This is an optimization exercise on Yosys and OpenROAD, whose aim is small area and a short achievable clock period, not a production implementation. Where RTL was checked, it was by simulation tests only, not by an equivalence proof against the original. Not every run is shown, and edits may drop behaviour that the tests do not exercise. For runs 2 and 3, only the layout was checked, not whether the RTL still works. No activity file was given, so power comes from the tool's default toggle rates.

==> design/flow/design.v <==
`timescale 1ns / 1ps
module PPU_gen2
(
    input wire[1:0] debug_in,
    input wire clk_in,				 
    input wire rst_in,				 
    input wire[2:0] ri_sel_in,		 
    input wire ri_ncs_in,			 
    input wire ri_r_nw_in,			 
    input wire[7:0] ri_d_in,		 
    input wire[7:0] vram_d_in,		 
    output wire[2:0] debug_out,
	output reg vde,
    output reg hsync_out,			 
    output reg vsync_out,			 
    output wire[1:0] r_out,          
    output wire[1:0] g_out,          
    output wire[1:0] b_out,          
    output wire[7:0] ri_d_out,       
    output wire nvbl_out,			 
    output wire[13:0] vram_a_out,	 
    output reg[7:0] vram_d_out,		 
    output reg vram_wr_out			 
);
    reg ri_address_inc;  
    reg next_ri_address_inc;
    reg ri_address_update, next_ri_address_update;   
    reg ri_inc_sel, next_ri_inc_sel;      
    reg ri_v_name, next_ri_v_name;
    reg[4:0] ri_v_tile, next_ri_v_tile;
    reg[2:0] ri_v_fine, next_ri_v_fine;  
    reg ri_h_name, next_ri_h_name;
    reg[2:0] ri_h_fine, next_ri_h_fine;
    reg[4:0] ri_h_tile, next_ri_h_tile;  
    reg ri_background_select, next_ri_background_select;   
    reg[7:0] ri_cpu_data_out, next_ri_cpu_data_out;  
    reg ri_sprite_height, next_ri_sprite_height;     
    reg ri_sprite_select, next_ri_sprite_select;     
    reg ri_vblank, next_ri_vblank;   
    reg ri_byte_sel, next_ri_byte_sel;   
    reg[7:0] ri_read_buf, next_ri_read_buf;     
    reg ri_read_buf_update, next_ri_read_buf_update;     
    reg[7:0] ri_oam_address, next_ri_oam_address;    
    reg ri_prev_ncs;     
    reg ri_prev_vblank;  
    reg[7:0] ri_oam_d;   
    reg ri_oam_wr;   
    reg ri_bg_enable, next_ri_bg_enable;    
    reg ri_spr_enable, next_ri_spr_enable;   
    reg ri_bg_clip_enable, next_ri_bg_clip_enable;  
    reg ri_spr_clip_enable, next_ri_spr_clip_enable;     
    reg ri_nmi_enable, next_ri_nmi_enable;   
    reg ri_pram_wr;  
    wire horiz_advance;
    wire vblank;     
    wire ri_spr0_hit;
    wire ri_spr_overflow;
    wire[7:0] ri_oam_q;
    wire[7:0] ri_pram_q;
    assign debug_out = {ri_spr0_hit, ri_spr_enable, ri_bg_enable};
    always @(posedge clk_in or posedge rst_in)
    begin
        if (rst_in)
        begin
            ri_v_fine <= 3'h0;
            ri_v_tile <= 5'h00;
            ri_v_name <= 1'h0;
            ri_h_fine <= 3'h0;
            ri_h_tile <= 5'h00;
            ri_h_name <= 1'h0;
            ri_background_select <= 1'h0;
            ri_cpu_data_out <= 8'h00;
            ri_address_update <= 1'h0;
            ri_nmi_enable <= 1'h0;
            ri_sprite_height <= 1'h0;
            ri_sprite_select <= 1'h0;
            ri_inc_sel <= 1'h0;
            ri_spr_enable <= 1'h0;
            ri_bg_enable <= 1'h0;
            ri_spr_clip_enable <= 1'h0;
            ri_bg_clip_enable <= 1'h0;
            ri_vblank <= 1'h0;
            ri_byte_sel <= 1'h0;
            ri_read_buf <= 8'h00;
            ri_read_buf_update <= 1'h0;
            ri_oam_address <= 8'h00;
            ri_prev_ncs <= 1'h1;
            ri_prev_vblank <= 1'h0;
            ri_address_inc <= 1'b0;
        end
        else if(horiz_advance)
        begin
            ri_v_fine            <= next_ri_v_fine;
            ri_v_tile            <= next_ri_v_tile;
            ri_v_name             <= next_ri_v_name;
            ri_h_fine            <= next_ri_h_fine;
            ri_h_tile           <= next_ri_h_tile;
            ri_h_name             <= next_ri_h_name;
            ri_background_select             <= next_ri_background_select;
            ri_cpu_data_out     <= next_ri_cpu_data_out;
            ri_address_update <= next_ri_address_update;
            ri_nmi_enable       <= next_ri_nmi_enable;
            ri_sprite_height         <= next_ri_sprite_height;
            ri_sprite_select    <= next_ri_sprite_select;
            ri_inc_sel     <= next_ri_inc_sel;
            ri_spr_enable        <= next_ri_spr_enable;
            ri_bg_enable         <= next_ri_bg_enable;
            ri_spr_clip_enable   <= next_ri_spr_clip_enable;
            ri_bg_clip_enable    <= next_ri_bg_clip_enable;
            ri_vblank        <= next_ri_vblank;
            ri_byte_sel      <= next_ri_byte_sel;
            ri_read_buf        <= next_ri_read_buf;
            ri_read_buf_update        <= next_ri_read_buf_update;
            ri_oam_address     <= next_ri_oam_address;
            ri_prev_ncs        <= ri_ncs_in;
            ri_prev_vblank     <= vblank;
            ri_address_inc <= next_ri_address_inc;
        end
    end
    always @(*)
    begin
        next_ri_v_fine = ri_v_fine;
        next_ri_v_tile          = ri_v_tile;
        next_ri_v_name           = ri_v_name;
        next_ri_h_fine          = ri_h_fine;
        next_ri_h_tile          = ri_h_tile;
        next_ri_h_name           = ri_h_name;
        next_ri_background_select           = ri_background_select;
        next_ri_cpu_data_out   = ri_cpu_data_out;
        next_ri_nmi_enable     = ri_nmi_enable;
        next_ri_sprite_height       = ri_sprite_height;
        next_ri_sprite_select  = ri_sprite_select;
        next_ri_inc_sel   = ri_inc_sel;
        next_ri_spr_enable      = ri_spr_enable;
        next_ri_bg_enable       = ri_bg_enable;
        next_ri_spr_clip_enable = ri_spr_clip_enable;
        next_ri_bg_clip_enable  = ri_bg_clip_enable;
        next_ri_byte_sel    = ri_byte_sel;
        next_ri_oam_address   = ri_oam_address;
        vram_wr_out = 1'b0;
        vram_d_out  = 8'h00;
        ri_pram_wr = 1'b0;
        next_ri_address_inc = 1'b0;
        ri_oam_d  = 8'h00;
        ri_oam_wr = 1'b0;
        next_ri_read_buf_update = 1'b0;
        next_ri_address_update = 1'b0;
        next_ri_read_buf = (ri_read_buf_update) ? vram_d_in : ri_read_buf;
        if(~ri_prev_vblank & vblank)
            next_ri_vblank = 1'b1;
        else if(~vblank)
            next_ri_vblank = 1'b0;
        else
            next_ri_vblank = ri_vblank;
        if (ri_prev_ncs & ~ri_ncs_in)
        begin
            if (ri_r_nw_in)
            begin
                case (ri_sel_in)
                    3'h2:   
                    begin
                        next_ri_cpu_data_out = {ri_vblank, ri_spr0_hit, ri_spr_overflow, 5'b00000};
                        next_ri_byte_sel = 1'b0;
                        next_ri_vblank = 1'b0;
                    end
                    3'h4:   
                    begin
                        next_ri_cpu_data_out = ri_oam_q;
                    end
                    3'h7:   
                    begin
                        next_ri_cpu_data_out  = (vram_a_out[13:8] == 6'h3F) ? ri_pram_q : ri_read_buf;
                        next_ri_read_buf_update = 1'b1;
                        next_ri_address_inc = 1'b1;
                    end
                    default: ;
                endcase
            end
            else
            begin
                case (ri_sel_in)
                    3'h0:   
                    begin
                        next_ri_nmi_enable = ri_d_in[7];
                        next_ri_sprite_height = ri_d_in[5];
                        next_ri_background_select = ri_d_in[4];
                        next_ri_sprite_select = ri_d_in[3];
                        next_ri_inc_sel  = ri_d_in[2];
                        next_ri_v_name = ri_d_in[1];
                        next_ri_h_name = ri_d_in[0];
                    end
                    3'h1:   
                    begin
                        next_ri_spr_enable = ri_d_in[4];
                        next_ri_bg_enable = ri_d_in[3];
                        next_ri_spr_clip_enable = ~ri_d_in[2];
                        next_ri_bg_clip_enable = ~ri_d_in[1];
                    end
                    3'h3:   
                    begin
                        next_ri_oam_address = ri_d_in;
                    end
                    3'h4:   
                    begin
                        ri_oam_d = ri_d_in;
                        ri_oam_wr = 1'b1;
                        next_ri_oam_address = ri_oam_address + 8'h01;
                    end
                    3'h5:   
                    begin
                        next_ri_byte_sel = ~ri_byte_sel;
                        if (~ri_byte_sel)
                        begin
                            next_ri_h_fine = ri_d_in[2:0];
                            next_ri_h_tile = ri_d_in[7:3];
                        end
                        else
                        begin
                            next_ri_v_fine = ri_d_in[2:0];
                            next_ri_v_tile = ri_d_in[7:3];
                        end
                    end
                    3'h6:   
                    begin
                        next_ri_byte_sel = ~ri_byte_sel;
                        if (~ri_byte_sel)
                        begin
                            next_ri_v_fine = {1'b0, ri_d_in[5:4]};
                            next_ri_v_name = ri_d_in[3];
                            next_ri_h_name = ri_d_in[2];
                            next_ri_v_tile[4:3] = ri_d_in[1:0];
                        end
                        else
                        begin
                            next_ri_v_tile[2:0] = ri_d_in[7:5];
                            next_ri_h_tile = ri_d_in[4:0];
                            next_ri_address_update = 1'b1;
                        end
                    end
                    3'h7:   
                    begin
                        if (vram_a_out[13:8] == 6'h3F)
                            ri_pram_wr = 1'b1;
                        else
                            vram_wr_out = 1'b1;
                        vram_d_out = ri_d_in;
                        next_ri_address_inc = 1'b1;
                    end
                    default: ;
                endcase
            end
        end
    end
    assign ri_d_out = (~ri_ncs_in & ri_r_nw_in) ? ri_cpu_data_out : 8'h00;
    reg[9:0] vesa_col;	 
    reg[9:0] vesa_line;	 
    reg active_rows;
    reg active_render_area;
    reg active_draw_area;
    reg HSYNC;
    reg VSYNC;
    reg[2:0] horiz_scaler;
    always @(posedge clk_in or posedge rst_in)
    begin
        if(rst_in)
        begin
            vesa_col <= 0;
            vesa_line <= 0;
            active_rows <= 0;
            active_render_area <= 0;
            active_draw_area <= 0;
            horiz_scaler <= 0;
            HSYNC <= 1'b0;
            VSYNC <= 1'b0;
        end
        else
        begin
            if(vesa_col == 10'd799)
                vesa_col <= 10'h00;
            else
                vesa_col <= vesa_col + 10'h01;
            if(vesa_col == 10'd799)
            begin
                if(vesa_line == 10'd524)
                    vesa_line <= 10'h00;
                else
                    vesa_line <= vesa_line + 10'h01;
            end
            if(vesa_line == 10'h00)
                active_rows <= 1'b1;
            else if(vesa_line == 10'd480)
                active_rows <= 1'b0;
            if(active_rows && vesa_col == 10'd777)
               active_render_area <= 1'b1;
            else if(vesa_col == 10'd637)
               active_render_area <= 1'b0;
            if(active_rows && vesa_col == 10'd799)
                active_draw_area <= 1'b1;
            else if(vesa_col == 10'd639)
                active_draw_area <= 1'b0;    
            if(horiz_scaler == 3'b100)
                horiz_scaler <= 3'b000;
            else
                horiz_scaler <= horiz_scaler + 3'b001;
            if(vesa_col <= 10'd751 && vesa_col >= 10'd656)
                HSYNC <= 1'b0;
            else
                HSYNC <= 1'b1;
            if(vesa_line == 10'd491 || vesa_line == 10'd492)
                VSYNC <= 1'b0;
            else
                VSYNC <= 1'b1;
        end
    end
    assign horiz_advance = (horiz_scaler == 3'b000) | (horiz_scaler == 3'b010);
    assign vblank = ~(active_rows | active_draw_area);    
    assign nvbl_out = ~(ri_vblank & ri_nmi_enable);
    reg[7:0] NES_col;
    reg[7:0] NES_row;
    reg vert_scaler;
    reg prev_active_rows;
    always @(posedge clk_in or posedge rst_in)
    begin
        if(rst_in)
        begin
            NES_col <= 0;
            NES_row <= 0;
            vert_scaler <= 0;
            prev_active_rows <= 1'b0;
        end
        else if(horiz_advance)
        begin
            if(active_render_area)
            begin
                NES_col <= NES_col + 8'd01;
                if(NES_col == 8'd255)
                begin
                    vert_scaler <= ~vert_scaler;
                    if(vert_scaler)
                    begin
                        if(NES_row == 8'd239)
                            NES_row <= 8'h00;
                        else
                            NES_row <= NES_row + 8'h01;
                    end
                end
            end
            else if(active_rows)
            begin
                NES_col <= 8'h00;
            end
            else
            begin
                NES_col <= 8'h00;
                NES_row <= 8'h00;
                vert_scaler <= 1'b0;
            end
            prev_active_rows <= active_rows;
        end
    end
    reg v_name, next_v_name;     
    reg h_name, next_h_name;     
    reg[4:0] v_tile, next_v_tile;    
    reg[4:0] h_tile, next_h_tile;    
    reg[2:0] v_fine, next_v_fine;    
    reg[7:0] picture_address, next_picture_address;  
    reg[1:0] tile_attribute, next_tile_attribute;    
    reg[7:0] pattern_data0, next_pattern_data0;      
    reg[8:0] bg_shift3, next_bg_shift3;      
    reg[8:0] bg_shift2, next_bg_shift2;      
    reg[15:0] bg_shift1, next_bg_shift1;     
    reg[15:0] bg_shift0, next_bg_shift0;     
    reg[13:0] bg_vram_a;
    always @(posedge clk_in or posedge rst_in)
    begin
        if (rst_in)
        begin
            v_fine <= 3'h0;
            v_tile <= 5'h00;
            v_name <= 1'h0;
            h_tile <= 5'h00;
            h_name <= 1'h0;
            picture_address <= 8'h00;
            tile_attribute <= 2'h0;
            pattern_data0 <= 8'h00;
            bg_shift3 <= 9'h000;
            bg_shift2 <= 9'h000;
            bg_shift1 <= 16'h0000;
            bg_shift0 <= 16'h0000;
        end
        else if(horiz_advance)
        begin
            v_fine <= next_v_fine;
            v_tile <= next_v_tile;
            v_name <= next_v_name;
            h_tile <= next_h_tile;
            h_name <= next_h_name;
            picture_address <= next_picture_address;
            tile_attribute <= next_tile_attribute;
            pattern_data0 <= next_pattern_data0;
            bg_shift3 <= next_bg_shift3;
            bg_shift2 <= next_bg_shift2;
            bg_shift1 <= next_bg_shift1;
            bg_shift0 <= next_bg_shift0;
        end
    end
    reg update_v_count;  
    reg update_h_count;  
    reg inc_v_count;     
    reg inc_h_count;     
    always @(*)
    begin
        next_v_fine = v_fine;
        next_v_name = v_name;
        next_h_name  = h_name;
        next_v_tile = v_tile;
        next_h_tile = h_tile;
        if(ri_address_inc)
        begin
            if(ri_inc_sel)
                {next_v_fine, next_v_name, next_h_name, next_v_tile} = {v_fine, v_name, h_name, v_tile} + 10'h001;
            else
                {next_v_fine, next_v_name, next_h_name, next_v_tile, next_h_tile} = {v_fine, v_name, h_name, v_tile, h_tile} + 15'h0001;
        end
        else
        begin
            if(inc_v_count)
            begin
                if(v_fine == 3'b111 && v_tile == 5'b11101)
                begin
                    next_v_name = ~v_name;
                    next_v_tile = 5'h00;
                    next_v_fine = 3'h0;
                end
                else
                begin
                    {next_v_tile, next_v_fine} = {v_tile, v_fine} + 8'h01;
                end
            end
            if(inc_h_count)
            begin
                {next_h_name, next_h_tile} = {h_name, h_tile} + 6'h01;
            end
            if(update_v_count || ri_address_update)
            begin
                next_v_name  = ri_v_name;
                next_v_tile = ri_v_tile;
                next_v_fine = ri_v_fine;
            end
            if(update_h_count || ri_address_update)
            begin
                next_h_name  = ri_h_name;
                next_h_tile = ri_h_tile;
            end
        end
    end
    always @(*)
    begin
        next_picture_address = picture_address;
        next_tile_attribute = tile_attribute;
        next_pattern_data0 = pattern_data0;
        next_bg_shift3 = bg_shift3;
        next_bg_shift2 = bg_shift2;
        next_bg_shift1 = bg_shift1;
        next_bg_shift0 = bg_shift0;
        update_v_count = 1'b0;
        inc_v_count = 1'b0;
        update_h_count = 1'b0;
        inc_h_count = 1'b0;
        bg_vram_a = {v_fine[1:0], v_name, h_name, v_tile, h_tile};
        if(ri_bg_enable && active_rows && ~prev_active_rows)
        begin
            update_h_count = 1'b1;
            update_v_count = 1'b1;
        end
        if(ri_bg_enable && active_render_area)
        begin
            if(NES_col == 8'd255)    
            begin
                update_h_count = 1'b1;
                if(vert_scaler)     
                begin
                    if(NES_row == 8'd239)   
                        update_v_count = 1'b1;
                    else
                        inc_v_count = 1'b1;
                end
            end
            else if(NES_col[2:0] == 3'h7)
            begin
                inc_h_count = 1'b1;
            end
            next_bg_shift3 = {bg_shift3[8], bg_shift3[8:1]};
            next_bg_shift2 = {bg_shift2[8], bg_shift2[8:1]};
            next_bg_shift1 = {1'b0, bg_shift1[15:1]};
            next_bg_shift0 = {1'b0, bg_shift0[15:1]};
            if(NES_col[2:0] == 3'h7)
            begin
                next_bg_shift3[8]  = tile_attribute[1];
                next_bg_shift2[8]  = tile_attribute[0];
                next_bg_shift1[15] = vram_d_in[0];
                next_bg_shift1[14] = vram_d_in[1];
                next_bg_shift1[13] = vram_d_in[2];
                next_bg_shift1[12] = vram_d_in[3];
                next_bg_shift1[11] = vram_d_in[4];
                next_bg_shift1[10] = vram_d_in[5];
                next_bg_shift1[9] = vram_d_in[6];
                next_bg_shift1[8] = vram_d_in[7];
                next_bg_shift0[15] = pattern_data0[0];
                next_bg_shift0[14] = pattern_data0[1];
                next_bg_shift0[13] = pattern_data0[2];
                next_bg_shift0[12] = pattern_data0[3];
                next_bg_shift0[11] = pattern_data0[4];
                next_bg_shift0[10] = pattern_data0[5];
                next_bg_shift0[9] = pattern_data0[6];
                next_bg_shift0[8] = pattern_data0[7];
            end
            case (NES_col[2:0])
            3'd0:
                bg_vram_a = {2'b10, v_name, h_name, v_tile, h_tile};
            3'd1:
            begin
                bg_vram_a = {2'b10, v_name, h_name, v_tile, h_tile};
                next_picture_address = vram_d_in;
            end
            3'd2:
                bg_vram_a = {2'b10, v_name, h_name, 4'b1111, v_tile[4:2], h_tile[4:2]};
            3'd3:
            begin
                bg_vram_a = {2'b10, v_name, h_name, 4'b1111, v_tile[4:2], h_tile[4:2]};
                next_tile_attribute = vram_d_in >> {v_tile[1], h_tile[1], 1'b0};
            end
            3'd4:
                bg_vram_a = {1'b0, ri_background_select, picture_address, 1'b0, v_fine};
            3'd5:
            begin
                bg_vram_a = {1'b0, ri_background_select, picture_address, 1'b0, v_fine};
                next_pattern_data0 = vram_d_in;
            end
            3'd6:
                bg_vram_a = {1'b0, ri_background_select, picture_address, 1'b1, v_fine};
            3'd7:
            begin
                bg_vram_a = {1'b0, ri_background_select, picture_address, 1'b1, v_fine};
            end
            endcase
        end
    end
    wire clip;
    wire clip_area;
    wire[3:0] bg_palette_index;
    assign clip_area = (NES_col < 8'd16) & (|NES_col[7:3]);  
    assign clip = ri_bg_clip_enable && clip_area;
    assign bg_palette_index = (~clip & ri_bg_enable & debug_in[0]) ? {bg_shift3[ri_h_fine], bg_shift2[ri_h_fine], bg_shift1[ri_h_fine], bg_shift0[ri_h_fine]} : 4'h0;
    wire[7:0] OAM_a;
    wire[7:0] OAM_d;
    wire[7:0] OAM_q;
    wire OAM_wren;
    reg[7:0] m_OAM[255:0];
    reg[7:0] OAM_a_hold;
    always @(posedge clk_in)
    begin
        OAM_a_hold <= OAM_a;
        if(OAM_wren)
        begin
            m_OAM[OAM_a] <= OAM_d;
        end
    end
    assign OAM_q = m_OAM[OAM_a_hold];
    wire[4:0] sec_OAM_a;
    wire[7:0] sec_OAM_d;
    wire[7:0] sec_OAM_q;
    wire sec_OAM_wren;
    reg[7:0] m_sec_OAM[31:0];
	reg[4:0] sec_OAM_a_hold;
    always @(posedge clk_in)
    begin
		sec_OAM_a_hold <= sec_OAM_a;
        if(sec_OAM_wren)
        begin
            m_sec_OAM[sec_OAM_a] <= sec_OAM_d;
        end
    end
	assign sec_OAM_q = m_sec_OAM[sec_OAM_a_hold];
    reg[3:0] state;
    localparam[3:0]
		S_IDLE = 4'h0,
		S_CLEAR = 4'h1,
		S_EVALUATE = 4'h2,
		S_EVALUATE_NOP = 4'h3,
		S_LOAD_NOP = 4'h4,
		S_LOAD_REGS = 4'h5,
		S_FETCH_NOP = 4'h6,
		S_FETCH_PATTERN_LOW = 4'h7,
		S_FETCH_PATTERN_HIGH = 4'h8;
    reg[7:0] OAM_address;
    reg[5:0] sec_OAM_address;
    reg gate_sec_OAM;
    reg sec_OAM_write;
    reg[12:0] spr_vram_a;
    reg[15:0] spr_shift_low[7:0];     
    reg[15:0] spr_shift_high[7:0];    
    reg[5:0] spr_attribute[7:0];     
    reg[7:0] spr_col[7:0];           
    reg[3:0] spr_row;
    reg spr_v_invert;
    reg spr_h_invert;
    reg spr_primary_exists;  
    reg sprite_overflow;
    reg[1:0] spr_timer;
    wire[8:0] spr_y_compare;
    wire spr_in_range;
    wire spr_timer_nz;
    assign spr_y_compare = NES_row + ~OAM_q + {7'h0, vert_scaler};
    assign sec_OAM_d = ((sec_OAM_address[1:0] == 2'b00) ? spr_y_compare[7:0] : OAM_q) | {8{~gate_sec_OAM}};   
    assign spr_in_range = (~|spr_y_compare[8:4]) & (~spr_y_compare[3] | ri_sprite_height);
    assign spr_timer_nz = |spr_timer;
    assign sec_OAM_wren = sec_OAM_write;
    assign sec_OAM_a = sec_OAM_address[4:0];
    assign OAM_a = (vblank | ~ri_spr_enable) ? ri_oam_address : OAM_address;
    assign OAM_wren = (vblank | ~ri_spr_enable) ? ri_oam_wr : 1'b0;
    assign OAM_d = ri_oam_d;
    assign ri_oam_q = OAM_q;
    assign ri_spr_overflow = sprite_overflow;
    always @(posedge clk_in or posedge rst_in)
    begin
        if(rst_in)
        begin
            state <= S_IDLE;
            OAM_address <= 8'h00;
            sec_OAM_address <= 6'h00;
            gate_sec_OAM <= 1'b0;
            sec_OAM_write <= 1'b0;
            spr_vram_a <= 13'h0000;
            spr_shift_low[0] <= 16'h0000;
            spr_shift_low[1] <= 16'h0000;
            spr_shift_low[2] <= 16'h0000;
            spr_shift_low[3] <= 16'h0000;
            spr_shift_low[4] <= 16'h0000;
            spr_shift_low[5] <= 16'h0000;
            spr_shift_low[6] <= 16'h0000;
            spr_shift_low[7] <= 16'h0000;
            spr_shift_high[0] <= 16'h0000;
            spr_shift_high[1] <= 16'h0000;
            spr_shift_high[2] <= 16'h0000;
            spr_shift_high[3] <= 16'h0000;
            spr_shift_high[4] <= 16'h0000;
            spr_shift_high[5] <= 16'h0000;
            spr_shift_high[6] <= 16'h0000;
            spr_shift_high[7] <= 16'h0000;
            spr_attribute[0] <= 6'h00;
            spr_attribute[1] <= 6'h00;
            spr_attribute[2] <= 6'h00;
            spr_attribute[3] <= 6'h00;
            spr_attribute[4] <= 6'h00;
            spr_attribute[5] <= 6'h00;
            spr_attribute[6] <= 6'h00;
            spr_attribute[7] <= 6'h00;
            spr_col[0] <= 8'h00;
            spr_col[1] <= 8'h00;
            spr_col[2] <= 8'h00;
            spr_col[3] <= 8'h00;
            spr_col[4] <= 8'h00;
            spr_col[5] <= 8'h00;
            spr_col[6] <= 8'h00;
            spr_col[7] <= 8'h00;
            spr_row <= 4'h0;
            spr_v_invert <= 1'b0;
            spr_h_invert <= 1'b0;
            spr_primary_exists <= 1'b0;
            sprite_overflow <= 1'b0;
            spr_timer <= 2'b00;
        end
        else
        begin
            if(active_rows && ~prev_active_rows)
                sprite_overflow <= 1'b0;
            if(active_render_area & (|NES_row[7:0]))
            begin
                if(horiz_advance)
                begin
                    spr_col[0] <= (|spr_col[0]) ? (spr_col[0] - 8'h01) : spr_col[0];
                    spr_col[1] <= (|spr_col[1]) ? (spr_col[1] - 8'h01) : spr_col[1];
                    spr_col[2] <= (|spr_col[2]) ? (spr_col[2] - 8'h01) : spr_col[2];
                    spr_col[3] <= (|spr_col[3]) ? (spr_col[3] - 8'h01) : spr_col[3];
                    spr_col[4] <= (|spr_col[4]) ? (spr_col[4] - 8'h01) : spr_col[4];
                    spr_col[5] <= (|spr_col[5]) ? (spr_col[5] - 8'h01) : spr_col[5];
                    spr_col[6] <= (|spr_col[6]) ? (spr_col[6] - 8'h01) : spr_col[6];
                    spr_col[7] <= (|spr_col[7]) ? (spr_col[7] - 8'h01) : spr_col[7];
                    spr_shift_low[0] <= ~(|spr_col[0]) ? ({1'b0, spr_shift_low[0][15:1]}) : spr_shift_low[0];
                    spr_shift_low[1] <= ~(|spr_col[1]) ? ({1'b0, spr_shift_low[1][15:1]}) : spr_shift_low[1];
                    spr_shift_low[2] <= ~(|spr_col[2]) ? ({1'b0, spr_shift_low[2][15:1]}) : spr_shift_low[2];
                    spr_shift_low[3] <= ~(|spr_col[3]) ? ({1'b0, spr_shift_low[3][15:1]}) : spr_shift_low[3];
                    spr_shift_low[4] <= ~(|spr_col[4]) ? ({1'b0, spr_shift_low[4][15:1]}) : spr_shift_low[4];
                    spr_shift_low[5] <= ~(|spr_col[5]) ? ({1'b0, spr_shift_low[5][15:1]}) : spr_shift_low[5];
                    spr_shift_low[6] <= ~(|spr_col[6]) ? ({1'b0, spr_shift_low[6][15:1]}) : spr_shift_low[6];
                    spr_shift_low[7] <= ~(|spr_col[7]) ? ({1'b0, spr_shift_low[7][15:1]}) : spr_shift_low[7];
                    spr_shift_high[0] <= ~(|spr_col[0]) ? ({1'b0, spr_shift_high[0][15:1]}) : spr_shift_high[0];
                    spr_shift_high[1] <= ~(|spr_col[1]) ? ({1'b0, spr_shift_high[1][15:1]}) : spr_shift_high[1];
                    spr_shift_high[2] <= ~(|spr_col[2]) ? ({1'b0, spr_shift_high[2][15:1]}) : spr_shift_high[2];
                    spr_shift_high[3] <= ~(|spr_col[3]) ? ({1'b0, spr_shift_high[3][15:1]}) : spr_shift_high[3];
                    spr_shift_high[4] <= ~(|spr_col[4]) ? ({1'b0, spr_shift_high[4][15:1]}) : spr_shift_high[4];
                    spr_shift_high[5] <= ~(|spr_col[5]) ? ({1'b0, spr_shift_high[5][15:1]}) : spr_shift_high[5];
                    spr_shift_high[6] <= ~(|spr_col[6]) ? ({1'b0, spr_shift_high[6][15:1]}) : spr_shift_high[6];
                    spr_shift_high[7] <= ~(|spr_col[7]) ? ({1'b0, spr_shift_high[7][15:1]}) : spr_shift_high[7];
                end
            end
            else
            begin
                spr_shift_low[0][7:0] <= 8'h00;
                spr_shift_low[1][7:0] <= 8'h00;
                spr_shift_low[2][7:0] <= 8'h00;
                spr_shift_low[3][7:0] <= 8'h00;
                spr_shift_low[4][7:0] <= 8'h00;
                spr_shift_low[5][7:0] <= 8'h00;
                spr_shift_low[6][7:0] <= 8'h00;
                spr_shift_low[7][7:0] <= 8'h00;
                spr_shift_high[0][7:0] <= 8'h00;
                spr_shift_high[1][7:0] <= 8'h00;
                spr_shift_high[2][7:0] <= 8'h00;
                spr_shift_high[3][7:0] <= 8'h00;
                spr_shift_high[4][7:0] <= 8'h00;
                spr_shift_high[5][7:0] <= 8'h00;
                spr_shift_high[6][7:0] <= 8'h00;
                spr_shift_high[7][7:0] <= 8'h00;
            end
            if(spr_timer_nz)
                spr_timer <= spr_timer - 2'b01;
            case(state)
                S_IDLE:
                begin
                    OAM_address <= 8'h00;
                    sec_OAM_address <= 6'h00;
                    gate_sec_OAM <= 1'b0;
                    sec_OAM_write <= 1'b0;
                    if(active_render_area & ri_spr_enable)
                    begin
                        sec_OAM_write <= 1'b1;
                        state <= S_CLEAR;
                    end
                end
                S_CLEAR:
                begin
                    sec_OAM_address[4:0] <= sec_OAM_address[4:0] + 5'h01;
                    if(&sec_OAM_address[4:0])
                    begin
                        gate_sec_OAM <= 1'b1;
                        state <= S_EVALUATE;
                    end
                end
                S_EVALUATE:
                begin
                    sec_OAM_write <= 1'b0;
                    state <= S_EVALUATE_NOP;
                    if(spr_in_range | (|sec_OAM_address[1:0]))    
                    begin
                        OAM_address <= OAM_address + 8'h01;
                        sec_OAM_address <= sec_OAM_address[4:0] + 5'h01;
                        if(~(|sec_OAM_address[5:2]))
                            spr_primary_exists <= 1'b1;
                    end
                    else     
                    begin
                        OAM_address <= OAM_address + 8'h04;
                        if(~(|sec_OAM_address[5:2]))
                            spr_primary_exists <= 1'b0;
                    end
                    if(sec_OAM_address[5] && spr_in_range)
                    begin
                        sec_OAM_address <= 6'h00;
                        sprite_overflow <= 1'b1;
                        state <= S_LOAD_NOP;
                    end
                end
                S_EVALUATE_NOP:
                begin
                    sec_OAM_write <= ~sec_OAM_address[5];    
                    state <= S_EVALUATE;
                    if(OAM_address == 8'h00)     
                    begin
                        sec_OAM_write <= 1'b0;
                        sec_OAM_address <= 6'h00;
                        state <= S_LOAD_NOP;
                    end
                end
                S_LOAD_NOP:
                begin
                    if(~active_render_area)    
                        state <= S_LOAD_REGS;
                end
                S_LOAD_REGS:
                begin
                    case(sec_OAM_address[1:0])
                        2'b00:
                        begin
                            sec_OAM_address <= sec_OAM_address + 5'h01;
                            spr_row <= sec_OAM_q[3:0];   
                            state <= S_LOAD_NOP;
                        end
                        2'b01:
                        begin
                            sec_OAM_address <= sec_OAM_address + 5'h01;
                            if(ri_sprite_height)
                                spr_vram_a[12:5] <= {sec_OAM_q[0], sec_OAM_q[7:1]};
                            else
                                spr_vram_a[12:4] <= {ri_sprite_select, sec_OAM_q[7:0]};  
                            state <= S_LOAD_NOP;
                        end
                        2'b10:
                        begin
                            sec_OAM_address <= sec_OAM_address + 5'h01;
                            spr_attribute[sec_OAM_address[4:2]] <= sec_OAM_q[5:0];    
                            spr_v_invert <= sec_OAM_q[7];    
                            spr_h_invert <= sec_OAM_q[6];
                            state <= S_LOAD_NOP;
                        end
                        2'b11:
                        begin
                            spr_col[sec_OAM_address[4:2]] <= sec_OAM_q;  
                            if(ri_sprite_height)
                                spr_vram_a[4] <= spr_v_invert ^ spr_row[3];
                            spr_vram_a[2:0] <= {3{spr_v_invert}} ^ spr_row[2:0];   
                            state <= S_FETCH_PATTERN_LOW;
                        end
                    endcase
                    spr_timer <= 2'h3;
                    spr_vram_a[3] <= 1'b0;
                end
                S_FETCH_PATTERN_LOW:
                begin
                    if(~spr_timer_nz)
                    begin
                        spr_vram_a[3] <= 1'b1;
                        if(spr_h_invert)
                            spr_shift_low[sec_OAM_address[4:2]][15:8] <= vram_d_in[7:0];
                        else
                        begin
                            spr_shift_low[sec_OAM_address[4:2]][15] <= vram_d_in[0];
                            spr_shift_low[sec_OAM_address[4:2]][14] <= vram_d_in[1];
                            spr_shift_low[sec_OAM_address[4:2]][13] <= vram_d_in[2];
                            spr_shift_low[sec_OAM_address[4:2]][12] <= vram_d_in[3];
                            spr_shift_low[sec_OAM_address[4:2]][11] <= vram_d_in[4];
                            spr_shift_low[sec_OAM_address[4:2]][10] <= vram_d_in[5];
                            spr_shift_low[sec_OAM_address[4:2]][9] <= vram_d_in[6];
                            spr_shift_low[sec_OAM_address[4:2]][8] <= vram_d_in[7];
                        end
                        spr_timer <= 2'h3;
                        state <= S_FETCH_PATTERN_HIGH;
                    end
                end
                S_FETCH_PATTERN_HIGH:
                begin
                    if(~spr_timer_nz)
                    begin
                        sec_OAM_address <= sec_OAM_address + 5'h01;
                        if(spr_h_invert)
                            spr_shift_high[sec_OAM_address[4:2]][15:8] <= vram_d_in[7:0];
                        else
                        begin
                            spr_shift_high[sec_OAM_address[4:2]][15] <= vram_d_in[0];
                            spr_shift_high[sec_OAM_address[4:2]][14] <= vram_d_in[1];
                            spr_shift_high[sec_OAM_address[4:2]][13] <= vram_d_in[2];
                            spr_shift_high[sec_OAM_address[4:2]][12] <= vram_d_in[3];
                            spr_shift_high[sec_OAM_address[4:2]][11] <= vram_d_in[4];
                            spr_shift_high[sec_OAM_address[4:2]][10] <= vram_d_in[5];
                            spr_shift_high[sec_OAM_address[4:2]][9] <= vram_d_in[6];
                            spr_shift_high[sec_OAM_address[4:2]][8] <= vram_d_in[7];
                        end
                        if(&sec_OAM_address[4:2])
                            state <= S_IDLE;
                        else
                            state <= S_LOAD_NOP;
                    end
                end
                default: ;
            endcase
        end
    end
    wire[3:0] spr_palette_index;
    wire spr_priority;
    wire spr_primary;
    assign spr_palette_index = (!(ri_spr_enable & debug_in[1]) || (ri_spr_clip_enable & clip_area)) ? 4'h0 : 
        (spr_shift_high[0][0] | spr_shift_low[0][0]) ? {spr_attribute[0][1:0], spr_shift_high[0][0], spr_shift_low[0][0]} : 
        (spr_shift_high[1][0] | spr_shift_low[1][0]) ? {spr_attribute[1][1:0], spr_shift_high[1][0], spr_shift_low[1][0]} : 
        (spr_shift_high[2][0] | spr_shift_low[2][0]) ? {spr_attribute[2][1:0], spr_shift_high[2][0], spr_shift_low[2][0]} : 
        (spr_shift_high[3][0] | spr_shift_low[3][0]) ? {spr_attribute[3][1:0], spr_shift_high[3][0], spr_shift_low[3][0]} : 
        (spr_shift_high[4][0] | spr_shift_low[4][0]) ? {spr_attribute[4][1:0], spr_shift_high[4][0], spr_shift_low[4][0]} : 
        (spr_shift_high[5][0] | spr_shift_low[5][0]) ? {spr_attribute[5][1:0], spr_shift_high[5][0], spr_shift_low[5][0]} : 
        (spr_shift_high[6][0] | spr_shift_low[6][0]) ? {spr_attribute[6][1:0], spr_shift_high[6][0], spr_shift_low[6][0]} : 
        (spr_shift_high[7][0] | spr_shift_low[7][0]) ? {spr_attribute[7][1:0], spr_shift_high[7][0], spr_shift_low[7][0]} : 4'h0;
    assign spr_priority = (!(ri_spr_enable & debug_in[1]) || (ri_spr_clip_enable & clip_area)) ? 1'b0 : 
        (spr_shift_high[0][0] | spr_shift_low[0][0]) ? spr_attribute[0][5] : 
        (spr_shift_high[1][0] | spr_shift_low[1][0]) ? spr_attribute[1][5] : 
        (spr_shift_high[2][0] | spr_shift_low[2][0]) ? spr_attribute[2][5] : 
        (spr_shift_high[3][0] | spr_shift_low[3][0]) ? spr_attribute[3][5] : 
        (spr_shift_high[4][0] | spr_shift_low[4][0]) ? spr_attribute[4][5] : 
        (spr_shift_high[5][0] | spr_shift_low[5][0]) ? spr_attribute[5][5] : 
        (spr_shift_high[6][0] | spr_shift_low[6][0]) ? spr_attribute[6][5] : 
        (spr_shift_high[7][0] | spr_shift_low[7][0]) ? spr_attribute[7][5] : 1'b0;
    assign spr_primary = (!(ri_spr_enable & debug_in[1]) || (ri_spr_clip_enable & clip_area)) ? 1'b0 : 
        (spr_shift_high[0][0] | spr_shift_low[0][0]) ? spr_primary_exists : 1'b0;
    reg[5:0] palette_ram [31:0];   
    reg[4:0] pram_a_hold;    
    wire[5:0] pram_q;
    wire[4:0] pram_a;    
    wire[4:0] pram_address;  
    assign pram_a = (vblank | ~(ri_spr_enable | ri_bg_enable)) ? ((vram_a_out[4:0] & 5'h03) ? (vram_a_out[4:0]) : (vram_a_out[4:0] & 5'h0f)) : (pram_address);
    always @(posedge clk_in)
    begin
        pram_a_hold <= pram_a;
        if(ri_pram_wr)
            palette_ram[pram_a] <= vram_d_out[5:0];
    end
    assign pram_q = palette_ram[pram_a_hold];
    assign ri_pram_q = {2'b00, pram_q};
    reg[5:0] rgb_reg;
    reg[5:0] rgb_buf;
    reg spr0_hit;
    wire spr_foreground;
    wire spr_trans;
    wire bg_trans;
    assign spr_foreground  = ~spr_priority;
    assign spr_trans       = ~(|spr_palette_index[1:0]);
    assign bg_trans        = ~(|bg_palette_index[1:0]);
    assign ri_spr0_hit = spr0_hit;
    always @(posedge clk_in or posedge rst_in)
    begin
        if (rst_in)
            spr0_hit <= 1'b0;
        else
        begin
            if(active_rows & ~prev_active_rows)
                spr0_hit <= 1'b0;
            else if(spr_primary && !spr_trans && !bg_trans)
                spr0_hit <= 1'b1;
        end
    end
    assign pram_address = ((spr_foreground || bg_trans) && !spr_trans) ? {1'b1, spr_palette_index} : (!bg_trans) ? {1'b0, bg_palette_index} : 5'h00;
    always @(posedge clk_in)
    begin
    	 case (pram_q)
            6'h00: rgb_reg <= 6'o25;
            6'h01: rgb_reg <= 6'o02;
            6'h02: rgb_reg <= 6'o03;
            6'h03: rgb_reg <= 6'o22;
            6'h04: rgb_reg <= 6'o41;
            6'h05: rgb_reg <= 6'o42;
            6'h06: rgb_reg <= 6'o44;
            6'h07: rgb_reg <= 6'o45;
            6'h08: rgb_reg <= 6'o24;
            6'h09: rgb_reg <= 6'o04;
            6'h0a: rgb_reg <= 6'o10;
            6'h0b: rgb_reg <= 6'o10;
            6'h0c: rgb_reg <= 6'o05;
            6'h0d: rgb_reg <= 6'o00;
            6'h0e: rgb_reg <= 6'o00;
            6'h0f: rgb_reg <= 6'o00;
            6'h10: rgb_reg <= 6'o52;
            6'h11: rgb_reg <= 6'o13;
            6'h12: rgb_reg <= 6'o07;
            6'h13: rgb_reg <= 6'o23;
            6'h14: rgb_reg <= 6'o43;
            6'h15: rgb_reg <= 6'o62;
            6'h16: rgb_reg <= 6'o60;
            6'h17: rgb_reg <= 6'o64;
            6'h18: rgb_reg <= 6'o44;
            6'h19: rgb_reg <= 6'o30;
            6'h1a: rgb_reg <= 6'o10;
            6'h1b: rgb_reg <= 6'o11;
            6'h1c: rgb_reg <= 6'o12;
            6'h1d: rgb_reg <= 6'o00;
            6'h1e: rgb_reg <= 6'o00;
            6'h1f: rgb_reg <= 6'o00;
            6'h20: rgb_reg <= 6'o77;
            6'h21: rgb_reg <= 6'o37;
            6'h22: rgb_reg <= 6'o33;
            6'h23: rgb_reg <= 6'o67;
            6'h24: rgb_reg <= 6'o63;
            6'h25: rgb_reg <= 6'o73;
            6'h26: rgb_reg <= 6'o70;
            6'h27: rgb_reg <= 6'o71;
            6'h28: rgb_reg <= 6'o74;
            6'h29: rgb_reg <= 6'o54;
            6'h2a: rgb_reg <= 6'o14;
            6'h2b: rgb_reg <= 6'o37;
            6'h2c: rgb_reg <= 6'o17;
            6'h2d: rgb_reg <= 6'o25;
            6'h2e: rgb_reg <= 6'o00;
            6'h2f: rgb_reg <= 6'o00;
            6'h30: rgb_reg <= 6'o77;
            6'h31: rgb_reg <= 6'o57;
            6'h32: rgb_reg <= 6'o53;
            6'h33: rgb_reg <= 6'o66;
            6'h34: rgb_reg <= 6'o46;
            6'h35: rgb_reg <= 6'o72;
            6'h36: rgb_reg <= 6'o74;
            6'h37: rgb_reg <= 6'o75;
            6'h38: rgb_reg <= 6'o76;
            6'h39: rgb_reg <= 6'o55;
            6'h3a: rgb_reg <= 6'o35;
            6'h3b: rgb_reg <= 6'o37;
            6'h3c: rgb_reg <= 6'o57;
            6'h3d: rgb_reg <= 6'o52;
            6'h3e: rgb_reg <= 6'o00;
            6'h3f: rgb_reg <= 6'o00;
        endcase
    end
    always @(posedge clk_in or posedge rst_in)
    begin
        if(rst_in)
        begin
            rgb_buf <= 6'h00;
			vde <= 1'b0;
            hsync_out <= 1'b0;
            vsync_out <= 1'b0;
        end
        else
        begin
            if(~active_draw_area | (~ri_spr_enable & ~ri_bg_enable))
                rgb_buf <= 6'h00;
            else
                rgb_buf <= rgb_reg;
			vde <= active_draw_area;
            hsync_out <= HSYNC;
            vsync_out <= VSYNC;
        end
    end
    assign {r_out, g_out, b_out} = rgb_buf;
    assign vram_a_out  = (ri_spr_enable && ~active_render_area && ~vblank) ? {1'b0, spr_vram_a} : bg_vram_a;
endmodule
==> design/flow/run.sh <==
#!/bin/bash
# synth_recipe.tcl (not shown) runs the flow's synth.tcl, then flattens the netlist and writes it again
# the make line also repeats each setting of config.mk as NAME=value (left out here)
make -C /OpenROAD-flow-scripts/flow DESIGN_CONFIG=/design/flow/config.mk WORK_HOME=/design/flow/orfs CLKGATE_MAP_FILE= SYNTH_SCRIPT=/design/flow/synth_recipe.tcl finish
==> design/flow/config.mk <==
export PLATFORM = sky130hd
export DESIGN_NAME = PPU_gen2
export DESIGN_NICKNAME = PPU_gen2
export VERILOG_FILES = /design/flow/design.v
export SDC_FILE = /design/flow/constraint.sdc
export NUM_CORES = 4
export LEC_CHECK = 0
export CAP_MARGIN = 20
export CORE_MARGIN = 2
export CORE_UTILIZATION = 30
export SLEW_MARGIN = 20
==> design/flow/constraint.sdc <==
create_clock -name core_clock -period 10.0 [get_ports {clk_in}]
set_input_delay 2.0000 -clock core_clock [delete_from_list [all_inputs] [get_ports {clk_in}]]
set_output_delay 2.0000 -clock core_clock [all_outputs]
set_load 0.01 [all_outputs]
run_1/m2.png
Scale bar: 200 um.
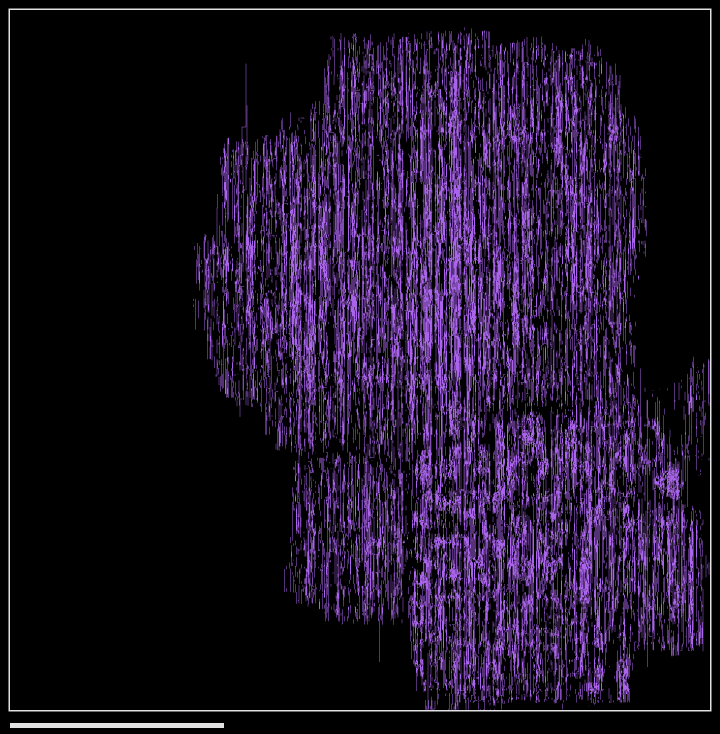
wire length on this layer = 157 mm
main direction = vertical
nets with wire on the layer = 6,715
longest straight run = 250 um
GR Layer Usage met2: 24.4%
final WL: 324 mm
via count: 68,900

run_1/port_trees.png
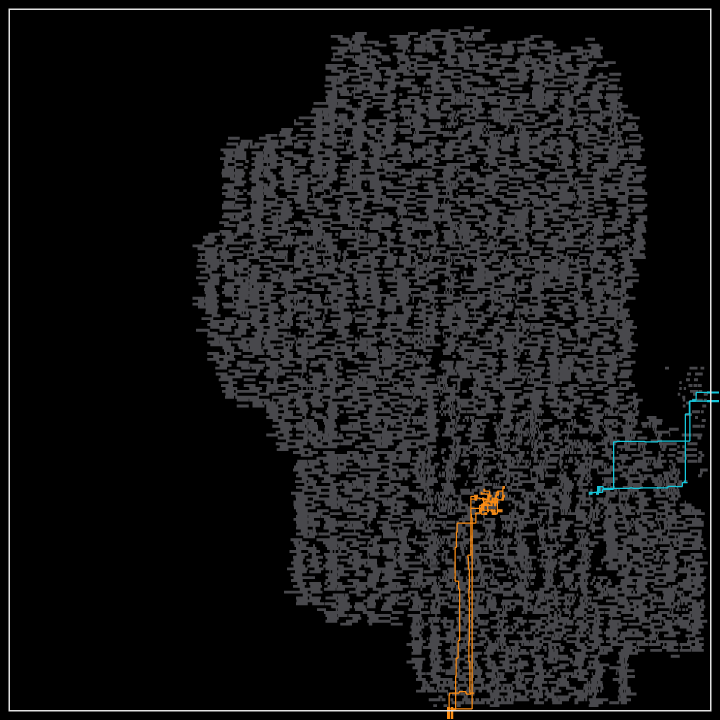
debug_in -> cyan  # bits 2, direction input, edge east, end cells 4, wire 404 um
ri_sel_in -> orange  # bits 3, direction input, edge south, end cells 32, wire 898 um

run_1/top_view.png
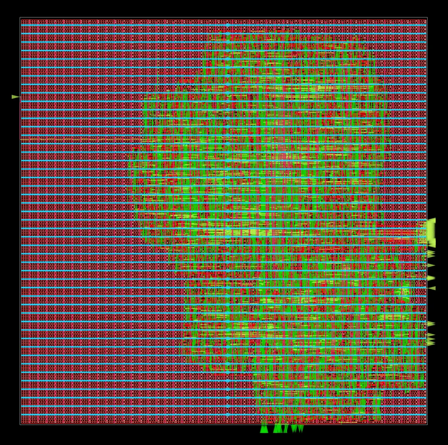
# rows: 238
fin cells: 13,400

==> notes.md, run 1 <==
- Status: timing/DRC/antenna clean
- Synth Area in Simple Gates: 5.23%
- FILL cells: 39,300
- Vias in the first global route: 69,300
- Max cap viols: 0
- Top area cells in the synthesized netlist: edfxtp_1, mux4_2, dfrtp_1
- Min Tclk post-route: 7.43 ns
- Worst path max stage delay: 1.15 ns
- Met2 routed WL: 157 mm
- CTS tree: built
- Via density: 5.15
- Post-synthesis instance total: 7,331
- Multi-input combinational area share: 23.9%
- Final setup fails: 0
- Worst setup path class: in -> out
- Chip Height: 654 um
- Max layer used: met4
- Sw Share: 24.4%
- Root buffer cell: clkbuf_16
- First-pass GRT wire length: 474 mm
- Seq/Total Area, Yosys: 71.0%
- GRT Residual Overflow: 0
- Max Freq: 0.135 GHz
- Antenna violations before repair: 14
- H-tree depth: 5
- Seq. pwr: 0.0140 W
- Switching power: 0.00711 W
- Post-route cell area: 144,000 sq um
- Clock transition at the registers of the reported paths: 0.06 ns
- Slowest cell on the critical path: clkdlybuf4s50_1
- Tot GR Track Use: 14.7%
- CP Cell Sequence: clkdlybuf4s50_1 > and3_1 > nand2_1 > nor2_1 > clkdlybuf4s50_1
- Worst setup path startpoint: ri_sel_in[1]
- GPL Wtd Cong: 0.849
- Non-clock buffering overhead: 1.51%
- Wl on met1: 135 mm
- CP bufs+invs: 2
- Die W: 654 um
- Nonclk buf count: 231
- Fraction of area in registers: 62.5%
- Hpwl dp: 204 mm
- Routing usage on met3: 2.22%
- Area of the die: 428,000 sq um
- Clock buffer cells: 393
- Slew HR: 21.3%
- Biggest register: m_OAM
- Crit. path cell count: 5
- Worst vdd ir: 127 uV
- Adder-cell share of the synthesized area: 0.682%
- Layout cells sized above 1: 18.7%
- Area Overhead vs Synth: 13.7%
- Inserted Clock Buffers: 311
- Util after Layout: 34.3%
- Initial Util: 30.2%
- #MultiIn Comb: 3,750
- Hold bufs inserted after CTS: 0
- Area of the multi-input gates: 34,500 sq um
- Asr flop ratio synth: 18.8%
- Crit. End Element: primary output
- Setup WS pre-CTS: 2.55 ns
- Drc violations: 0
- EDFF count, synth: 2,496
- CP max FO: 24
- CTS max path bufs: 4
- Routing usage on met1: 19.9%
- Core footprint: 421,000 sq um
- Clock buf/inv share: 6.98%
- Leakage power: 48.6 nW
- FFs & Latches: 3,104
- Mean Syn Cell Area: 17.3 sq um
- Worst slew pin tran: 1.16 ns
- Dominant synthesized flop cell: edfxtp_1
- Mapped Area: 127,000 sq um
- Crit-path most repeated cell: clkdlybuf4s50_1
- Largest net degree at the start of global routing: 217
- Pwr top: sequential cells
- Post-Synth XOR/XNOR Area: 0.366%
- Antenna cells: 4
- Max-area cell class: sequential cells
- # nets final: 7,584
- Area after DPL: 134,000 sq um
- Library cells used by synthesis: 104
- I/O Buffers: 68
- Power Density: 202 nW/um^2
- Tap cells: 5,640
- Hold WS: 0.353 ns
- Placed insts: 12,800
- GR peak layer: met2
- Yosys Warn Count: 5
- Hold endpoint: vsync_out
- Synth area leader: edfxtp_1
- Post-CTS setup buffers: 0
- Post-route ant nets: 0
- Post_cts resized: 0
- Critical Path Sink: vram_wr_out
- Hold path cells: 0
- Largest register FFs: 2,048
- Internal power: 0.0220 W
- Combinational power share: 11.9%
- Flip-flop and latch area: 90,100 sq um
- Tot Pwr: 0.0291 W
- First-pass DRT Iterations: 6
- Critical Path RT: 8.00 ns
- Worst R2R End: sec_OAM_address[1]
- Worst Clk Skew: 0.0916 ns
- Non-clock inverter count: 93
- Crit path DAT: 5.43 ns
- Hold Crit Start: VSYNC
- CP Launch Type: primary input
- Initial DRC count: 7,835
- Compound-Gate Fraction of Synth Area: 5.59%
- Avg WL per Cell: 24.2 um
- Synth cell count leaders: edfxtp_1, mux4_2, dfrtp_1, nor2_1, nand2_1
- Most frequent cell after synthesis: edfxtp_1
- Fin crit share: 74.3%
- Met3 WL: 21.2 mm
- Clock share of power: 40.0%
- Clock latency (worst-skew pair): 0.92 ns
- Post-synthesis register bit count: 3,104
- Sink Count: 3,104
- Fin Setup TNS: 0 ns
- Synth top area share: 59.1%
- Reg2Reg Setup Slack: 2.81 ns
- P_clk: 0.0116 W
- Largest regs: m_OAM (2048), m_sec_OAM (256), palette_ram (192)
- Pins Over Slew Limit: 0
- Mux share of post-synthesis cell area: 15.1%
- HP Class: reg -> reg
- Flop pwr share: 48.2%
- Unrepaired setup endpoints after global routing: no
- Combinational power: 0.00345 W
- Hold Fails Final Rpt: 0
- Top delay family on crit path: buffers and inverters
- I/O pins: 69
- Largest family of logic cells by synthesized area: multiplexers
- Path depth of the worst reg2reg path: 19
- Setup WS post-layout: 2.57 ns
run 1: layout by cell type, fill, tap and decap left out, types with 20 or more instances in the layout:
master | netlist | layout
clkdlybuf4s50_1 | 0 | 68
nor2b_1 | 30 | 26
conb_1 | 1 | 24
buf_4 | 28 | 140
clkbuf_16 | 0 | 320
o211ai_1 | 24 | 24
clkbuf_1 | 220 | 54
nand2b_1 | 36 | 36
clkinv_2 | 0 | 56
ha_1 | 66 | 66
nor4_1 | 22 | 21
a21oi_1 | 186 | 186
a22oi_1 | 73 | 73
a211oi_1 | 20 | 20
mux2_2 | 80 | 80
edfxtp_1 | 2496 | 2496
a31oi_1 | 30 | 30
o22ai_1 | 198 | 198
mux4_2 | 656 | 656
a22o_1 | 145 | 145
mux2i_1 | 270 | 269
o21ai_0 | 196 | 195
xnor2_1 | 34 | 34
and3_1 | 49 | 41
o21a_1 | 20 | 20
bufinv_16 | 0 | 26
mux4_1 | 27 | 27
nand3_1 | 114 | 114
nand4_1 | 23 | 23
clkinv_1 | 6 | 51
nor3_1 | 94 | 89
and2_1 | 29 | 29
dfrtp_1 | 583 | 583
nand2_1 | 496 | 490
inv_1 | 85 | 84
nor2_1 | 551 | 540
## Run 2: what changed since run 1
--- a/design/flow/design.v
+++ b/design/flow/design.v
@@ -555,32 +555,51 @@
     wire[7:0] OAM_a;
     wire[7:0] OAM_d;
-    wire[7:0] OAM_q;
+    reg[7:0] OAM_q;
     wire OAM_wren;
     reg[7:0] m_OAM[255:0];
-    reg[7:0] OAM_a_hold;
+    wire[15:0] OAM_sel_hi = 16'h0001 << OAM_a[7:4];
+    wire[15:0] OAM_sel_lo = 16'h0001 << OAM_a[3:0];
+    reg[7:0] OAM_rd;
+    integer oi;
+    always @(*)
+    begin
+        OAM_rd = 8'h00;
+        for(oi = 0; oi < 256; oi = oi + 1)
+            OAM_rd = OAM_rd | (m_OAM[oi] & {8{OAM_sel_hi[oi >> 4] & OAM_sel_lo[oi & 15]}});
+    end
     always @(posedge clk_in)
     begin
-        OAM_a_hold <= OAM_a;
-        if(OAM_wren)
-        begin
-            m_OAM[OAM_a] <= OAM_d;
-        end
+        OAM_q <= OAM_wren ? OAM_d : OAM_rd;
+        for(oi = 0; oi < 256; oi = oi + 1)
+            if(OAM_wren & OAM_sel_hi[oi >> 4] & OAM_sel_lo[oi & 15])
+                m_OAM[oi] <= OAM_d;
     end
-    assign OAM_q = m_OAM[OAM_a_hold];
     wire[4:0] sec_OAM_a;
     wire[7:0] sec_OAM_d;
     wire[7:0] sec_OAM_q;
     wire sec_OAM_wren;
-    reg[7:0] m_sec_OAM[31:0];
-	reg[4:0] sec_OAM_a_hold;
+    reg[3:0] m_sec_y[7:0];
+    reg[7:0] m_sec_tile[7:0];
+    reg[4:0] m_sec_attr[7:0];
+    reg[7:0] m_sec_x[7:0];
+    reg[4:0] sec_attr_q;
     always @(posedge clk_in)
     begin
-		sec_OAM_a_hold <= sec_OAM_a;
         if(sec_OAM_wren)
         begin
-            m_sec_OAM[sec_OAM_a] <= sec_OAM_d;
+            case(sec_OAM_a[1:0])
+                2'b00: m_sec_y[sec_OAM_a[4:2]] <= sec_OAM_d[3:0];
+                2'b01: m_sec_tile[sec_OAM_a[4:2]] <= sec_OAM_d;
+                2'b10: m_sec_attr[sec_OAM_a[4:2]] <= {sec_OAM_d[7:5], sec_OAM_d[1:0]};
+                2'b11: m_sec_x[sec_OAM_a[4:2]] <= sec_OAM_d;
+            endcase
         end
     end
-	assign sec_OAM_q = m_sec_OAM[sec_OAM_a_hold];
+    always @(*)
+        sec_attr_q = m_sec_attr[sec_OAM_a[4:2]];
+    assign sec_OAM_q = (sec_OAM_a[1:0] == 2'b00) ? {4'h0, m_sec_y[sec_OAM_a[4:2]]} :
+                       (sec_OAM_a[1:0] == 2'b01) ? m_sec_tile[sec_OAM_a[4:2]] :
+                       (sec_OAM_a[1:0] == 2'b10) ? {sec_attr_q[4:2], 3'b000, sec_attr_q[1:0]} :
+                       m_sec_x[sec_OAM_a[4:2]];
     reg[3:0] state;
     localparam[3:0]
@@ -909,8 +928,8 @@
     begin
         pram_a_hold <= pram_a;
-        if(ri_pram_wr)
+        if(ri_pram_wr && !(pram_a[4] && pram_a[1:0] == 2'b00))
             palette_ram[pram_a] <= vram_d_out[5:0];
     end
-    assign pram_q = palette_ram[pram_a_hold];
+    assign pram_q = (pram_a_hold[4] && pram_a_hold[1:0] == 2'b00) ? 6'h00 : palette_ram[pram_a_hold];
     assign ri_pram_q = {2'b00, pram_q};
     reg[5:0] rgb_reg;
--- a/design/flow/config.mk
+++ b/design/flow/config.mk
@@ -8,4 +8,5 @@
 export CAP_MARGIN = 20
 export CORE_MARGIN = 2
-export CORE_UTILIZATION = 30
+export CORE_UTILIZATION = 45
+export SETUP_SLACK_MARGIN = 4.5
 export SLEW_MARGIN = 20
run_2/m1.png
Supply wires on this layer in grey. Cells faint in the background.
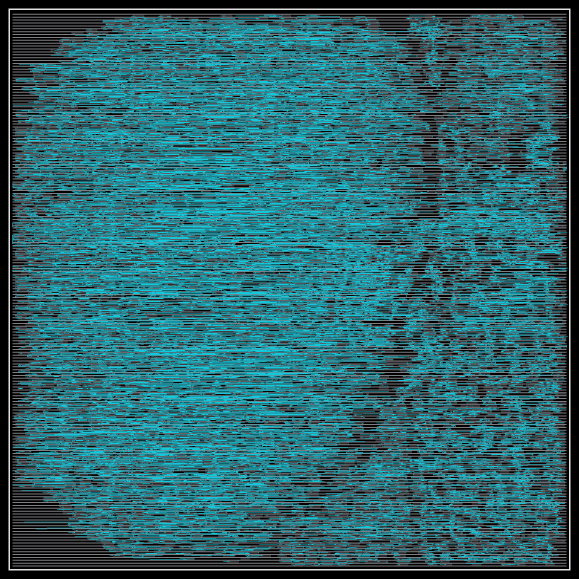
share of all routed wire = 33%
main direction = horizontal

run_2/port_trees.png
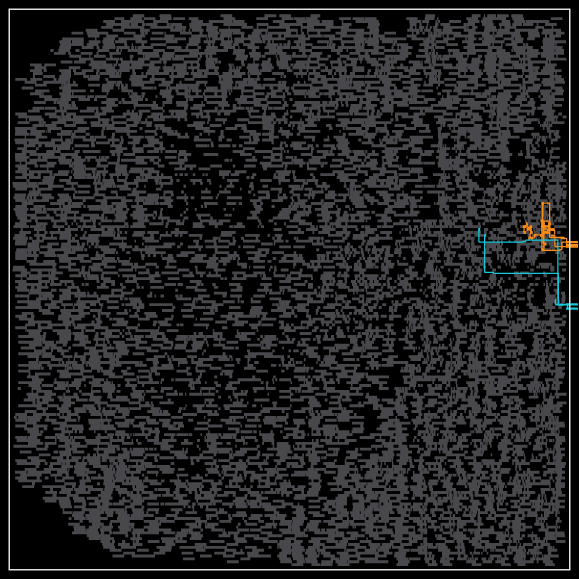
I/O Buffers: 68
I/O pins: 69

==> run 2 against run 1 <==
Still clean on timing, DRC and antenna. Synthesized cell count up 13%. Total power up 0.24%. First-iteration DRC count up 130%. Count of clock-buffer cells in the layout up 29. Core utilization up 18 points. Synthesized area down 3.3%. Cell count down 5.9%. Non-clock buffer count up 302. Worst hold slack better by 0.0069 ns. Largest cell class unchanged. Largest power group unchanged.
==> notes.md, run 2 <==
- Inserted Clock Buffers: 329 (+5.8%)
- Antenna violations before repair: 96 (+82)
- Seq/Total Area, Yosys: 71.9% (+0.93 points)
- Via count: 92,400 (+34%)
- Fraction of area in registers: 62.0% (-0.41 points)
- Tot GR Track Use: 45.6% (+31 points)
- GPL Wtd Cong: 1.14 (+34%)
- Largest regs: m_OAM (2048), palette_ram (192)
- CP max FO: 22 (-8.3%)
- Setup WS pre-CTS: 2.45 ns (-0.0951 ns)
- Top area cells in the synthesized netlist: edfxtp_1, dfrtp_1, a22oi_1
- Worst vdd ir: 149 uV (+17%)
- Flip-flop and latch area: 88,300 sq um (-2.0%)
- Clock buf/inv share: 7.42% (+0.44 points)
- Initial DRC count: 18,300 (+130%)
- CP bufs+invs: 1 (-1)
- # nets final: 8,772 (+16%)
- Post-synthesis register bit count: 3,043 (-2.0%)
- Via density: 7.34 (+43%)
- Fin cells: 12,600 (-5.9%)
- Crit. End Element: flip-flop
- Multi-input combinational area share: 23.7% (-0.25 points)
- FILL cells: 22,300 (-43%)
- Area of the multi-input gates: 33,700 sq um (-2.4%)
- First-pass DRT Iterations: 9 (+3)
- Asr flop ratio synth: 19.2% (+0.38 points)
- Min Tclk post-route: 5.96 ns (-1.46 ns)
- Worst setup path class: reg -> reg
- Layout cells sized above 1: 16.5% (-2.2 points)
- Post-route cell area: 142,000 sq um (-1.3%)
- Antenna cells: 76 (+72)
- HP Class: reg -> reg
- Largest register FFs: 2,048 (unchanged)
- Max-area cell class: sequential cells
- Mapped Area: 123,000 sq um (-3.3%)
- Most frequent cell after synthesis: edfxtp_1
- Post-route ant nets: 0 (unchanged)
- Worst Clk Skew: 0.0876 ns (-0.00395 ns)
- Synth top area share: 59.7% (+0.62 points)
- Nonclk buf count: 533 (+130%)
- Setup WS post-layout: 4.04 ns (+1.46 ns)
- Compound-Gate Fraction of Synth Area: 12.2% (+6.6 points)
- Drc violations: 0 (unchanged)
- Fin Setup TNS: 0 ns (unchanged)
- EDFF count, synth: 2,440 (-2.2%)
- Mux share of post-synthesis cell area: 5.04% (-10 points)
- Post-Synth XOR/XNOR Area: 0.485% (+0.12 points)
- FFs & Latches: 3,043 (-2.0%)
- Post-synthesis instance total: 8,300 (+13%)
- Placed insts: 11,900 (-7.4%)
- Largest net degree at the start of global routing: 155 (-29%)
- Mean Syn Cell Area: 14.8 sq um (-15%)
- Unrepaired setup endpoints after global routing: yes
- Power Density: 205 nW/um^2 (+1.6%)
- Synth cell count leaders: edfxtp_1, nand2_1, nor2_1, dfrtp_1, a22oi_1
- Critical Path RT: 10.86 ns (+2.86 ns)
- GRT Residual Overflow: 0 (unchanged)
- Clock buffer cells: 422 (+7.4%)
- Clock transition at the registers of the reported paths: 0.06 ns (about the same)
- Root buffer cell: clkbuf_16
- Initial Util: 45.3% (+15 points)
- Clock latency (worst-skew pair): 1.02 ns (+0.10 ns)
- First-pass GRT wire length: 826 mm (+74%)
- Sink Count: 3,043 (-2.0%)
- Worst slew pin tran: 1.43 ns (+0.275 ns)
- Library cells used by synthesis: 92 (-12%)
- Synth area leader: edfxtp_1
- Pins Over Slew Limit: 0 (unchanged)
- Slowest cell on the critical path: nor4_2
- CP Cell Sequence: nand4bb_1 > mux2_2 > buf_4 > nor2_1 > a32oi_1 > nand4_1 > nor4_2 > nand2_1 > nor4_1 > a31oi_1
- Commonest non-fill, non-tap cell in the layout: edfxtp_1
- Crit. path cell count: 10 (+5)
- Non-clock inverter count: 90 (-3.2%)
- Area Overhead vs Synth: 15.9%
- Dominant synthesized flop cell: edfxtp_1
- Status: timing/DRC/antenna clean
- Hold endpoint: vsync_out
- Leakage power: 48.1 nW (-1.0%)
- Tot Pwr: 0.0292 W (+0.24%)
- Most frequent cells in the layout: edfxtp_1, nand2_1, dfrtp_1, nor2_1, a22oi_1
- CTS max path bufs: 4 (unchanged)
- Critical Path Sink: OAM_q[4]
- Area after DPL: 131,000 sq um (-2.6%)
- Worst path max stage delay: 0.86 ns (-0.29 ns)
- Max Freq: 0.168 GHz (+25%)
- Path depth of the worst reg2reg path: 10 (-9)
- Largest family of logic cells by synthesized area: compound AO/OA/AOI/OAI gates
- Avg WL per Cell: 50.9 um (+110%)
- Synth Area in Simple Gates: 7.62% (+2.4 points)
- Fin crit share: 59.6% (-15 points)
- Hold path cells: 0 (unchanged)
- CTS tree: built
- Worst R2R End: OAM_q[4]
- Adder-cell share of the synthesized area: 0.726% (+0.043 points)
- Hold WS: 0.360 ns (+0.00693 ns)
- #MultiIn Comb: 4,680 (+25%)
- Top delay family on crit path: simple AND/OR/NAND/NOR gates
- Crit path DAT: 6.82 ns (+1.39 ns)
- Non-clock buffering overhead: 3.36% (+1.8 points)
run_2/top_view.png
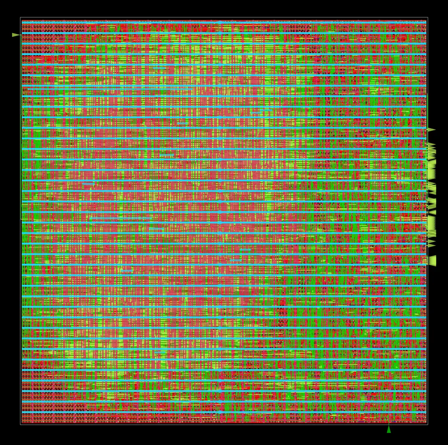
Util after Layout: 52.5%
Die W: 526 um
# rows: 191
Chip Height: 526 um
area of the die: 277,000 sq um

==> run 2: cell count changes after synthesis, sizes merged, moves of 53 or more <==
cell and delta:
a22oi +422, a221oi +71, a32oi +110, mux4 -563, a222oi +129, nand2 +133
o22ai +134, edfxtp -56, nor4 +59, clkbuf +85, nand3 +68, mux2i -53
==> run 2: metal layers <==
layer | part of all wire (%) | wire (um) | vias to the layer above | GRT usage [%]
met5 | 0.068 | 437 | - | 1.42
met4 | 11 | 67600 | 26 | 38.4
met3 | 15 | 96300 | 2395 | 21.6
met2 | 41 | 262000 | 8853 | 62.8
met1 | 33 | 214000 | 47100 | 53.4
li1 | - | - | 34000 | -
==> run 2: cells by family after synthesis <==
family / Yosys count
xor+xnor: 68
compound gates: 2079
buf+inv: 602
other cells: 1
mux: 450
fa+ha+maj: 70
simple gates: 1987
flops: 3043
==> run 2: where the power goes <==
part | internal, W | switching [W] | total (W)
clock network | 0.00698 | 0.00532 | 0.0123
logic | 0.000783 | 0.00226 | 0.00304
registers | 0.0136 | 0.000204 | 0.0138
==> run 2: repair_timing <==
item	CTS	global route
pin swaps	8	8
cloned	7	0
resized for setup	85	21
endpoints found under the setup margin	68	24
setup buffers	25	5
## Run 3: what changed since run 2
--- a/design/flow/design.v
+++ b/design/flow/design.v
@@ -53,4 +53,5 @@
     reg ri_pram_wr;  
     wire horiz_advance;
+    wire vram_pal;       
     wire vblank;     
     wire ri_spr0_hit;
@@ -170,5 +171,5 @@
                     3'h7:   
                     begin
-                        next_ri_cpu_data_out  = (vram_a_out[13:8] == 6'h3F) ? ri_pram_q : ri_read_buf;
+                        next_ri_cpu_data_out  = vram_pal ? ri_pram_q : ri_read_buf;
                         next_ri_read_buf_update = 1'b1;
                         next_ri_address_inc = 1'b1;
@@ -240,5 +241,5 @@
                     3'h7:   
                     begin
-                        if (vram_a_out[13:8] == 6'h3F)
+                        if (vram_pal)
                             ri_pram_wr = 1'b1;
                         else
@@ -253,4 +254,8 @@
     end
     assign ri_d_out = (~ri_ncs_in & ri_r_nw_in) ? ri_cpu_data_out : 8'h00;
+    wire ri_spr_enable_nx = horiz_advance ? next_ri_spr_enable : ri_spr_enable;
+    wire ri_bg_enable_nx = horiz_advance ? next_ri_bg_enable : ri_bg_enable;
+    wire ri_background_select_nx = horiz_advance ? next_ri_background_select : ri_background_select;
+    wire[7:0] ri_oam_address_nx = horiz_advance ? next_ri_oam_address : ri_oam_address;
     reg[9:0] vesa_col;	 
     reg[9:0] vesa_line;	 
@@ -261,4 +266,14 @@
     reg VSYNC;
     reg[2:0] horiz_scaler;
+    wire col_last = (vesa_col == 10'd799);
+    wire[9:0] vesa_col_nx = col_last ? 10'h00 : vesa_col + 10'h01;
+    wire[9:0] vesa_line_nx = col_last ? ((vesa_line == 10'd524) ? 10'h00 : vesa_line + 10'h01) : vesa_line;
+    wire active_rows_nx = (vesa_line == 10'h00) ? 1'b1 : (vesa_line == 10'd480) ? 1'b0 : active_rows;
+    wire active_render_nx = (active_rows && vesa_col == 10'd777) ? 1'b1 : (vesa_col == 10'd637) ? 1'b0 : active_render_area;
+    wire active_draw_nx = (active_rows && col_last) ? 1'b1 : (vesa_col == 10'd639) ? 1'b0 : active_draw_area;
+    wire[2:0] horiz_scaler_nx = (horiz_scaler == 3'b100) ? 3'b000 : horiz_scaler + 3'b001;
+    wire vblank_nx = ~(active_rows_nx | active_draw_nx);
+    reg vblank_r;
+    reg horiz_advance_r;
     always @(posedge clk_in or posedge rst_in)
     begin
@@ -273,34 +288,17 @@
             HSYNC <= 1'b0;
             VSYNC <= 1'b0;
+            vblank_r <= 1'b1;
+            horiz_advance_r <= 1'b1;
         end
         else
         begin
-            if(vesa_col == 10'd799)
-                vesa_col <= 10'h00;
-            else
-                vesa_col <= vesa_col + 10'h01;
-            if(vesa_col == 10'd799)
-            begin
-                if(vesa_line == 10'd524)
-                    vesa_line <= 10'h00;
-                else
-                    vesa_line <= vesa_line + 10'h01;
-            end
-            if(vesa_line == 10'h00)
-                active_rows <= 1'b1;
-            else if(vesa_line == 10'd480)
-                active_rows <= 1'b0;
-            if(active_rows && vesa_col == 10'd777)
-               active_render_area <= 1'b1;
-            else if(vesa_col == 10'd637)
-               active_render_area <= 1'b0;
-            if(active_rows && vesa_col == 10'd799)
-                active_draw_area <= 1'b1;
-            else if(vesa_col == 10'd639)
-                active_draw_area <= 1'b0;    
-            if(horiz_scaler == 3'b100)
-                horiz_scaler <= 3'b000;
-            else
-                horiz_scaler <= horiz_scaler + 3'b001;
+            vesa_col <= vesa_col_nx;
+            vesa_line <= vesa_line_nx;
+            active_rows <= active_rows_nx;
+            active_render_area <= active_render_nx;
+            active_draw_area <= active_draw_nx;
+            horiz_scaler <= horiz_scaler_nx;
+            vblank_r <= vblank_nx;
+            horiz_advance_r <= (horiz_scaler_nx == 3'b000) | (horiz_scaler_nx == 3'b010);
             if(vesa_col <= 10'd751 && vesa_col >= 10'd656)
                 HSYNC <= 1'b0;
@@ -313,6 +311,6 @@
         end
     end
-    assign horiz_advance = (horiz_scaler == 3'b000) | (horiz_scaler == 3'b010);
-    assign vblank = ~(active_rows | active_draw_area);    
+    assign horiz_advance = horiz_advance_r;
+    assign vblank = vblank_r;    
     assign nvbl_out = ~(ri_vblank & ri_nmi_enable);
     reg[7:0] NES_col;
@@ -359,4 +357,5 @@
         end
     end
+    wire[7:0] NES_col_nx = ~horiz_advance ? NES_col : active_render_area ? NES_col + 8'd01 : 8'h00;
     reg v_name, next_v_name;     
     reg h_name, next_h_name;     
@@ -547,4 +546,24 @@
         end
     end
+    wire v_name_nx = horiz_advance ? next_v_name : v_name;
+    wire h_name_nx = horiz_advance ? next_h_name : h_name;
+    wire[4:0] v_tile_nx = horiz_advance ? next_v_tile : v_tile;
+    wire[4:0] h_tile_nx = horiz_advance ? next_h_tile : h_tile;
+    wire[2:0] v_fine_nx = horiz_advance ? next_v_fine : v_fine;
+    wire[7:0] picture_address_nx = horiz_advance ? next_picture_address : picture_address;
+    reg[13:0] bg_vram_a_nx;
+    always @(*)
+    begin
+        bg_vram_a_nx = {v_fine_nx[1:0], v_name_nx, h_name_nx, v_tile_nx, h_tile_nx};
+        if(ri_bg_enable_nx && active_render_nx)
+        begin
+            case (NES_col_nx[2:1])
+            2'd0: bg_vram_a_nx = {2'b10, v_name_nx, h_name_nx, v_tile_nx, h_tile_nx};
+            2'd1: bg_vram_a_nx = {2'b10, v_name_nx, h_name_nx, 4'b1111, v_tile_nx[4:2], h_tile_nx[4:2]};
+            2'd2: bg_vram_a_nx = {1'b0, ri_background_select_nx, picture_address_nx, 1'b0, v_fine_nx};
+            2'd3: bg_vram_a_nx = {1'b0, ri_background_select_nx, picture_address_nx, 1'b1, v_fine_nx};
+            endcase
+        end
+    end
     wire clip;
     wire clip_area;
@@ -553,24 +572,31 @@
     assign clip = ri_bg_clip_enable && clip_area;
     assign bg_palette_index = (~clip & ri_bg_enable & debug_in[0]) ? {bg_shift3[ri_h_fine], bg_shift2[ri_h_fine], bg_shift1[ri_h_fine], bg_shift0[ri_h_fine]} : 4'h0;
-    wire[7:0] OAM_a;
     wire[7:0] OAM_d;
     reg[7:0] OAM_q;
     wire OAM_wren;
     reg[7:0] m_OAM[255:0];
-    wire[15:0] OAM_sel_hi = 16'h0001 << OAM_a[7:4];
-    wire[15:0] OAM_sel_lo = 16'h0001 << OAM_a[3:0];
+    reg[15:0] OAM_sel_hi;
+    reg[15:0] OAM_sel_lo;
+    reg[7:0] OAM_grp[15:0];
     reg[7:0] OAM_rd;
-    integer oi;
+    integer oi, oj;
     always @(*)
     begin
+        for(oi = 0; oi < 16; oi = oi + 1)
+        begin
+            OAM_grp[oi] = 8'h00;
+            for(oj = 0; oj < 16; oj = oj + 1)
+                OAM_grp[oi] = OAM_grp[oi] | (m_OAM[oi * 16 + oj] & {8{OAM_sel_lo[oj]}});
+        end
         OAM_rd = 8'h00;
-        for(oi = 0; oi < 256; oi = oi + 1)
-            OAM_rd = OAM_rd | (m_OAM[oi] & {8{OAM_sel_hi[oi >> 4] & OAM_sel_lo[oi & 15]}});
+        for(oi = 0; oi < 16; oi = oi + 1)
+            OAM_rd = OAM_rd | (OAM_grp[oi] & {8{OAM_sel_hi[oi]}});
     end
+    wire[15:0] OAM_wr_hi = OAM_sel_hi & {16{OAM_wren}};
     always @(posedge clk_in)
     begin
         OAM_q <= OAM_wren ? OAM_d : OAM_rd;
         for(oi = 0; oi < 256; oi = oi + 1)
-            if(OAM_wren & OAM_sel_hi[oi >> 4] & OAM_sel_lo[oi & 15])
+            if(OAM_wr_hi[oi >> 4] & OAM_sel_lo[oi & 15])
                 m_OAM[oi] <= OAM_d;
     end
@@ -628,4 +654,6 @@
     reg sprite_overflow;
     reg[1:0] spr_timer;
+    reg[7:0] OAM_address_nx;
+    reg[12:0] spr_vram_a_nx;
     wire[8:0] spr_y_compare;
     wire spr_in_range;
@@ -637,7 +665,24 @@
     assign sec_OAM_wren = sec_OAM_write;
     assign sec_OAM_a = sec_OAM_address[4:0];
-    assign OAM_a = (vblank | ~ri_spr_enable) ? ri_oam_address : OAM_address;
-    assign OAM_wren = (vblank | ~ri_spr_enable) ? ri_oam_wr : 1'b0;
-    assign OAM_d = ri_oam_d;
+    wire OAM_cpu_nx = vblank_nx | ~ri_spr_enable_nx;
+    reg OAM_cpu_r;
+    wire[7:0] OAM_a_nx = OAM_cpu_nx ? ri_oam_address_nx : OAM_address_nx;
+    always @(posedge clk_in or posedge rst_in)
+    begin
+        if(rst_in)
+        begin
+            OAM_cpu_r <= 1'b1;
+            OAM_sel_hi <= 16'h0001;
+            OAM_sel_lo <= 16'h0001;
+        end
+        else
+        begin
+            OAM_cpu_r <= OAM_cpu_nx;
+            OAM_sel_hi <= 16'h0001 << OAM_a_nx[7:4];
+            OAM_sel_lo <= 16'h0001 << OAM_a_nx[3:0];
+        end
+    end
+    assign OAM_wren = OAM_cpu_r ? ri_oam_wr : 1'b0;
+    assign OAM_d = ri_d_in;     
     assign ri_oam_q = OAM_q;
     assign ri_spr_overflow = sprite_overflow;
@@ -693,4 +738,6 @@
         else
         begin
+            OAM_address <= OAM_address_nx;
+            spr_vram_a <= spr_vram_a_nx;
             if(active_rows && ~prev_active_rows)
                 sprite_overflow <= 1'b0;
@@ -749,5 +796,4 @@
                 S_IDLE:
                 begin
-                    OAM_address <= 8'h00;
                     sec_OAM_address <= 6'h00;
                     gate_sec_OAM <= 1'b0;
@@ -774,5 +820,4 @@
                     if(spr_in_range | (|sec_OAM_address[1:0]))    
                     begin
-                        OAM_address <= OAM_address + 8'h01;
                         sec_OAM_address <= sec_OAM_address[4:0] + 5'h01;
                         if(~(|sec_OAM_address[5:2]))
@@ -781,5 +826,4 @@
                     else     
                     begin
-                        OAM_address <= OAM_address + 8'h04;
                         if(~(|sec_OAM_address[5:2]))
                             spr_primary_exists <= 1'b0;
@@ -820,8 +864,4 @@
                         begin
                             sec_OAM_address <= sec_OAM_address + 5'h01;
-                            if(ri_sprite_height)
-                                spr_vram_a[12:5] <= {sec_OAM_q[0], sec_OAM_q[7:1]};
-                            else
-                                spr_vram_a[12:4] <= {ri_sprite_select, sec_OAM_q[7:0]};  
                             state <= S_LOAD_NOP;
                         end
@@ -837,12 +877,8 @@
                         begin
                             spr_col[sec_OAM_address[4:2]] <= sec_OAM_q;  
-                            if(ri_sprite_height)
-                                spr_vram_a[4] <= spr_v_invert ^ spr_row[3];
-                            spr_vram_a[2:0] <= {3{spr_v_invert}} ^ spr_row[2:0];   
                             state <= S_FETCH_PATTERN_LOW;
                         end
                     endcase
                     spr_timer <= 2'h3;
-                    spr_vram_a[3] <= 1'b0;
                 end
                 S_FETCH_PATTERN_LOW:
@@ -850,5 +886,4 @@
                     if(~spr_timer_nz)
                     begin
-                        spr_vram_a[3] <= 1'b1;
                         if(spr_h_invert)
                             spr_shift_low[sec_OAM_address[4:2]][15:8] <= vram_d_in[7:0];
@@ -896,4 +931,39 @@
         end
     end
+    always @(*)
+    begin
+        OAM_address_nx = OAM_address;
+        spr_vram_a_nx = spr_vram_a;
+        case(state)
+            S_IDLE:
+                OAM_address_nx = 8'h00;
+            S_EVALUATE:
+                OAM_address_nx = (spr_in_range | (|sec_OAM_address[1:0])) ? OAM_address + 8'h01 : OAM_address + 8'h04;
+            S_LOAD_REGS:
+            begin
+                case(sec_OAM_address[1:0])
+                    2'b01:
+                    begin
+                        if(ri_sprite_height)
+                            spr_vram_a_nx[12:5] = {sec_OAM_q[0], sec_OAM_q[7:1]};
+                        else
+                            spr_vram_a_nx[12:4] = {ri_sprite_select, sec_OAM_q[7:0]};
+                    end
+                    2'b11:
+                    begin
+                        if(ri_sprite_height)
+                            spr_vram_a_nx[4] = spr_v_invert ^ spr_row[3];
+                        spr_vram_a_nx[2:0] = {3{spr_v_invert}} ^ spr_row[2:0];
+                    end
+                    default: ;
+                endcase
+                spr_vram_a_nx[3] = 1'b0;
+            end
+            S_FETCH_PATTERN_LOW:
+                if(~spr_timer_nz)
+                    spr_vram_a_nx[3] = 1'b1;
+            default: ;
+        endcase
+    end
     wire[3:0] spr_palette_index;
     wire spr_priority;
@@ -924,10 +994,18 @@
     wire[4:0] pram_a;    
     wire[4:0] pram_address;  
-    assign pram_a = (vblank | ~(ri_spr_enable | ri_bg_enable)) ? ((vram_a_out[4:0] & 5'h03) ? (vram_a_out[4:0]) : (vram_a_out[4:0] & 5'h0f)) : (pram_address);
+    reg pram_cpu_r;
+    always @(posedge clk_in or posedge rst_in)
+    begin
+        if(rst_in)
+            pram_cpu_r <= 1'b1;
+        else
+            pram_cpu_r <= vblank_nx | ~(ri_spr_enable_nx | ri_bg_enable_nx);
+    end
+    assign pram_a = pram_cpu_r ? ((vram_a_out[4:0] & 5'h03) ? (vram_a_out[4:0]) : (vram_a_out[4:0] & 5'h0f)) : (pram_address);
     always @(posedge clk_in)
     begin
         pram_a_hold <= pram_a;
         if(ri_pram_wr && !(pram_a[4] && pram_a[1:0] == 2'b00))
-            palette_ram[pram_a] <= vram_d_out[5:0];
+            palette_ram[pram_a] <= ri_d_in[5:0];     
     end
     assign pram_q = (pram_a_hold[4] && pram_a_hold[1:0] == 2'b00) ? 6'h00 : palette_ram[pram_a_hold];
@@ -1046,4 +1124,13 @@
     end
     assign {r_out, g_out, b_out} = rgb_buf;
-    assign vram_a_out  = (ri_spr_enable && ~active_render_area && ~vblank) ? {1'b0, spr_vram_a} : bg_vram_a;
+    reg[13:0] vram_a_r;
+    always @(posedge clk_in or posedge rst_in)
+    begin
+        if(rst_in)
+            vram_a_r <= 14'h0000;
+        else
+            vram_a_r <= (ri_spr_enable_nx && ~active_render_nx && ~vblank_nx) ? {1'b0, spr_vram_a_nx} : bg_vram_a_nx;
+    end
+    assign vram_a_out = vram_a_r;
+    assign vram_pal = (vram_a_r[13:8] == 6'h3F);
 endmodule
--- a/design/flow/config.mk
+++ b/design/flow/config.mk
@@ -8,5 +8,7 @@
 export CAP_MARGIN = 20
 export CORE_MARGIN = 2
-export CORE_UTILIZATION = 45
-export SETUP_SLACK_MARGIN = 4.5
+export CORE_UTILIZATION = 40
+export CTS_BUF_LIST = sky130_fd_sc_hd__clkbuf_8
+export CTS_CLUSTER_SIZE = 30
+export SETUP_SLACK_MARGIN = 5
 export SLEW_MARGIN = 20
run_3/m2.png
Scale bar: 200 um.
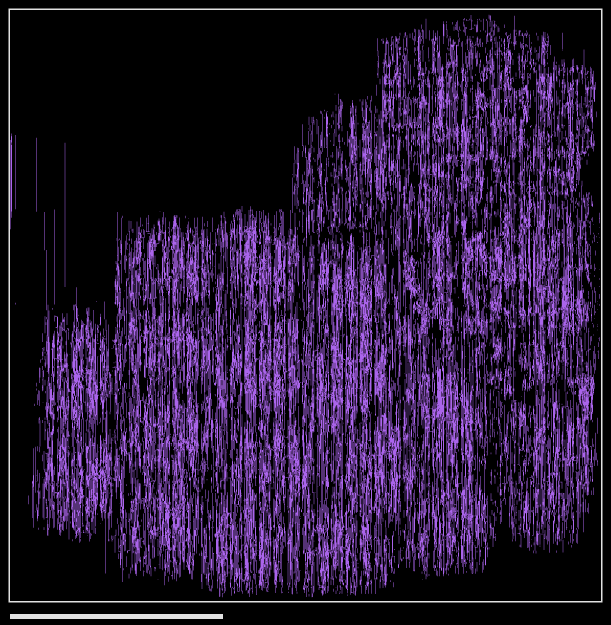
longest straight run = 158 um
main direction = vertical
share of all routed wire = 46%
nets with wire on the layer = 7,156

run_3/port_trees.png
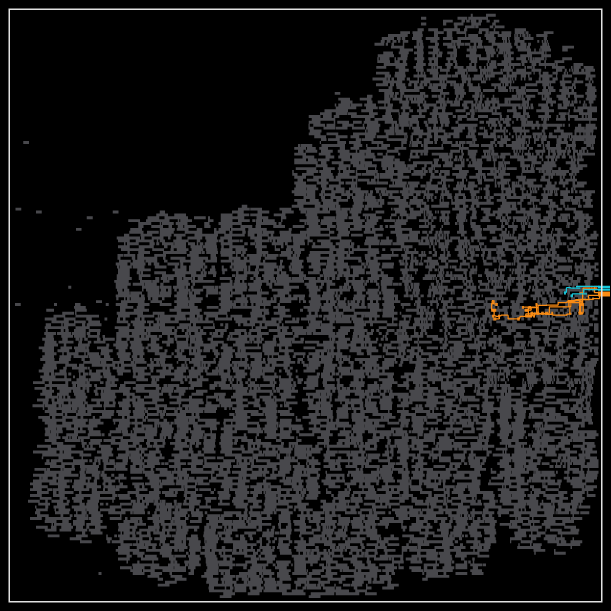

==> run 3 against run 2 <==
Clock skew rose by 0.091 ns. Clock power fell by 17%. Fmax rose by 20%. Via count fell by 18%. Sequential cell count rose by 46. Cell count fell by 0.29%. Sequential share of layout area rose by 3.5 points. Largest power group unchanged.
==> notes.md, run 3 <==
- Status: timing/DRC/antenna clean
- Routing usage on met3: 4.86% (-17 points)
- Synth Area in Simple Gates: 7.12% (-0.50 points)
- Critical Path RT: 8.00 ns (-2.86 ns)
- Most frequent cells in the layout: edfxtp_1, dfrtp_1, nand2_1, clkbuf_8, a22o_1
- Antenna cells: 8 (-89%)
- Area after DPL: 127,000 sq um (-2.7%)
- Worst Clk Skew: 0.179 ns (+0.0911 ns)
- Wl on met1: 144 mm (-33%)
- Chip Height: 556 um (+5.6%)
- Fraction of area in registers: 65.6% (+3.5 points)
- CTS max path bufs: 4 (unchanged)
- Seq/Total Area, Yosys: 73.4% (+1.5 points)
- Area of the die: 309,000 sq um (+12%)
- Mux share of post-synthesis cell area: 4.44% (-0.59 points)
- Synth top area share: 60.1% (+0.38 points)
- Largest regs: m_OAM (2048), palette_ram (188)
- Met2 routed WL: 163 mm (-38%)
- Root buffer cell: clkbuf_8
- Max Freq: 0.201 GHz (+20%)
- Worst path max stage delay: 0.25 ns (-0.61 ns)
- Min Tclk post-route: 4.96 ns (-0.996 ns)
- Max-area cell class: sequential cells
- GRT Residual Overflow: 0 (unchanged)
- Pins Over Slew Limit: 0 (unchanged)
- Yosys Warn Count: 7
- GPL Wtd Cong: 0.902 (-21%)
- Clock latency (worst-skew pair): 1.20 ns (+0.18 ns)
- Initial Util: 40.2% (-5.1 points)
- Flip-flop and latch area: 89,500 sq um (+1.3%)
- Library cells used by synthesis: 102 (+11%)
- Largest register FFs: 2,048 (unchanged)
- Worst slew pin tran: 1.20 ns (-0.231 ns)
- Multi-input combinational area share: 22.1% (-1.6 points)
- Hold endpoint: hsync_out
- #MultiIn Comb: 4,246 (-9.3%)
- Layout cells sized above 1: 12.5% (-3.9 points)
- Synth area leader: edfxtp_1
- Adder-cell share of the synthesized area: 0.731% (+0.0058 points)
- Clock buf/inv share: 6.77% (-0.64 points)
- Clock buffer cells: 509 (+21%)
- Sw Share: 26.4% (-0.27 points)
- I/O Buffers: 68 (unchanged)
- Setup WS pre-CTS: 4.05 ns (+1.60 ns)
- CP Cell Sequence: dlygate4sd2_1 > buf_6 > and3_4 > and3_1 > clkdlybuf4s15_2
- Pwr top: sequential cells
- Critical Path Sink: vram_d_out[6]
- # rows: 202 (+5.8%)
- Non-clock inverter count: 101 (+12%)
- Switching power: 0.00716 W (-8.1%)
- Hold path cells: 0 (unchanged)
- Combinational power: 0.00263 W (-13%)
- Hold Crit Start: HSYNC
- Commonest non-fill, non-tap cell in the layout: edfxtp_1
- Tot GR Track Use: 22.3% (-23 points)
- Clock transition at the registers of the reported paths: 0.06 ns (about the same)
- EDFF count, synth: 2,436 (-0.16%)
- Area Overhead vs Synth: 12.0%
- CP bufs+invs: 3 (+2)
- First-pass DRT Iterations: 8 (-1)
- GR Layer Usage met2: 34.8% (-28 points)
- Sink Count: 3,089 (+1.5%)
- I/O pins: 69 (unchanged)
- Slowest cell on the critical path: dlygate4sd2_1
- Top delay family on crit path: buffers and inverters
- Post-synthesis register bit count: 3,089 (+1.5%)
- Internal power: 0.0199 W (-6.8%)
- GR peak layer: met2
- Via density: 6.06 (-17%)
- Area of the multi-input gates: 30,200 sq um (-10%)
- Fin crit share: 49.6% (-10 points)
- Clock share of power: 37.8% (-4.4 points)
- HP Class: reg -> reg
- Non-clock buffering overhead: 1.61% (-1.7 points)
- Post-Synth XOR/XNOR Area: 0.489% (+0.0039 points)
- # nets final: 8,241 (-6.1%)
- First-pass GRT wire length: 515 mm (-38%)
- Path depth of the worst reg2reg path: 8 (-2)
- Unrepaired setup endpoints after global routing: no
- Seq. pwr: 0.0142 W (+3%)
- Largest family of logic cells by synthesized area: compound AO/OA/AOI/OAI gates
- FILL cells: 26,400 (+18%)
- CP max FO: 5 (-77%)
- Crit. End Element: primary output
- Setup WS post-layout: 5.04 ns (+0.996 ns)
- Avg WL per Cell: 28.2 um (-45%)
- Asr flop ratio synth: 20.5% (+1.3 points)
- Worst R2R End: OAM_q[7]
- Crit. path cell count: 5 (-5)
- Dominant synthesized flop cell: edfxtp_1
- Flop pwr share: 52.5% (+5.1 points)
- Most frequent cell after synthesis: edfxtp_1
- Leakage power: 47.5 nW (-1.4%)
- Worst setup path class: in -> out
- Largest net degree at the start of global routing: 184 (+19%)
- Die W: 556 um (+5.6%)
- Inserted Clock Buffers: 480 (+46%)
- Worst setup path startpoint: ri_sel_in[2]
- Initial DRC count: 10,200 (-44%)
- Mean Syn Cell Area: 15.3 sq um (+3.7%)
- Top area cells in the synthesized netlist: edfxtp_1, dfrtp_1, a22o_1
- Routing usage on met1: 31.4% (-22 points)
- Max layer used: met5
- Power Density: 199 nW/um^2 (-3.2%)
- Antenna violations before repair: 13 (-86%)
- Met3 WL: 36.3 mm (-62%)
- Tap cells: 3,978
- Synth cell count leaders: edfxtp_1, dfrtp_1, nand2_1, clkbuf_1, a22o_1
- Worst vdd ir: 112 uV (-25%)
run_3/m1.png
Supply wires on this layer in grey. Cells faint in the background.
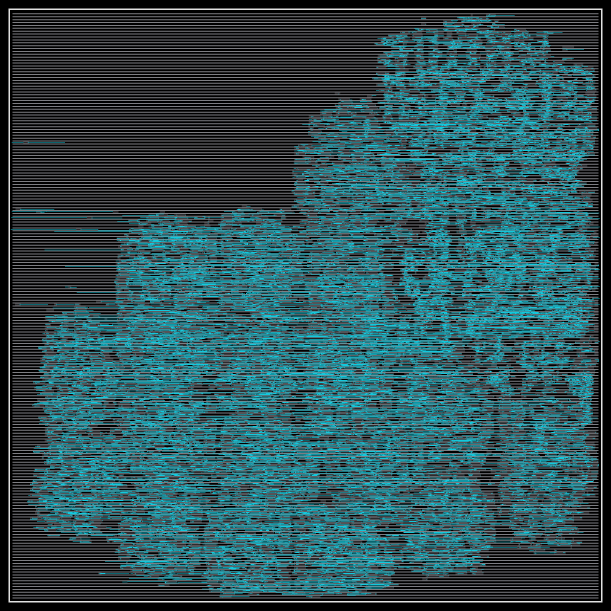
longest straight run = 157 um
nets with wire on the layer = 7,902
main direction = horizontal
share of all routed wire = 41%
via count: 76,000
final WL: 353 mm

[run 3: changes by cell type after synthesis, sizes merged, moves of 110 or more]
| cell | before | now |
|---|---|---|
| a22o | 156 | 388 |
| a32oi | 115 | 5 |
| o22ai | 332 | 177 |
| a22oi | 497 | 356 |
| and3 | 38 | 311 |
| a222oi | 133 | 8 |
| a221oi | 86 | 366 |
| nor2 | 594 | 298 |
[run 3: what timing repair did]
item                                    CTS  global route
hold buffers                              0             0
gates resized for setup                  62             7
setup buffers                             8             0
cloned                                    3             0
pin swaps                                 2             0
endpoints found under the setup margin   17            11
[run 3: through the flow]
| stage | hold WS (ns) | cells | util [%] | power [W] | setup TNS, ns |
|---|---|---|---|---|---|
| finish | 0.415 | 12500 | 45.1 | 0.0271 | 0 |
| global placement | 0.413 | 11600 | 41.9 | 0.0170 | 0 |
| floorplan | 0.331 | 7956 | - | 0.0158 | -409.49 |
| CTS | 0.407 | 12500 | 45.1 | 0.0272 | 0 |
| global route | 0.434 | 12500 | 45.1 | 0.0280 | 0 |
| detailed placement | 0.410 | 11600 | 42.0 | 0.0171 | 0 |
## Run 4: what changed since run 3
--- a/design/flow/design.v
+++ b/design/flow/design.v
@@ -644,8 +644,4 @@
     reg sec_OAM_write;
     reg[12:0] spr_vram_a;
-    reg[15:0] spr_shift_low[7:0];     
-    reg[15:0] spr_shift_high[7:0];    
-    reg[5:0] spr_attribute[7:0];     
-    reg[7:0] spr_col[7:0];           
     reg[3:0] spr_row;
     reg spr_v_invert;
@@ -697,40 +693,4 @@
             sec_OAM_write <= 1'b0;
             spr_vram_a <= 13'h0000;
-            spr_shift_low[0] <= 16'h0000;
-            spr_shift_low[1] <= 16'h0000;
-            spr_shift_low[2] <= 16'h0000;
-            spr_shift_low[3] <= 16'h0000;
-            spr_shift_low[4] <= 16'h0000;
-            spr_shift_low[5] <= 16'h0000;
-            spr_shift_low[6] <= 16'h0000;
-            spr_shift_low[7] <= 16'h0000;
-            spr_shift_high[0] <= 16'h0000;
-            spr_shift_high[1] <= 16'h0000;
-            spr_shift_high[2] <= 16'h0000;
-            spr_shift_high[3] <= 16'h0000;
-            spr_shift_high[4] <= 16'h0000;
-            spr_shift_high[5] <= 16'h0000;
-            spr_shift_high[6] <= 16'h0000;
-            spr_shift_high[7] <= 16'h0000;
-            spr_attribute[0] <= 6'h00;
-            spr_attribute[1] <= 6'h00;
-            spr_attribute[2] <= 6'h00;
-            spr_attribute[3] <= 6'h00;
-            spr_attribute[4] <= 6'h00;
-            spr_attribute[5] <= 6'h00;
-            spr_attribute[6] <= 6'h00;
-            spr_attribute[7] <= 6'h00;
-            spr_col[0] <= 8'h00;
-            spr_col[1] <= 8'h00;
-            spr_col[2] <= 8'h00;
-            spr_col[3] <= 8'h00;
-            spr_col[4] <= 8'h00;
-            spr_col[5] <= 8'h00;
-            spr_col[6] <= 8'h00;
-            spr_col[7] <= 8'h00;
-            spr_row <= 4'h0;
-            spr_v_invert <= 1'b0;
-            spr_h_invert <= 1'b0;
-            spr_primary_exists <= 1'b0;
             sprite_overflow <= 1'b0;
             spr_timer <= 2'b00;
@@ -742,53 +702,4 @@
             if(active_rows && ~prev_active_rows)
                 sprite_overflow <= 1'b0;
-            if(active_render_area & (|NES_row[7:0]))
-            begin
-                if(horiz_advance)
-                begin
-                    spr_col[0] <= (|spr_col[0]) ? (spr_col[0] - 8'h01) : spr_col[0];
-                    spr_col[1] <= (|spr_col[1]) ? (spr_col[1] - 8'h01) : spr_col[1];
-                    spr_col[2] <= (|spr_col[2]) ? (spr_col[2] - 8'h01) : spr_col[2];
-                    spr_col[3] <= (|spr_col[3]) ? (spr_col[3] - 8'h01) : spr_col[3];
-                    spr_col[4] <= (|spr_col[4]) ? (spr_col[4] - 8'h01) : spr_col[4];
-                    spr_col[5] <= (|spr_col[5]) ? (spr_col[5] - 8'h01) : spr_col[5];
-                    spr_col[6] <= (|spr_col[6]) ? (spr_col[6] - 8'h01) : spr_col[6];
-                    spr_col[7] <= (|spr_col[7]) ? (spr_col[7] - 8'h01) : spr_col[7];
-                    spr_shift_low[0] <= ~(|spr_col[0]) ? ({1'b0, spr_shift_low[0][15:1]}) : spr_shift_low[0];
-                    spr_shift_low[1] <= ~(|spr_col[1]) ? ({1'b0, spr_shift_low[1][15:1]}) : spr_shift_low[1];
-                    spr_shift_low[2] <= ~(|spr_col[2]) ? ({1'b0, spr_shift_low[2][15:1]}) : spr_shift_low[2];
-                    spr_shift_low[3] <= ~(|spr_col[3]) ? ({1'b0, spr_shift_low[3][15:1]}) : spr_shift_low[3];
-                    spr_shift_low[4] <= ~(|spr_col[4]) ? ({1'b0, spr_shift_low[4][15:1]}) : spr_shift_low[4];
-                    spr_shift_low[5] <= ~(|spr_col[5]) ? ({1'b0, spr_shift_low[5][15:1]}) : spr_shift_low[5];
-                    spr_shift_low[6] <= ~(|spr_col[6]) ? ({1'b0, spr_shift_low[6][15:1]}) : spr_shift_low[6];
-                    spr_shift_low[7] <= ~(|spr_col[7]) ? ({1'b0, spr_shift_low[7][15:1]}) : spr_shift_low[7];
-                    spr_shift_high[0] <= ~(|spr_col[0]) ? ({1'b0, spr_shift_high[0][15:1]}) : spr_shift_high[0];
-                    spr_shift_high[1] <= ~(|spr_col[1]) ? ({1'b0, spr_shift_high[1][15:1]}) : spr_shift_high[1];
-                    spr_shift_high[2] <= ~(|spr_col[2]) ? ({1'b0, spr_shift_high[2][15:1]}) : spr_shift_high[2];
-                    spr_shift_high[3] <= ~(|spr_col[3]) ? ({1'b0, spr_shift_high[3][15:1]}) : spr_shift_high[3];
-                    spr_shift_high[4] <= ~(|spr_col[4]) ? ({1'b0, spr_shift_high[4][15:1]}) : spr_shift_high[4];
-                    spr_shift_high[5] <= ~(|spr_col[5]) ? ({1'b0, spr_shift_high[5][15:1]}) : spr_shift_high[5];
-                    spr_shift_high[6] <= ~(|spr_col[6]) ? ({1'b0, spr_shift_high[6][15:1]}) : spr_shift_high[6];
-                    spr_shift_high[7] <= ~(|spr_col[7]) ? ({1'b0, spr_shift_high[7][15:1]}) : spr_shift_high[7];
-                end
-            end
-            else
-            begin
-                spr_shift_low[0][7:0] <= 8'h00;
-                spr_shift_low[1][7:0] <= 8'h00;
-                spr_shift_low[2][7:0] <= 8'h00;
-                spr_shift_low[3][7:0] <= 8'h00;
-                spr_shift_low[4][7:0] <= 8'h00;
-                spr_shift_low[5][7:0] <= 8'h00;
-                spr_shift_low[6][7:0] <= 8'h00;
-                spr_shift_low[7][7:0] <= 8'h00;
-                spr_shift_high[0][7:0] <= 8'h00;
-                spr_shift_high[1][7:0] <= 8'h00;
-                spr_shift_high[2][7:0] <= 8'h00;
-                spr_shift_high[3][7:0] <= 8'h00;
-                spr_shift_high[4][7:0] <= 8'h00;
-                spr_shift_high[5][7:0] <= 8'h00;
-                spr_shift_high[6][7:0] <= 8'h00;
-                spr_shift_high[7][7:0] <= 8'h00;
-            end
             if(spr_timer_nz)
                 spr_timer <= spr_timer - 2'b01;
@@ -821,11 +732,7 @@
                     begin
                         sec_OAM_address <= sec_OAM_address[4:0] + 5'h01;
-                        if(~(|sec_OAM_address[5:2]))
-                            spr_primary_exists <= 1'b1;
                     end
                     else     
                     begin
-                        if(~(|sec_OAM_address[5:2]))
-                            spr_primary_exists <= 1'b0;
                     end
                     if(sec_OAM_address[5] && spr_in_range)
@@ -858,5 +765,4 @@
                         begin
                             sec_OAM_address <= sec_OAM_address + 5'h01;
-                            spr_row <= sec_OAM_q[3:0];   
                             state <= S_LOAD_NOP;
                         end
@@ -869,12 +775,8 @@
                         begin
                             sec_OAM_address <= sec_OAM_address + 5'h01;
-                            spr_attribute[sec_OAM_address[4:2]] <= sec_OAM_q[5:0];    
-                            spr_v_invert <= sec_OAM_q[7];    
-                            spr_h_invert <= sec_OAM_q[6];
                             state <= S_LOAD_NOP;
                         end
                         2'b11:
                         begin
-                            spr_col[sec_OAM_address[4:2]] <= sec_OAM_q;  
                             state <= S_FETCH_PATTERN_LOW;
                         end
@@ -886,17 +788,4 @@
                     if(~spr_timer_nz)
                     begin
-                        if(spr_h_invert)
-                            spr_shift_low[sec_OAM_address[4:2]][15:8] <= vram_d_in[7:0];
-                        else
-                        begin
-                            spr_shift_low[sec_OAM_address[4:2]][15] <= vram_d_in[0];
-                            spr_shift_low[sec_OAM_address[4:2]][14] <= vram_d_in[1];
-                            spr_shift_low[sec_OAM_address[4:2]][13] <= vram_d_in[2];
-                            spr_shift_low[sec_OAM_address[4:2]][12] <= vram_d_in[3];
-                            spr_shift_low[sec_OAM_address[4:2]][11] <= vram_d_in[4];
-                            spr_shift_low[sec_OAM_address[4:2]][10] <= vram_d_in[5];
-                            spr_shift_low[sec_OAM_address[4:2]][9] <= vram_d_in[6];
-                            spr_shift_low[sec_OAM_address[4:2]][8] <= vram_d_in[7];
-                        end
                         spr_timer <= 2'h3;
                         state <= S_FETCH_PATTERN_HIGH;
@@ -908,17 +797,4 @@
                     begin
                         sec_OAM_address <= sec_OAM_address + 5'h01;
-                        if(spr_h_invert)
-                            spr_shift_high[sec_OAM_address[4:2]][15:8] <= vram_d_in[7:0];
-                        else
-                        begin
-                            spr_shift_high[sec_OAM_address[4:2]][15] <= vram_d_in[0];
-                            spr_shift_high[sec_OAM_address[4:2]][14] <= vram_d_in[1];
-                            spr_shift_high[sec_OAM_address[4:2]][13] <= vram_d_in[2];
-                            spr_shift_high[sec_OAM_address[4:2]][12] <= vram_d_in[3];
-                            spr_shift_high[sec_OAM_address[4:2]][11] <= vram_d_in[4];
-                            spr_shift_high[sec_OAM_address[4:2]][10] <= vram_d_in[5];
-                            spr_shift_high[sec_OAM_address[4:2]][9] <= vram_d_in[6];
-                            spr_shift_high[sec_OAM_address[4:2]][8] <= vram_d_in[7];
-                        end
                         if(&sec_OAM_address[4:2])
                             state <= S_IDLE;
@@ -966,27 +842,106 @@
         endcase
     end
+    wire spr_shift_area = active_render_area & (|NES_row[7:0]);
+    wire spr_fetch_low = (state == S_FETCH_PATTERN_LOW) & ~spr_timer_nz;
+    wire spr_fetch_high = (state == S_FETCH_PATTERN_HIGH) & ~spr_timer_nz;
+    wire spr_load_regs = (state == S_LOAD_REGS);
+    wire[7:0] spr_pattern = spr_h_invert ? vram_d_in : {vram_d_in[0], vram_d_in[1], vram_d_in[2], vram_d_in[3], vram_d_in[4], vram_d_in[5], vram_d_in[6], vram_d_in[7]};
+    wire[7:0] spr_bit_low;       
+    wire[7:0] spr_bit_high;      
+    wire[7:0] spr_pal0;          
+    wire[7:0] spr_pal1;          
+    wire[7:0] spr_prio;          
+    genvar gk;
+    generate
+        for(gk = 0; gk < 8; gk = gk + 1)
+        begin : g_spr
+            reg[7:0] low_hi;     
+            reg[7:0] low_lo;     
+            reg[7:0] high_hi;    
+            reg[7:0] high_lo;    
+            reg[7:0] col;        
+            reg[5:0] attr;       
+            wire sel_k = (sec_OAM_address[4:2] == gk);
+            wire shift_k = spr_shift_area & horiz_advance & ~(|col);
+            always @(posedge clk_in or posedge rst_in)
+            begin
+                if(rst_in)
+                begin
+                    low_hi <= 8'h00;
+                    high_hi <= 8'h00;
+                end
+                else
+                begin
+                    if(spr_fetch_low & sel_k)
+                        low_hi <= spr_pattern;
+                    else if(shift_k)
+                        low_hi <= {1'b0, low_hi[7:1]};
+                    if(spr_fetch_high & sel_k)
+                        high_hi <= spr_pattern;
+                    else if(shift_k)
+                        high_hi <= {1'b0, high_hi[7:1]};
+                end
+            end
+            always @(posedge clk_in)
+            begin
+                if(~spr_shift_area)
+                begin
+                    low_lo <= 8'h00;
+                    high_lo <= 8'h00;
+                end
+                else if(shift_k)
+                begin
+                    low_lo <= {low_hi[0], low_lo[7:1]};
+                    high_lo <= {high_hi[0], high_lo[7:1]};
+                end
+                if(spr_load_regs & (sec_OAM_address[1:0] == 2'b11) & sel_k)
+                    col <= sec_OAM_q;    
+                else if(spr_shift_area & horiz_advance & (|col))
+                    col <= col - 8'h01;
+                if(spr_load_regs & (sec_OAM_address[1:0] == 2'b10) & sel_k)
+                    attr <= sec_OAM_q[5:0];    
+            end
+            assign spr_bit_low[gk] = low_lo[0];
+            assign spr_bit_high[gk] = high_lo[0];
+            assign spr_pal0[gk] = attr[0];
+            assign spr_pal1[gk] = attr[1];
+            assign spr_prio[gk] = attr[5];
+        end
+    endgenerate
+    always @(posedge clk_in)
+    begin
+        if(spr_load_regs & (sec_OAM_address[1:0] == 2'b00))
+            spr_row <= sec_OAM_q[3:0];   
+        if(spr_load_regs & (sec_OAM_address[1:0] == 2'b10))
+        begin
+            spr_v_invert <= sec_OAM_q[7];
+            spr_h_invert <= sec_OAM_q[6];
+        end
+        if((state == S_EVALUATE) & ~(|sec_OAM_address[5:2]))
+            spr_primary_exists <= spr_in_range | (|sec_OAM_address[1:0]);
+    end
     wire[3:0] spr_palette_index;
     wire spr_priority;
     wire spr_primary;
     assign spr_palette_index = (!(ri_spr_enable & debug_in[1]) || (ri_spr_clip_enable & clip_area)) ? 4'h0 : 
-        (spr_shift_high[0][0] | spr_shift_low[0][0]) ? {spr_attribute[0][1:0], spr_shift_high[0][0], spr_shift_low[0][0]} : 
-        (spr_shift_high[1][0] | spr_shift_low[1][0]) ? {spr_attribute[1][1:0], spr_shift_high[1][0], spr_shift_low[1][0]} : 
-        (spr_shift_high[2][0] | spr_shift_low[2][0]) ? {spr_attribute[2][1:0], spr_shift_high[2][0], spr_shift_low[2][0]} : 
-        (spr_shift_high[3][0] | spr_shift_low[3][0]) ? {spr_attribute[3][1:0], spr_shift_high[3][0], spr_shift_low[3][0]} : 
-        (spr_shift_high[4][0] | spr_shift_low[4][0]) ? {spr_attribute[4][1:0], spr_shift_high[4][0], spr_shift_low[4][0]} : 
-        (spr_shift_high[5][0] | spr_shift_low[5][0]) ? {spr_attribute[5][1:0], spr_shift_high[5][0], spr_shift_low[5][0]} : 
-        (spr_shift_high[6][0] | spr_shift_low[6][0]) ? {spr_attribute[6][1:0], spr_shift_high[6][0], spr_shift_low[6][0]} : 
-        (spr_shift_high[7][0] | spr_shift_low[7][0]) ? {spr_attribute[7][1:0], spr_shift_high[7][0], spr_shift_low[7][0]} : 4'h0;
+        (spr_bit_high[0] | spr_bit_low[0]) ? {spr_pal1[0], spr_pal0[0], spr_bit_high[0], spr_bit_low[0]} : 
+        (spr_bit_high[1] | spr_bit_low[1]) ? {spr_pal1[1], spr_pal0[1], spr_bit_high[1], spr_bit_low[1]} : 
+        (spr_bit_high[2] | spr_bit_low[2]) ? {spr_pal1[2], spr_pal0[2], spr_bit_high[2], spr_bit_low[2]} : 
+        (spr_bit_high[3] | spr_bit_low[3]) ? {spr_pal1[3], spr_pal0[3], spr_bit_high[3], spr_bit_low[3]} : 
+        (spr_bit_high[4] | spr_bit_low[4]) ? {spr_pal1[4], spr_pal0[4], spr_bit_high[4], spr_bit_low[4]} : 
+        (spr_bit_high[5] | spr_bit_low[5]) ? {spr_pal1[5], spr_pal0[5], spr_bit_high[5], spr_bit_low[5]} : 
+        (spr_bit_high[6] | spr_bit_low[6]) ? {spr_pal1[6], spr_pal0[6], spr_bit_high[6], spr_bit_low[6]} : 
+        (spr_bit_high[7] | spr_bit_low[7]) ? {spr_pal1[7], spr_pal0[7], spr_bit_high[7], spr_bit_low[7]} : 4'h0;
     assign spr_priority = (!(ri_spr_enable & debug_in[1]) || (ri_spr_clip_enable & clip_area)) ? 1'b0 : 
-        (spr_shift_high[0][0] | spr_shift_low[0][0]) ? spr_attribute[0][5] : 
-        (spr_shift_high[1][0] | spr_shift_low[1][0]) ? spr_attribute[1][5] : 
-        (spr_shift_high[2][0] | spr_shift_low[2][0]) ? spr_attribute[2][5] : 
-        (spr_shift_high[3][0] | spr_shift_low[3][0]) ? spr_attribute[3][5] : 
-        (spr_shift_high[4][0] | spr_shift_low[4][0]) ? spr_attribute[4][5] : 
-        (spr_shift_high[5][0] | spr_shift_low[5][0]) ? spr_attribute[5][5] : 
-        (spr_shift_high[6][0] | spr_shift_low[6][0]) ? spr_attribute[6][5] : 
-        (spr_shift_high[7][0] | spr_shift_low[7][0]) ? spr_attribute[7][5] : 1'b0;
+        (spr_bit_high[0] | spr_bit_low[0]) ? spr_prio[0] : 
+        (spr_bit_high[1] | spr_bit_low[1]) ? spr_prio[1] : 
+        (spr_bit_high[2] | spr_bit_low[2]) ? spr_prio[2] : 
+        (spr_bit_high[3] | spr_bit_low[3]) ? spr_prio[3] : 
+        (spr_bit_high[4] | spr_bit_low[4]) ? spr_prio[4] : 
+        (spr_bit_high[5] | spr_bit_low[5]) ? spr_prio[5] : 
+        (spr_bit_high[6] | spr_bit_low[6]) ? spr_prio[6] : 
+        (spr_bit_high[7] | spr_bit_low[7]) ? spr_prio[7] : 1'b0;
     assign spr_primary = (!(ri_spr_enable & debug_in[1]) || (ri_spr_clip_enable & clip_area)) ? 1'b0 : 
-        (spr_shift_high[0][0] | spr_shift_low[0][0]) ? spr_primary_exists : 1'b0;
+        (spr_bit_high[0] | spr_bit_low[0]) ? spr_primary_exists : 1'b0;
     reg[5:0] palette_ram [31:0];   
     reg[4:0] pram_a_hold;    
--- a/design/flow/config.mk
+++ b/design/flow/config.mk
@@ -9,6 +9,7 @@
 export CORE_MARGIN = 2
 export CORE_UTILIZATION = 40
-export CTS_BUF_LIST = sky130_fd_sc_hd__clkbuf_8
-export CTS_CLUSTER_SIZE = 30
+export CTS_BUF_LIST = sky130_fd_sc_hd__clkbuf_16
+export CTS_CLUSTER_DIAMETER = 80
+export CTS_CLUSTER_SIZE = 24
 export SETUP_SLACK_MARGIN = 5
 export SLEW_MARGIN = 20
run_4/m2.png
Scale bar: 200 um.
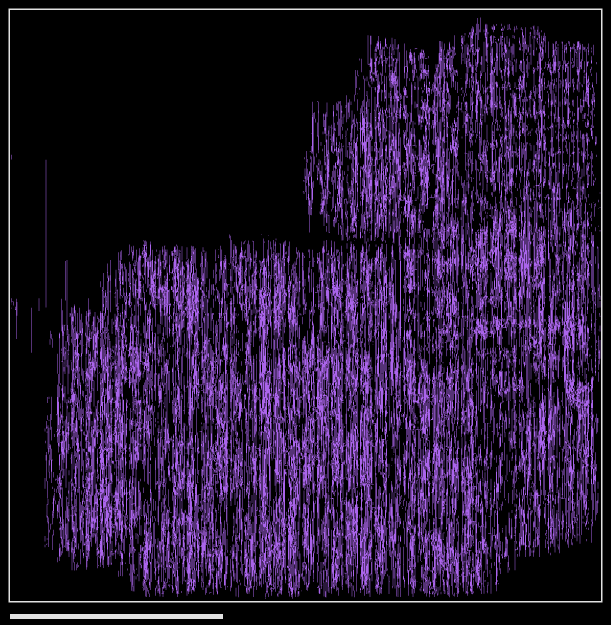
final WL: 342 mm
via count: 73,800
GR Layer Usage met2: 33.3%

run_4/port_trees.png
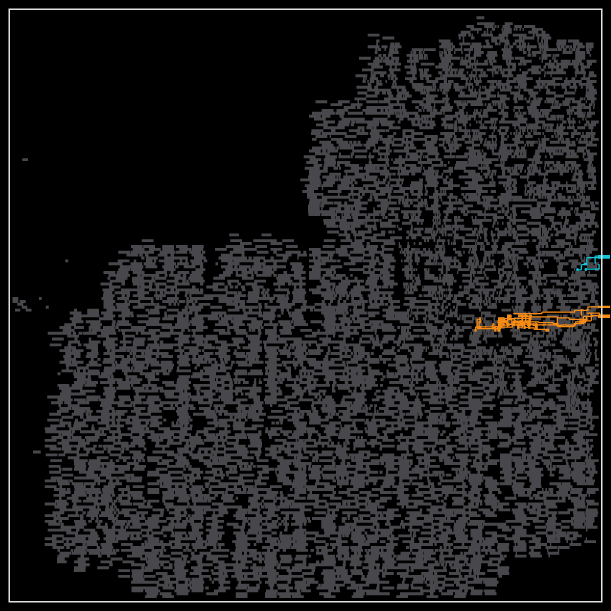

==> run 4 against run 3 <==
Routed wire length is 3.2% lower. Total power is 15% lower. Still clean on timing, DRC and antenna. Cell count fell by 4.1%. Sequential power hardly changed. Sequential cell count increased by 4. Global-route usage is 0.72 points lower. Setup slack worse by 0.036 ns. Synthesized cell count is 2.2% higher.
==> notes.md, run 4 <==
- Yosys Warn Count: 3 (-4)
- I/O pins: 69 (unchanged)
- Layout cells sized above 1: 7.82% (-4.7 points)
- Mean Syn Cell Area: 15.0 sq um (-2.3%)
- Mapped Area: 122,000 sq um
- Root buffer cell: clkbuf_16
- First-pass DRT Iterations: 8 (unchanged)
- Status: timing/DRC/antenna clean
- Inserted Clock Buffers: 160 (-67%)
- Crit. End Element: primary output
- Adder-cell share of the synthesized area: 0.722% (-0.0093 points)
- Max layer used: met5
- Library cells used by synthesis: 105 (+2.9%)
- Antenna cells: 4 (-4)
- Clock transition at the registers of the reported paths: 0.10 ns (+0.04 ns)
- Largest regs: m_OAM (2048), palette_ram (192)
- FILL cells: 26,500 (+0.50%)
- CP max FO: 7 (+2)
- Synth top area share: 62.6% (+2.5 points)
- Top delay family on crit path: buffers and inverters
- Die W: 555 um (about the same)
- Avg WL per Cell: 28.4 um (+0.99%)
- Area of the die: 308,000 sq um (-0.14%)
- Worst Clk Skew: 0.113 ns (-0.0658 ns)
- Non-clock buffering overhead: 1.65% (+0.040 points)
- Post-CTS setup buffers: 7 (-1)
- Leakage power: 44.2 nW (-7.0%)
- Internal power: 0.0176 W (-12%)
- Critical Path Sink: vram_d_out[4]
- Commonest non-fill, non-tap cell in the layout: edfxtp_1
- Combinational power: 0.00170 W (-35%)
- GR peak layer: met2
- Top area cells in the synthesized netlist: edfxtp_1, dfrtp_1, a22o_1
- Switching power: 0.00552 W (-23%)
- Chip Height: 555 um (about the same)
- Initial Util: 40.2% (-0.055 points)
- Most frequent cells in the layout: edfxtp_1, nand2_1, a22o_1, a221oi_1, dfrtp_1
- Clock share of power: 31.3% (-6.5 points)
- Largest net degree at the start of global routing: 174 (-5.4%)
- Drc violations: 0
- CTS max path bufs: 4 (unchanged)
- Synth cell count leaders: edfxtp_1, nand2_1, a22o_1, a221oi_1, clkbuf_1
- Worst setup path startpoint: ri_sel_in[0]
- Min Tclk post-route: 5.00 ns (+0.0365 ns)
- Post-synthesis instance total: 8,112
- Multi-input combinational area share: 22.8% (+0.75 points)
- Worst setup path class: in -> out
- Antenna violations before repair: 16 (+3)
- Routing usage on met1: 31.5% (+0.056 points)
- Max-area cell class: sequential cells
- Most frequent cell after synthesis: edfxtp_1
- Synth Area in Simple Gates: 7.42% (+0.30 points)
- Post-synthesis register bit count: 3,093 (+0.13%)
- Tap cells: 3,978 (unchanged)
- Core footprint: 303,000 sq um
- Post_cts resized: 75 (+21%)
- Area Overhead vs Synth: 8.36%
- GPL Wtd Cong: 0.898 (-0.43%)
- Mux share of post-synthesis cell area: 3.60% (-0.84 points)
- Combinational power share: 7.3%
- Flip-flop and latch area: 89,400 sq um (about the same)
- Hold bufs inserted after CTS: 0 (unchanged)
- Slowest cell on the critical path: nor3_4
- Routing usage on met3: 4.00% (-0.85 points)
- Unrepaired setup endpoints after global routing: yes
- Worst slew pin tran: 1.13 ns (-0.0719 ns)
- Worst vdd ir: 127 uV (+13%)
- Met3 WL: 34.3 mm (-5.6%)
- CP Cell Sequence: buf_8 > buf_12 > nand3_4 > nor3_4 > buf_4 > buf_4 > and2_1 > buf_2
- GRT Residual Overflow: 0 (unchanged)
- Seq. pwr: 0.0142 W (about the same)
- # nets final: 8,059 (-2.2%)
- Path depth of the worst reg2reg path: 9 (+1)
- Hold path cells: 0 (unchanged)
- EDFF count, synth: 2,535 (+4.1%)
- Critical Path RT: 8.00 ns (about the same)
- Dominant synthesized flop cell: edfxtp_1
- Sw Share: 23.9% (-2.6 points)
- Flop pwr share: 61.4% (+8.9 points)
- Initial DRC count: 10,200 (-0.21%)
- Largest register FFs: 2,048 (unchanged)
- Fin Setup TNS: 0 ns (unchanged)
- Worst path max stage delay: 0.23 ns (-0.02 ns)
- Via density: 6.13 (+1.3%)
- Post-Synth XOR/XNOR Area: 0.547% (+0.058 points)
- Met2 routed WL: 156 mm (-3.8%)
- Crit. path cell count: 8 (+3)
- Clock buf/inv share: 3.56% (-3.2 points)
- CP bufs+invs: 5 (+2)
- Sink Count: 3,093 (+0.13%)
- Non-clock inverter count: 107 (+5.9%)
- Pwr top: sequential cells
- First-pass GRT wire length: 498 mm (-3.2%)
- Power Density: 176 nW/um^2 (-12%)
- H-tree depth: 4
- I/O Buffers: 68 (unchanged)
- Wl on met1: 143 mm (-1.1%)
- HP Class: reg -> reg
- Clock latency (worst-skew pair): 0.93 ns (-0.27 ns)
- Fraction of area in registers: 67.9% (+2.3 points)
- Hold endpoint: vsync_out
- Tot GR Track Use: 21.6% (-0.72 points)
- # rows: 202 (unchanged)
- Max Freq: 0.200 GHz (-0.73%)
- Clock buffer cells: 164 (-68%)
- Seq/Total Area, Yosys: 73.5% (about the same)
- Area after DPL: 127,000 sq um (-0.31%)
- Synth area leader: edfxtp_1
- Hold Crit Start: VSYNC
- Worst R2R End: palette_ram[0][2]
- Largest family of logic cells by synthesized area: compound AO/OA/AOI/OAI gates
- Pins Over Slew Limit: 0 (unchanged)
- #MultiIn Comb: 4,380 (+3.2%)
- Fin crit share: 50.0% (+0.36 points)
- Asr flop ratio synth: 13.3% (-7.2 points)
- Area of the multi-input gates: 30,100 sq um (-0.15%)
run_4/m1.png
Supply wires on this layer in grey. Cells faint in the background.
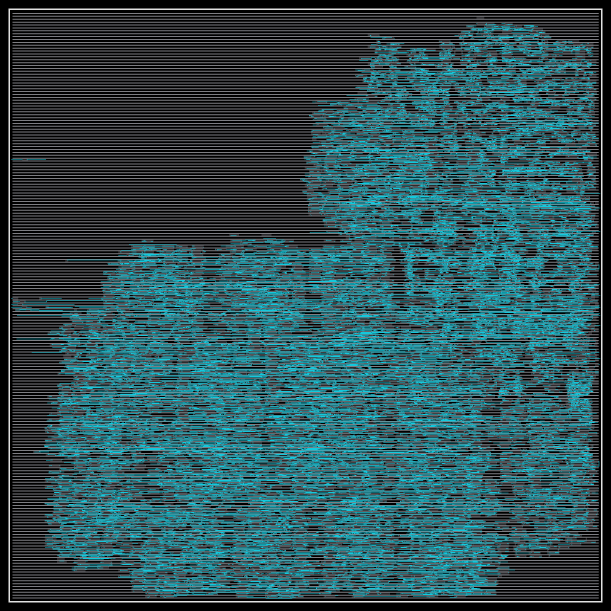
nets with wire on the layer = 7,714
longest straight run = 124 um
wire length on this layer = 143 mm

## run 4: cell types whose count changed after synthesis, sizes merged, moves of 21 or more
cell    before   now
dfrtp      627   404
o22ai      177    40
dfxtp       19   147
edfxtp    2436  2535
o21ai      252   347
nand2      580   666
nor2       298   374
a22oi      356   295
a221oi     366   422
mux4       116    65
a22o       388   424
mux2i      180   210
and3       311   282
nand3      127   106
## run 4: per-stage QoR
step                util [%]  setup WS (ns)  hold slack, ns  cells  total power (W)
floorplan                  -           2.47           0.331   8135           0.0153
global placement        41.8           3.59           0.334  11800           0.0161
detailed placement      41.8           3.49           0.336  11800           0.0162
CTS                     43.4           4.78           0.356  12000           0.0232
global route            43.5           4.85           0.367  12000           0.0238
finish                  43.5           5.00           0.352  12000           0.0231
## run 4: cell families after synthesis
group | Yosys count
multiplexers | 347
flip-flops | 3093
AND/OR/NAND/NOR | 1865
adder cells (fa/ha/maj) | 69
XOR/XNOR | 76
buffers and inverters | 662
other | 1
AO/OA/AOI/OAI | 1999
## run 4: worst register-to-register path: cells and delay by family (launching register included)
kind	cells	cell delay, ns
flip-flops	1	0.44
AND/OR/NAND/NOR	4	2.04
AO/OA/AOI/OAI	5	1.72
## Run 5: what changed since run 4
--- a/design/flow/config.mk
+++ b/design/flow/config.mk
@@ -9,7 +9,7 @@
 export CORE_MARGIN = 2
 export CORE_UTILIZATION = 40
-export CTS_BUF_LIST = sky130_fd_sc_hd__clkbuf_16
-export CTS_CLUSTER_DIAMETER = 80
-export CTS_CLUSTER_SIZE = 24
+export CTS_BUF_LIST = sky130_fd_sc_hd__clkbuf_8
+export CTS_CLUSTER_DIAMETER = 60
+export CTS_CLUSTER_SIZE = 16
 export SETUP_SLACK_MARGIN = 5
 export SLEW_MARGIN = 20
run_5/m1.png
Supply wires on this layer in grey. Cells faint in the background.
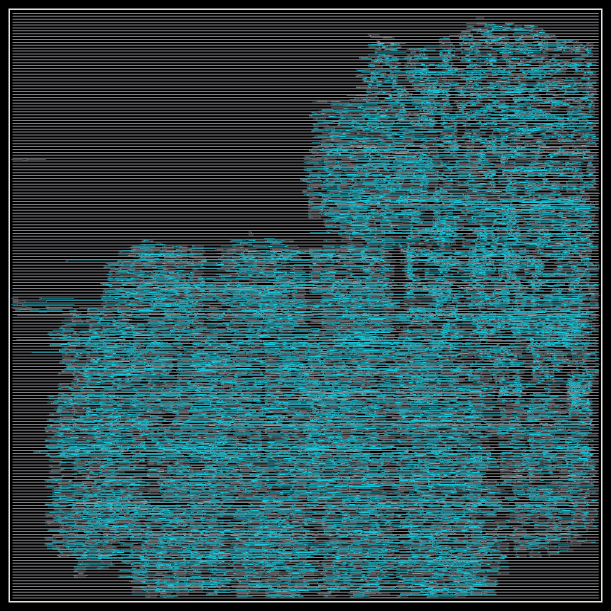
longest straight run = 127 um
wire length on this layer = 144 mm
via count: 74,100
routing usage on met1: 31.5%
final WL: 344 mm

run_5/top_view.png
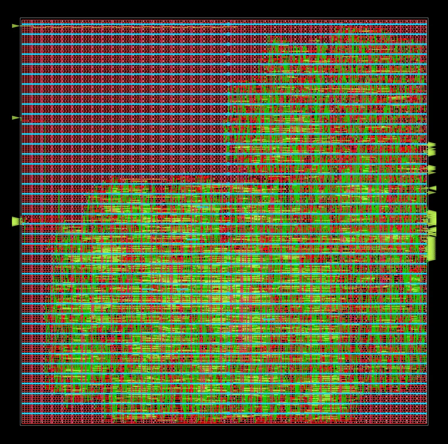
# rows: 202
Chip Height: 555 um
Die W: 555 um
area of the die: 308,000 sq um
Util after Layout: 43.4%

==> run 5 against run 4 <==
Still clean. Non-clock buffer count shrank 2. Fmax rose by 0.36%. Sequential share of layout area grew 0.26 points. Die area unchanged. Critical path depth shrank 1. Final area is 0.38% lower. Critical path type unchanged.
==> notes.md, run 5 <==
- Area after DPL: 127,000 sq um (unchanged)
- Leakage power: 44.0 nW (-0.31%)
- Worst slew pin tran: 1.21 ns (+0.0801 ns)
- Seq/Total Area, Yosys: 73.5% (unchanged)
- H-tree depth: 4 (unchanged)
- Unrepaired setup endpoints after global routing: yes
- Core footprint: 303,000 sq um (unchanged)
- Worst setup path class: in -> out
- Synth top area share: 62.6% (unchanged)
- Via density: 6.10 (-0.52%)
- Avg WL per Cell: 28.3 um (-0.35%)
- Critical Path Sink: vram_d_out[0]
- Path depth of the worst reg2reg path: 9 (unchanged)
- Largest family of logic cells by synthesized area: compound AO/OA/AOI/OAI gates
- Layout cells sized above 1: 8.96% (+1.1 points)
- Slowest cell on the critical path: nor3_4
- Largest register FFs: 2,048 (unchanged)
- GPL Wtd Cong: 0.898 (unchanged)
- Setup WS post-layout: 5.02 ns (+0.0177 ns)
- Sink Count: 3,093 (unchanged)
- Max Freq: 0.201 GHz (+0.36%)
- Crit. End Element: primary output
- Fin Setup TNS: 0 ns (unchanged)
- Drc violations: 0 (unchanged)
- First-pass DRT Iterations: 7 (-1)
- Synth cell count leaders: edfxtp_1, nand2_1, a22o_1, a221oi_1, clkbuf_1
- CP bufs+invs: 4 (-1)
- Critical Path RT: 8.00 ns (about the same)
- Min Tclk post-route: 4.98 ns (-0.0177 ns)
- Top delay family on crit path: buffers and inverters
- Post-CTS setup buffers: 7 (unchanged)
- Inserted Clock Buffers: 238 (+49%)
- Mux share of post-synthesis cell area: 3.60% (unchanged)
- FILL cells: 26,500 (+0.12%)
- First-pass GRT wire length: 501 mm (+0.52%)
- Area Overhead vs Synth: 7.95%
- Initial Util: 40.2% (unchanged)
- Most frequent cell after synthesis: edfxtp_1
- Post-Synth XOR/XNOR Area: 0.547% (unchanged)
- Hold WS: 0.314 ns (-0.0381 ns)
- I/O Buffers: 68 (unchanged)
- Worst path max stage delay: 0.24 ns (about the same)
- Synth area leader: edfxtp_1
- Hold bufs inserted after CTS: 0 (unchanged)
- CP Cell Sequence: buf_4 > buf_12 > nand3_4 > nor3_4 > buf_4 > and2_1 > clkbuf_2
- Worst Clk Skew: 0.209 ns (+0.0958 ns)
- # nets final: 8,135 (+0.94%)
- Library cells used by synthesis: 105 (unchanged)
- Clock latency (worst-skew pair): 1.14 ns (+0.21 ns)
- Dominant synthesized flop cell: edfxtp_1
- Pins Over Slew Limit: 0 (unchanged)
- Fin crit share: 49.8% (-0.18 points)
- GRT Residual Overflow: 0 (unchanged)
- Crit. path cell count: 7 (-1)
- Worst vdd ir: 127 uV (+0.47%)
- Post_cts resized: 73 (-2.7%)
- Power Density: 172 nW/um^2 (-1.9%)
- Hold endpoint: vsync_out
- Adder-cell share of the synthesized area: 0.722% (unchanged)
- Post-synthesis instance total: 8,112 (unchanged)
- Placed insts: 11,800 (unchanged)
- Tot GR Track Use: 21.7% (+0.11 points)
- Status: timing/DRC/antenna clean
- Synth Area in Simple Gates: 7.42% (unchanged)
- Clock transition at the registers of the reported paths: 0.09 ns (about the same)
- CTS max path bufs: 4 (unchanged)
- Most frequent cells in the layout: edfxtp_1, nand2_1, a22o_1, a221oi_1, dfrtp_1
- Initial DRC count: 10,400 (+2.1%)
- Largest net degree at the start of global routing: 174 (unchanged)
- Mean Syn Cell Area: 15.0 sq um (unchanged)
- Worst R2R End: palette_ram[2][0]
- I/O pins: 69 (unchanged)
- Fin cells: 12,100 (+0.96%)
- Largest regs: m_OAM (2048), palette_ram (192)
- Hold Crit Start: VSYNC
- Yosys Warn Count: 3 (unchanged)
- Hold path cells: 0 (unchanged)
- Tot Pwr: 0.0226 W (-2.3%)
- Post-synthesis register bit count: 3,093 (unchanged)
run_5/port_trees.png
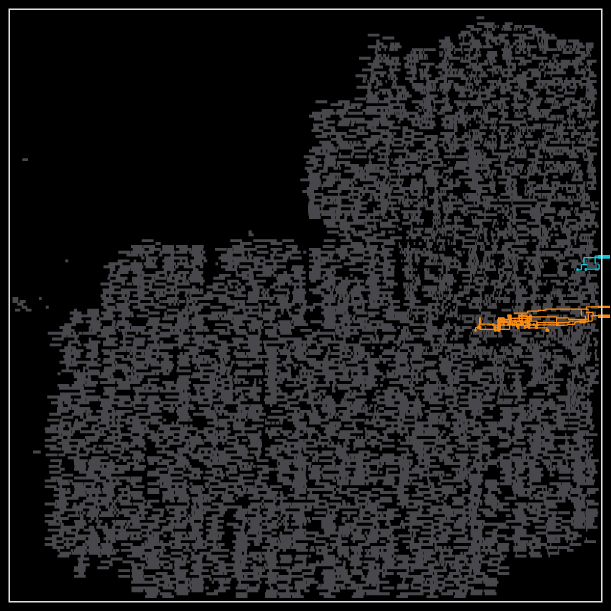
debug_in -> cyan  # bits 2, direction input, edge east, end cells 2, wire 66.3 um
ri_sel_in -> orange  # bits 3, direction input, edge east, end cells 46, wire 716 um

run 5: layout make-up:
class | count | area (sq um) | share of cell area, %
Antenna cell | 4 | 10.0 | 0.00762
Timing Repair Buffer | 221 | 2130 | 1.62
Clock buffer | 246 | 3390 | 2.58
Tap cell | 3978 | 4980 | 3.79
Inverter | 107 | 405 | 0.309
Sequential cell | 3093 | 89400 | 68.1
Multi-Input combinational cell | 4380 | 30100 | 22.9
Clock inverter | 112 | 868 | 0.661
run 5: power breakdown:
group / total (W) / switching [W] / internal [W]
registers: 0.0142 / 0.000196 / 0.0140
clock network: 0.00671 / 0.00424 / 0.00247
logic: 0.00170 / 0.00116 / 0.000545
total: 0.0226 / 0.00559 / 0.0170
run 5: layer usage:
layer | vias to the layer above | GRT usage (%) | part of all wire [%]
li1 | 31700 | - | -
met1 | 37800 | 31.5 | 42
met2 | 4055 | 33.3 | 45
met3 | 554 | 4.23 | 10
met4 | 10 | 5.57 | 2.7
met5 | - | 0 | 0.020
run 5: cell families after synthesis:
family                     after synthesis
adders and majority gates               69
DFF                                   3093
muxes                                  347
xor gates and xnor gates                76
AOI/OAI and AO/OA                     1999
other                                    1
buffers and inverters                  662
and+or+nand+nor                       1865
## Run 6: what changed since run 5
--- a/design/flow/design.v
+++ b/design/flow/design.v
@@ -944,5 +944,5 @@
     assign spr_primary = (!(ri_spr_enable & debug_in[1]) || (ri_spr_clip_enable & clip_area)) ? 1'b0 : 
         (spr_bit_high[0] | spr_bit_low[0]) ? spr_primary_exists : 1'b0;
-    reg[5:0] palette_ram [31:0];   
+    wire[191:0] palette_ram;   
     reg[4:0] pram_a_hold;    
     wire[5:0] pram_q;
@@ -959,10 +959,24 @@
     assign pram_a = pram_cpu_r ? ((vram_a_out[4:0] & 5'h03) ? (vram_a_out[4:0]) : (vram_a_out[4:0] & 5'h0f)) : (pram_address);
     always @(posedge clk_in)
-    begin
         pram_a_hold <= pram_a;
-        if(ri_pram_wr && !(pram_a[4] && pram_a[1:0] == 2'b00))
-            palette_ram[pram_a] <= ri_d_in[5:0];     
-    end
-    assign pram_q = (pram_a_hold[4] && pram_a_hold[1:0] == 2'b00) ? 6'h00 : palette_ram[pram_a_hold];
+    genvar gp;
+    generate
+        for(gp = 0; gp < 32; gp = gp + 1)
+        begin : g_pal
+            if((gp >= 16) && (gp % 4 == 0))
+            begin : g_none
+                assign palette_ram[gp * 6 +: 6] = 6'h00;
+            end
+            else
+            begin : g_entry
+                reg[5:0] entry;
+                always @(posedge clk_in)
+                    if(ri_pram_wr && (pram_a == gp))
+                        entry <= ri_d_in[5:0];     
+                assign palette_ram[gp * 6 +: 6] = entry;
+            end
+        end
+    endgenerate
+    assign pram_q = palette_ram[pram_a_hold * 6 +: 6];
     assign ri_pram_q = {2'b00, pram_q};
     reg[5:0] rgb_reg;
run_6/layers.png
Scale bar: 200 um.
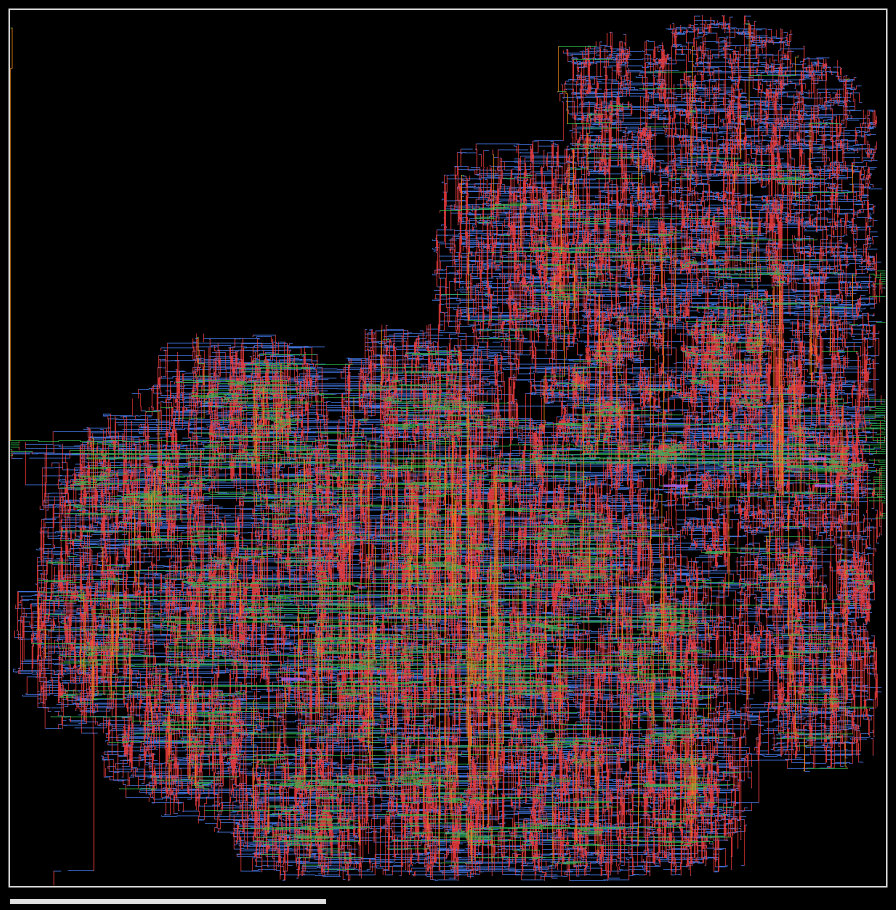
M4 -> orange  # wire length 10,100 um
M5 -> purple  # wire length 51.5 um
M2 -> red  # wire length 157 mm
M1 -> blue  # wire length 143 mm
M3 -> green  # wire length 36.2 mm

run_6/m2.png
Scale bar: 200 um.
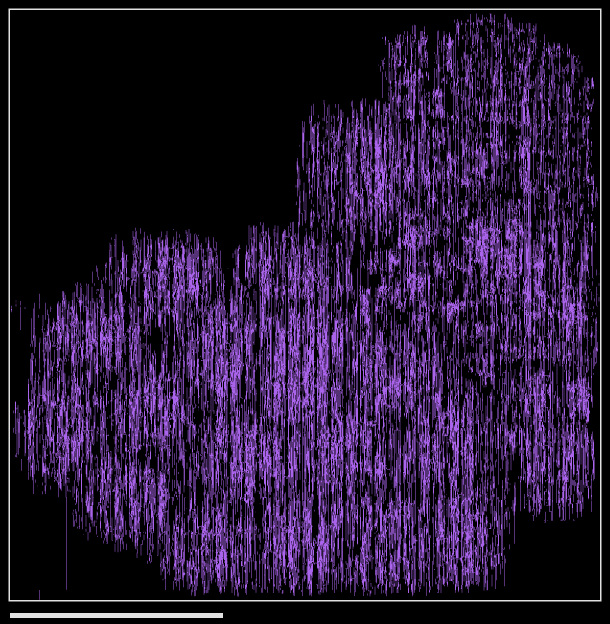
nets with wire on the layer = 6,946
wire length on this layer = 157 mm
share of all routed wire = 45%
longest straight run = 141 um
main direction = vertical

==> run 6 against run 5 <==
Critical path type unchanged. Clock skew down 0.092 ns. Sequential cell count decreased by 24. Final area is essentially flat. Largest cell class unchanged. Register-to-register slack worse by 0.23 ns. Synthesized area fell by 0.35%. Largest power group unchanged. Clock power grew 4.8%.
==> notes.md, run 6 <==
- First-pass GRT wire length: 504 mm (+0.59%)
- Setup WS pre-CTS: 3.26 ns
- Area Overhead vs Synth: 8.26%
- Worst path max stage delay: 0.20 ns (-0.04 ns)
- Met2 routed WL: 157 mm (+0.43%)
- I/O Buffers: 68 (unchanged)
- Compound-Gate Fraction of Synth Area: 12.1%
- Hpwl dp: 212 mm
- CTS max path bufs: 4 (unchanged)
- Slowest cell on the critical path: nor3_4
- Largest regs: m_OAM (2048), g_pal.g_entry.entry (168)
- Initial Util: 40.1% (-0.040 points)
- HP Class: reg -> reg
- CP max FO: 6
- Mean Syn Cell Area: 14.8 sq um (-1.3%)
- Mux share of post-synthesis cell area: 3.34% (-0.26 points)
- Hold bufs inserted after CTS: 0 (unchanged)
- Synth top area share: 62.2% (-0.37 points)
- Initial DRC count: 10,800 (+4.3%)
- Critical Path Sink: vram_d_out[6]
- Asr flop ratio synth: 13.4%
- Post-Synth XOR/XNOR Area: 0.535% (-0.013 points)
- Post_cts resized: 67 (-8.2%)
- Worst vdd ir: 119 uV (-6.3%)
- Crit. path cell count: 6 (-1)
- Most frequent cells in the layout: edfxtp_1, nand2_1, a22oi_1, o21ai_0, dfrtp_1
- Top delay family on crit path: simple AND/OR/NAND/NOR gates
- Hold Crit Start: HSYNC
- Hold WS: 0.364 ns (+0.0497 ns)
- Post-synthesis instance total: 8,193 (+1.0%)
- Area of the die: 307,000 sq um (-0.35%)
- Largest register FFs: 2,048 (unchanged)
- Sink Count: 3,069 (-0.78%)
- Fin cells: 12,200 (+0.78%)
- Crit path DAT: 2.93 ns
- CP Cell Sequence: buf_2 > nand2b_4 > nor3_4 > buf_6 > and2_1 > clkbuf_2
- Placed insts: 11,800 (+0.54%)
- GRT Residual Overflow: 0 (unchanged)
- Unrepaired setup endpoints after global routing: no
- Hold endpoint: hsync_out
- Library cells used by synthesis: 117 (+11%)
- Power Density: 178 nW/um^2 (+3.5%)
- Synth cell count leaders: edfxtp_1, nand2_1, a22oi_1, o21ai_0, clkbuf_1
- Root buffer cell: clkbuf_8
- GPL Wtd Cong: 0.909 (+1.3%)
- CP Launch Type: primary input
- Max layer used: met5
- Clock latency (worst-skew pair): 1.11 ns (-0.03 ns)
- Synth Area in Simple Gates: 7.94% (+0.52 points)
- Via count: 74,900 (+1.1%)
- Post-route cell area: 131,000 sq um
- I/O pins: 69 (unchanged)
- Area after DPL: 126,000 sq um (-0.37%)
- GR peak layer: met2
- Tot GR Track Use: 21.9% (+0.20 points)
- Adder-cell share of the synthesized area: 0.725% (+0.0025 points)
- Worst Clk Skew: 0.117 ns (-0.0917 ns)
- Wl on met1: 143 mm (-0.29%)
- Vias in the first global route: 72,300
- Path depth of the worst reg2reg path: 8 (-1)
- Post-CTS setup buffers: 9 (+2)
- Crit. End Element: primary output
- Avg WL per Cell: 28.4 um (about the same)
- Core footprint: 302,000 sq um (-0.25%)
- Largest family of logic cells by synthesized area: compound AO/OA/AOI/OAI gates
- Yosys Warn Count: 3 (unchanged)
- Slew HR: 14.0%
- Reg-to-reg startpoint: g_spr[1].high_lo[0]
- Synth area leader: edfxtp_1
- # rows: 202 (unchanged)
- Most frequent cell after synthesis: edfxtp_1
- Dominant synthesized flop cell: edfxtp_1
- EDFF count, synth: 2,511
- H-tree depth: 4 (unchanged)
- Final setup fails: 0
- CP bufs+invs: 3 (-1)
- Max Freq: 0.203 GHz (+0.99%)
- Max cap viols: 0
- Setup WS post-layout: 5.07 ns (+0.0489 ns)
- Fin crit share: 49.3% (-0.49 points)
- Commonest non-fill, non-tap cell in the layout: edfxtp_1
- First-pass DRT Iterations: 8 (+1)
- Reg2Reg Setup Slack: 5.28 ns
- Util after Layout: 43.4% (+0.083 points)
- Clock transition at the registers of the reported paths: 0.10 ns (about the same)
- Worst R2R End: g_pal[23].g_entry.entry[2]
- CTS tree: built
- Via density: 6.12 (+0.31%)
- Antenna violations before repair: 12
- Worst setup path class: in -> out
- Post-synthesis register bit count: 3,069 (-0.78%)
- Met3 WL: 36.2 mm (+5.4%)
- Worst setup path startpoint: ri_ncs_in
- Seq/Total Area, Yosys: 73.1% (-0.34 points)
- Die W: 554 um (-0.17%)
- Inserted Clock Buffers: 244 (+2.5%)
- # nets final: 8,211 (+0.93%)
- Hold path cells: 0 (unchanged)
- GR Layer Usage met2: 33.6% (+0.30 points)
- Largest net degree at the start of global routing: 170 (-2.3%)
- Min Tclk post-route: 4.93 ns (-0.0489 ns)
- Worst slew pin tran: 1.28 ns (+0.0661 ns)
- Hold Fails Final Rpt: 0
- Top area cells in the synthesized netlist: edfxtp_1, dfrtp_1, a22oi_1
- Tot Pwr: 0.0234 W (+3.4%)
- Pins Over Slew Limit: 0 (unchanged)
- Drc violations: 0 (unchanged)
- Critical Path RT: 8.00 ns (about the same)
- Routing usage on met3: 4.50% (+0.27 points)
- Mapped Area: 121,000 sq um
- Routing usage on met1: 31.3% (-0.17 points)
- Layout cells sized above 1: 9.21% (+0.25 points)
- Leakage power: 43.7 nW (-0.83%)
- FILL cells: 26,700 (+0.62%)
- Fin Setup TNS: 0 ns (unchanged)
- Post-route ant nets: 0
- Biggest register: m_OAM
- Status: timing/DRC/antenna clean
run_6/top_view.png
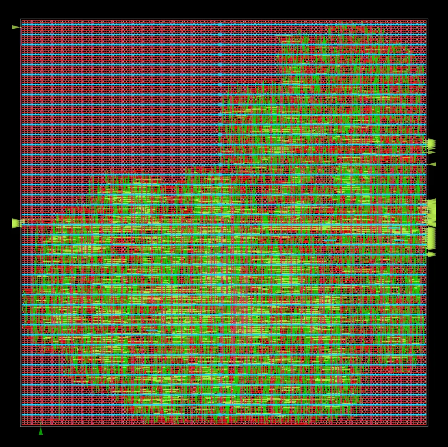
Chip Height: 554 um
final WL: 347 mm

run 6: worst register-to-register path: stages (launching register included):
cell,delay (ns)
dfxtp_1,0.37
nor4_1,0.95
and4_1,0.32
o21ai_0,0.36
a31o_1,0.38
nor3b_4,0.30
a221o_1,0.33
nand2b_1,0.33
nor4_1,0.96
run 6: logic make-up after synthesis:
kind of cell	Yosys count
DFF	3069
AOI/OAI and AO/OA	2025
and+or+nand+nor	1950
buffers and inverters	680
muxes	326
xor gates and xnor gates	74
adders and majority gates	69
run 6: power breakdown:
group | total (W) | internal [W] | switching [W]
Sequential | 0.0141 | 0.0139 | 0.000229
Combinational | 0.00224 | 0.000719 | 0.00152
Clock | 0.00703 | 0.00273 | 0.00431
Total | 0.0234 | 0.0173 | 0.00605
run 6: area by class of cell:
cell class	instances	area, sq um	area share (%)
antenna	7	17.5	0.0134
inverter	117	450	0.343
multi-input combinational	4446	30100	23.0
sequential	3069	88700	67.6
clock buffer	249	3430	2.61
tap	3978	4980	3.79
timing repair buffer	239	2270	1.73
clock inverter	131	1250	0.956
## Run 7: what changed since run 6
--- a/design/flow/design.v
+++ b/design/flow/design.v
@@ -944,5 +944,5 @@
     assign spr_primary = (!(ri_spr_enable & debug_in[1]) || (ri_spr_clip_enable & clip_area)) ? 1'b0 : 
         (spr_bit_high[0] | spr_bit_low[0]) ? spr_primary_exists : 1'b0;
-    wire[191:0] palette_ram;   
+    reg[5:0] palette_ram [31:0];   
     reg[4:0] pram_a_hold;    
     wire[5:0] pram_q;
@@ -959,24 +959,10 @@
     assign pram_a = pram_cpu_r ? ((vram_a_out[4:0] & 5'h03) ? (vram_a_out[4:0]) : (vram_a_out[4:0] & 5'h0f)) : (pram_address);
     always @(posedge clk_in)
+    begin
         pram_a_hold <= pram_a;
-    genvar gp;
-    generate
-        for(gp = 0; gp < 32; gp = gp + 1)
-        begin : g_pal
-            if((gp >= 16) && (gp % 4 == 0))
-            begin : g_none
-                assign palette_ram[gp * 6 +: 6] = 6'h00;
-            end
-            else
-            begin : g_entry
-                reg[5:0] entry;
-                always @(posedge clk_in)
-                    if(ri_pram_wr && (pram_a == gp))
-                        entry <= ri_d_in[5:0];     
-                assign palette_ram[gp * 6 +: 6] = entry;
-            end
-        end
-    endgenerate
-    assign pram_q = palette_ram[pram_a_hold * 6 +: 6];
+        if(ri_pram_wr && !(pram_a[4] && pram_a[1:0] == 2'b00))
+            palette_ram[pram_a] <= ri_d_in[5:0];     
+    end
+    assign pram_q = (pram_a_hold[4] && pram_a_hold[1:0] == 2'b00) ? 6'h00 : palette_ram[pram_a_hold];
     assign ri_pram_q = {2'b00, pram_q};
     reg[5:0] rgb_reg;
==> design/flow/flow/run.sh (new file) <==
#!/bin/bash
# Own flow: the standard synthesis (standard.sh synth, unchanged), then the combinational
# logic between the registers is mapped again by ABC for area (registers, their names and cell
# types kept as the standard synthesis made them), then the standard layout steps.
# Each tool's full output goes to a log file of its own in the work folder.
set -euo pipefail
cd "$(dirname "$0")/.."
WORK=$PWD
RES=$WORK/orfs/results/${FLOW_PLATFORM:-sky130hd}/PPU_gen2/base
LIB=$FLOW_HOME/platforms/sky130hd/lib/sky130_fd_sc_hd__tt_025C_1v80.lib

bash standard.sh synth > flow_synth.log 2>&1
cp $RES/1_2_yosys.v $WORK/standard_synth.v

# the register cell types of the standard netlist stay black boxes that ABC cannot touch
SEQ=$(grep -oE '^\s*sky130_fd_sc_hd__(df|edf|sdf|dl)[a-z0-9_]+' $WORK/standard_synth.v | sort -u | tr -d ' ' | tr '\n' ' ')
cat > $WORK/remap.ys <<EOF
read_liberty -ignore_miss_func $LIB
blackbox $SEQ sky130_fd_sc_hd__conb_1
read_verilog $WORK/standard_synth.v
hierarchy -check -top $FLOW_TOP
setattr -set keep 1 t:sky130_fd_sc_hd__df* t:sky130_fd_sc_hd__edf* t:sky130_fd_sc_hd__sdf* t:sky130_fd_sc_hd__dl*
flatten
rename -hide w:*.*
opt -purge
abc -liberty $LIB -dont_use sky130_fd_sc_hd__probe_p_8 -dont_use sky130_fd_sc_hd__probec_p_8 -dont_use sky130_fd_sc_hd__lpflow_bleeder_1 -dont_use sky130_fd_sc_hd__lpflow_clkbufkapwr_1 -dont_use sky130_fd_sc_hd__lpflow_clkbufkapwr_16 -dont_use sky130_fd_sc_hd__lpflow_clkbufkapwr_2 -dont_use sky130_fd_sc_hd__lpflow_clkbufkapwr_4 -dont_use sky130_fd_sc_hd__lpflow_clkbufkapwr_8 -dont_use sky130_fd_sc_hd__lpflow_clkinvkapwr_1 -dont_use sky130_fd_sc_hd__lpflow_clkinvkapwr_16 -dont_use sky130_fd_sc_hd__lpflow_clkinvkapwr_2 -dont_use sky130_fd_sc_hd__lpflow_clkinvkapwr_4 -dont_use sky130_fd_sc_hd__lpflow_clkinvkapwr_8 -dont_use sky130_fd_sc_hd__lpflow_decapkapwr_12 -dont_use sky130_fd_sc_hd__lpflow_decapkapwr_3 -dont_use sky130_fd_sc_hd__lpflow_decapkapwr_4 -dont_use sky130_fd_sc_hd__lpflow_decapkapwr_6 -dont_use sky130_fd_sc_hd__lpflow_decapkapwr_8 -dont_use sky130_fd_sc_hd__lpflow_inputiso0n_1 -dont_use sky130_fd_sc_hd__lpflow_inputiso0p_1 -dont_use sky130_fd_sc_hd__lpflow_inputiso1n_1 -dont_use sky130_fd_sc_hd__lpflow_inputiso1p_1 -dont_use sky130_fd_sc_hd__lpflow_inputisolatch_1 -dont_use sky130_fd_sc_hd__lpflow_isobufsrc_1 -dont_use sky130_fd_sc_hd__lpflow_isobufsrc_16 -dont_use sky130_fd_sc_hd__lpflow_isobufsrc_2 -dont_use sky130_fd_sc_hd__lpflow_isobufsrc_4 -dont_use sky130_fd_sc_hd__lpflow_isobufsrc_8 -dont_use sky130_fd_sc_hd__lpflow_isobufsrckapwr_16 -dont_use sky130_fd_sc_hd__lpflow_lsbuf_lh_hl_isowell_tap_1 -dont_use sky130_fd_sc_hd__lpflow_lsbuf_lh_hl_isowell_tap_2 -dont_use sky130_fd_sc_hd__lpflow_lsbuf_lh_hl_isowell_tap_4 -dont_use sky130_fd_sc_hd__lpflow_lsbuf_lh_isowell_4 -dont_use sky130_fd_sc_hd__lpflow_lsbuf_lh_isowell_tap_1 -dont_use sky130_fd_sc_hd__lpflow_lsbuf_lh_isowell_tap_2 -dont_use sky130_fd_sc_hd__lpflow_lsbuf_lh_isowell_tap_4 -dont_use sky130_fd_sc_hd__fill_1 -dont_use sky130_fd_sc_hd__fill_2 -dont_use sky130_fd_sc_hd__fill_4 -dont_use sky130_fd_sc_hd__fill_8
opt_clean -purge
hilomap -singleton -hicell sky130_fd_sc_hd__conb_1 HI -locell sky130_fd_sc_hd__conb_1 LO
insbuf -buf sky130_fd_sc_hd__buf_4 A X
splitnets
opt_clean -purge
rename -enumerate -pattern remap_% w:\$* c:\$*
tee -o $WORK/remap_stat.txt stat -liberty $LIB
write_verilog -noattr -nohex -nodec $WORK/remapped.v
EOF
yosys -s $WORK/remap.ys > flow_remap.log 2>&1
cat > $WORK/remap_check.ys <<EOF
read_liberty -lib $LIB
read_verilog $WORK/remapped.v
hierarchy -check -top $FLOW_TOP
check -assert -mapped
EOF
yosys -s $WORK/remap_check.ys > flow_remap_check.log 2>&1

grep -oE '^\s*sky130_fd_sc_hd__(df|edf|sdf|dl)[a-z0-9_]+\s+\S+' $WORK/standard_synth.v | awk '{print $1, $2}' | sort > $WORK/regs_standard.txt
grep -oE '^\s*sky130_fd_sc_hd__(df|edf|sdf|dl)[a-z0-9_]+\s+\S+' $WORK/remapped.v | awk '{print $1, $2}' | sort > $WORK/regs_remapped.txt
cmp $WORK/regs_standard.txt $WORK/regs_remapped.txt

# the layout steps read the remapped netlist in place of the standard one
cp $WORK/remapped.v $RES/1_2_yosys.v
rm -f $RES/1_synth.odb
bash standard.sh finish > flow_layout.log 2>&1
==> design/flow/standard.sh (new file) <==
#!/bin/bash
# synth_recipe.tcl (not shown) runs the flow's synth.tcl, then flattens the netlist and writes it again
# the make line also repeats each setting of config.mk as NAME=value (left out here)
make -C /OpenROAD-flow-scripts/flow DESIGN_CONFIG=/design/flow/config.mk WORK_HOME=/design/flow/orfs CLKGATE_MAP_FILE= SYNTH_SCRIPT=/design/flow/synth_recipe.tcl "${@:-finish}"
removed: design/flow/run.sh
run_7/layers.png
Scale bar: 200 um.
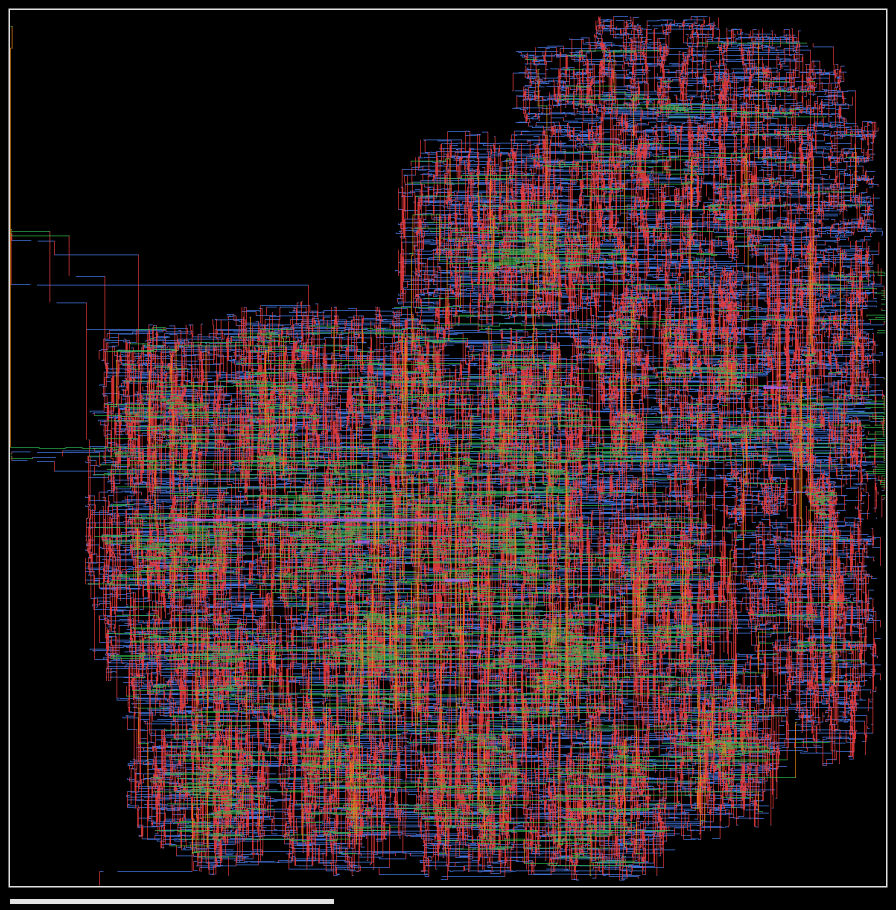
M4 -> orange  # wire length 10,100 um
M2 -> red  # wire length 158 mm
M3 -> green  # wire length 41.3 mm
M5 -> purple  # wire length 201 um
M1 -> blue  # wire length 140 mm
final WL: 349 mm
Avg WL per Cell: 29.5 um
Tot GR Track Use: 23.0%

run_7/port_trees.png
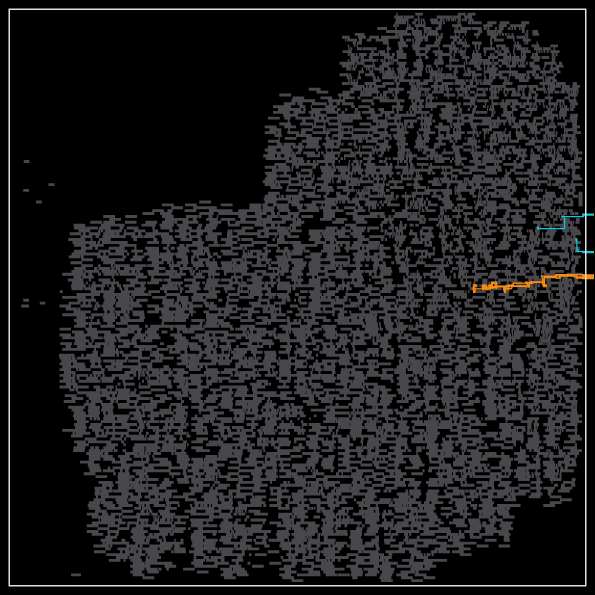

==> run 7 against run 6 <==
Clock skew up 0.045 ns. Non-clock buffer count up 11. Total power up 0.45%. Highest routed layer unchanged. Critical endpoint is now OAM_q[4]. Still clean on timing, DRC and antenna. Core utilization up 0.59 points. Synthesized area down 4.8%. Routed wire length up 0.65%. Combinational power up 28%. Global-route usage up 1.2 points. Via count up 0.66%. Die area down 4.8%. Worst hold slack about the same.
==> notes.md, run 7 <==
- Status: timing/DRC/antenna clean
- Die W: 541 um (-2.4%)
- Final setup fails: 0 (unchanged)
- Fin Setup TNS: 0 ns (unchanged)
- Non-clock inverter count: 52 (-56%)
- Drc violations: 0 (unchanged)
- CP max FO: 76 (+70)
- GRT Residual Overflow: 0 (unchanged)
- Setup WS pre-CTS: 3.95 ns (+0.697 ns)
- Max Freq: 0.198 GHz (-2.2%)
- Commonest non-fill, non-tap cell in the layout: edfxtp_1
- Inserted Clock Buffers: 227 (-7.0%)
- Antenna violations before repair: 16 (+4)
- Hold Crit Start: HSYNC
- Hold WS: 0.364 ns (-0.000286 ns)
- Switching power: 0.00638 W (+5.5%)
- Leakage power: 42.6 nW (-2.3%)
- Fraction of area in registers: 70.1% (+2.5 points)
- Post-synthesis instance total: 7,453 (-9.0%)
- FILL cells: 25,300 (-5.3%)
- Max cap viols: 0 (unchanged)
- Power Density: 186 nW/um^2 (+4.1%)
- Reg-to-reg startpoint: OAM_sel_lo[15]
- I/O Buffers: 68 (unchanged)
- Antenna cells: 9 (+2)
- Min Tclk post-route: 5.04 ns (+0.110 ns)
- Flop pwr share: 60.4% (about the same)
- Largest register FFs: 2,048 (unchanged)
- H-tree depth: 4 (unchanged)
- GPL Wtd Cong: 0.926 (+1.8%)
- CP bufs+invs: 2 (-1)
- Non-clock buffering overhead: 1.76% (+0.029 points)
- Most frequent cells in the layout: edfxtp_1, nor2_1, nand2_1, a222oi_1, a22oi_1
- Core footprint: 287,000 sq um (-4.8%)
- Root buffer cell: clkbuf_8
- Initial DRC count: 13,200 (+22%)
- Crit path DAT: 5.94 ns (+3.01 ns)
- Post-route ant nets: 0 (unchanged)
- Unrepaired setup endpoints after global routing: no
- Path depth of the worst reg2reg path: 9 (+1)
- Hpwl dp: 212 mm (about the same)
- Sink Count: 3,069 (unchanged)
- Worst vdd ir: 116 uV (-2.6%)
- Crit. path cell count: 9 (+3)
- # nets final: 7,956 (-3.1%)
- CP Launch Type: flip-flop
- Fin crit share: 50.4% (+1.1 points)
- Vias in the first global route: 70,900 (-2.0%)
- Max-area cell class: sequential cells
- Nonclk buf count: 250 (+4.6%)
- Clock share of power: 27.5% (-2.6 points)
- Worst path max stage delay: 0.87 ns (+0.67 ns)
- Multi-input combinational area share: 21.1% (-1.9 points)
- Setup WS post-layout: 4.96 ns (-0.110 ns)
- Flip-flop and latch area: 88,700 sq um (unchanged)
- Critical Path RT: 10.89 ns (+2.89 ns)
- Worst slew pin tran: 1.19 ns (-0.0852 ns)
- Combinational power share: 12.2% (+2.6 points)
- Pins Over Slew Limit: 0 (unchanged)
- Util after Layout: 44.0% (+0.59 points)
- Hold bufs inserted after CTS: 0 (unchanged)
- First-pass DRT Iterations: 15 (+7)
- I/O pins: 69 (unchanged)
- HP Class: reg -> reg
- Clock buf/inv share: 3.12% (-0.44 points)
- Post-route cell area: 127,000 sq um (-3.6%)
- Largest net degree at the start of global routing: 155 (-8.8%)
- Yosys Warn Count: 3 (unchanged)
- CP Cell Sequence: buf_12 > buf_4 > a222oi_1 > nand4_1 > o21ai_0 > nand3_1 > a2111oi_0 > nand4_1 > o22a_1
- # rows: 197 (-2.5%)
- Fin cells: 11,800 (-3.3%)
- Worst setup path startpoint: OAM_sel_lo[15]
- Worst setup path class: reg -> reg
- First-pass GRT wire length: 505 mm (+0.17%)
- Mean Syn Cell Area: 15.5 sq um (+4.6%)
- Chip Height: 541 um (-2.4%)
- Via density: 6.37 (+4.1%)
- Hold Fails Final Rpt: 0 (unchanged)
- Crit. End Element: flip-flop
- Top delay family on crit path: compound AO/OA/AOI/OAI gates
- Biggest register: m_OAM
- Area of the die: 293,000 sq um (-4.8%)
- Area after DPL: 122,000 sq um (-3.0%)
- Worst Clk Skew: 0.162 ns (+0.0448 ns)
- Tot Pwr: 0.0235 W (+0.45%)
run_7/m2.png
Scale bar: 200 um.
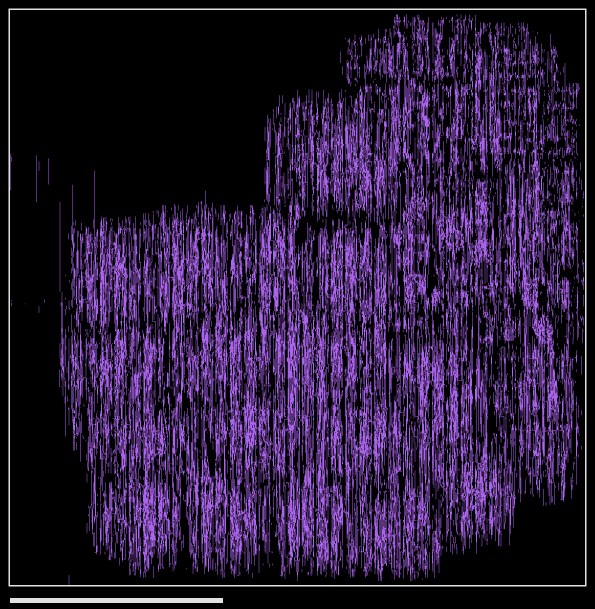
longest straight run = 130 um
wire length on this layer = 158 mm
GR Layer Usage met2: 35.1%
via count: 75,400

run 7: timing repair:
action                                  CTS  global route
gates cloned                              2             0
hold endpoints to repair                  0             0
gates resized for setup                  55             7
endpoints found under the setup margin   17            28
setup buffers                             7             2
pin swaps                                 3             2
run 7: final timing paths:
path,end,slack [ns]
max,OAM_q[4],4.96
min,hsync_out,0.36
max reg2reg,OAM_q[4],4.96
min reg2reg,hsync_out,0.36
max in group asynchronous,sec_OAM_write,6.47
min in group asynchronous,rgb_buf[0],1.43
run 7: power groups by stage:
| stage | Combinational (W) | Clock, W | Sequential, W |
|---|---|---|---|
| floorplan | 0.00121 | 0 | 0.0145 |
| global placement | 0.00275 | 0 | 0.0145 |
| detailed placement | 0.00276 | 0 | 0.0145 |
| CTS | 0.00277 | 0.00655 | 0.0142 |
| global route | 0.00297 | 0.00698 | 0.0142 |
| finish | 0.00286 | 0.00645 | 0.0142 |
run 7: layer usage:
metal / vias to the layer above / part of all wire, % / track usage, % / routed length [um]
li1: 31500 / - / - / -
met1: 38200 / 40 / 33.6 / 140000
met2: 5105 / 45 / 35.1 / 158000
met3: 601 / 12 / 4.55 / 41300
met4: 10 / 2.9 / 6.38 / 10100
met5: - / 0.057 / 0 / 200
## Run 8: what changed since run 7
--- a/design/flow/flow/run.sh
+++ b/design/flow/flow/run.sh
@@ -50,3 +50,3 @@
 cp $WORK/remapped.v $RES/1_2_yosys.v
 rm -f $RES/1_synth.odb
-bash standard.sh finish > flow_layout.log 2>&1
+bash standard.sh "BUFFER_PORTS_ARGS=-buffer_cell sky130_fd_sc_hd__buf_4" finish > flow_layout.log 2>&1
--- a/design/flow/config.mk
+++ b/design/flow/config.mk
@@ -6,5 +6,5 @@
 export NUM_CORES = 4
 export LEC_CHECK = 0
-export CAP_MARGIN = 20
+export CAP_MARGIN = 10
 export CORE_MARGIN = 2
 export CORE_UTILIZATION = 40
@@ -13,3 +13,3 @@
 export CTS_CLUSTER_SIZE = 16
 export SETUP_SLACK_MARGIN = 5
-export SLEW_MARGIN = 20
+export SLEW_MARGIN = 10
run_8/m2.png
Scale bar: 200 um.
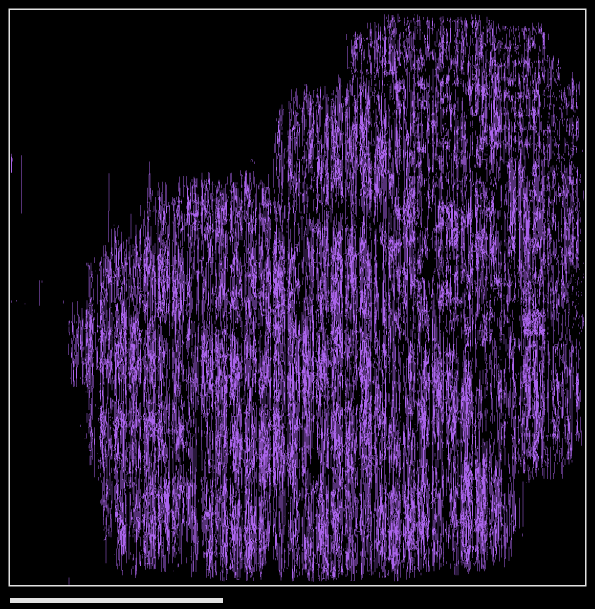
nets with wire on the layer = 6,781
main direction = vertical
longest straight run = 156 um
wire length on this layer = 155 mm

run_8/top_view.png
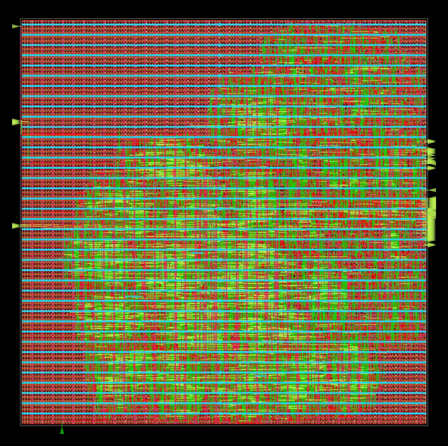
area of the die: 293,000 sq um
fin cells: 11,800
# rows: 197
Die W: 541 um

==> run 8 against run 7 <==
Count of clock-buffer cells in the layout is 3 higher. Largest cell class unchanged. Fmax is 2.6% higher. Critical path type unchanged. Total power is 0.80% lower. Critical endpoint is now OAM_q[3].
==> notes.md, run 8 <==
- Worst setup path class: reg -> reg
- CTS tree: built
- HP Class: reg -> reg
- Most frequent cells in the layout: edfxtp_1, nor2_1, nand2_1, a222oi_1, a22oi_1
- Pwr top: sequential cells
- Hold endpoint: rgb_buf[5]
- Area after DPL: 122,000 sq um (-0.15%)
- CP Cell Sequence: buf_4 > a22oi_1 > nand3_1 > a221oi_1 > nand4_1 > a222oi_1 > nand4_1 > nor4_2 > a21oi_1
- Tot GR Track Use: 22.8% (-0.29 points)
- Commonest non-fill, non-tap cell in the layout: edfxtp_1
- Path depth of the worst reg2reg path: 9 (unchanged)
- Crit path DAT: 5.82 ns (-0.12 ns)
- Worst slew pin tran: 1.27 ns (+0.0843 ns)
- GPL Wtd Cong: 0.908 (-1.9%)
- Worst Clk Skew: 0.180 ns (+0.0183 ns)
- Core footprint: 287,000 sq um (unchanged)
- Met3 WL: 40.0 mm (-3.2%)
- GRT Residual Overflow: 0 (unchanged)
- Post-route cell area: 126,000 sq um (-0.38%)
- Critical Path RT: 10.90 ns (about the same)
- Largest net degree at the start of global routing: 186 (+20%)
- Biggest register: m_OAM
- Fin Setup TNS: 0 ns (unchanged)
- Routing usage on met3: 4.43% (-0.11 points)
- Yosys Warn Count: 3 (unchanged)
- Combinational power: 0.00284 W (about the same)
- Seq. pwr: 0.0142 W (about the same)
- Inserted Clock Buffers: 225 (-0.88%)
- Reg-to-reg startpoint: OAM_sel_lo[10]
- Clock share of power: 26.9% (-0.6 points)
- Initial DRC count: 12,900 (-2.1%)
- GR Layer Usage met2: 34.9% (-0.26 points)
- P_clk: 0.00627 W (-3%)
- Hold bufs inserted after CTS: 0 (unchanged)
- Met2 routed WL: 155 mm (-1.4%)
- Leakage power: 42.4 nW (-0.50%)
- Worst setup path startpoint: OAM_sel_lo[10]
- Min Tclk post-route: 4.92 ns (-0.128 ns)
- Largest regs: m_OAM (2048), palette_ram (168)
- Post-route ant nets: 0 (unchanged)
- Clock latency (worst-skew pair): 1.10 ns
- Clock transition at the registers of the reported paths: 0.11 ns
- Wl on met1: 139 mm (-0.90%)
- Max Freq: 0.203 GHz (+2.6%)
- Sink Count: 3,069 (unchanged)
- Worst path max stage delay: 1.14 ns (+0.27 ns)
- CTS max path bufs: 4
- GR peak layer: met2
- CP max FO: 43 (-43%)
- FILL cells: 25,300 (+0.27%)
- Mean Syn Cell Area: 15.5 sq um (unchanged)
- Worst vdd ir: 118 uV (+1.5%)
- First-pass DRT Iterations: 12 (-3)
- Drc violations: 0 (unchanged)
- Critical Path Sink: OAM_q[3]
- Largest register FFs: 2,048 (unchanged)
- Unrepaired setup endpoints after global routing: no
- Status: timing/DRC/antenna clean
- Reg2Reg Setup Slack: 5.08 ns (+0.13 ns)
- Pins Over Slew Limit: 0 (unchanged)
- Vias in the first global route: 70,700 (-0.16%)
- CP Launch Type: flip-flop
- Crit-path most repeated cell: nand4_1
- Final setup fails: 0 (unchanged)
- Sw Share: 27.2%
- Hold Fails Final Rpt: 0 (unchanged)
- H-tree depth: 4 (unchanged)
- Hold Crit Start: rgb_reg[5]
- Max layer used: met5
- Slew HR: 15.0%
- Worst R2R End: OAM_q[3]
- I/O Buffers: 68 (unchanged)
- Post-CTS setup buffers: 0 (-7)
- First-pass GRT wire length: 499 mm (-1.2%)
- Fin crit share: 49.2% (-1.3 points)
- I/O pins: 69 (unchanged)
- # nets final: 7,936 (-0.25%)
- Hpwl dp: 208 mm (-1.6%)
- Root buffer cell: clkbuf_8
- Post-synthesis instance total: 7,453 (unchanged)
- Power Density: 185 nW/um^2 (-0.41%)
- Flop pwr share: 60.9% (+0.5 points)
- Max cap viols: 0 (unchanged)
- Switching power: 0.00635 W (-0.53%)
- Crit. End Element: flip-flop
- Avg WL per Cell: 29.2 um (-0.93%)
- Via density: 6.33 (-0.64%)
- Combinational power share: 12.2% (about the same)
- Antenna violations before repair: 11 (-5)
- Hold WS: 0.410 ns (+0.0460 ns)
run_8/m1.png
Supply wires on this layer in grey. Cells faint in the background.
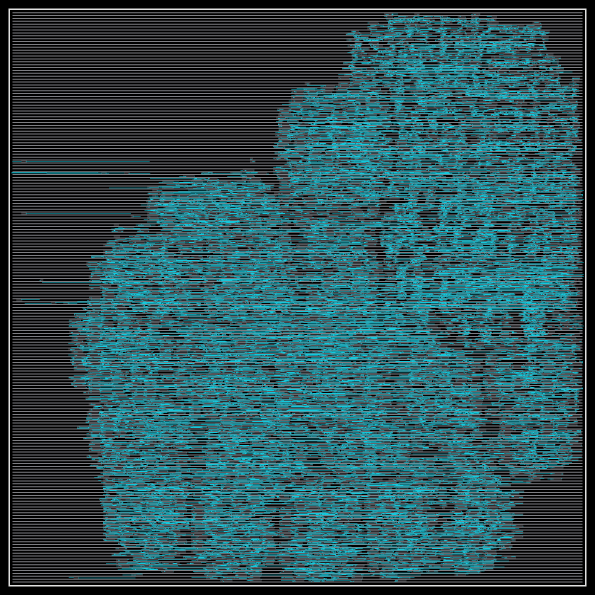
via count: 74,800
routing usage on met1: 32.8%
final WL: 345 mm

[run 8: cell type report]
type                       count  area, sq um  share of cell area [%]
timing repair buffer         234         1980                    1.57
inverter                      52          221                   0.176
antenna                        8         20.0                  0.0159
clock inverter               104          562                   0.446
tap                         3781         4730                    3.75
clock buffer                 234         3220                    2.55
sequential                  3069        88700                    70.4
multi-input combinational   4329        26600                    21.1
[run 8: worst max-delay path: cells and delay by family, from the launching register on]
family	cells	cell delay, ns
compound gates	4	1.93
simple gates	4	1.56
flops	1	0.72
buf+inv	1	0.45
[run 8: stage by stage]
stage          total power, W  utilization, %  setup WS, ns
3_3_place_gp           0.0172            42.5          4.45
6_report               0.0233            43.9          5.08
3_5_place_dp           0.0172            42.5          4.41
2_1_floorplan          0.0157               -          5.02
5_1_grt                0.0240            43.9          5.06
4_1_cts                0.0233            43.8          5.04
[run 8: timing repair]
item,CTS,global route
endpoints found under the setup margin,0,13
endpoints found under the hold margin,0,0
gates resized for setup,0,3
## Run 9: what changed since run 8
--- a/design/flow/design.v
+++ b/design/flow/design.v
@@ -944,5 +944,5 @@
     assign spr_primary = (!(ri_spr_enable & debug_in[1]) || (ri_spr_clip_enable & clip_area)) ? 1'b0 : 
         (spr_bit_high[0] | spr_bit_low[0]) ? spr_primary_exists : 1'b0;
-    reg[5:0] palette_ram [31:0];   
+    wire[191:0] palette_ram;   
     reg[4:0] pram_a_hold;    
     wire[5:0] pram_q;
@@ -959,10 +959,24 @@
     assign pram_a = pram_cpu_r ? ((vram_a_out[4:0] & 5'h03) ? (vram_a_out[4:0]) : (vram_a_out[4:0] & 5'h0f)) : (pram_address);
     always @(posedge clk_in)
-    begin
         pram_a_hold <= pram_a;
-        if(ri_pram_wr && !(pram_a[4] && pram_a[1:0] == 2'b00))
-            palette_ram[pram_a] <= ri_d_in[5:0];     
-    end
-    assign pram_q = (pram_a_hold[4] && pram_a_hold[1:0] == 2'b00) ? 6'h00 : palette_ram[pram_a_hold];
+    genvar gp;
+    generate
+        for(gp = 0; gp < 32; gp = gp + 1)
+        begin : g_pal
+            if((gp >= 16) && (gp % 4 == 0))
+            begin : g_none
+                assign palette_ram[gp * 6 +: 6] = 6'h00;
+            end
+            else
+            begin : g_entry
+                reg[5:0] entry;
+                always @(posedge clk_in)
+                    if(ri_pram_wr && (pram_a == gp))
+                        entry <= ri_d_in[5:0];     
+                assign palette_ram[gp * 6 +: 6] = entry;
+            end
+        end
+    endgenerate
+    assign pram_q = palette_ram[pram_a_hold * 6 +: 6];
     assign ri_pram_q = {2'b00, pram_q};
     reg[5:0] rgb_reg;
--- a/design/flow/flow/run.sh
+++ b/design/flow/flow/run.sh
@@ -2,5 +2,6 @@
 # Own flow: the standard synthesis (standard.sh synth, unchanged), then the combinational
 # logic between the registers is mapped again by ABC for area (registers, their names and cell
-# types kept as the standard synthesis made them), then the standard layout steps.
+# types kept as the standard synthesis made them), then the standard layout steps, with the
+# ports buffered by buf_4 cells instead of the default port buffer cell.
 # Each tool's full output goes to a log file of its own in the work folder.
 set -euo pipefail
run_9/port_trees.png
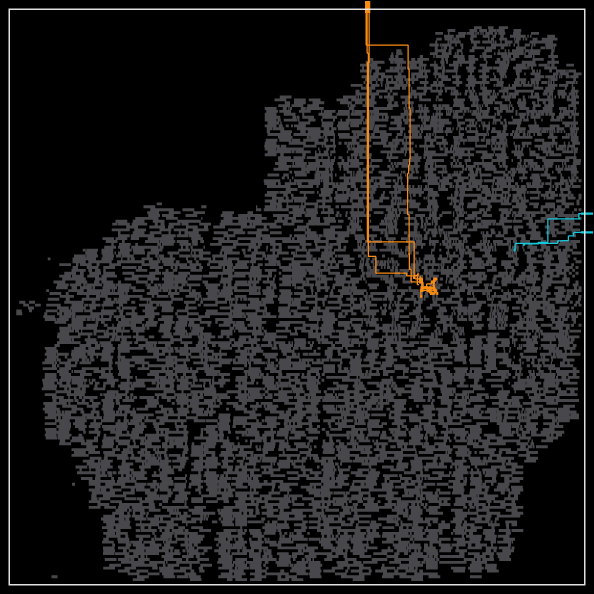
ri_sel_in -> orange  # bits 3, direction input, edge north, end cells 21, wire 1,090 um
debug_in -> cyan  # bits 2, direction input, edge east, end cells 2, wire 167 um

run_9/m2.png
Scale bar: 200 um.
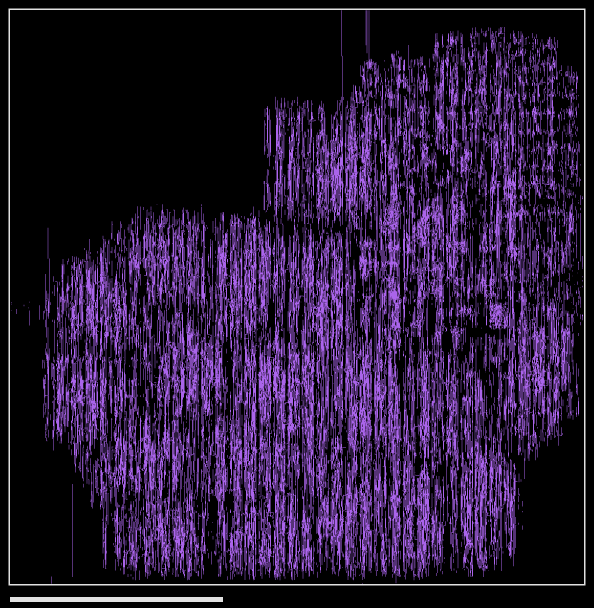
wire length on this layer = 154 mm
nets with wire on the layer = 6,673
final WL: 340 mm
GR Layer Usage met2: 34.6%
via count: 74,100

==> run 9 against run 8 <==
Still clean on timing, DRC and antenna. Worst hold slack better by 0.035 ns. Core utilization rose by 0.24 points. Largest power group unchanged. Highest routed layer unchanged. Final area fell by 0.13%. Combinational power down 25%. Register-to-register slack better by 0.097 ns. Count of clock-buffer cells in the layout up 5. Synthesized cell count down 2.5%. Via count down 0.82%. Critical endpoint is now vram_d_out[6]. Routed wire length fell by 1.4%.
==> notes.md, run 9 <==
- Status: timing/DRC/antenna clean
- Sw Share: 25.6% (-1.7 points)
- Mean Syn Cell Area: 15.8 sq um (+2.2%)
- Worst path max stage delay: 0.19 ns (-0.95 ns)
- Max layer used: met5
- Slowest cell on the critical path: nor2_4
- Initial DRC count: 13,500 (+4.1%)
- I/O Buffers: 68 (unchanged)
- Max cap viols: 0 (unchanged)
- # rows: 196 (-0.51%)
- CP Launch Type: primary input
- CTS max path bufs: 4 (unchanged)
- Pwr top: sequential cells
- GR peak layer: met2
- Root buffer cell: clkbuf_8
- GPL Wtd Cong: 0.917 (+0.92%)
- Hold bufs inserted after CTS: 0 (unchanged)
- Biggest register: m_OAM
- Post-CTS setup buffers: 2 (+2)
- Area of the die: 292,000 sq um (-0.33%)
- Commonest non-fill, non-tap cell in the layout: edfxtp_1
- GRT Residual Overflow: 0 (unchanged)
- P_clk: 0.00637 W (+2%)
- Post-route ant nets: 0 (unchanged)
- Post-synthesis instance total: 7,268 (-2.5%)
- I/O pins: 69 (unchanged)
- Vias in the first global route: 69,800 (-1.3%)
- Slew HR: 16.1% (+1.0 points)
- Final setup fails: 0 (unchanged)
- Met3 WL: 38.7 mm (-3.3%)
- Max Freq: 0.200 GHz (-1.7%)
- Clock share of power: 28.2% (+1.3 points)
- Combinational power share: 9.5% (-2.7 points)
- Largest net degree at the start of global routing: 170 (-8.6%)
- Drc violations: 0 (unchanged)
- Core footprint: 285,000 sq um (-0.68%)
- Seq. pwr: 0.0141 W (about the same)
- Hold Fails Final Rpt: 0 (unchanged)
- Fin crit share: 50.0% (+0.83 points)
- Initial Util: 40.3%
- Worst vdd ir: 120 uV (+2.0%)
- CP bufs+invs: 3 (+2)
- Pins Over Slew Limit: 0 (unchanged)
- Largest register FFs: 2,048 (unchanged)
- Worst Clk Skew: 0.174 ns (-0.00637 ns)
- Unrepaired setup endpoints after global routing: yes
- Chip Height: 540 um
- HP Class: reg -> reg
- Critical Path RT: 8.00 ns (-2.90 ns)
- Antenna violations before repair: 13 (+2)
- Area Overhead vs Synth: 9.49%
- Routing usage on met3: 3.82% (-0.62 points)
- Leakage power: 42.4 nW (-0.20%)
- CP Cell Sequence: buf_8 > nor2b_4 > nand4_1 > buf_6 > nor2_4 > and2_4 > buf_6
- Internal power: 0.0168 W
- Met2 routed WL: 154 mm (-0.50%)
- Clock latency (worst-skew pair): 1.06 ns (-0.04 ns)
- Inserted Clock Buffers: 231 (+2.7%)
- Most frequent cells in the layout: edfxtp_1, nor2_1, nand2_1, a222oi_1, a21oi_1
- Crit. End Element: primary output
- H-tree depth: 4 (unchanged)
- Post-route cell area: 126,000 sq um (-0.13%)
- First-pass GRT wire length: 492 mm (-1.4%)
- First-pass DRT Iterations: 11 (-1)
- # nets final: 7,770 (-2.1%)
- Crit path DAT: 3.00 ns (-2.82 ns)
- Layout cells sized above 1: 7.65%
- Switching power: 0.00578 W (-9.0%)
- Largest regs: m_OAM (2048), g_pal.g_entry.entry (168)
- Reg2Reg Setup Slack: 5.18 ns (+0.10 ns)
- Worst slew pin tran: 1.25 ns (-0.0289 ns)
- Post_cts resized: 4 (+4)
- Worst setup path class: in -> out
- Flop pwr share: 62.3% (+1.4 points)
- Power Density: 180 nW/um^2 (-2.9%)
- Clock transition at the registers of the reported paths: 0.10 ns (about the same)
- Via density: 6.38 (+0.82%)
- Fin Setup TNS: 0 ns (unchanged)
- Die W: 540 um (-0.17%)
- Routing usage on met1: 33.0% (+0.24 points)
- Hpwl dp: 209 mm (+0.37%)
- Min Tclk post-route: 5.00 ns (+0.0830 ns)
- CTS tree: built
- Area after DPL: 122,000 sq um (-0.33%)
- Combinational power: 0.00214 W (-25%)
- Mapped Area: 115,000 sq um
- CP max FO: 5 (-88%)
- Sink Count: 3,069 (unchanged)
- Yosys Warn Count: 3 (unchanged)
- Top delay family on crit path: simple AND/OR/NAND/NOR gates
- Wl on met1: 137 mm (-1.2%)
- Crit-path most repeated cell: buf_6
run_9/layers.png
Scale bar: 200 um.
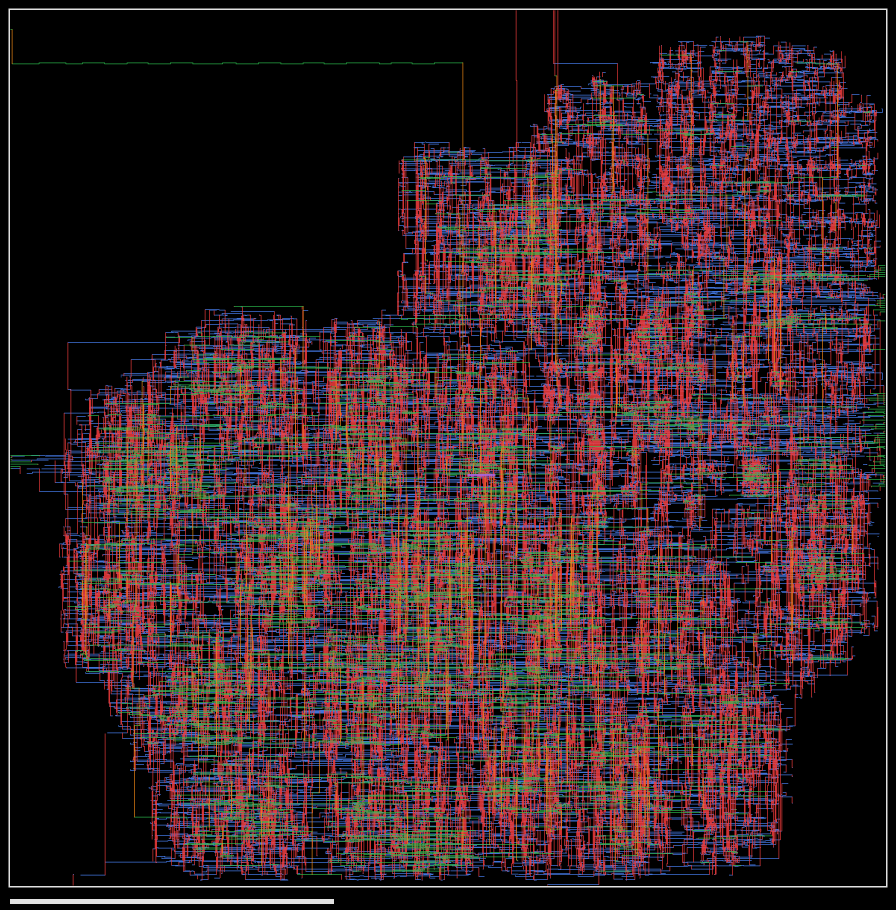
Tot GR Track Use: 22.5%
Avg WL per Cell: 29.3 um

[run 9: worst paths after layout]
| check | start | end | depth (start not counted) |
|---|---|---|---|
| setup / recovery | ri_ncs_in | vram_d_out[6] | 7 |
| min in group asynchronous | rst_in | rgb_buf[3] | 2 |
| hold reg to reg | g_spr[0].high_lo[1] | g_spr[0].high_lo[0] | 2 |
| hold / removal | g_spr[0].high_lo[1] | g_spr[0].high_lo[0] | 2 |
| setup reg to reg | OAM_q[0] | OAM_sel_hi[5] | 13 |
| max in group asynchronous | rst_in | g_spr[7].high_hi[2] | 4 |
[run 9: per-stage QoR]
stage	total power (W)	hold slack, ns	worst slack, ns	std cells	utilization [%]
floorplan	0.0153	0.331	4.99	7268	-
global placement	0.0164	0.439	4.51	11300	42.7
detailed placement	0.0164	0.437	4.50	11300	42.7
CTS	0.0226	0.448	4.90	11600	44.1
global route	0.0232	0.457	4.98	11600	44.1
finish	0.0226	0.445	5.00	11600	44.1
[run 9: area by class of cell]
type                    count  area [sq um]
multi-input cells        4117         26200
well taps                3762          4710
flip-flops and latches   3069         88700
diodes                     10          25.0
fillers                 25100        160000
repair buffers            246          2070
clock inverters            96           624
inverters                  80           327
clock buffers             239          3290
## Run 10: what changed since run 9
--- a/design/flow/config.mk
+++ b/design/flow/config.mk
@@ -8,5 +8,5 @@
 export CAP_MARGIN = 10
 export CORE_MARGIN = 2
-export CORE_UTILIZATION = 40
+export CORE_UTILIZATION = 48
 export CTS_BUF_LIST = sky130_fd_sc_hd__clkbuf_8
 export CTS_CLUSTER_DIAMETER = 60
run_10/layers.png
Scale bar: 100 um.
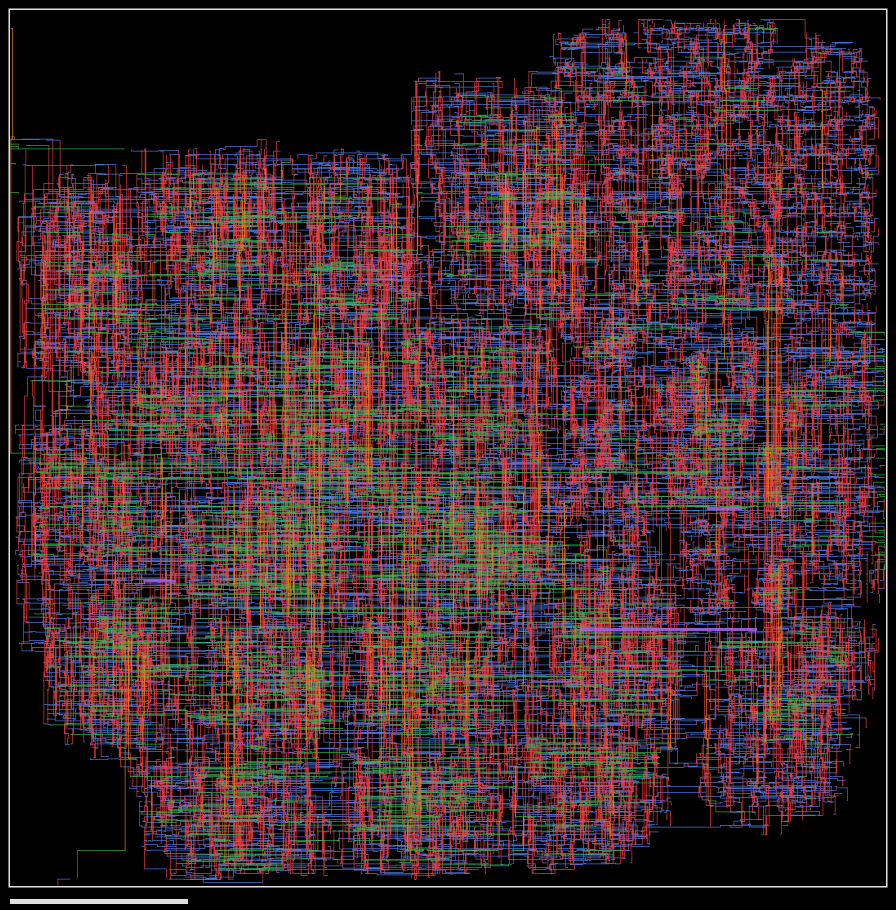
M3 -> green  # wire length 40.0 mm
M5 -> purple  # wire length 146 um
M2 -> red  # wire length 156 mm
M4 -> orange  # wire length 11,900 um
M1 -> blue  # wire length 135 mm
via count: 74,000
final WL: 343 mm
Avg WL per Cell: 31.1 um
Tot GR Track Use: 27.6%

run_10/port_trees.png
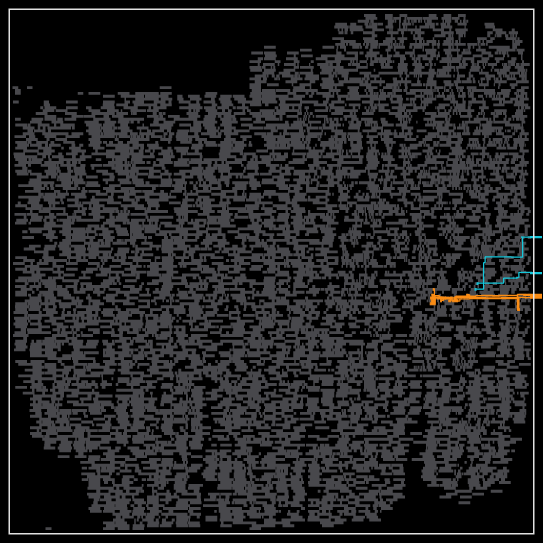
debug_in -> cyan  # bits 2, direction input, edge east, end cells 2, wire 166 um
ri_sel_in -> orange  # bits 3, direction input, edge east, end cells 21, wire 418 um

==> run 10 against run 9 <==
Sequential power about the same. Clock skew is 0.11 ns lower. First-iteration DRC count down 2.0%. Sequential cell count stayed put. Synthesized cell count stayed put. Global-route usage up 5.0 points. Setup slack better by 0.057 ns. Total power fell by 0.11%. Still clean on timing, DRC and antenna.
==> notes.md, run 10 <==
- Status: timing/DRC/antenna clean
- Crit. End Element: primary output
- Worst slew pin tran: 1.26 ns (+0.0128 ns)
- Worst setup path class: in -> out
- Worst setup path startpoint: ri_ncs_in
- Placed insts: 10,700 (-5.3%)
- Min Tclk post-route: 4.94 ns (-0.0568 ns)
- Hpwl dp: 209 mm (-0.24%)
- Met2 routed WL: 156 mm (+1.2%)
- Hold path cells: 0 (-2)
- Power Density: 180 nW/um^2 (+0.50%)
- Clock transition at the registers of the reported paths: 0.10 ns (about the same)
- Mean Syn Cell Area: 15.8 sq um (unchanged)
- Critical Path Sink: vram_d_out[5]
- Flip-flop and latch area: 88,700 sq um (unchanged)
- Biggest register: m_OAM
- Setup WS post-layout: 5.06 ns (+0.0568 ns)
- Reg-to-reg startpoint: OAM_q[0]
- HP Class: reg -> reg
- Fin crit share: 49.4% (-0.57 points)
- Largest net degree at the start of global routing: 148 (-13%)
- Chip Height: 493 um (-8.6%)
- Worst R2R End: OAM_sel_hi[4]
- H-tree depth: 4 (unchanged)
- FILL cells: 19,400 (-22%)
- CTS tree: built
- Commonest non-fill, non-tap cell in the layout: edfxtp_1
- Max Freq: 0.202 GHz (+1.1%)
- Area of the multi-input gates: 26,200 sq um (about the same)
- Hold bufs inserted after CTS: 0 (unchanged)
- Inserted Clock Buffers: 223 (-3.5%)
- First-pass DRT Iterations: 10 (-1)
- Sink Count: 3,069 (unchanged)
- CP Launch Type: primary input
- Slew HR: 15.2% (-0.86 points)
- Root buffer cell: clkbuf_8
- Routing usage on met1: 39.8% (+6.8 points)
- Mapped Area: 115,000 sq um (unchanged)
- Routing usage on met3: 5.66% (+1.8 points)
- Util after Layout: 52.6% (+8.5 points)
- First-pass GRT wire length: 497 mm (+1.1%)
- Area of the die: 243,000 sq um (-17%)
- Hold endpoint: vsync_out
- Vias in the first global route: 70,900 (+1.5%)
- GRT Residual Overflow: 0 (unchanged)
- Crit path DAT: 2.94 ns (-0.06 ns)
- Met3 WL: 40.0 mm (+3.4%)
- GPL Wtd Cong: 0.907 (-1.1%)
- Most frequent cells in the layout: edfxtp_1, nor2_1, nand2_1, a222oi_1, a21oi_1
- Drc violations: 0 (unchanged)
- Layout cells sized above 1: 7.63% (-0.021 points)
- Yosys Warn Count: 3 (unchanged)
- Antenna violations before repair: 12 (-1)
- Clock latency (worst-skew pair): 1.04 ns (-0.02 ns)
- Core footprint: 238,000 sq um (-17%)
- Wl on met1: 135 mm (-1.6%)
- Hold Fails Final Rpt: 0 (unchanged)
- GR peak layer: met2
- Largest regs: m_OAM (2048), g_pal.g_entry.entry (168)
- Post-synthesis instance total: 7,268 (unchanged)
- Max layer used: met5
- Path depth of the worst reg2reg path: 13 (unchanged)
- Initial DRC count: 13,200 (-2.0%)
- Post-route ant nets: 0 (unchanged)
- I/O Buffers: 68 (unchanged)
- Hold WS: 0.360 ns (-0.0852 ns)
- Pins Over Slew Limit: 0 (unchanged)
- CTS max path bufs: 3 (-1)
- Reg2Reg Setup Slack: 5.29 ns (+0.11 ns)
- Worst Clk Skew: 0.0648 ns (-0.109 ns)
- Via density: 6.71 (+5.2%)
- Max cap viols: 0 (unchanged)
- I/O pins: 69 (unchanged)
- # nets final: 7,759 (-0.14%)
- Tot Pwr: 0.0226 W (-0.11%)
- Leakage power: 42.3 nW (about the same)
- Die W: 493 um (-8.6%)
- Critical Path RT: 8.00 ns (about the same)
- Worst vdd ir: 134 uV (+11%)
- CP max FO: 4 (-1)
- Area Overhead vs Synth: 8.82%
- Largest register FFs: 2,048 (unchanged)
- Post-route cell area: 125,000 sq um (-0.61%)
- Area after DPL: 121,000 sq um (-0.63%)
- Initial Util: 48.3% (+8.0 points)
- Hold Crit Start: VSYNC
- Unrepaired setup endpoints after global routing: yes
- Fin Setup TNS: 0 ns (unchanged)
- Final setup fails: 0 (unchanged)
- Fin cells: 11,000 (-5.1%)
- Setup WS pre-CTS: 4.46 ns (-0.0434 ns)
- # rows: 179 (-8.7%)
run_10/m2.png
Scale bar: 100 um.
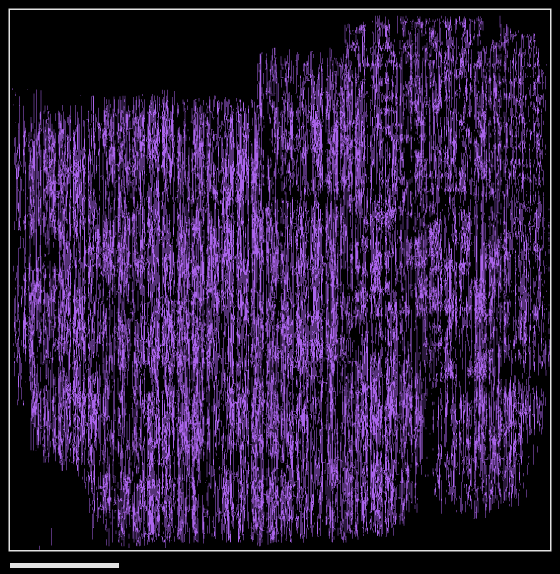
GR Layer Usage met2: 42.1%

run 10: repair_timing:
item                                    CTS  global route
pin swaps                                 2             2
gates resized for setup                   6             6
setup buffers                             2             0
cloned                                    1             0
endpoints found under the setup margin   48            31
hold endpoints to repair                  0             0
run 10: cell type report:
cell class | instances | area share (%)
sequential | 3069 | 70.9
multi-input combinational | 4117 | 20.9
tap | 3167 | 3.17
clock buffer | 231 | 2.54
timing repair buffer | 243 | 1.59
clock inverter | 115 | 0.634
inverter | 80 | 0.261
antenna | 6 | 0.0120
run 10: critical path: stages:
cell and delay [ns]:
buf_4 0.13, nor2b_4 0.12, nand4_1 0.21, nor2_2 0.21
and2_0 0.16, buf_4 0.12
run 10: report_power, final:
part	total, W	switching (W)	leakage (nW)	internal, W
combinational	0.00212	0.00150	11.1	0.000621
sequential	0.0141	0.000221	29.0	0.0139
clock	0.00636	0.00406	2.25	0.00230
total	0.0226	0.00578	42.3	0.0168
## Run 11: what changed since run 10
--- a/design/flow/config.mk
+++ b/design/flow/config.mk
@@ -8,8 +8,9 @@
 export CAP_MARGIN = 10
 export CORE_MARGIN = 2
-export CORE_UTILIZATION = 48
+export CORE_UTILIZATION = 40
 export CTS_BUF_LIST = sky130_fd_sc_hd__clkbuf_8
 export CTS_CLUSTER_DIAMETER = 60
 export CTS_CLUSTER_SIZE = 16
+export PLACE_DENSITY = 0.7
 export SETUP_SLACK_MARGIN = 5
 export SLEW_MARGIN = 10
run_11/m2.png
Scale bar: 200 um.
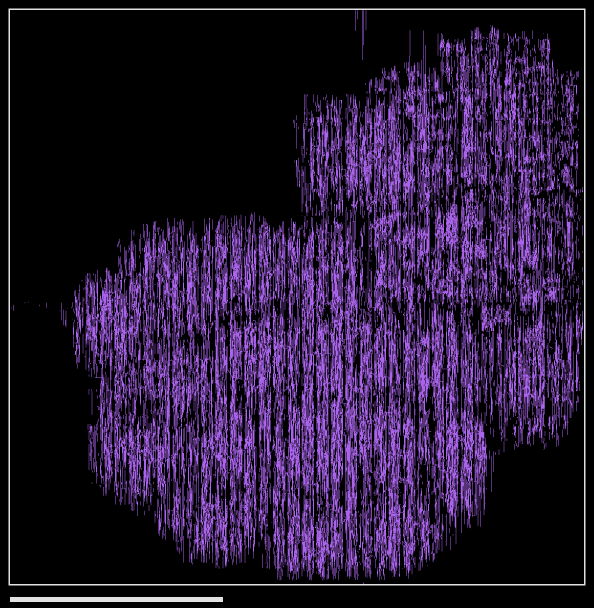
final WL: 329 mm
GR Layer Usage met2: 33.4%
via count: 74,400

run_11/port_trees.png
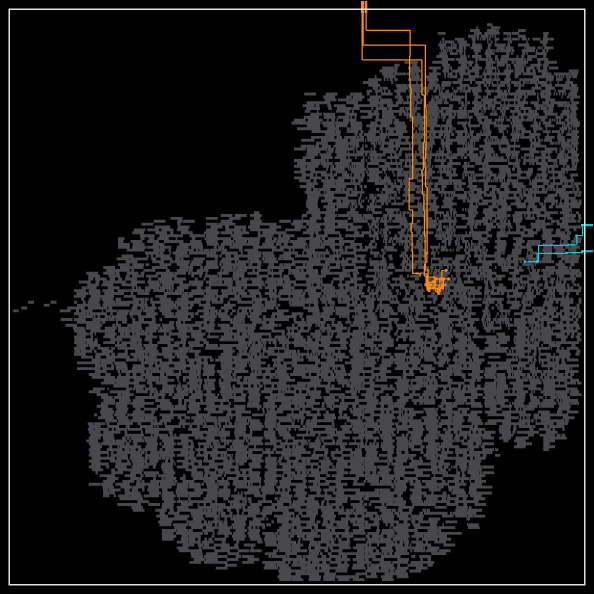
debug_in -> cyan  # bits 2, direction input, edge east, end cells 2, wire 145 um
ri_sel_in -> orange  # bits 3, direction input, edge north, end cells 21, wire 1,140 um

==> run 11 against run 10 <==
Clock skew up 0.094 ns. Largest power group unchanged. Synthesized cell count unchanged. Total power down 0.82%.
==> notes.md, run 11 <==
- Status: timing/DRC/antenna clean
- Largest net degree at the start of global routing: 191 (+29%)
- Commonest non-fill, non-tap cell in the layout: edfxtp_1
- # rows: 196 (+9.5%)
- Switching power: 0.00568 W (-1.7%)
- Yosys Warn Count: 3 (unchanged)
- Biggest register: m_OAM
- Worst slew pin tran: 1.39 ns (+0.136 ns)
- Via density: 6.42 (-4.4%)
- Max Freq: 0.201 GHz (-0.81%)
- Antenna violations before repair: 13 (+1)
- Worst vdd ir: 122 uV (-8.7%)
- GR peak layer: met2
- First-pass DRT Iterations: 20 (+10)
- Hold path cells: 0 (unchanged)
- Combinational power share: 9.2% (-0.2 points)
- Layout cells sized above 1: 7.33% (-0.30 points)
- Critical Path Sink: vram_wr_out
- Root buffer cell: clkbuf_8
- Inserted Clock Buffers: 229 (+2.7%)
- I/O Buffers: 68 (unchanged)
- Worst setup path startpoint: ri_ncs_in
- Setup WS pre-CTS: 4.45 ns (-0.0108 ns)
- Power Density: 178 nW/um^2 (-1.3%)
- Area Overhead vs Synth: 9.30%
- Seq. pwr: 0.0141 W (about the same)
- FILL cells: 24,800 (+28%)
- Sw Share: 25.4% (-0.22 points)
- Pins Over Slew Limit: 0 (unchanged)
- CTS max path bufs: 4 (+1)
- Vias in the first global route: 70,000 (-1.3%)
- First-pass GRT wire length: 479 mm (-3.7%)
- Hold bufs inserted after CTS: 0 (unchanged)
- Hold Fails Final Rpt: 0 (unchanged)
- Mean Syn Cell Area: 15.8 sq um (unchanged)
- Critical Path RT: 8.00 ns (about the same)
- Area of the multi-input gates: 26,200 sq um (about the same)
- Fin Setup TNS: 0 ns (unchanged)
- Worst setup path class: in -> out
- CTS tree: built
- Largest register FFs: 2,048 (unchanged)
- Hold endpoint: vsync_out
- Post-route cell area: 126,000 sq um (+0.44%)
- Core footprint: 285,000 sq um (+20%)
- Combinational power: 0.00206 W (-3%)
- Post-synthesis instance total: 7,268 (unchanged)
- Worst Clk Skew: 0.158 ns (+0.0936 ns)
- Unrepaired setup endpoints after global routing: yes
- HP Class: reg -> reg
- I/O pins: 69 (unchanged)
- Post-CTS setup buffers: 4 (+2)
- Reg2Reg Setup Slack: 5.23 ns (-0.06 ns)
- Reg-to-reg startpoint: OAM_q[1]
- Min Tclk post-route: 4.98 ns (+0.0406 ns)
- Drc violations: 0 (unchanged)
- Setup WS post-layout: 5.02 ns (-0.0406 ns)
- Fin crit share: 49.8% (+0.41 points)
- GPL Wtd Cong: 0.923 (+1.8%)
- Routing usage on met1: 30.7% (-9.1 points)
- CP Launch Type: primary input
- Hpwl dp: 199 mm (-4.6%)
- Path depth of the worst reg2reg path: 13 (unchanged)
- P_clk: 0.00622 W (-2%)
- Post-route ant nets: 0 (unchanged)
- Internal power: 0.0167 W (-0.53%)
- GRT Residual Overflow: 0 (unchanged)
- Sink Count: 3,069 (unchanged)
- Pwr top: sequential cells
- Routing usage on met3: 4.85% (-0.81 points)
- Flop pwr share: 63.0% (+0.6 points)
- # nets final: 7,747 (-0.15%)
- Flip-flop and latch area: 88,700 sq um (unchanged)
- Die W: 540 um (+9.5%)
- Area after DPL: 122,000 sq um (+0.53%)
- Clock transition at the registers of the reported paths: 0.09 ns (about the same)
- Most frequent cells in the layout: edfxtp_1, nor2_1, nand2_1, a222oi_1, a21oi_1
- Worst R2R End: OAM_sel_hi[4]
- Final setup fails: 0 (unchanged)
- Crit. End Element: primary output
- Clock latency (worst-skew pair): 1.07 ns (+0.03 ns)
- Mapped Area: 115,000 sq um (unchanged)
- Max cap viols: 0 (unchanged)
- Chip Height: 540 um (+9.5%)
- Clock share of power: 27.8% (-0.4 points)
- CP max FO: 3 (-1)
- Crit path DAT: 2.98 ns (+0.04 ns)
- Initial Util: 40.3% (-8.0 points)
- Hold Crit Start: VSYNC
- H-tree depth: 4 (unchanged)
- Area of the die: 292,000 sq um (+20%)
- Leakage power: 42.2 nW (-0.32%)
- Initial DRC count: 14,400 (+9.1%)
- Slew HR: 6.05% (-9.1 points)
- Largest regs: m_OAM (2048), g_pal.g_entry.entry (168)
- Post_cts resized: 15 (+9)
run_11/layers.png
Scale bar: 200 um.
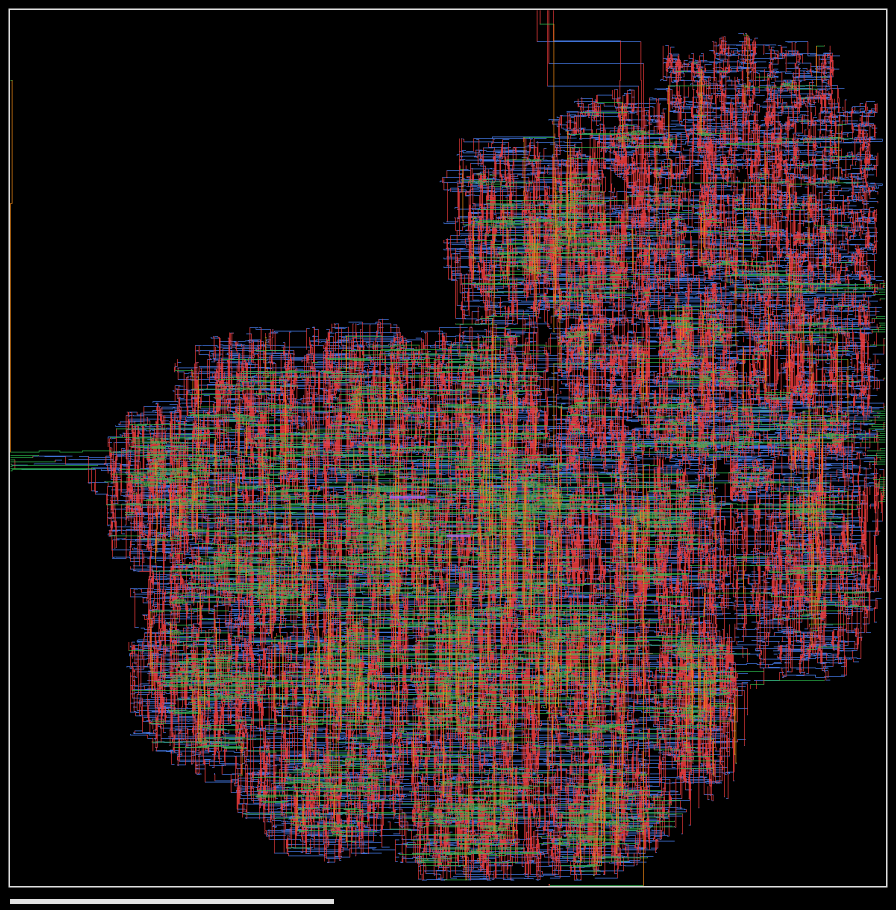
Tot GR Track Use: 21.7%
Avg WL per Cell: 28.4 um

-- run 11: cell types whose count changed in the layout (fill, tap and decap cells not counted), sizes merged, moves of 4 or more --
cell and delta:
clkbuf +4, buf -17, clkinvlp -4, bufinv -4, clkinv -12, inv -4
-- run 11: cell type report --
cell class	instances	area share [%]
antenna	7	0.0139
tap	3762	3.75
multi-input combinational	4116	20.8
clock inverter	91	0.431
sequential	3069	70.6
timing repair buffer	226	1.58
clock buffer	235	2.57
inverter	80	0.260
-- run 11: per-stage QoR --
step | utilization (%) | total power [W] | std cells | hold WS (ns)
finish | 44.0 | 0.0224 | 11600 | 0.355
global route | 44.0 | 0.0230 | 11600 | 0.371
CTS | 44.0 | 0.0224 | 11600 | 0.357
detailed placement | 42.6 | 0.0164 | 11200 | 0.335
global placement | 42.6 | 0.0163 | 11200 | 0.332
floorplan | - | 0.0153 | 7268 | 0.331
-- run 11: critical path, cell delays in order --
cell	delay [ns]
buf_8	0.11
nor2b_4	0.10
nand4_1	0.11
buf_6	0.17
nor3_1	0.29
buf_4	0.19
-- run 11: layer usage --
layer / part of all wire (%) / up-vias
met5: 0.010 / -
li1: - / 30800
met2: 45 / 5797
met4: 3.4 / 4
met1: 37 / 37100
met3: 14 / 680

[what the ideal ports hide]
The results above use ideal ports. As a check the final layouts listed here were re-extracted and re-timed, cells and wires unchanged.
Step 1 assumes that a clkbuf_16 drives the clock port and a buf_2 every other input.
Step 2 times the ports against the registers' clock, not the clock port: input delays grow and output delays shrink by t, the midpoint of the rising clock arrivals with the driver on.
Three values: no drivers, after step 1, after step 2; two values: the first two.
run | shift t [ns] | setup WS [ns] | worst setup path after step 2 | clock arrival spread, ns | worst register clock-pin slew, ns
run 1 | 0.981 | 2.575 / 2.522 / 2.522 | input to output | 0.092 / 0.092 | 0.07 / 0.07
run 2 | 1.065 | 4.039 / 4.039 / 3.583 | input to register | 0.094 / 0.093 | 0.07 / 0.07
run 3 | 1.177 | 5.035 / 4.985 / 4.388 | input to register | 0.227 / 0.227 | 0.07 / 0.07
run 4 | 0.954 | 4.999 / 4.938 / 4.154 | input to register | 0.150 / 0.150 | 0.10 / 0.10
run 5 | 1.139 | 5.016 / 4.979 / 4.170 | input to register | 0.220 / 0.221 | 0.11 / 0.11
run 6 | 1.153 | 5.065 / 4.762 / 4.162 | input to register | 0.137 / 0.137 | 0.12 / 0.12
run 7 | 1.095 | 4.955 / 4.955 / 4.253 | input to register | 0.205 / 0.205 | 0.12 / 0.12
run 8 | 1.108 | 5.083 / 5.038 / 4.303 | input to register | 0.202 / 0.203 | 0.12 / 0.12
run 9 | 1.087 | 5.000 / 4.783 / 4.458 | input to register | 0.217 / 0.217 | 0.11 / 0.11
run 10 | 1.094 | 5.057 / 5.034 / 4.413 | input to register | 0.066 / 0.067 | 0.11 / 0.11
run 11 | 1.095 | 5.017 / 4.827 / 4.408 | input to register | 0.185 / 0.185 | 0.11 / 0.11
After both steps setup and hold are still met in every run listed. The setup slack of run 6, which loses most, moves by -0.303 ns with the drivers and by -0.903 ns with both steps.
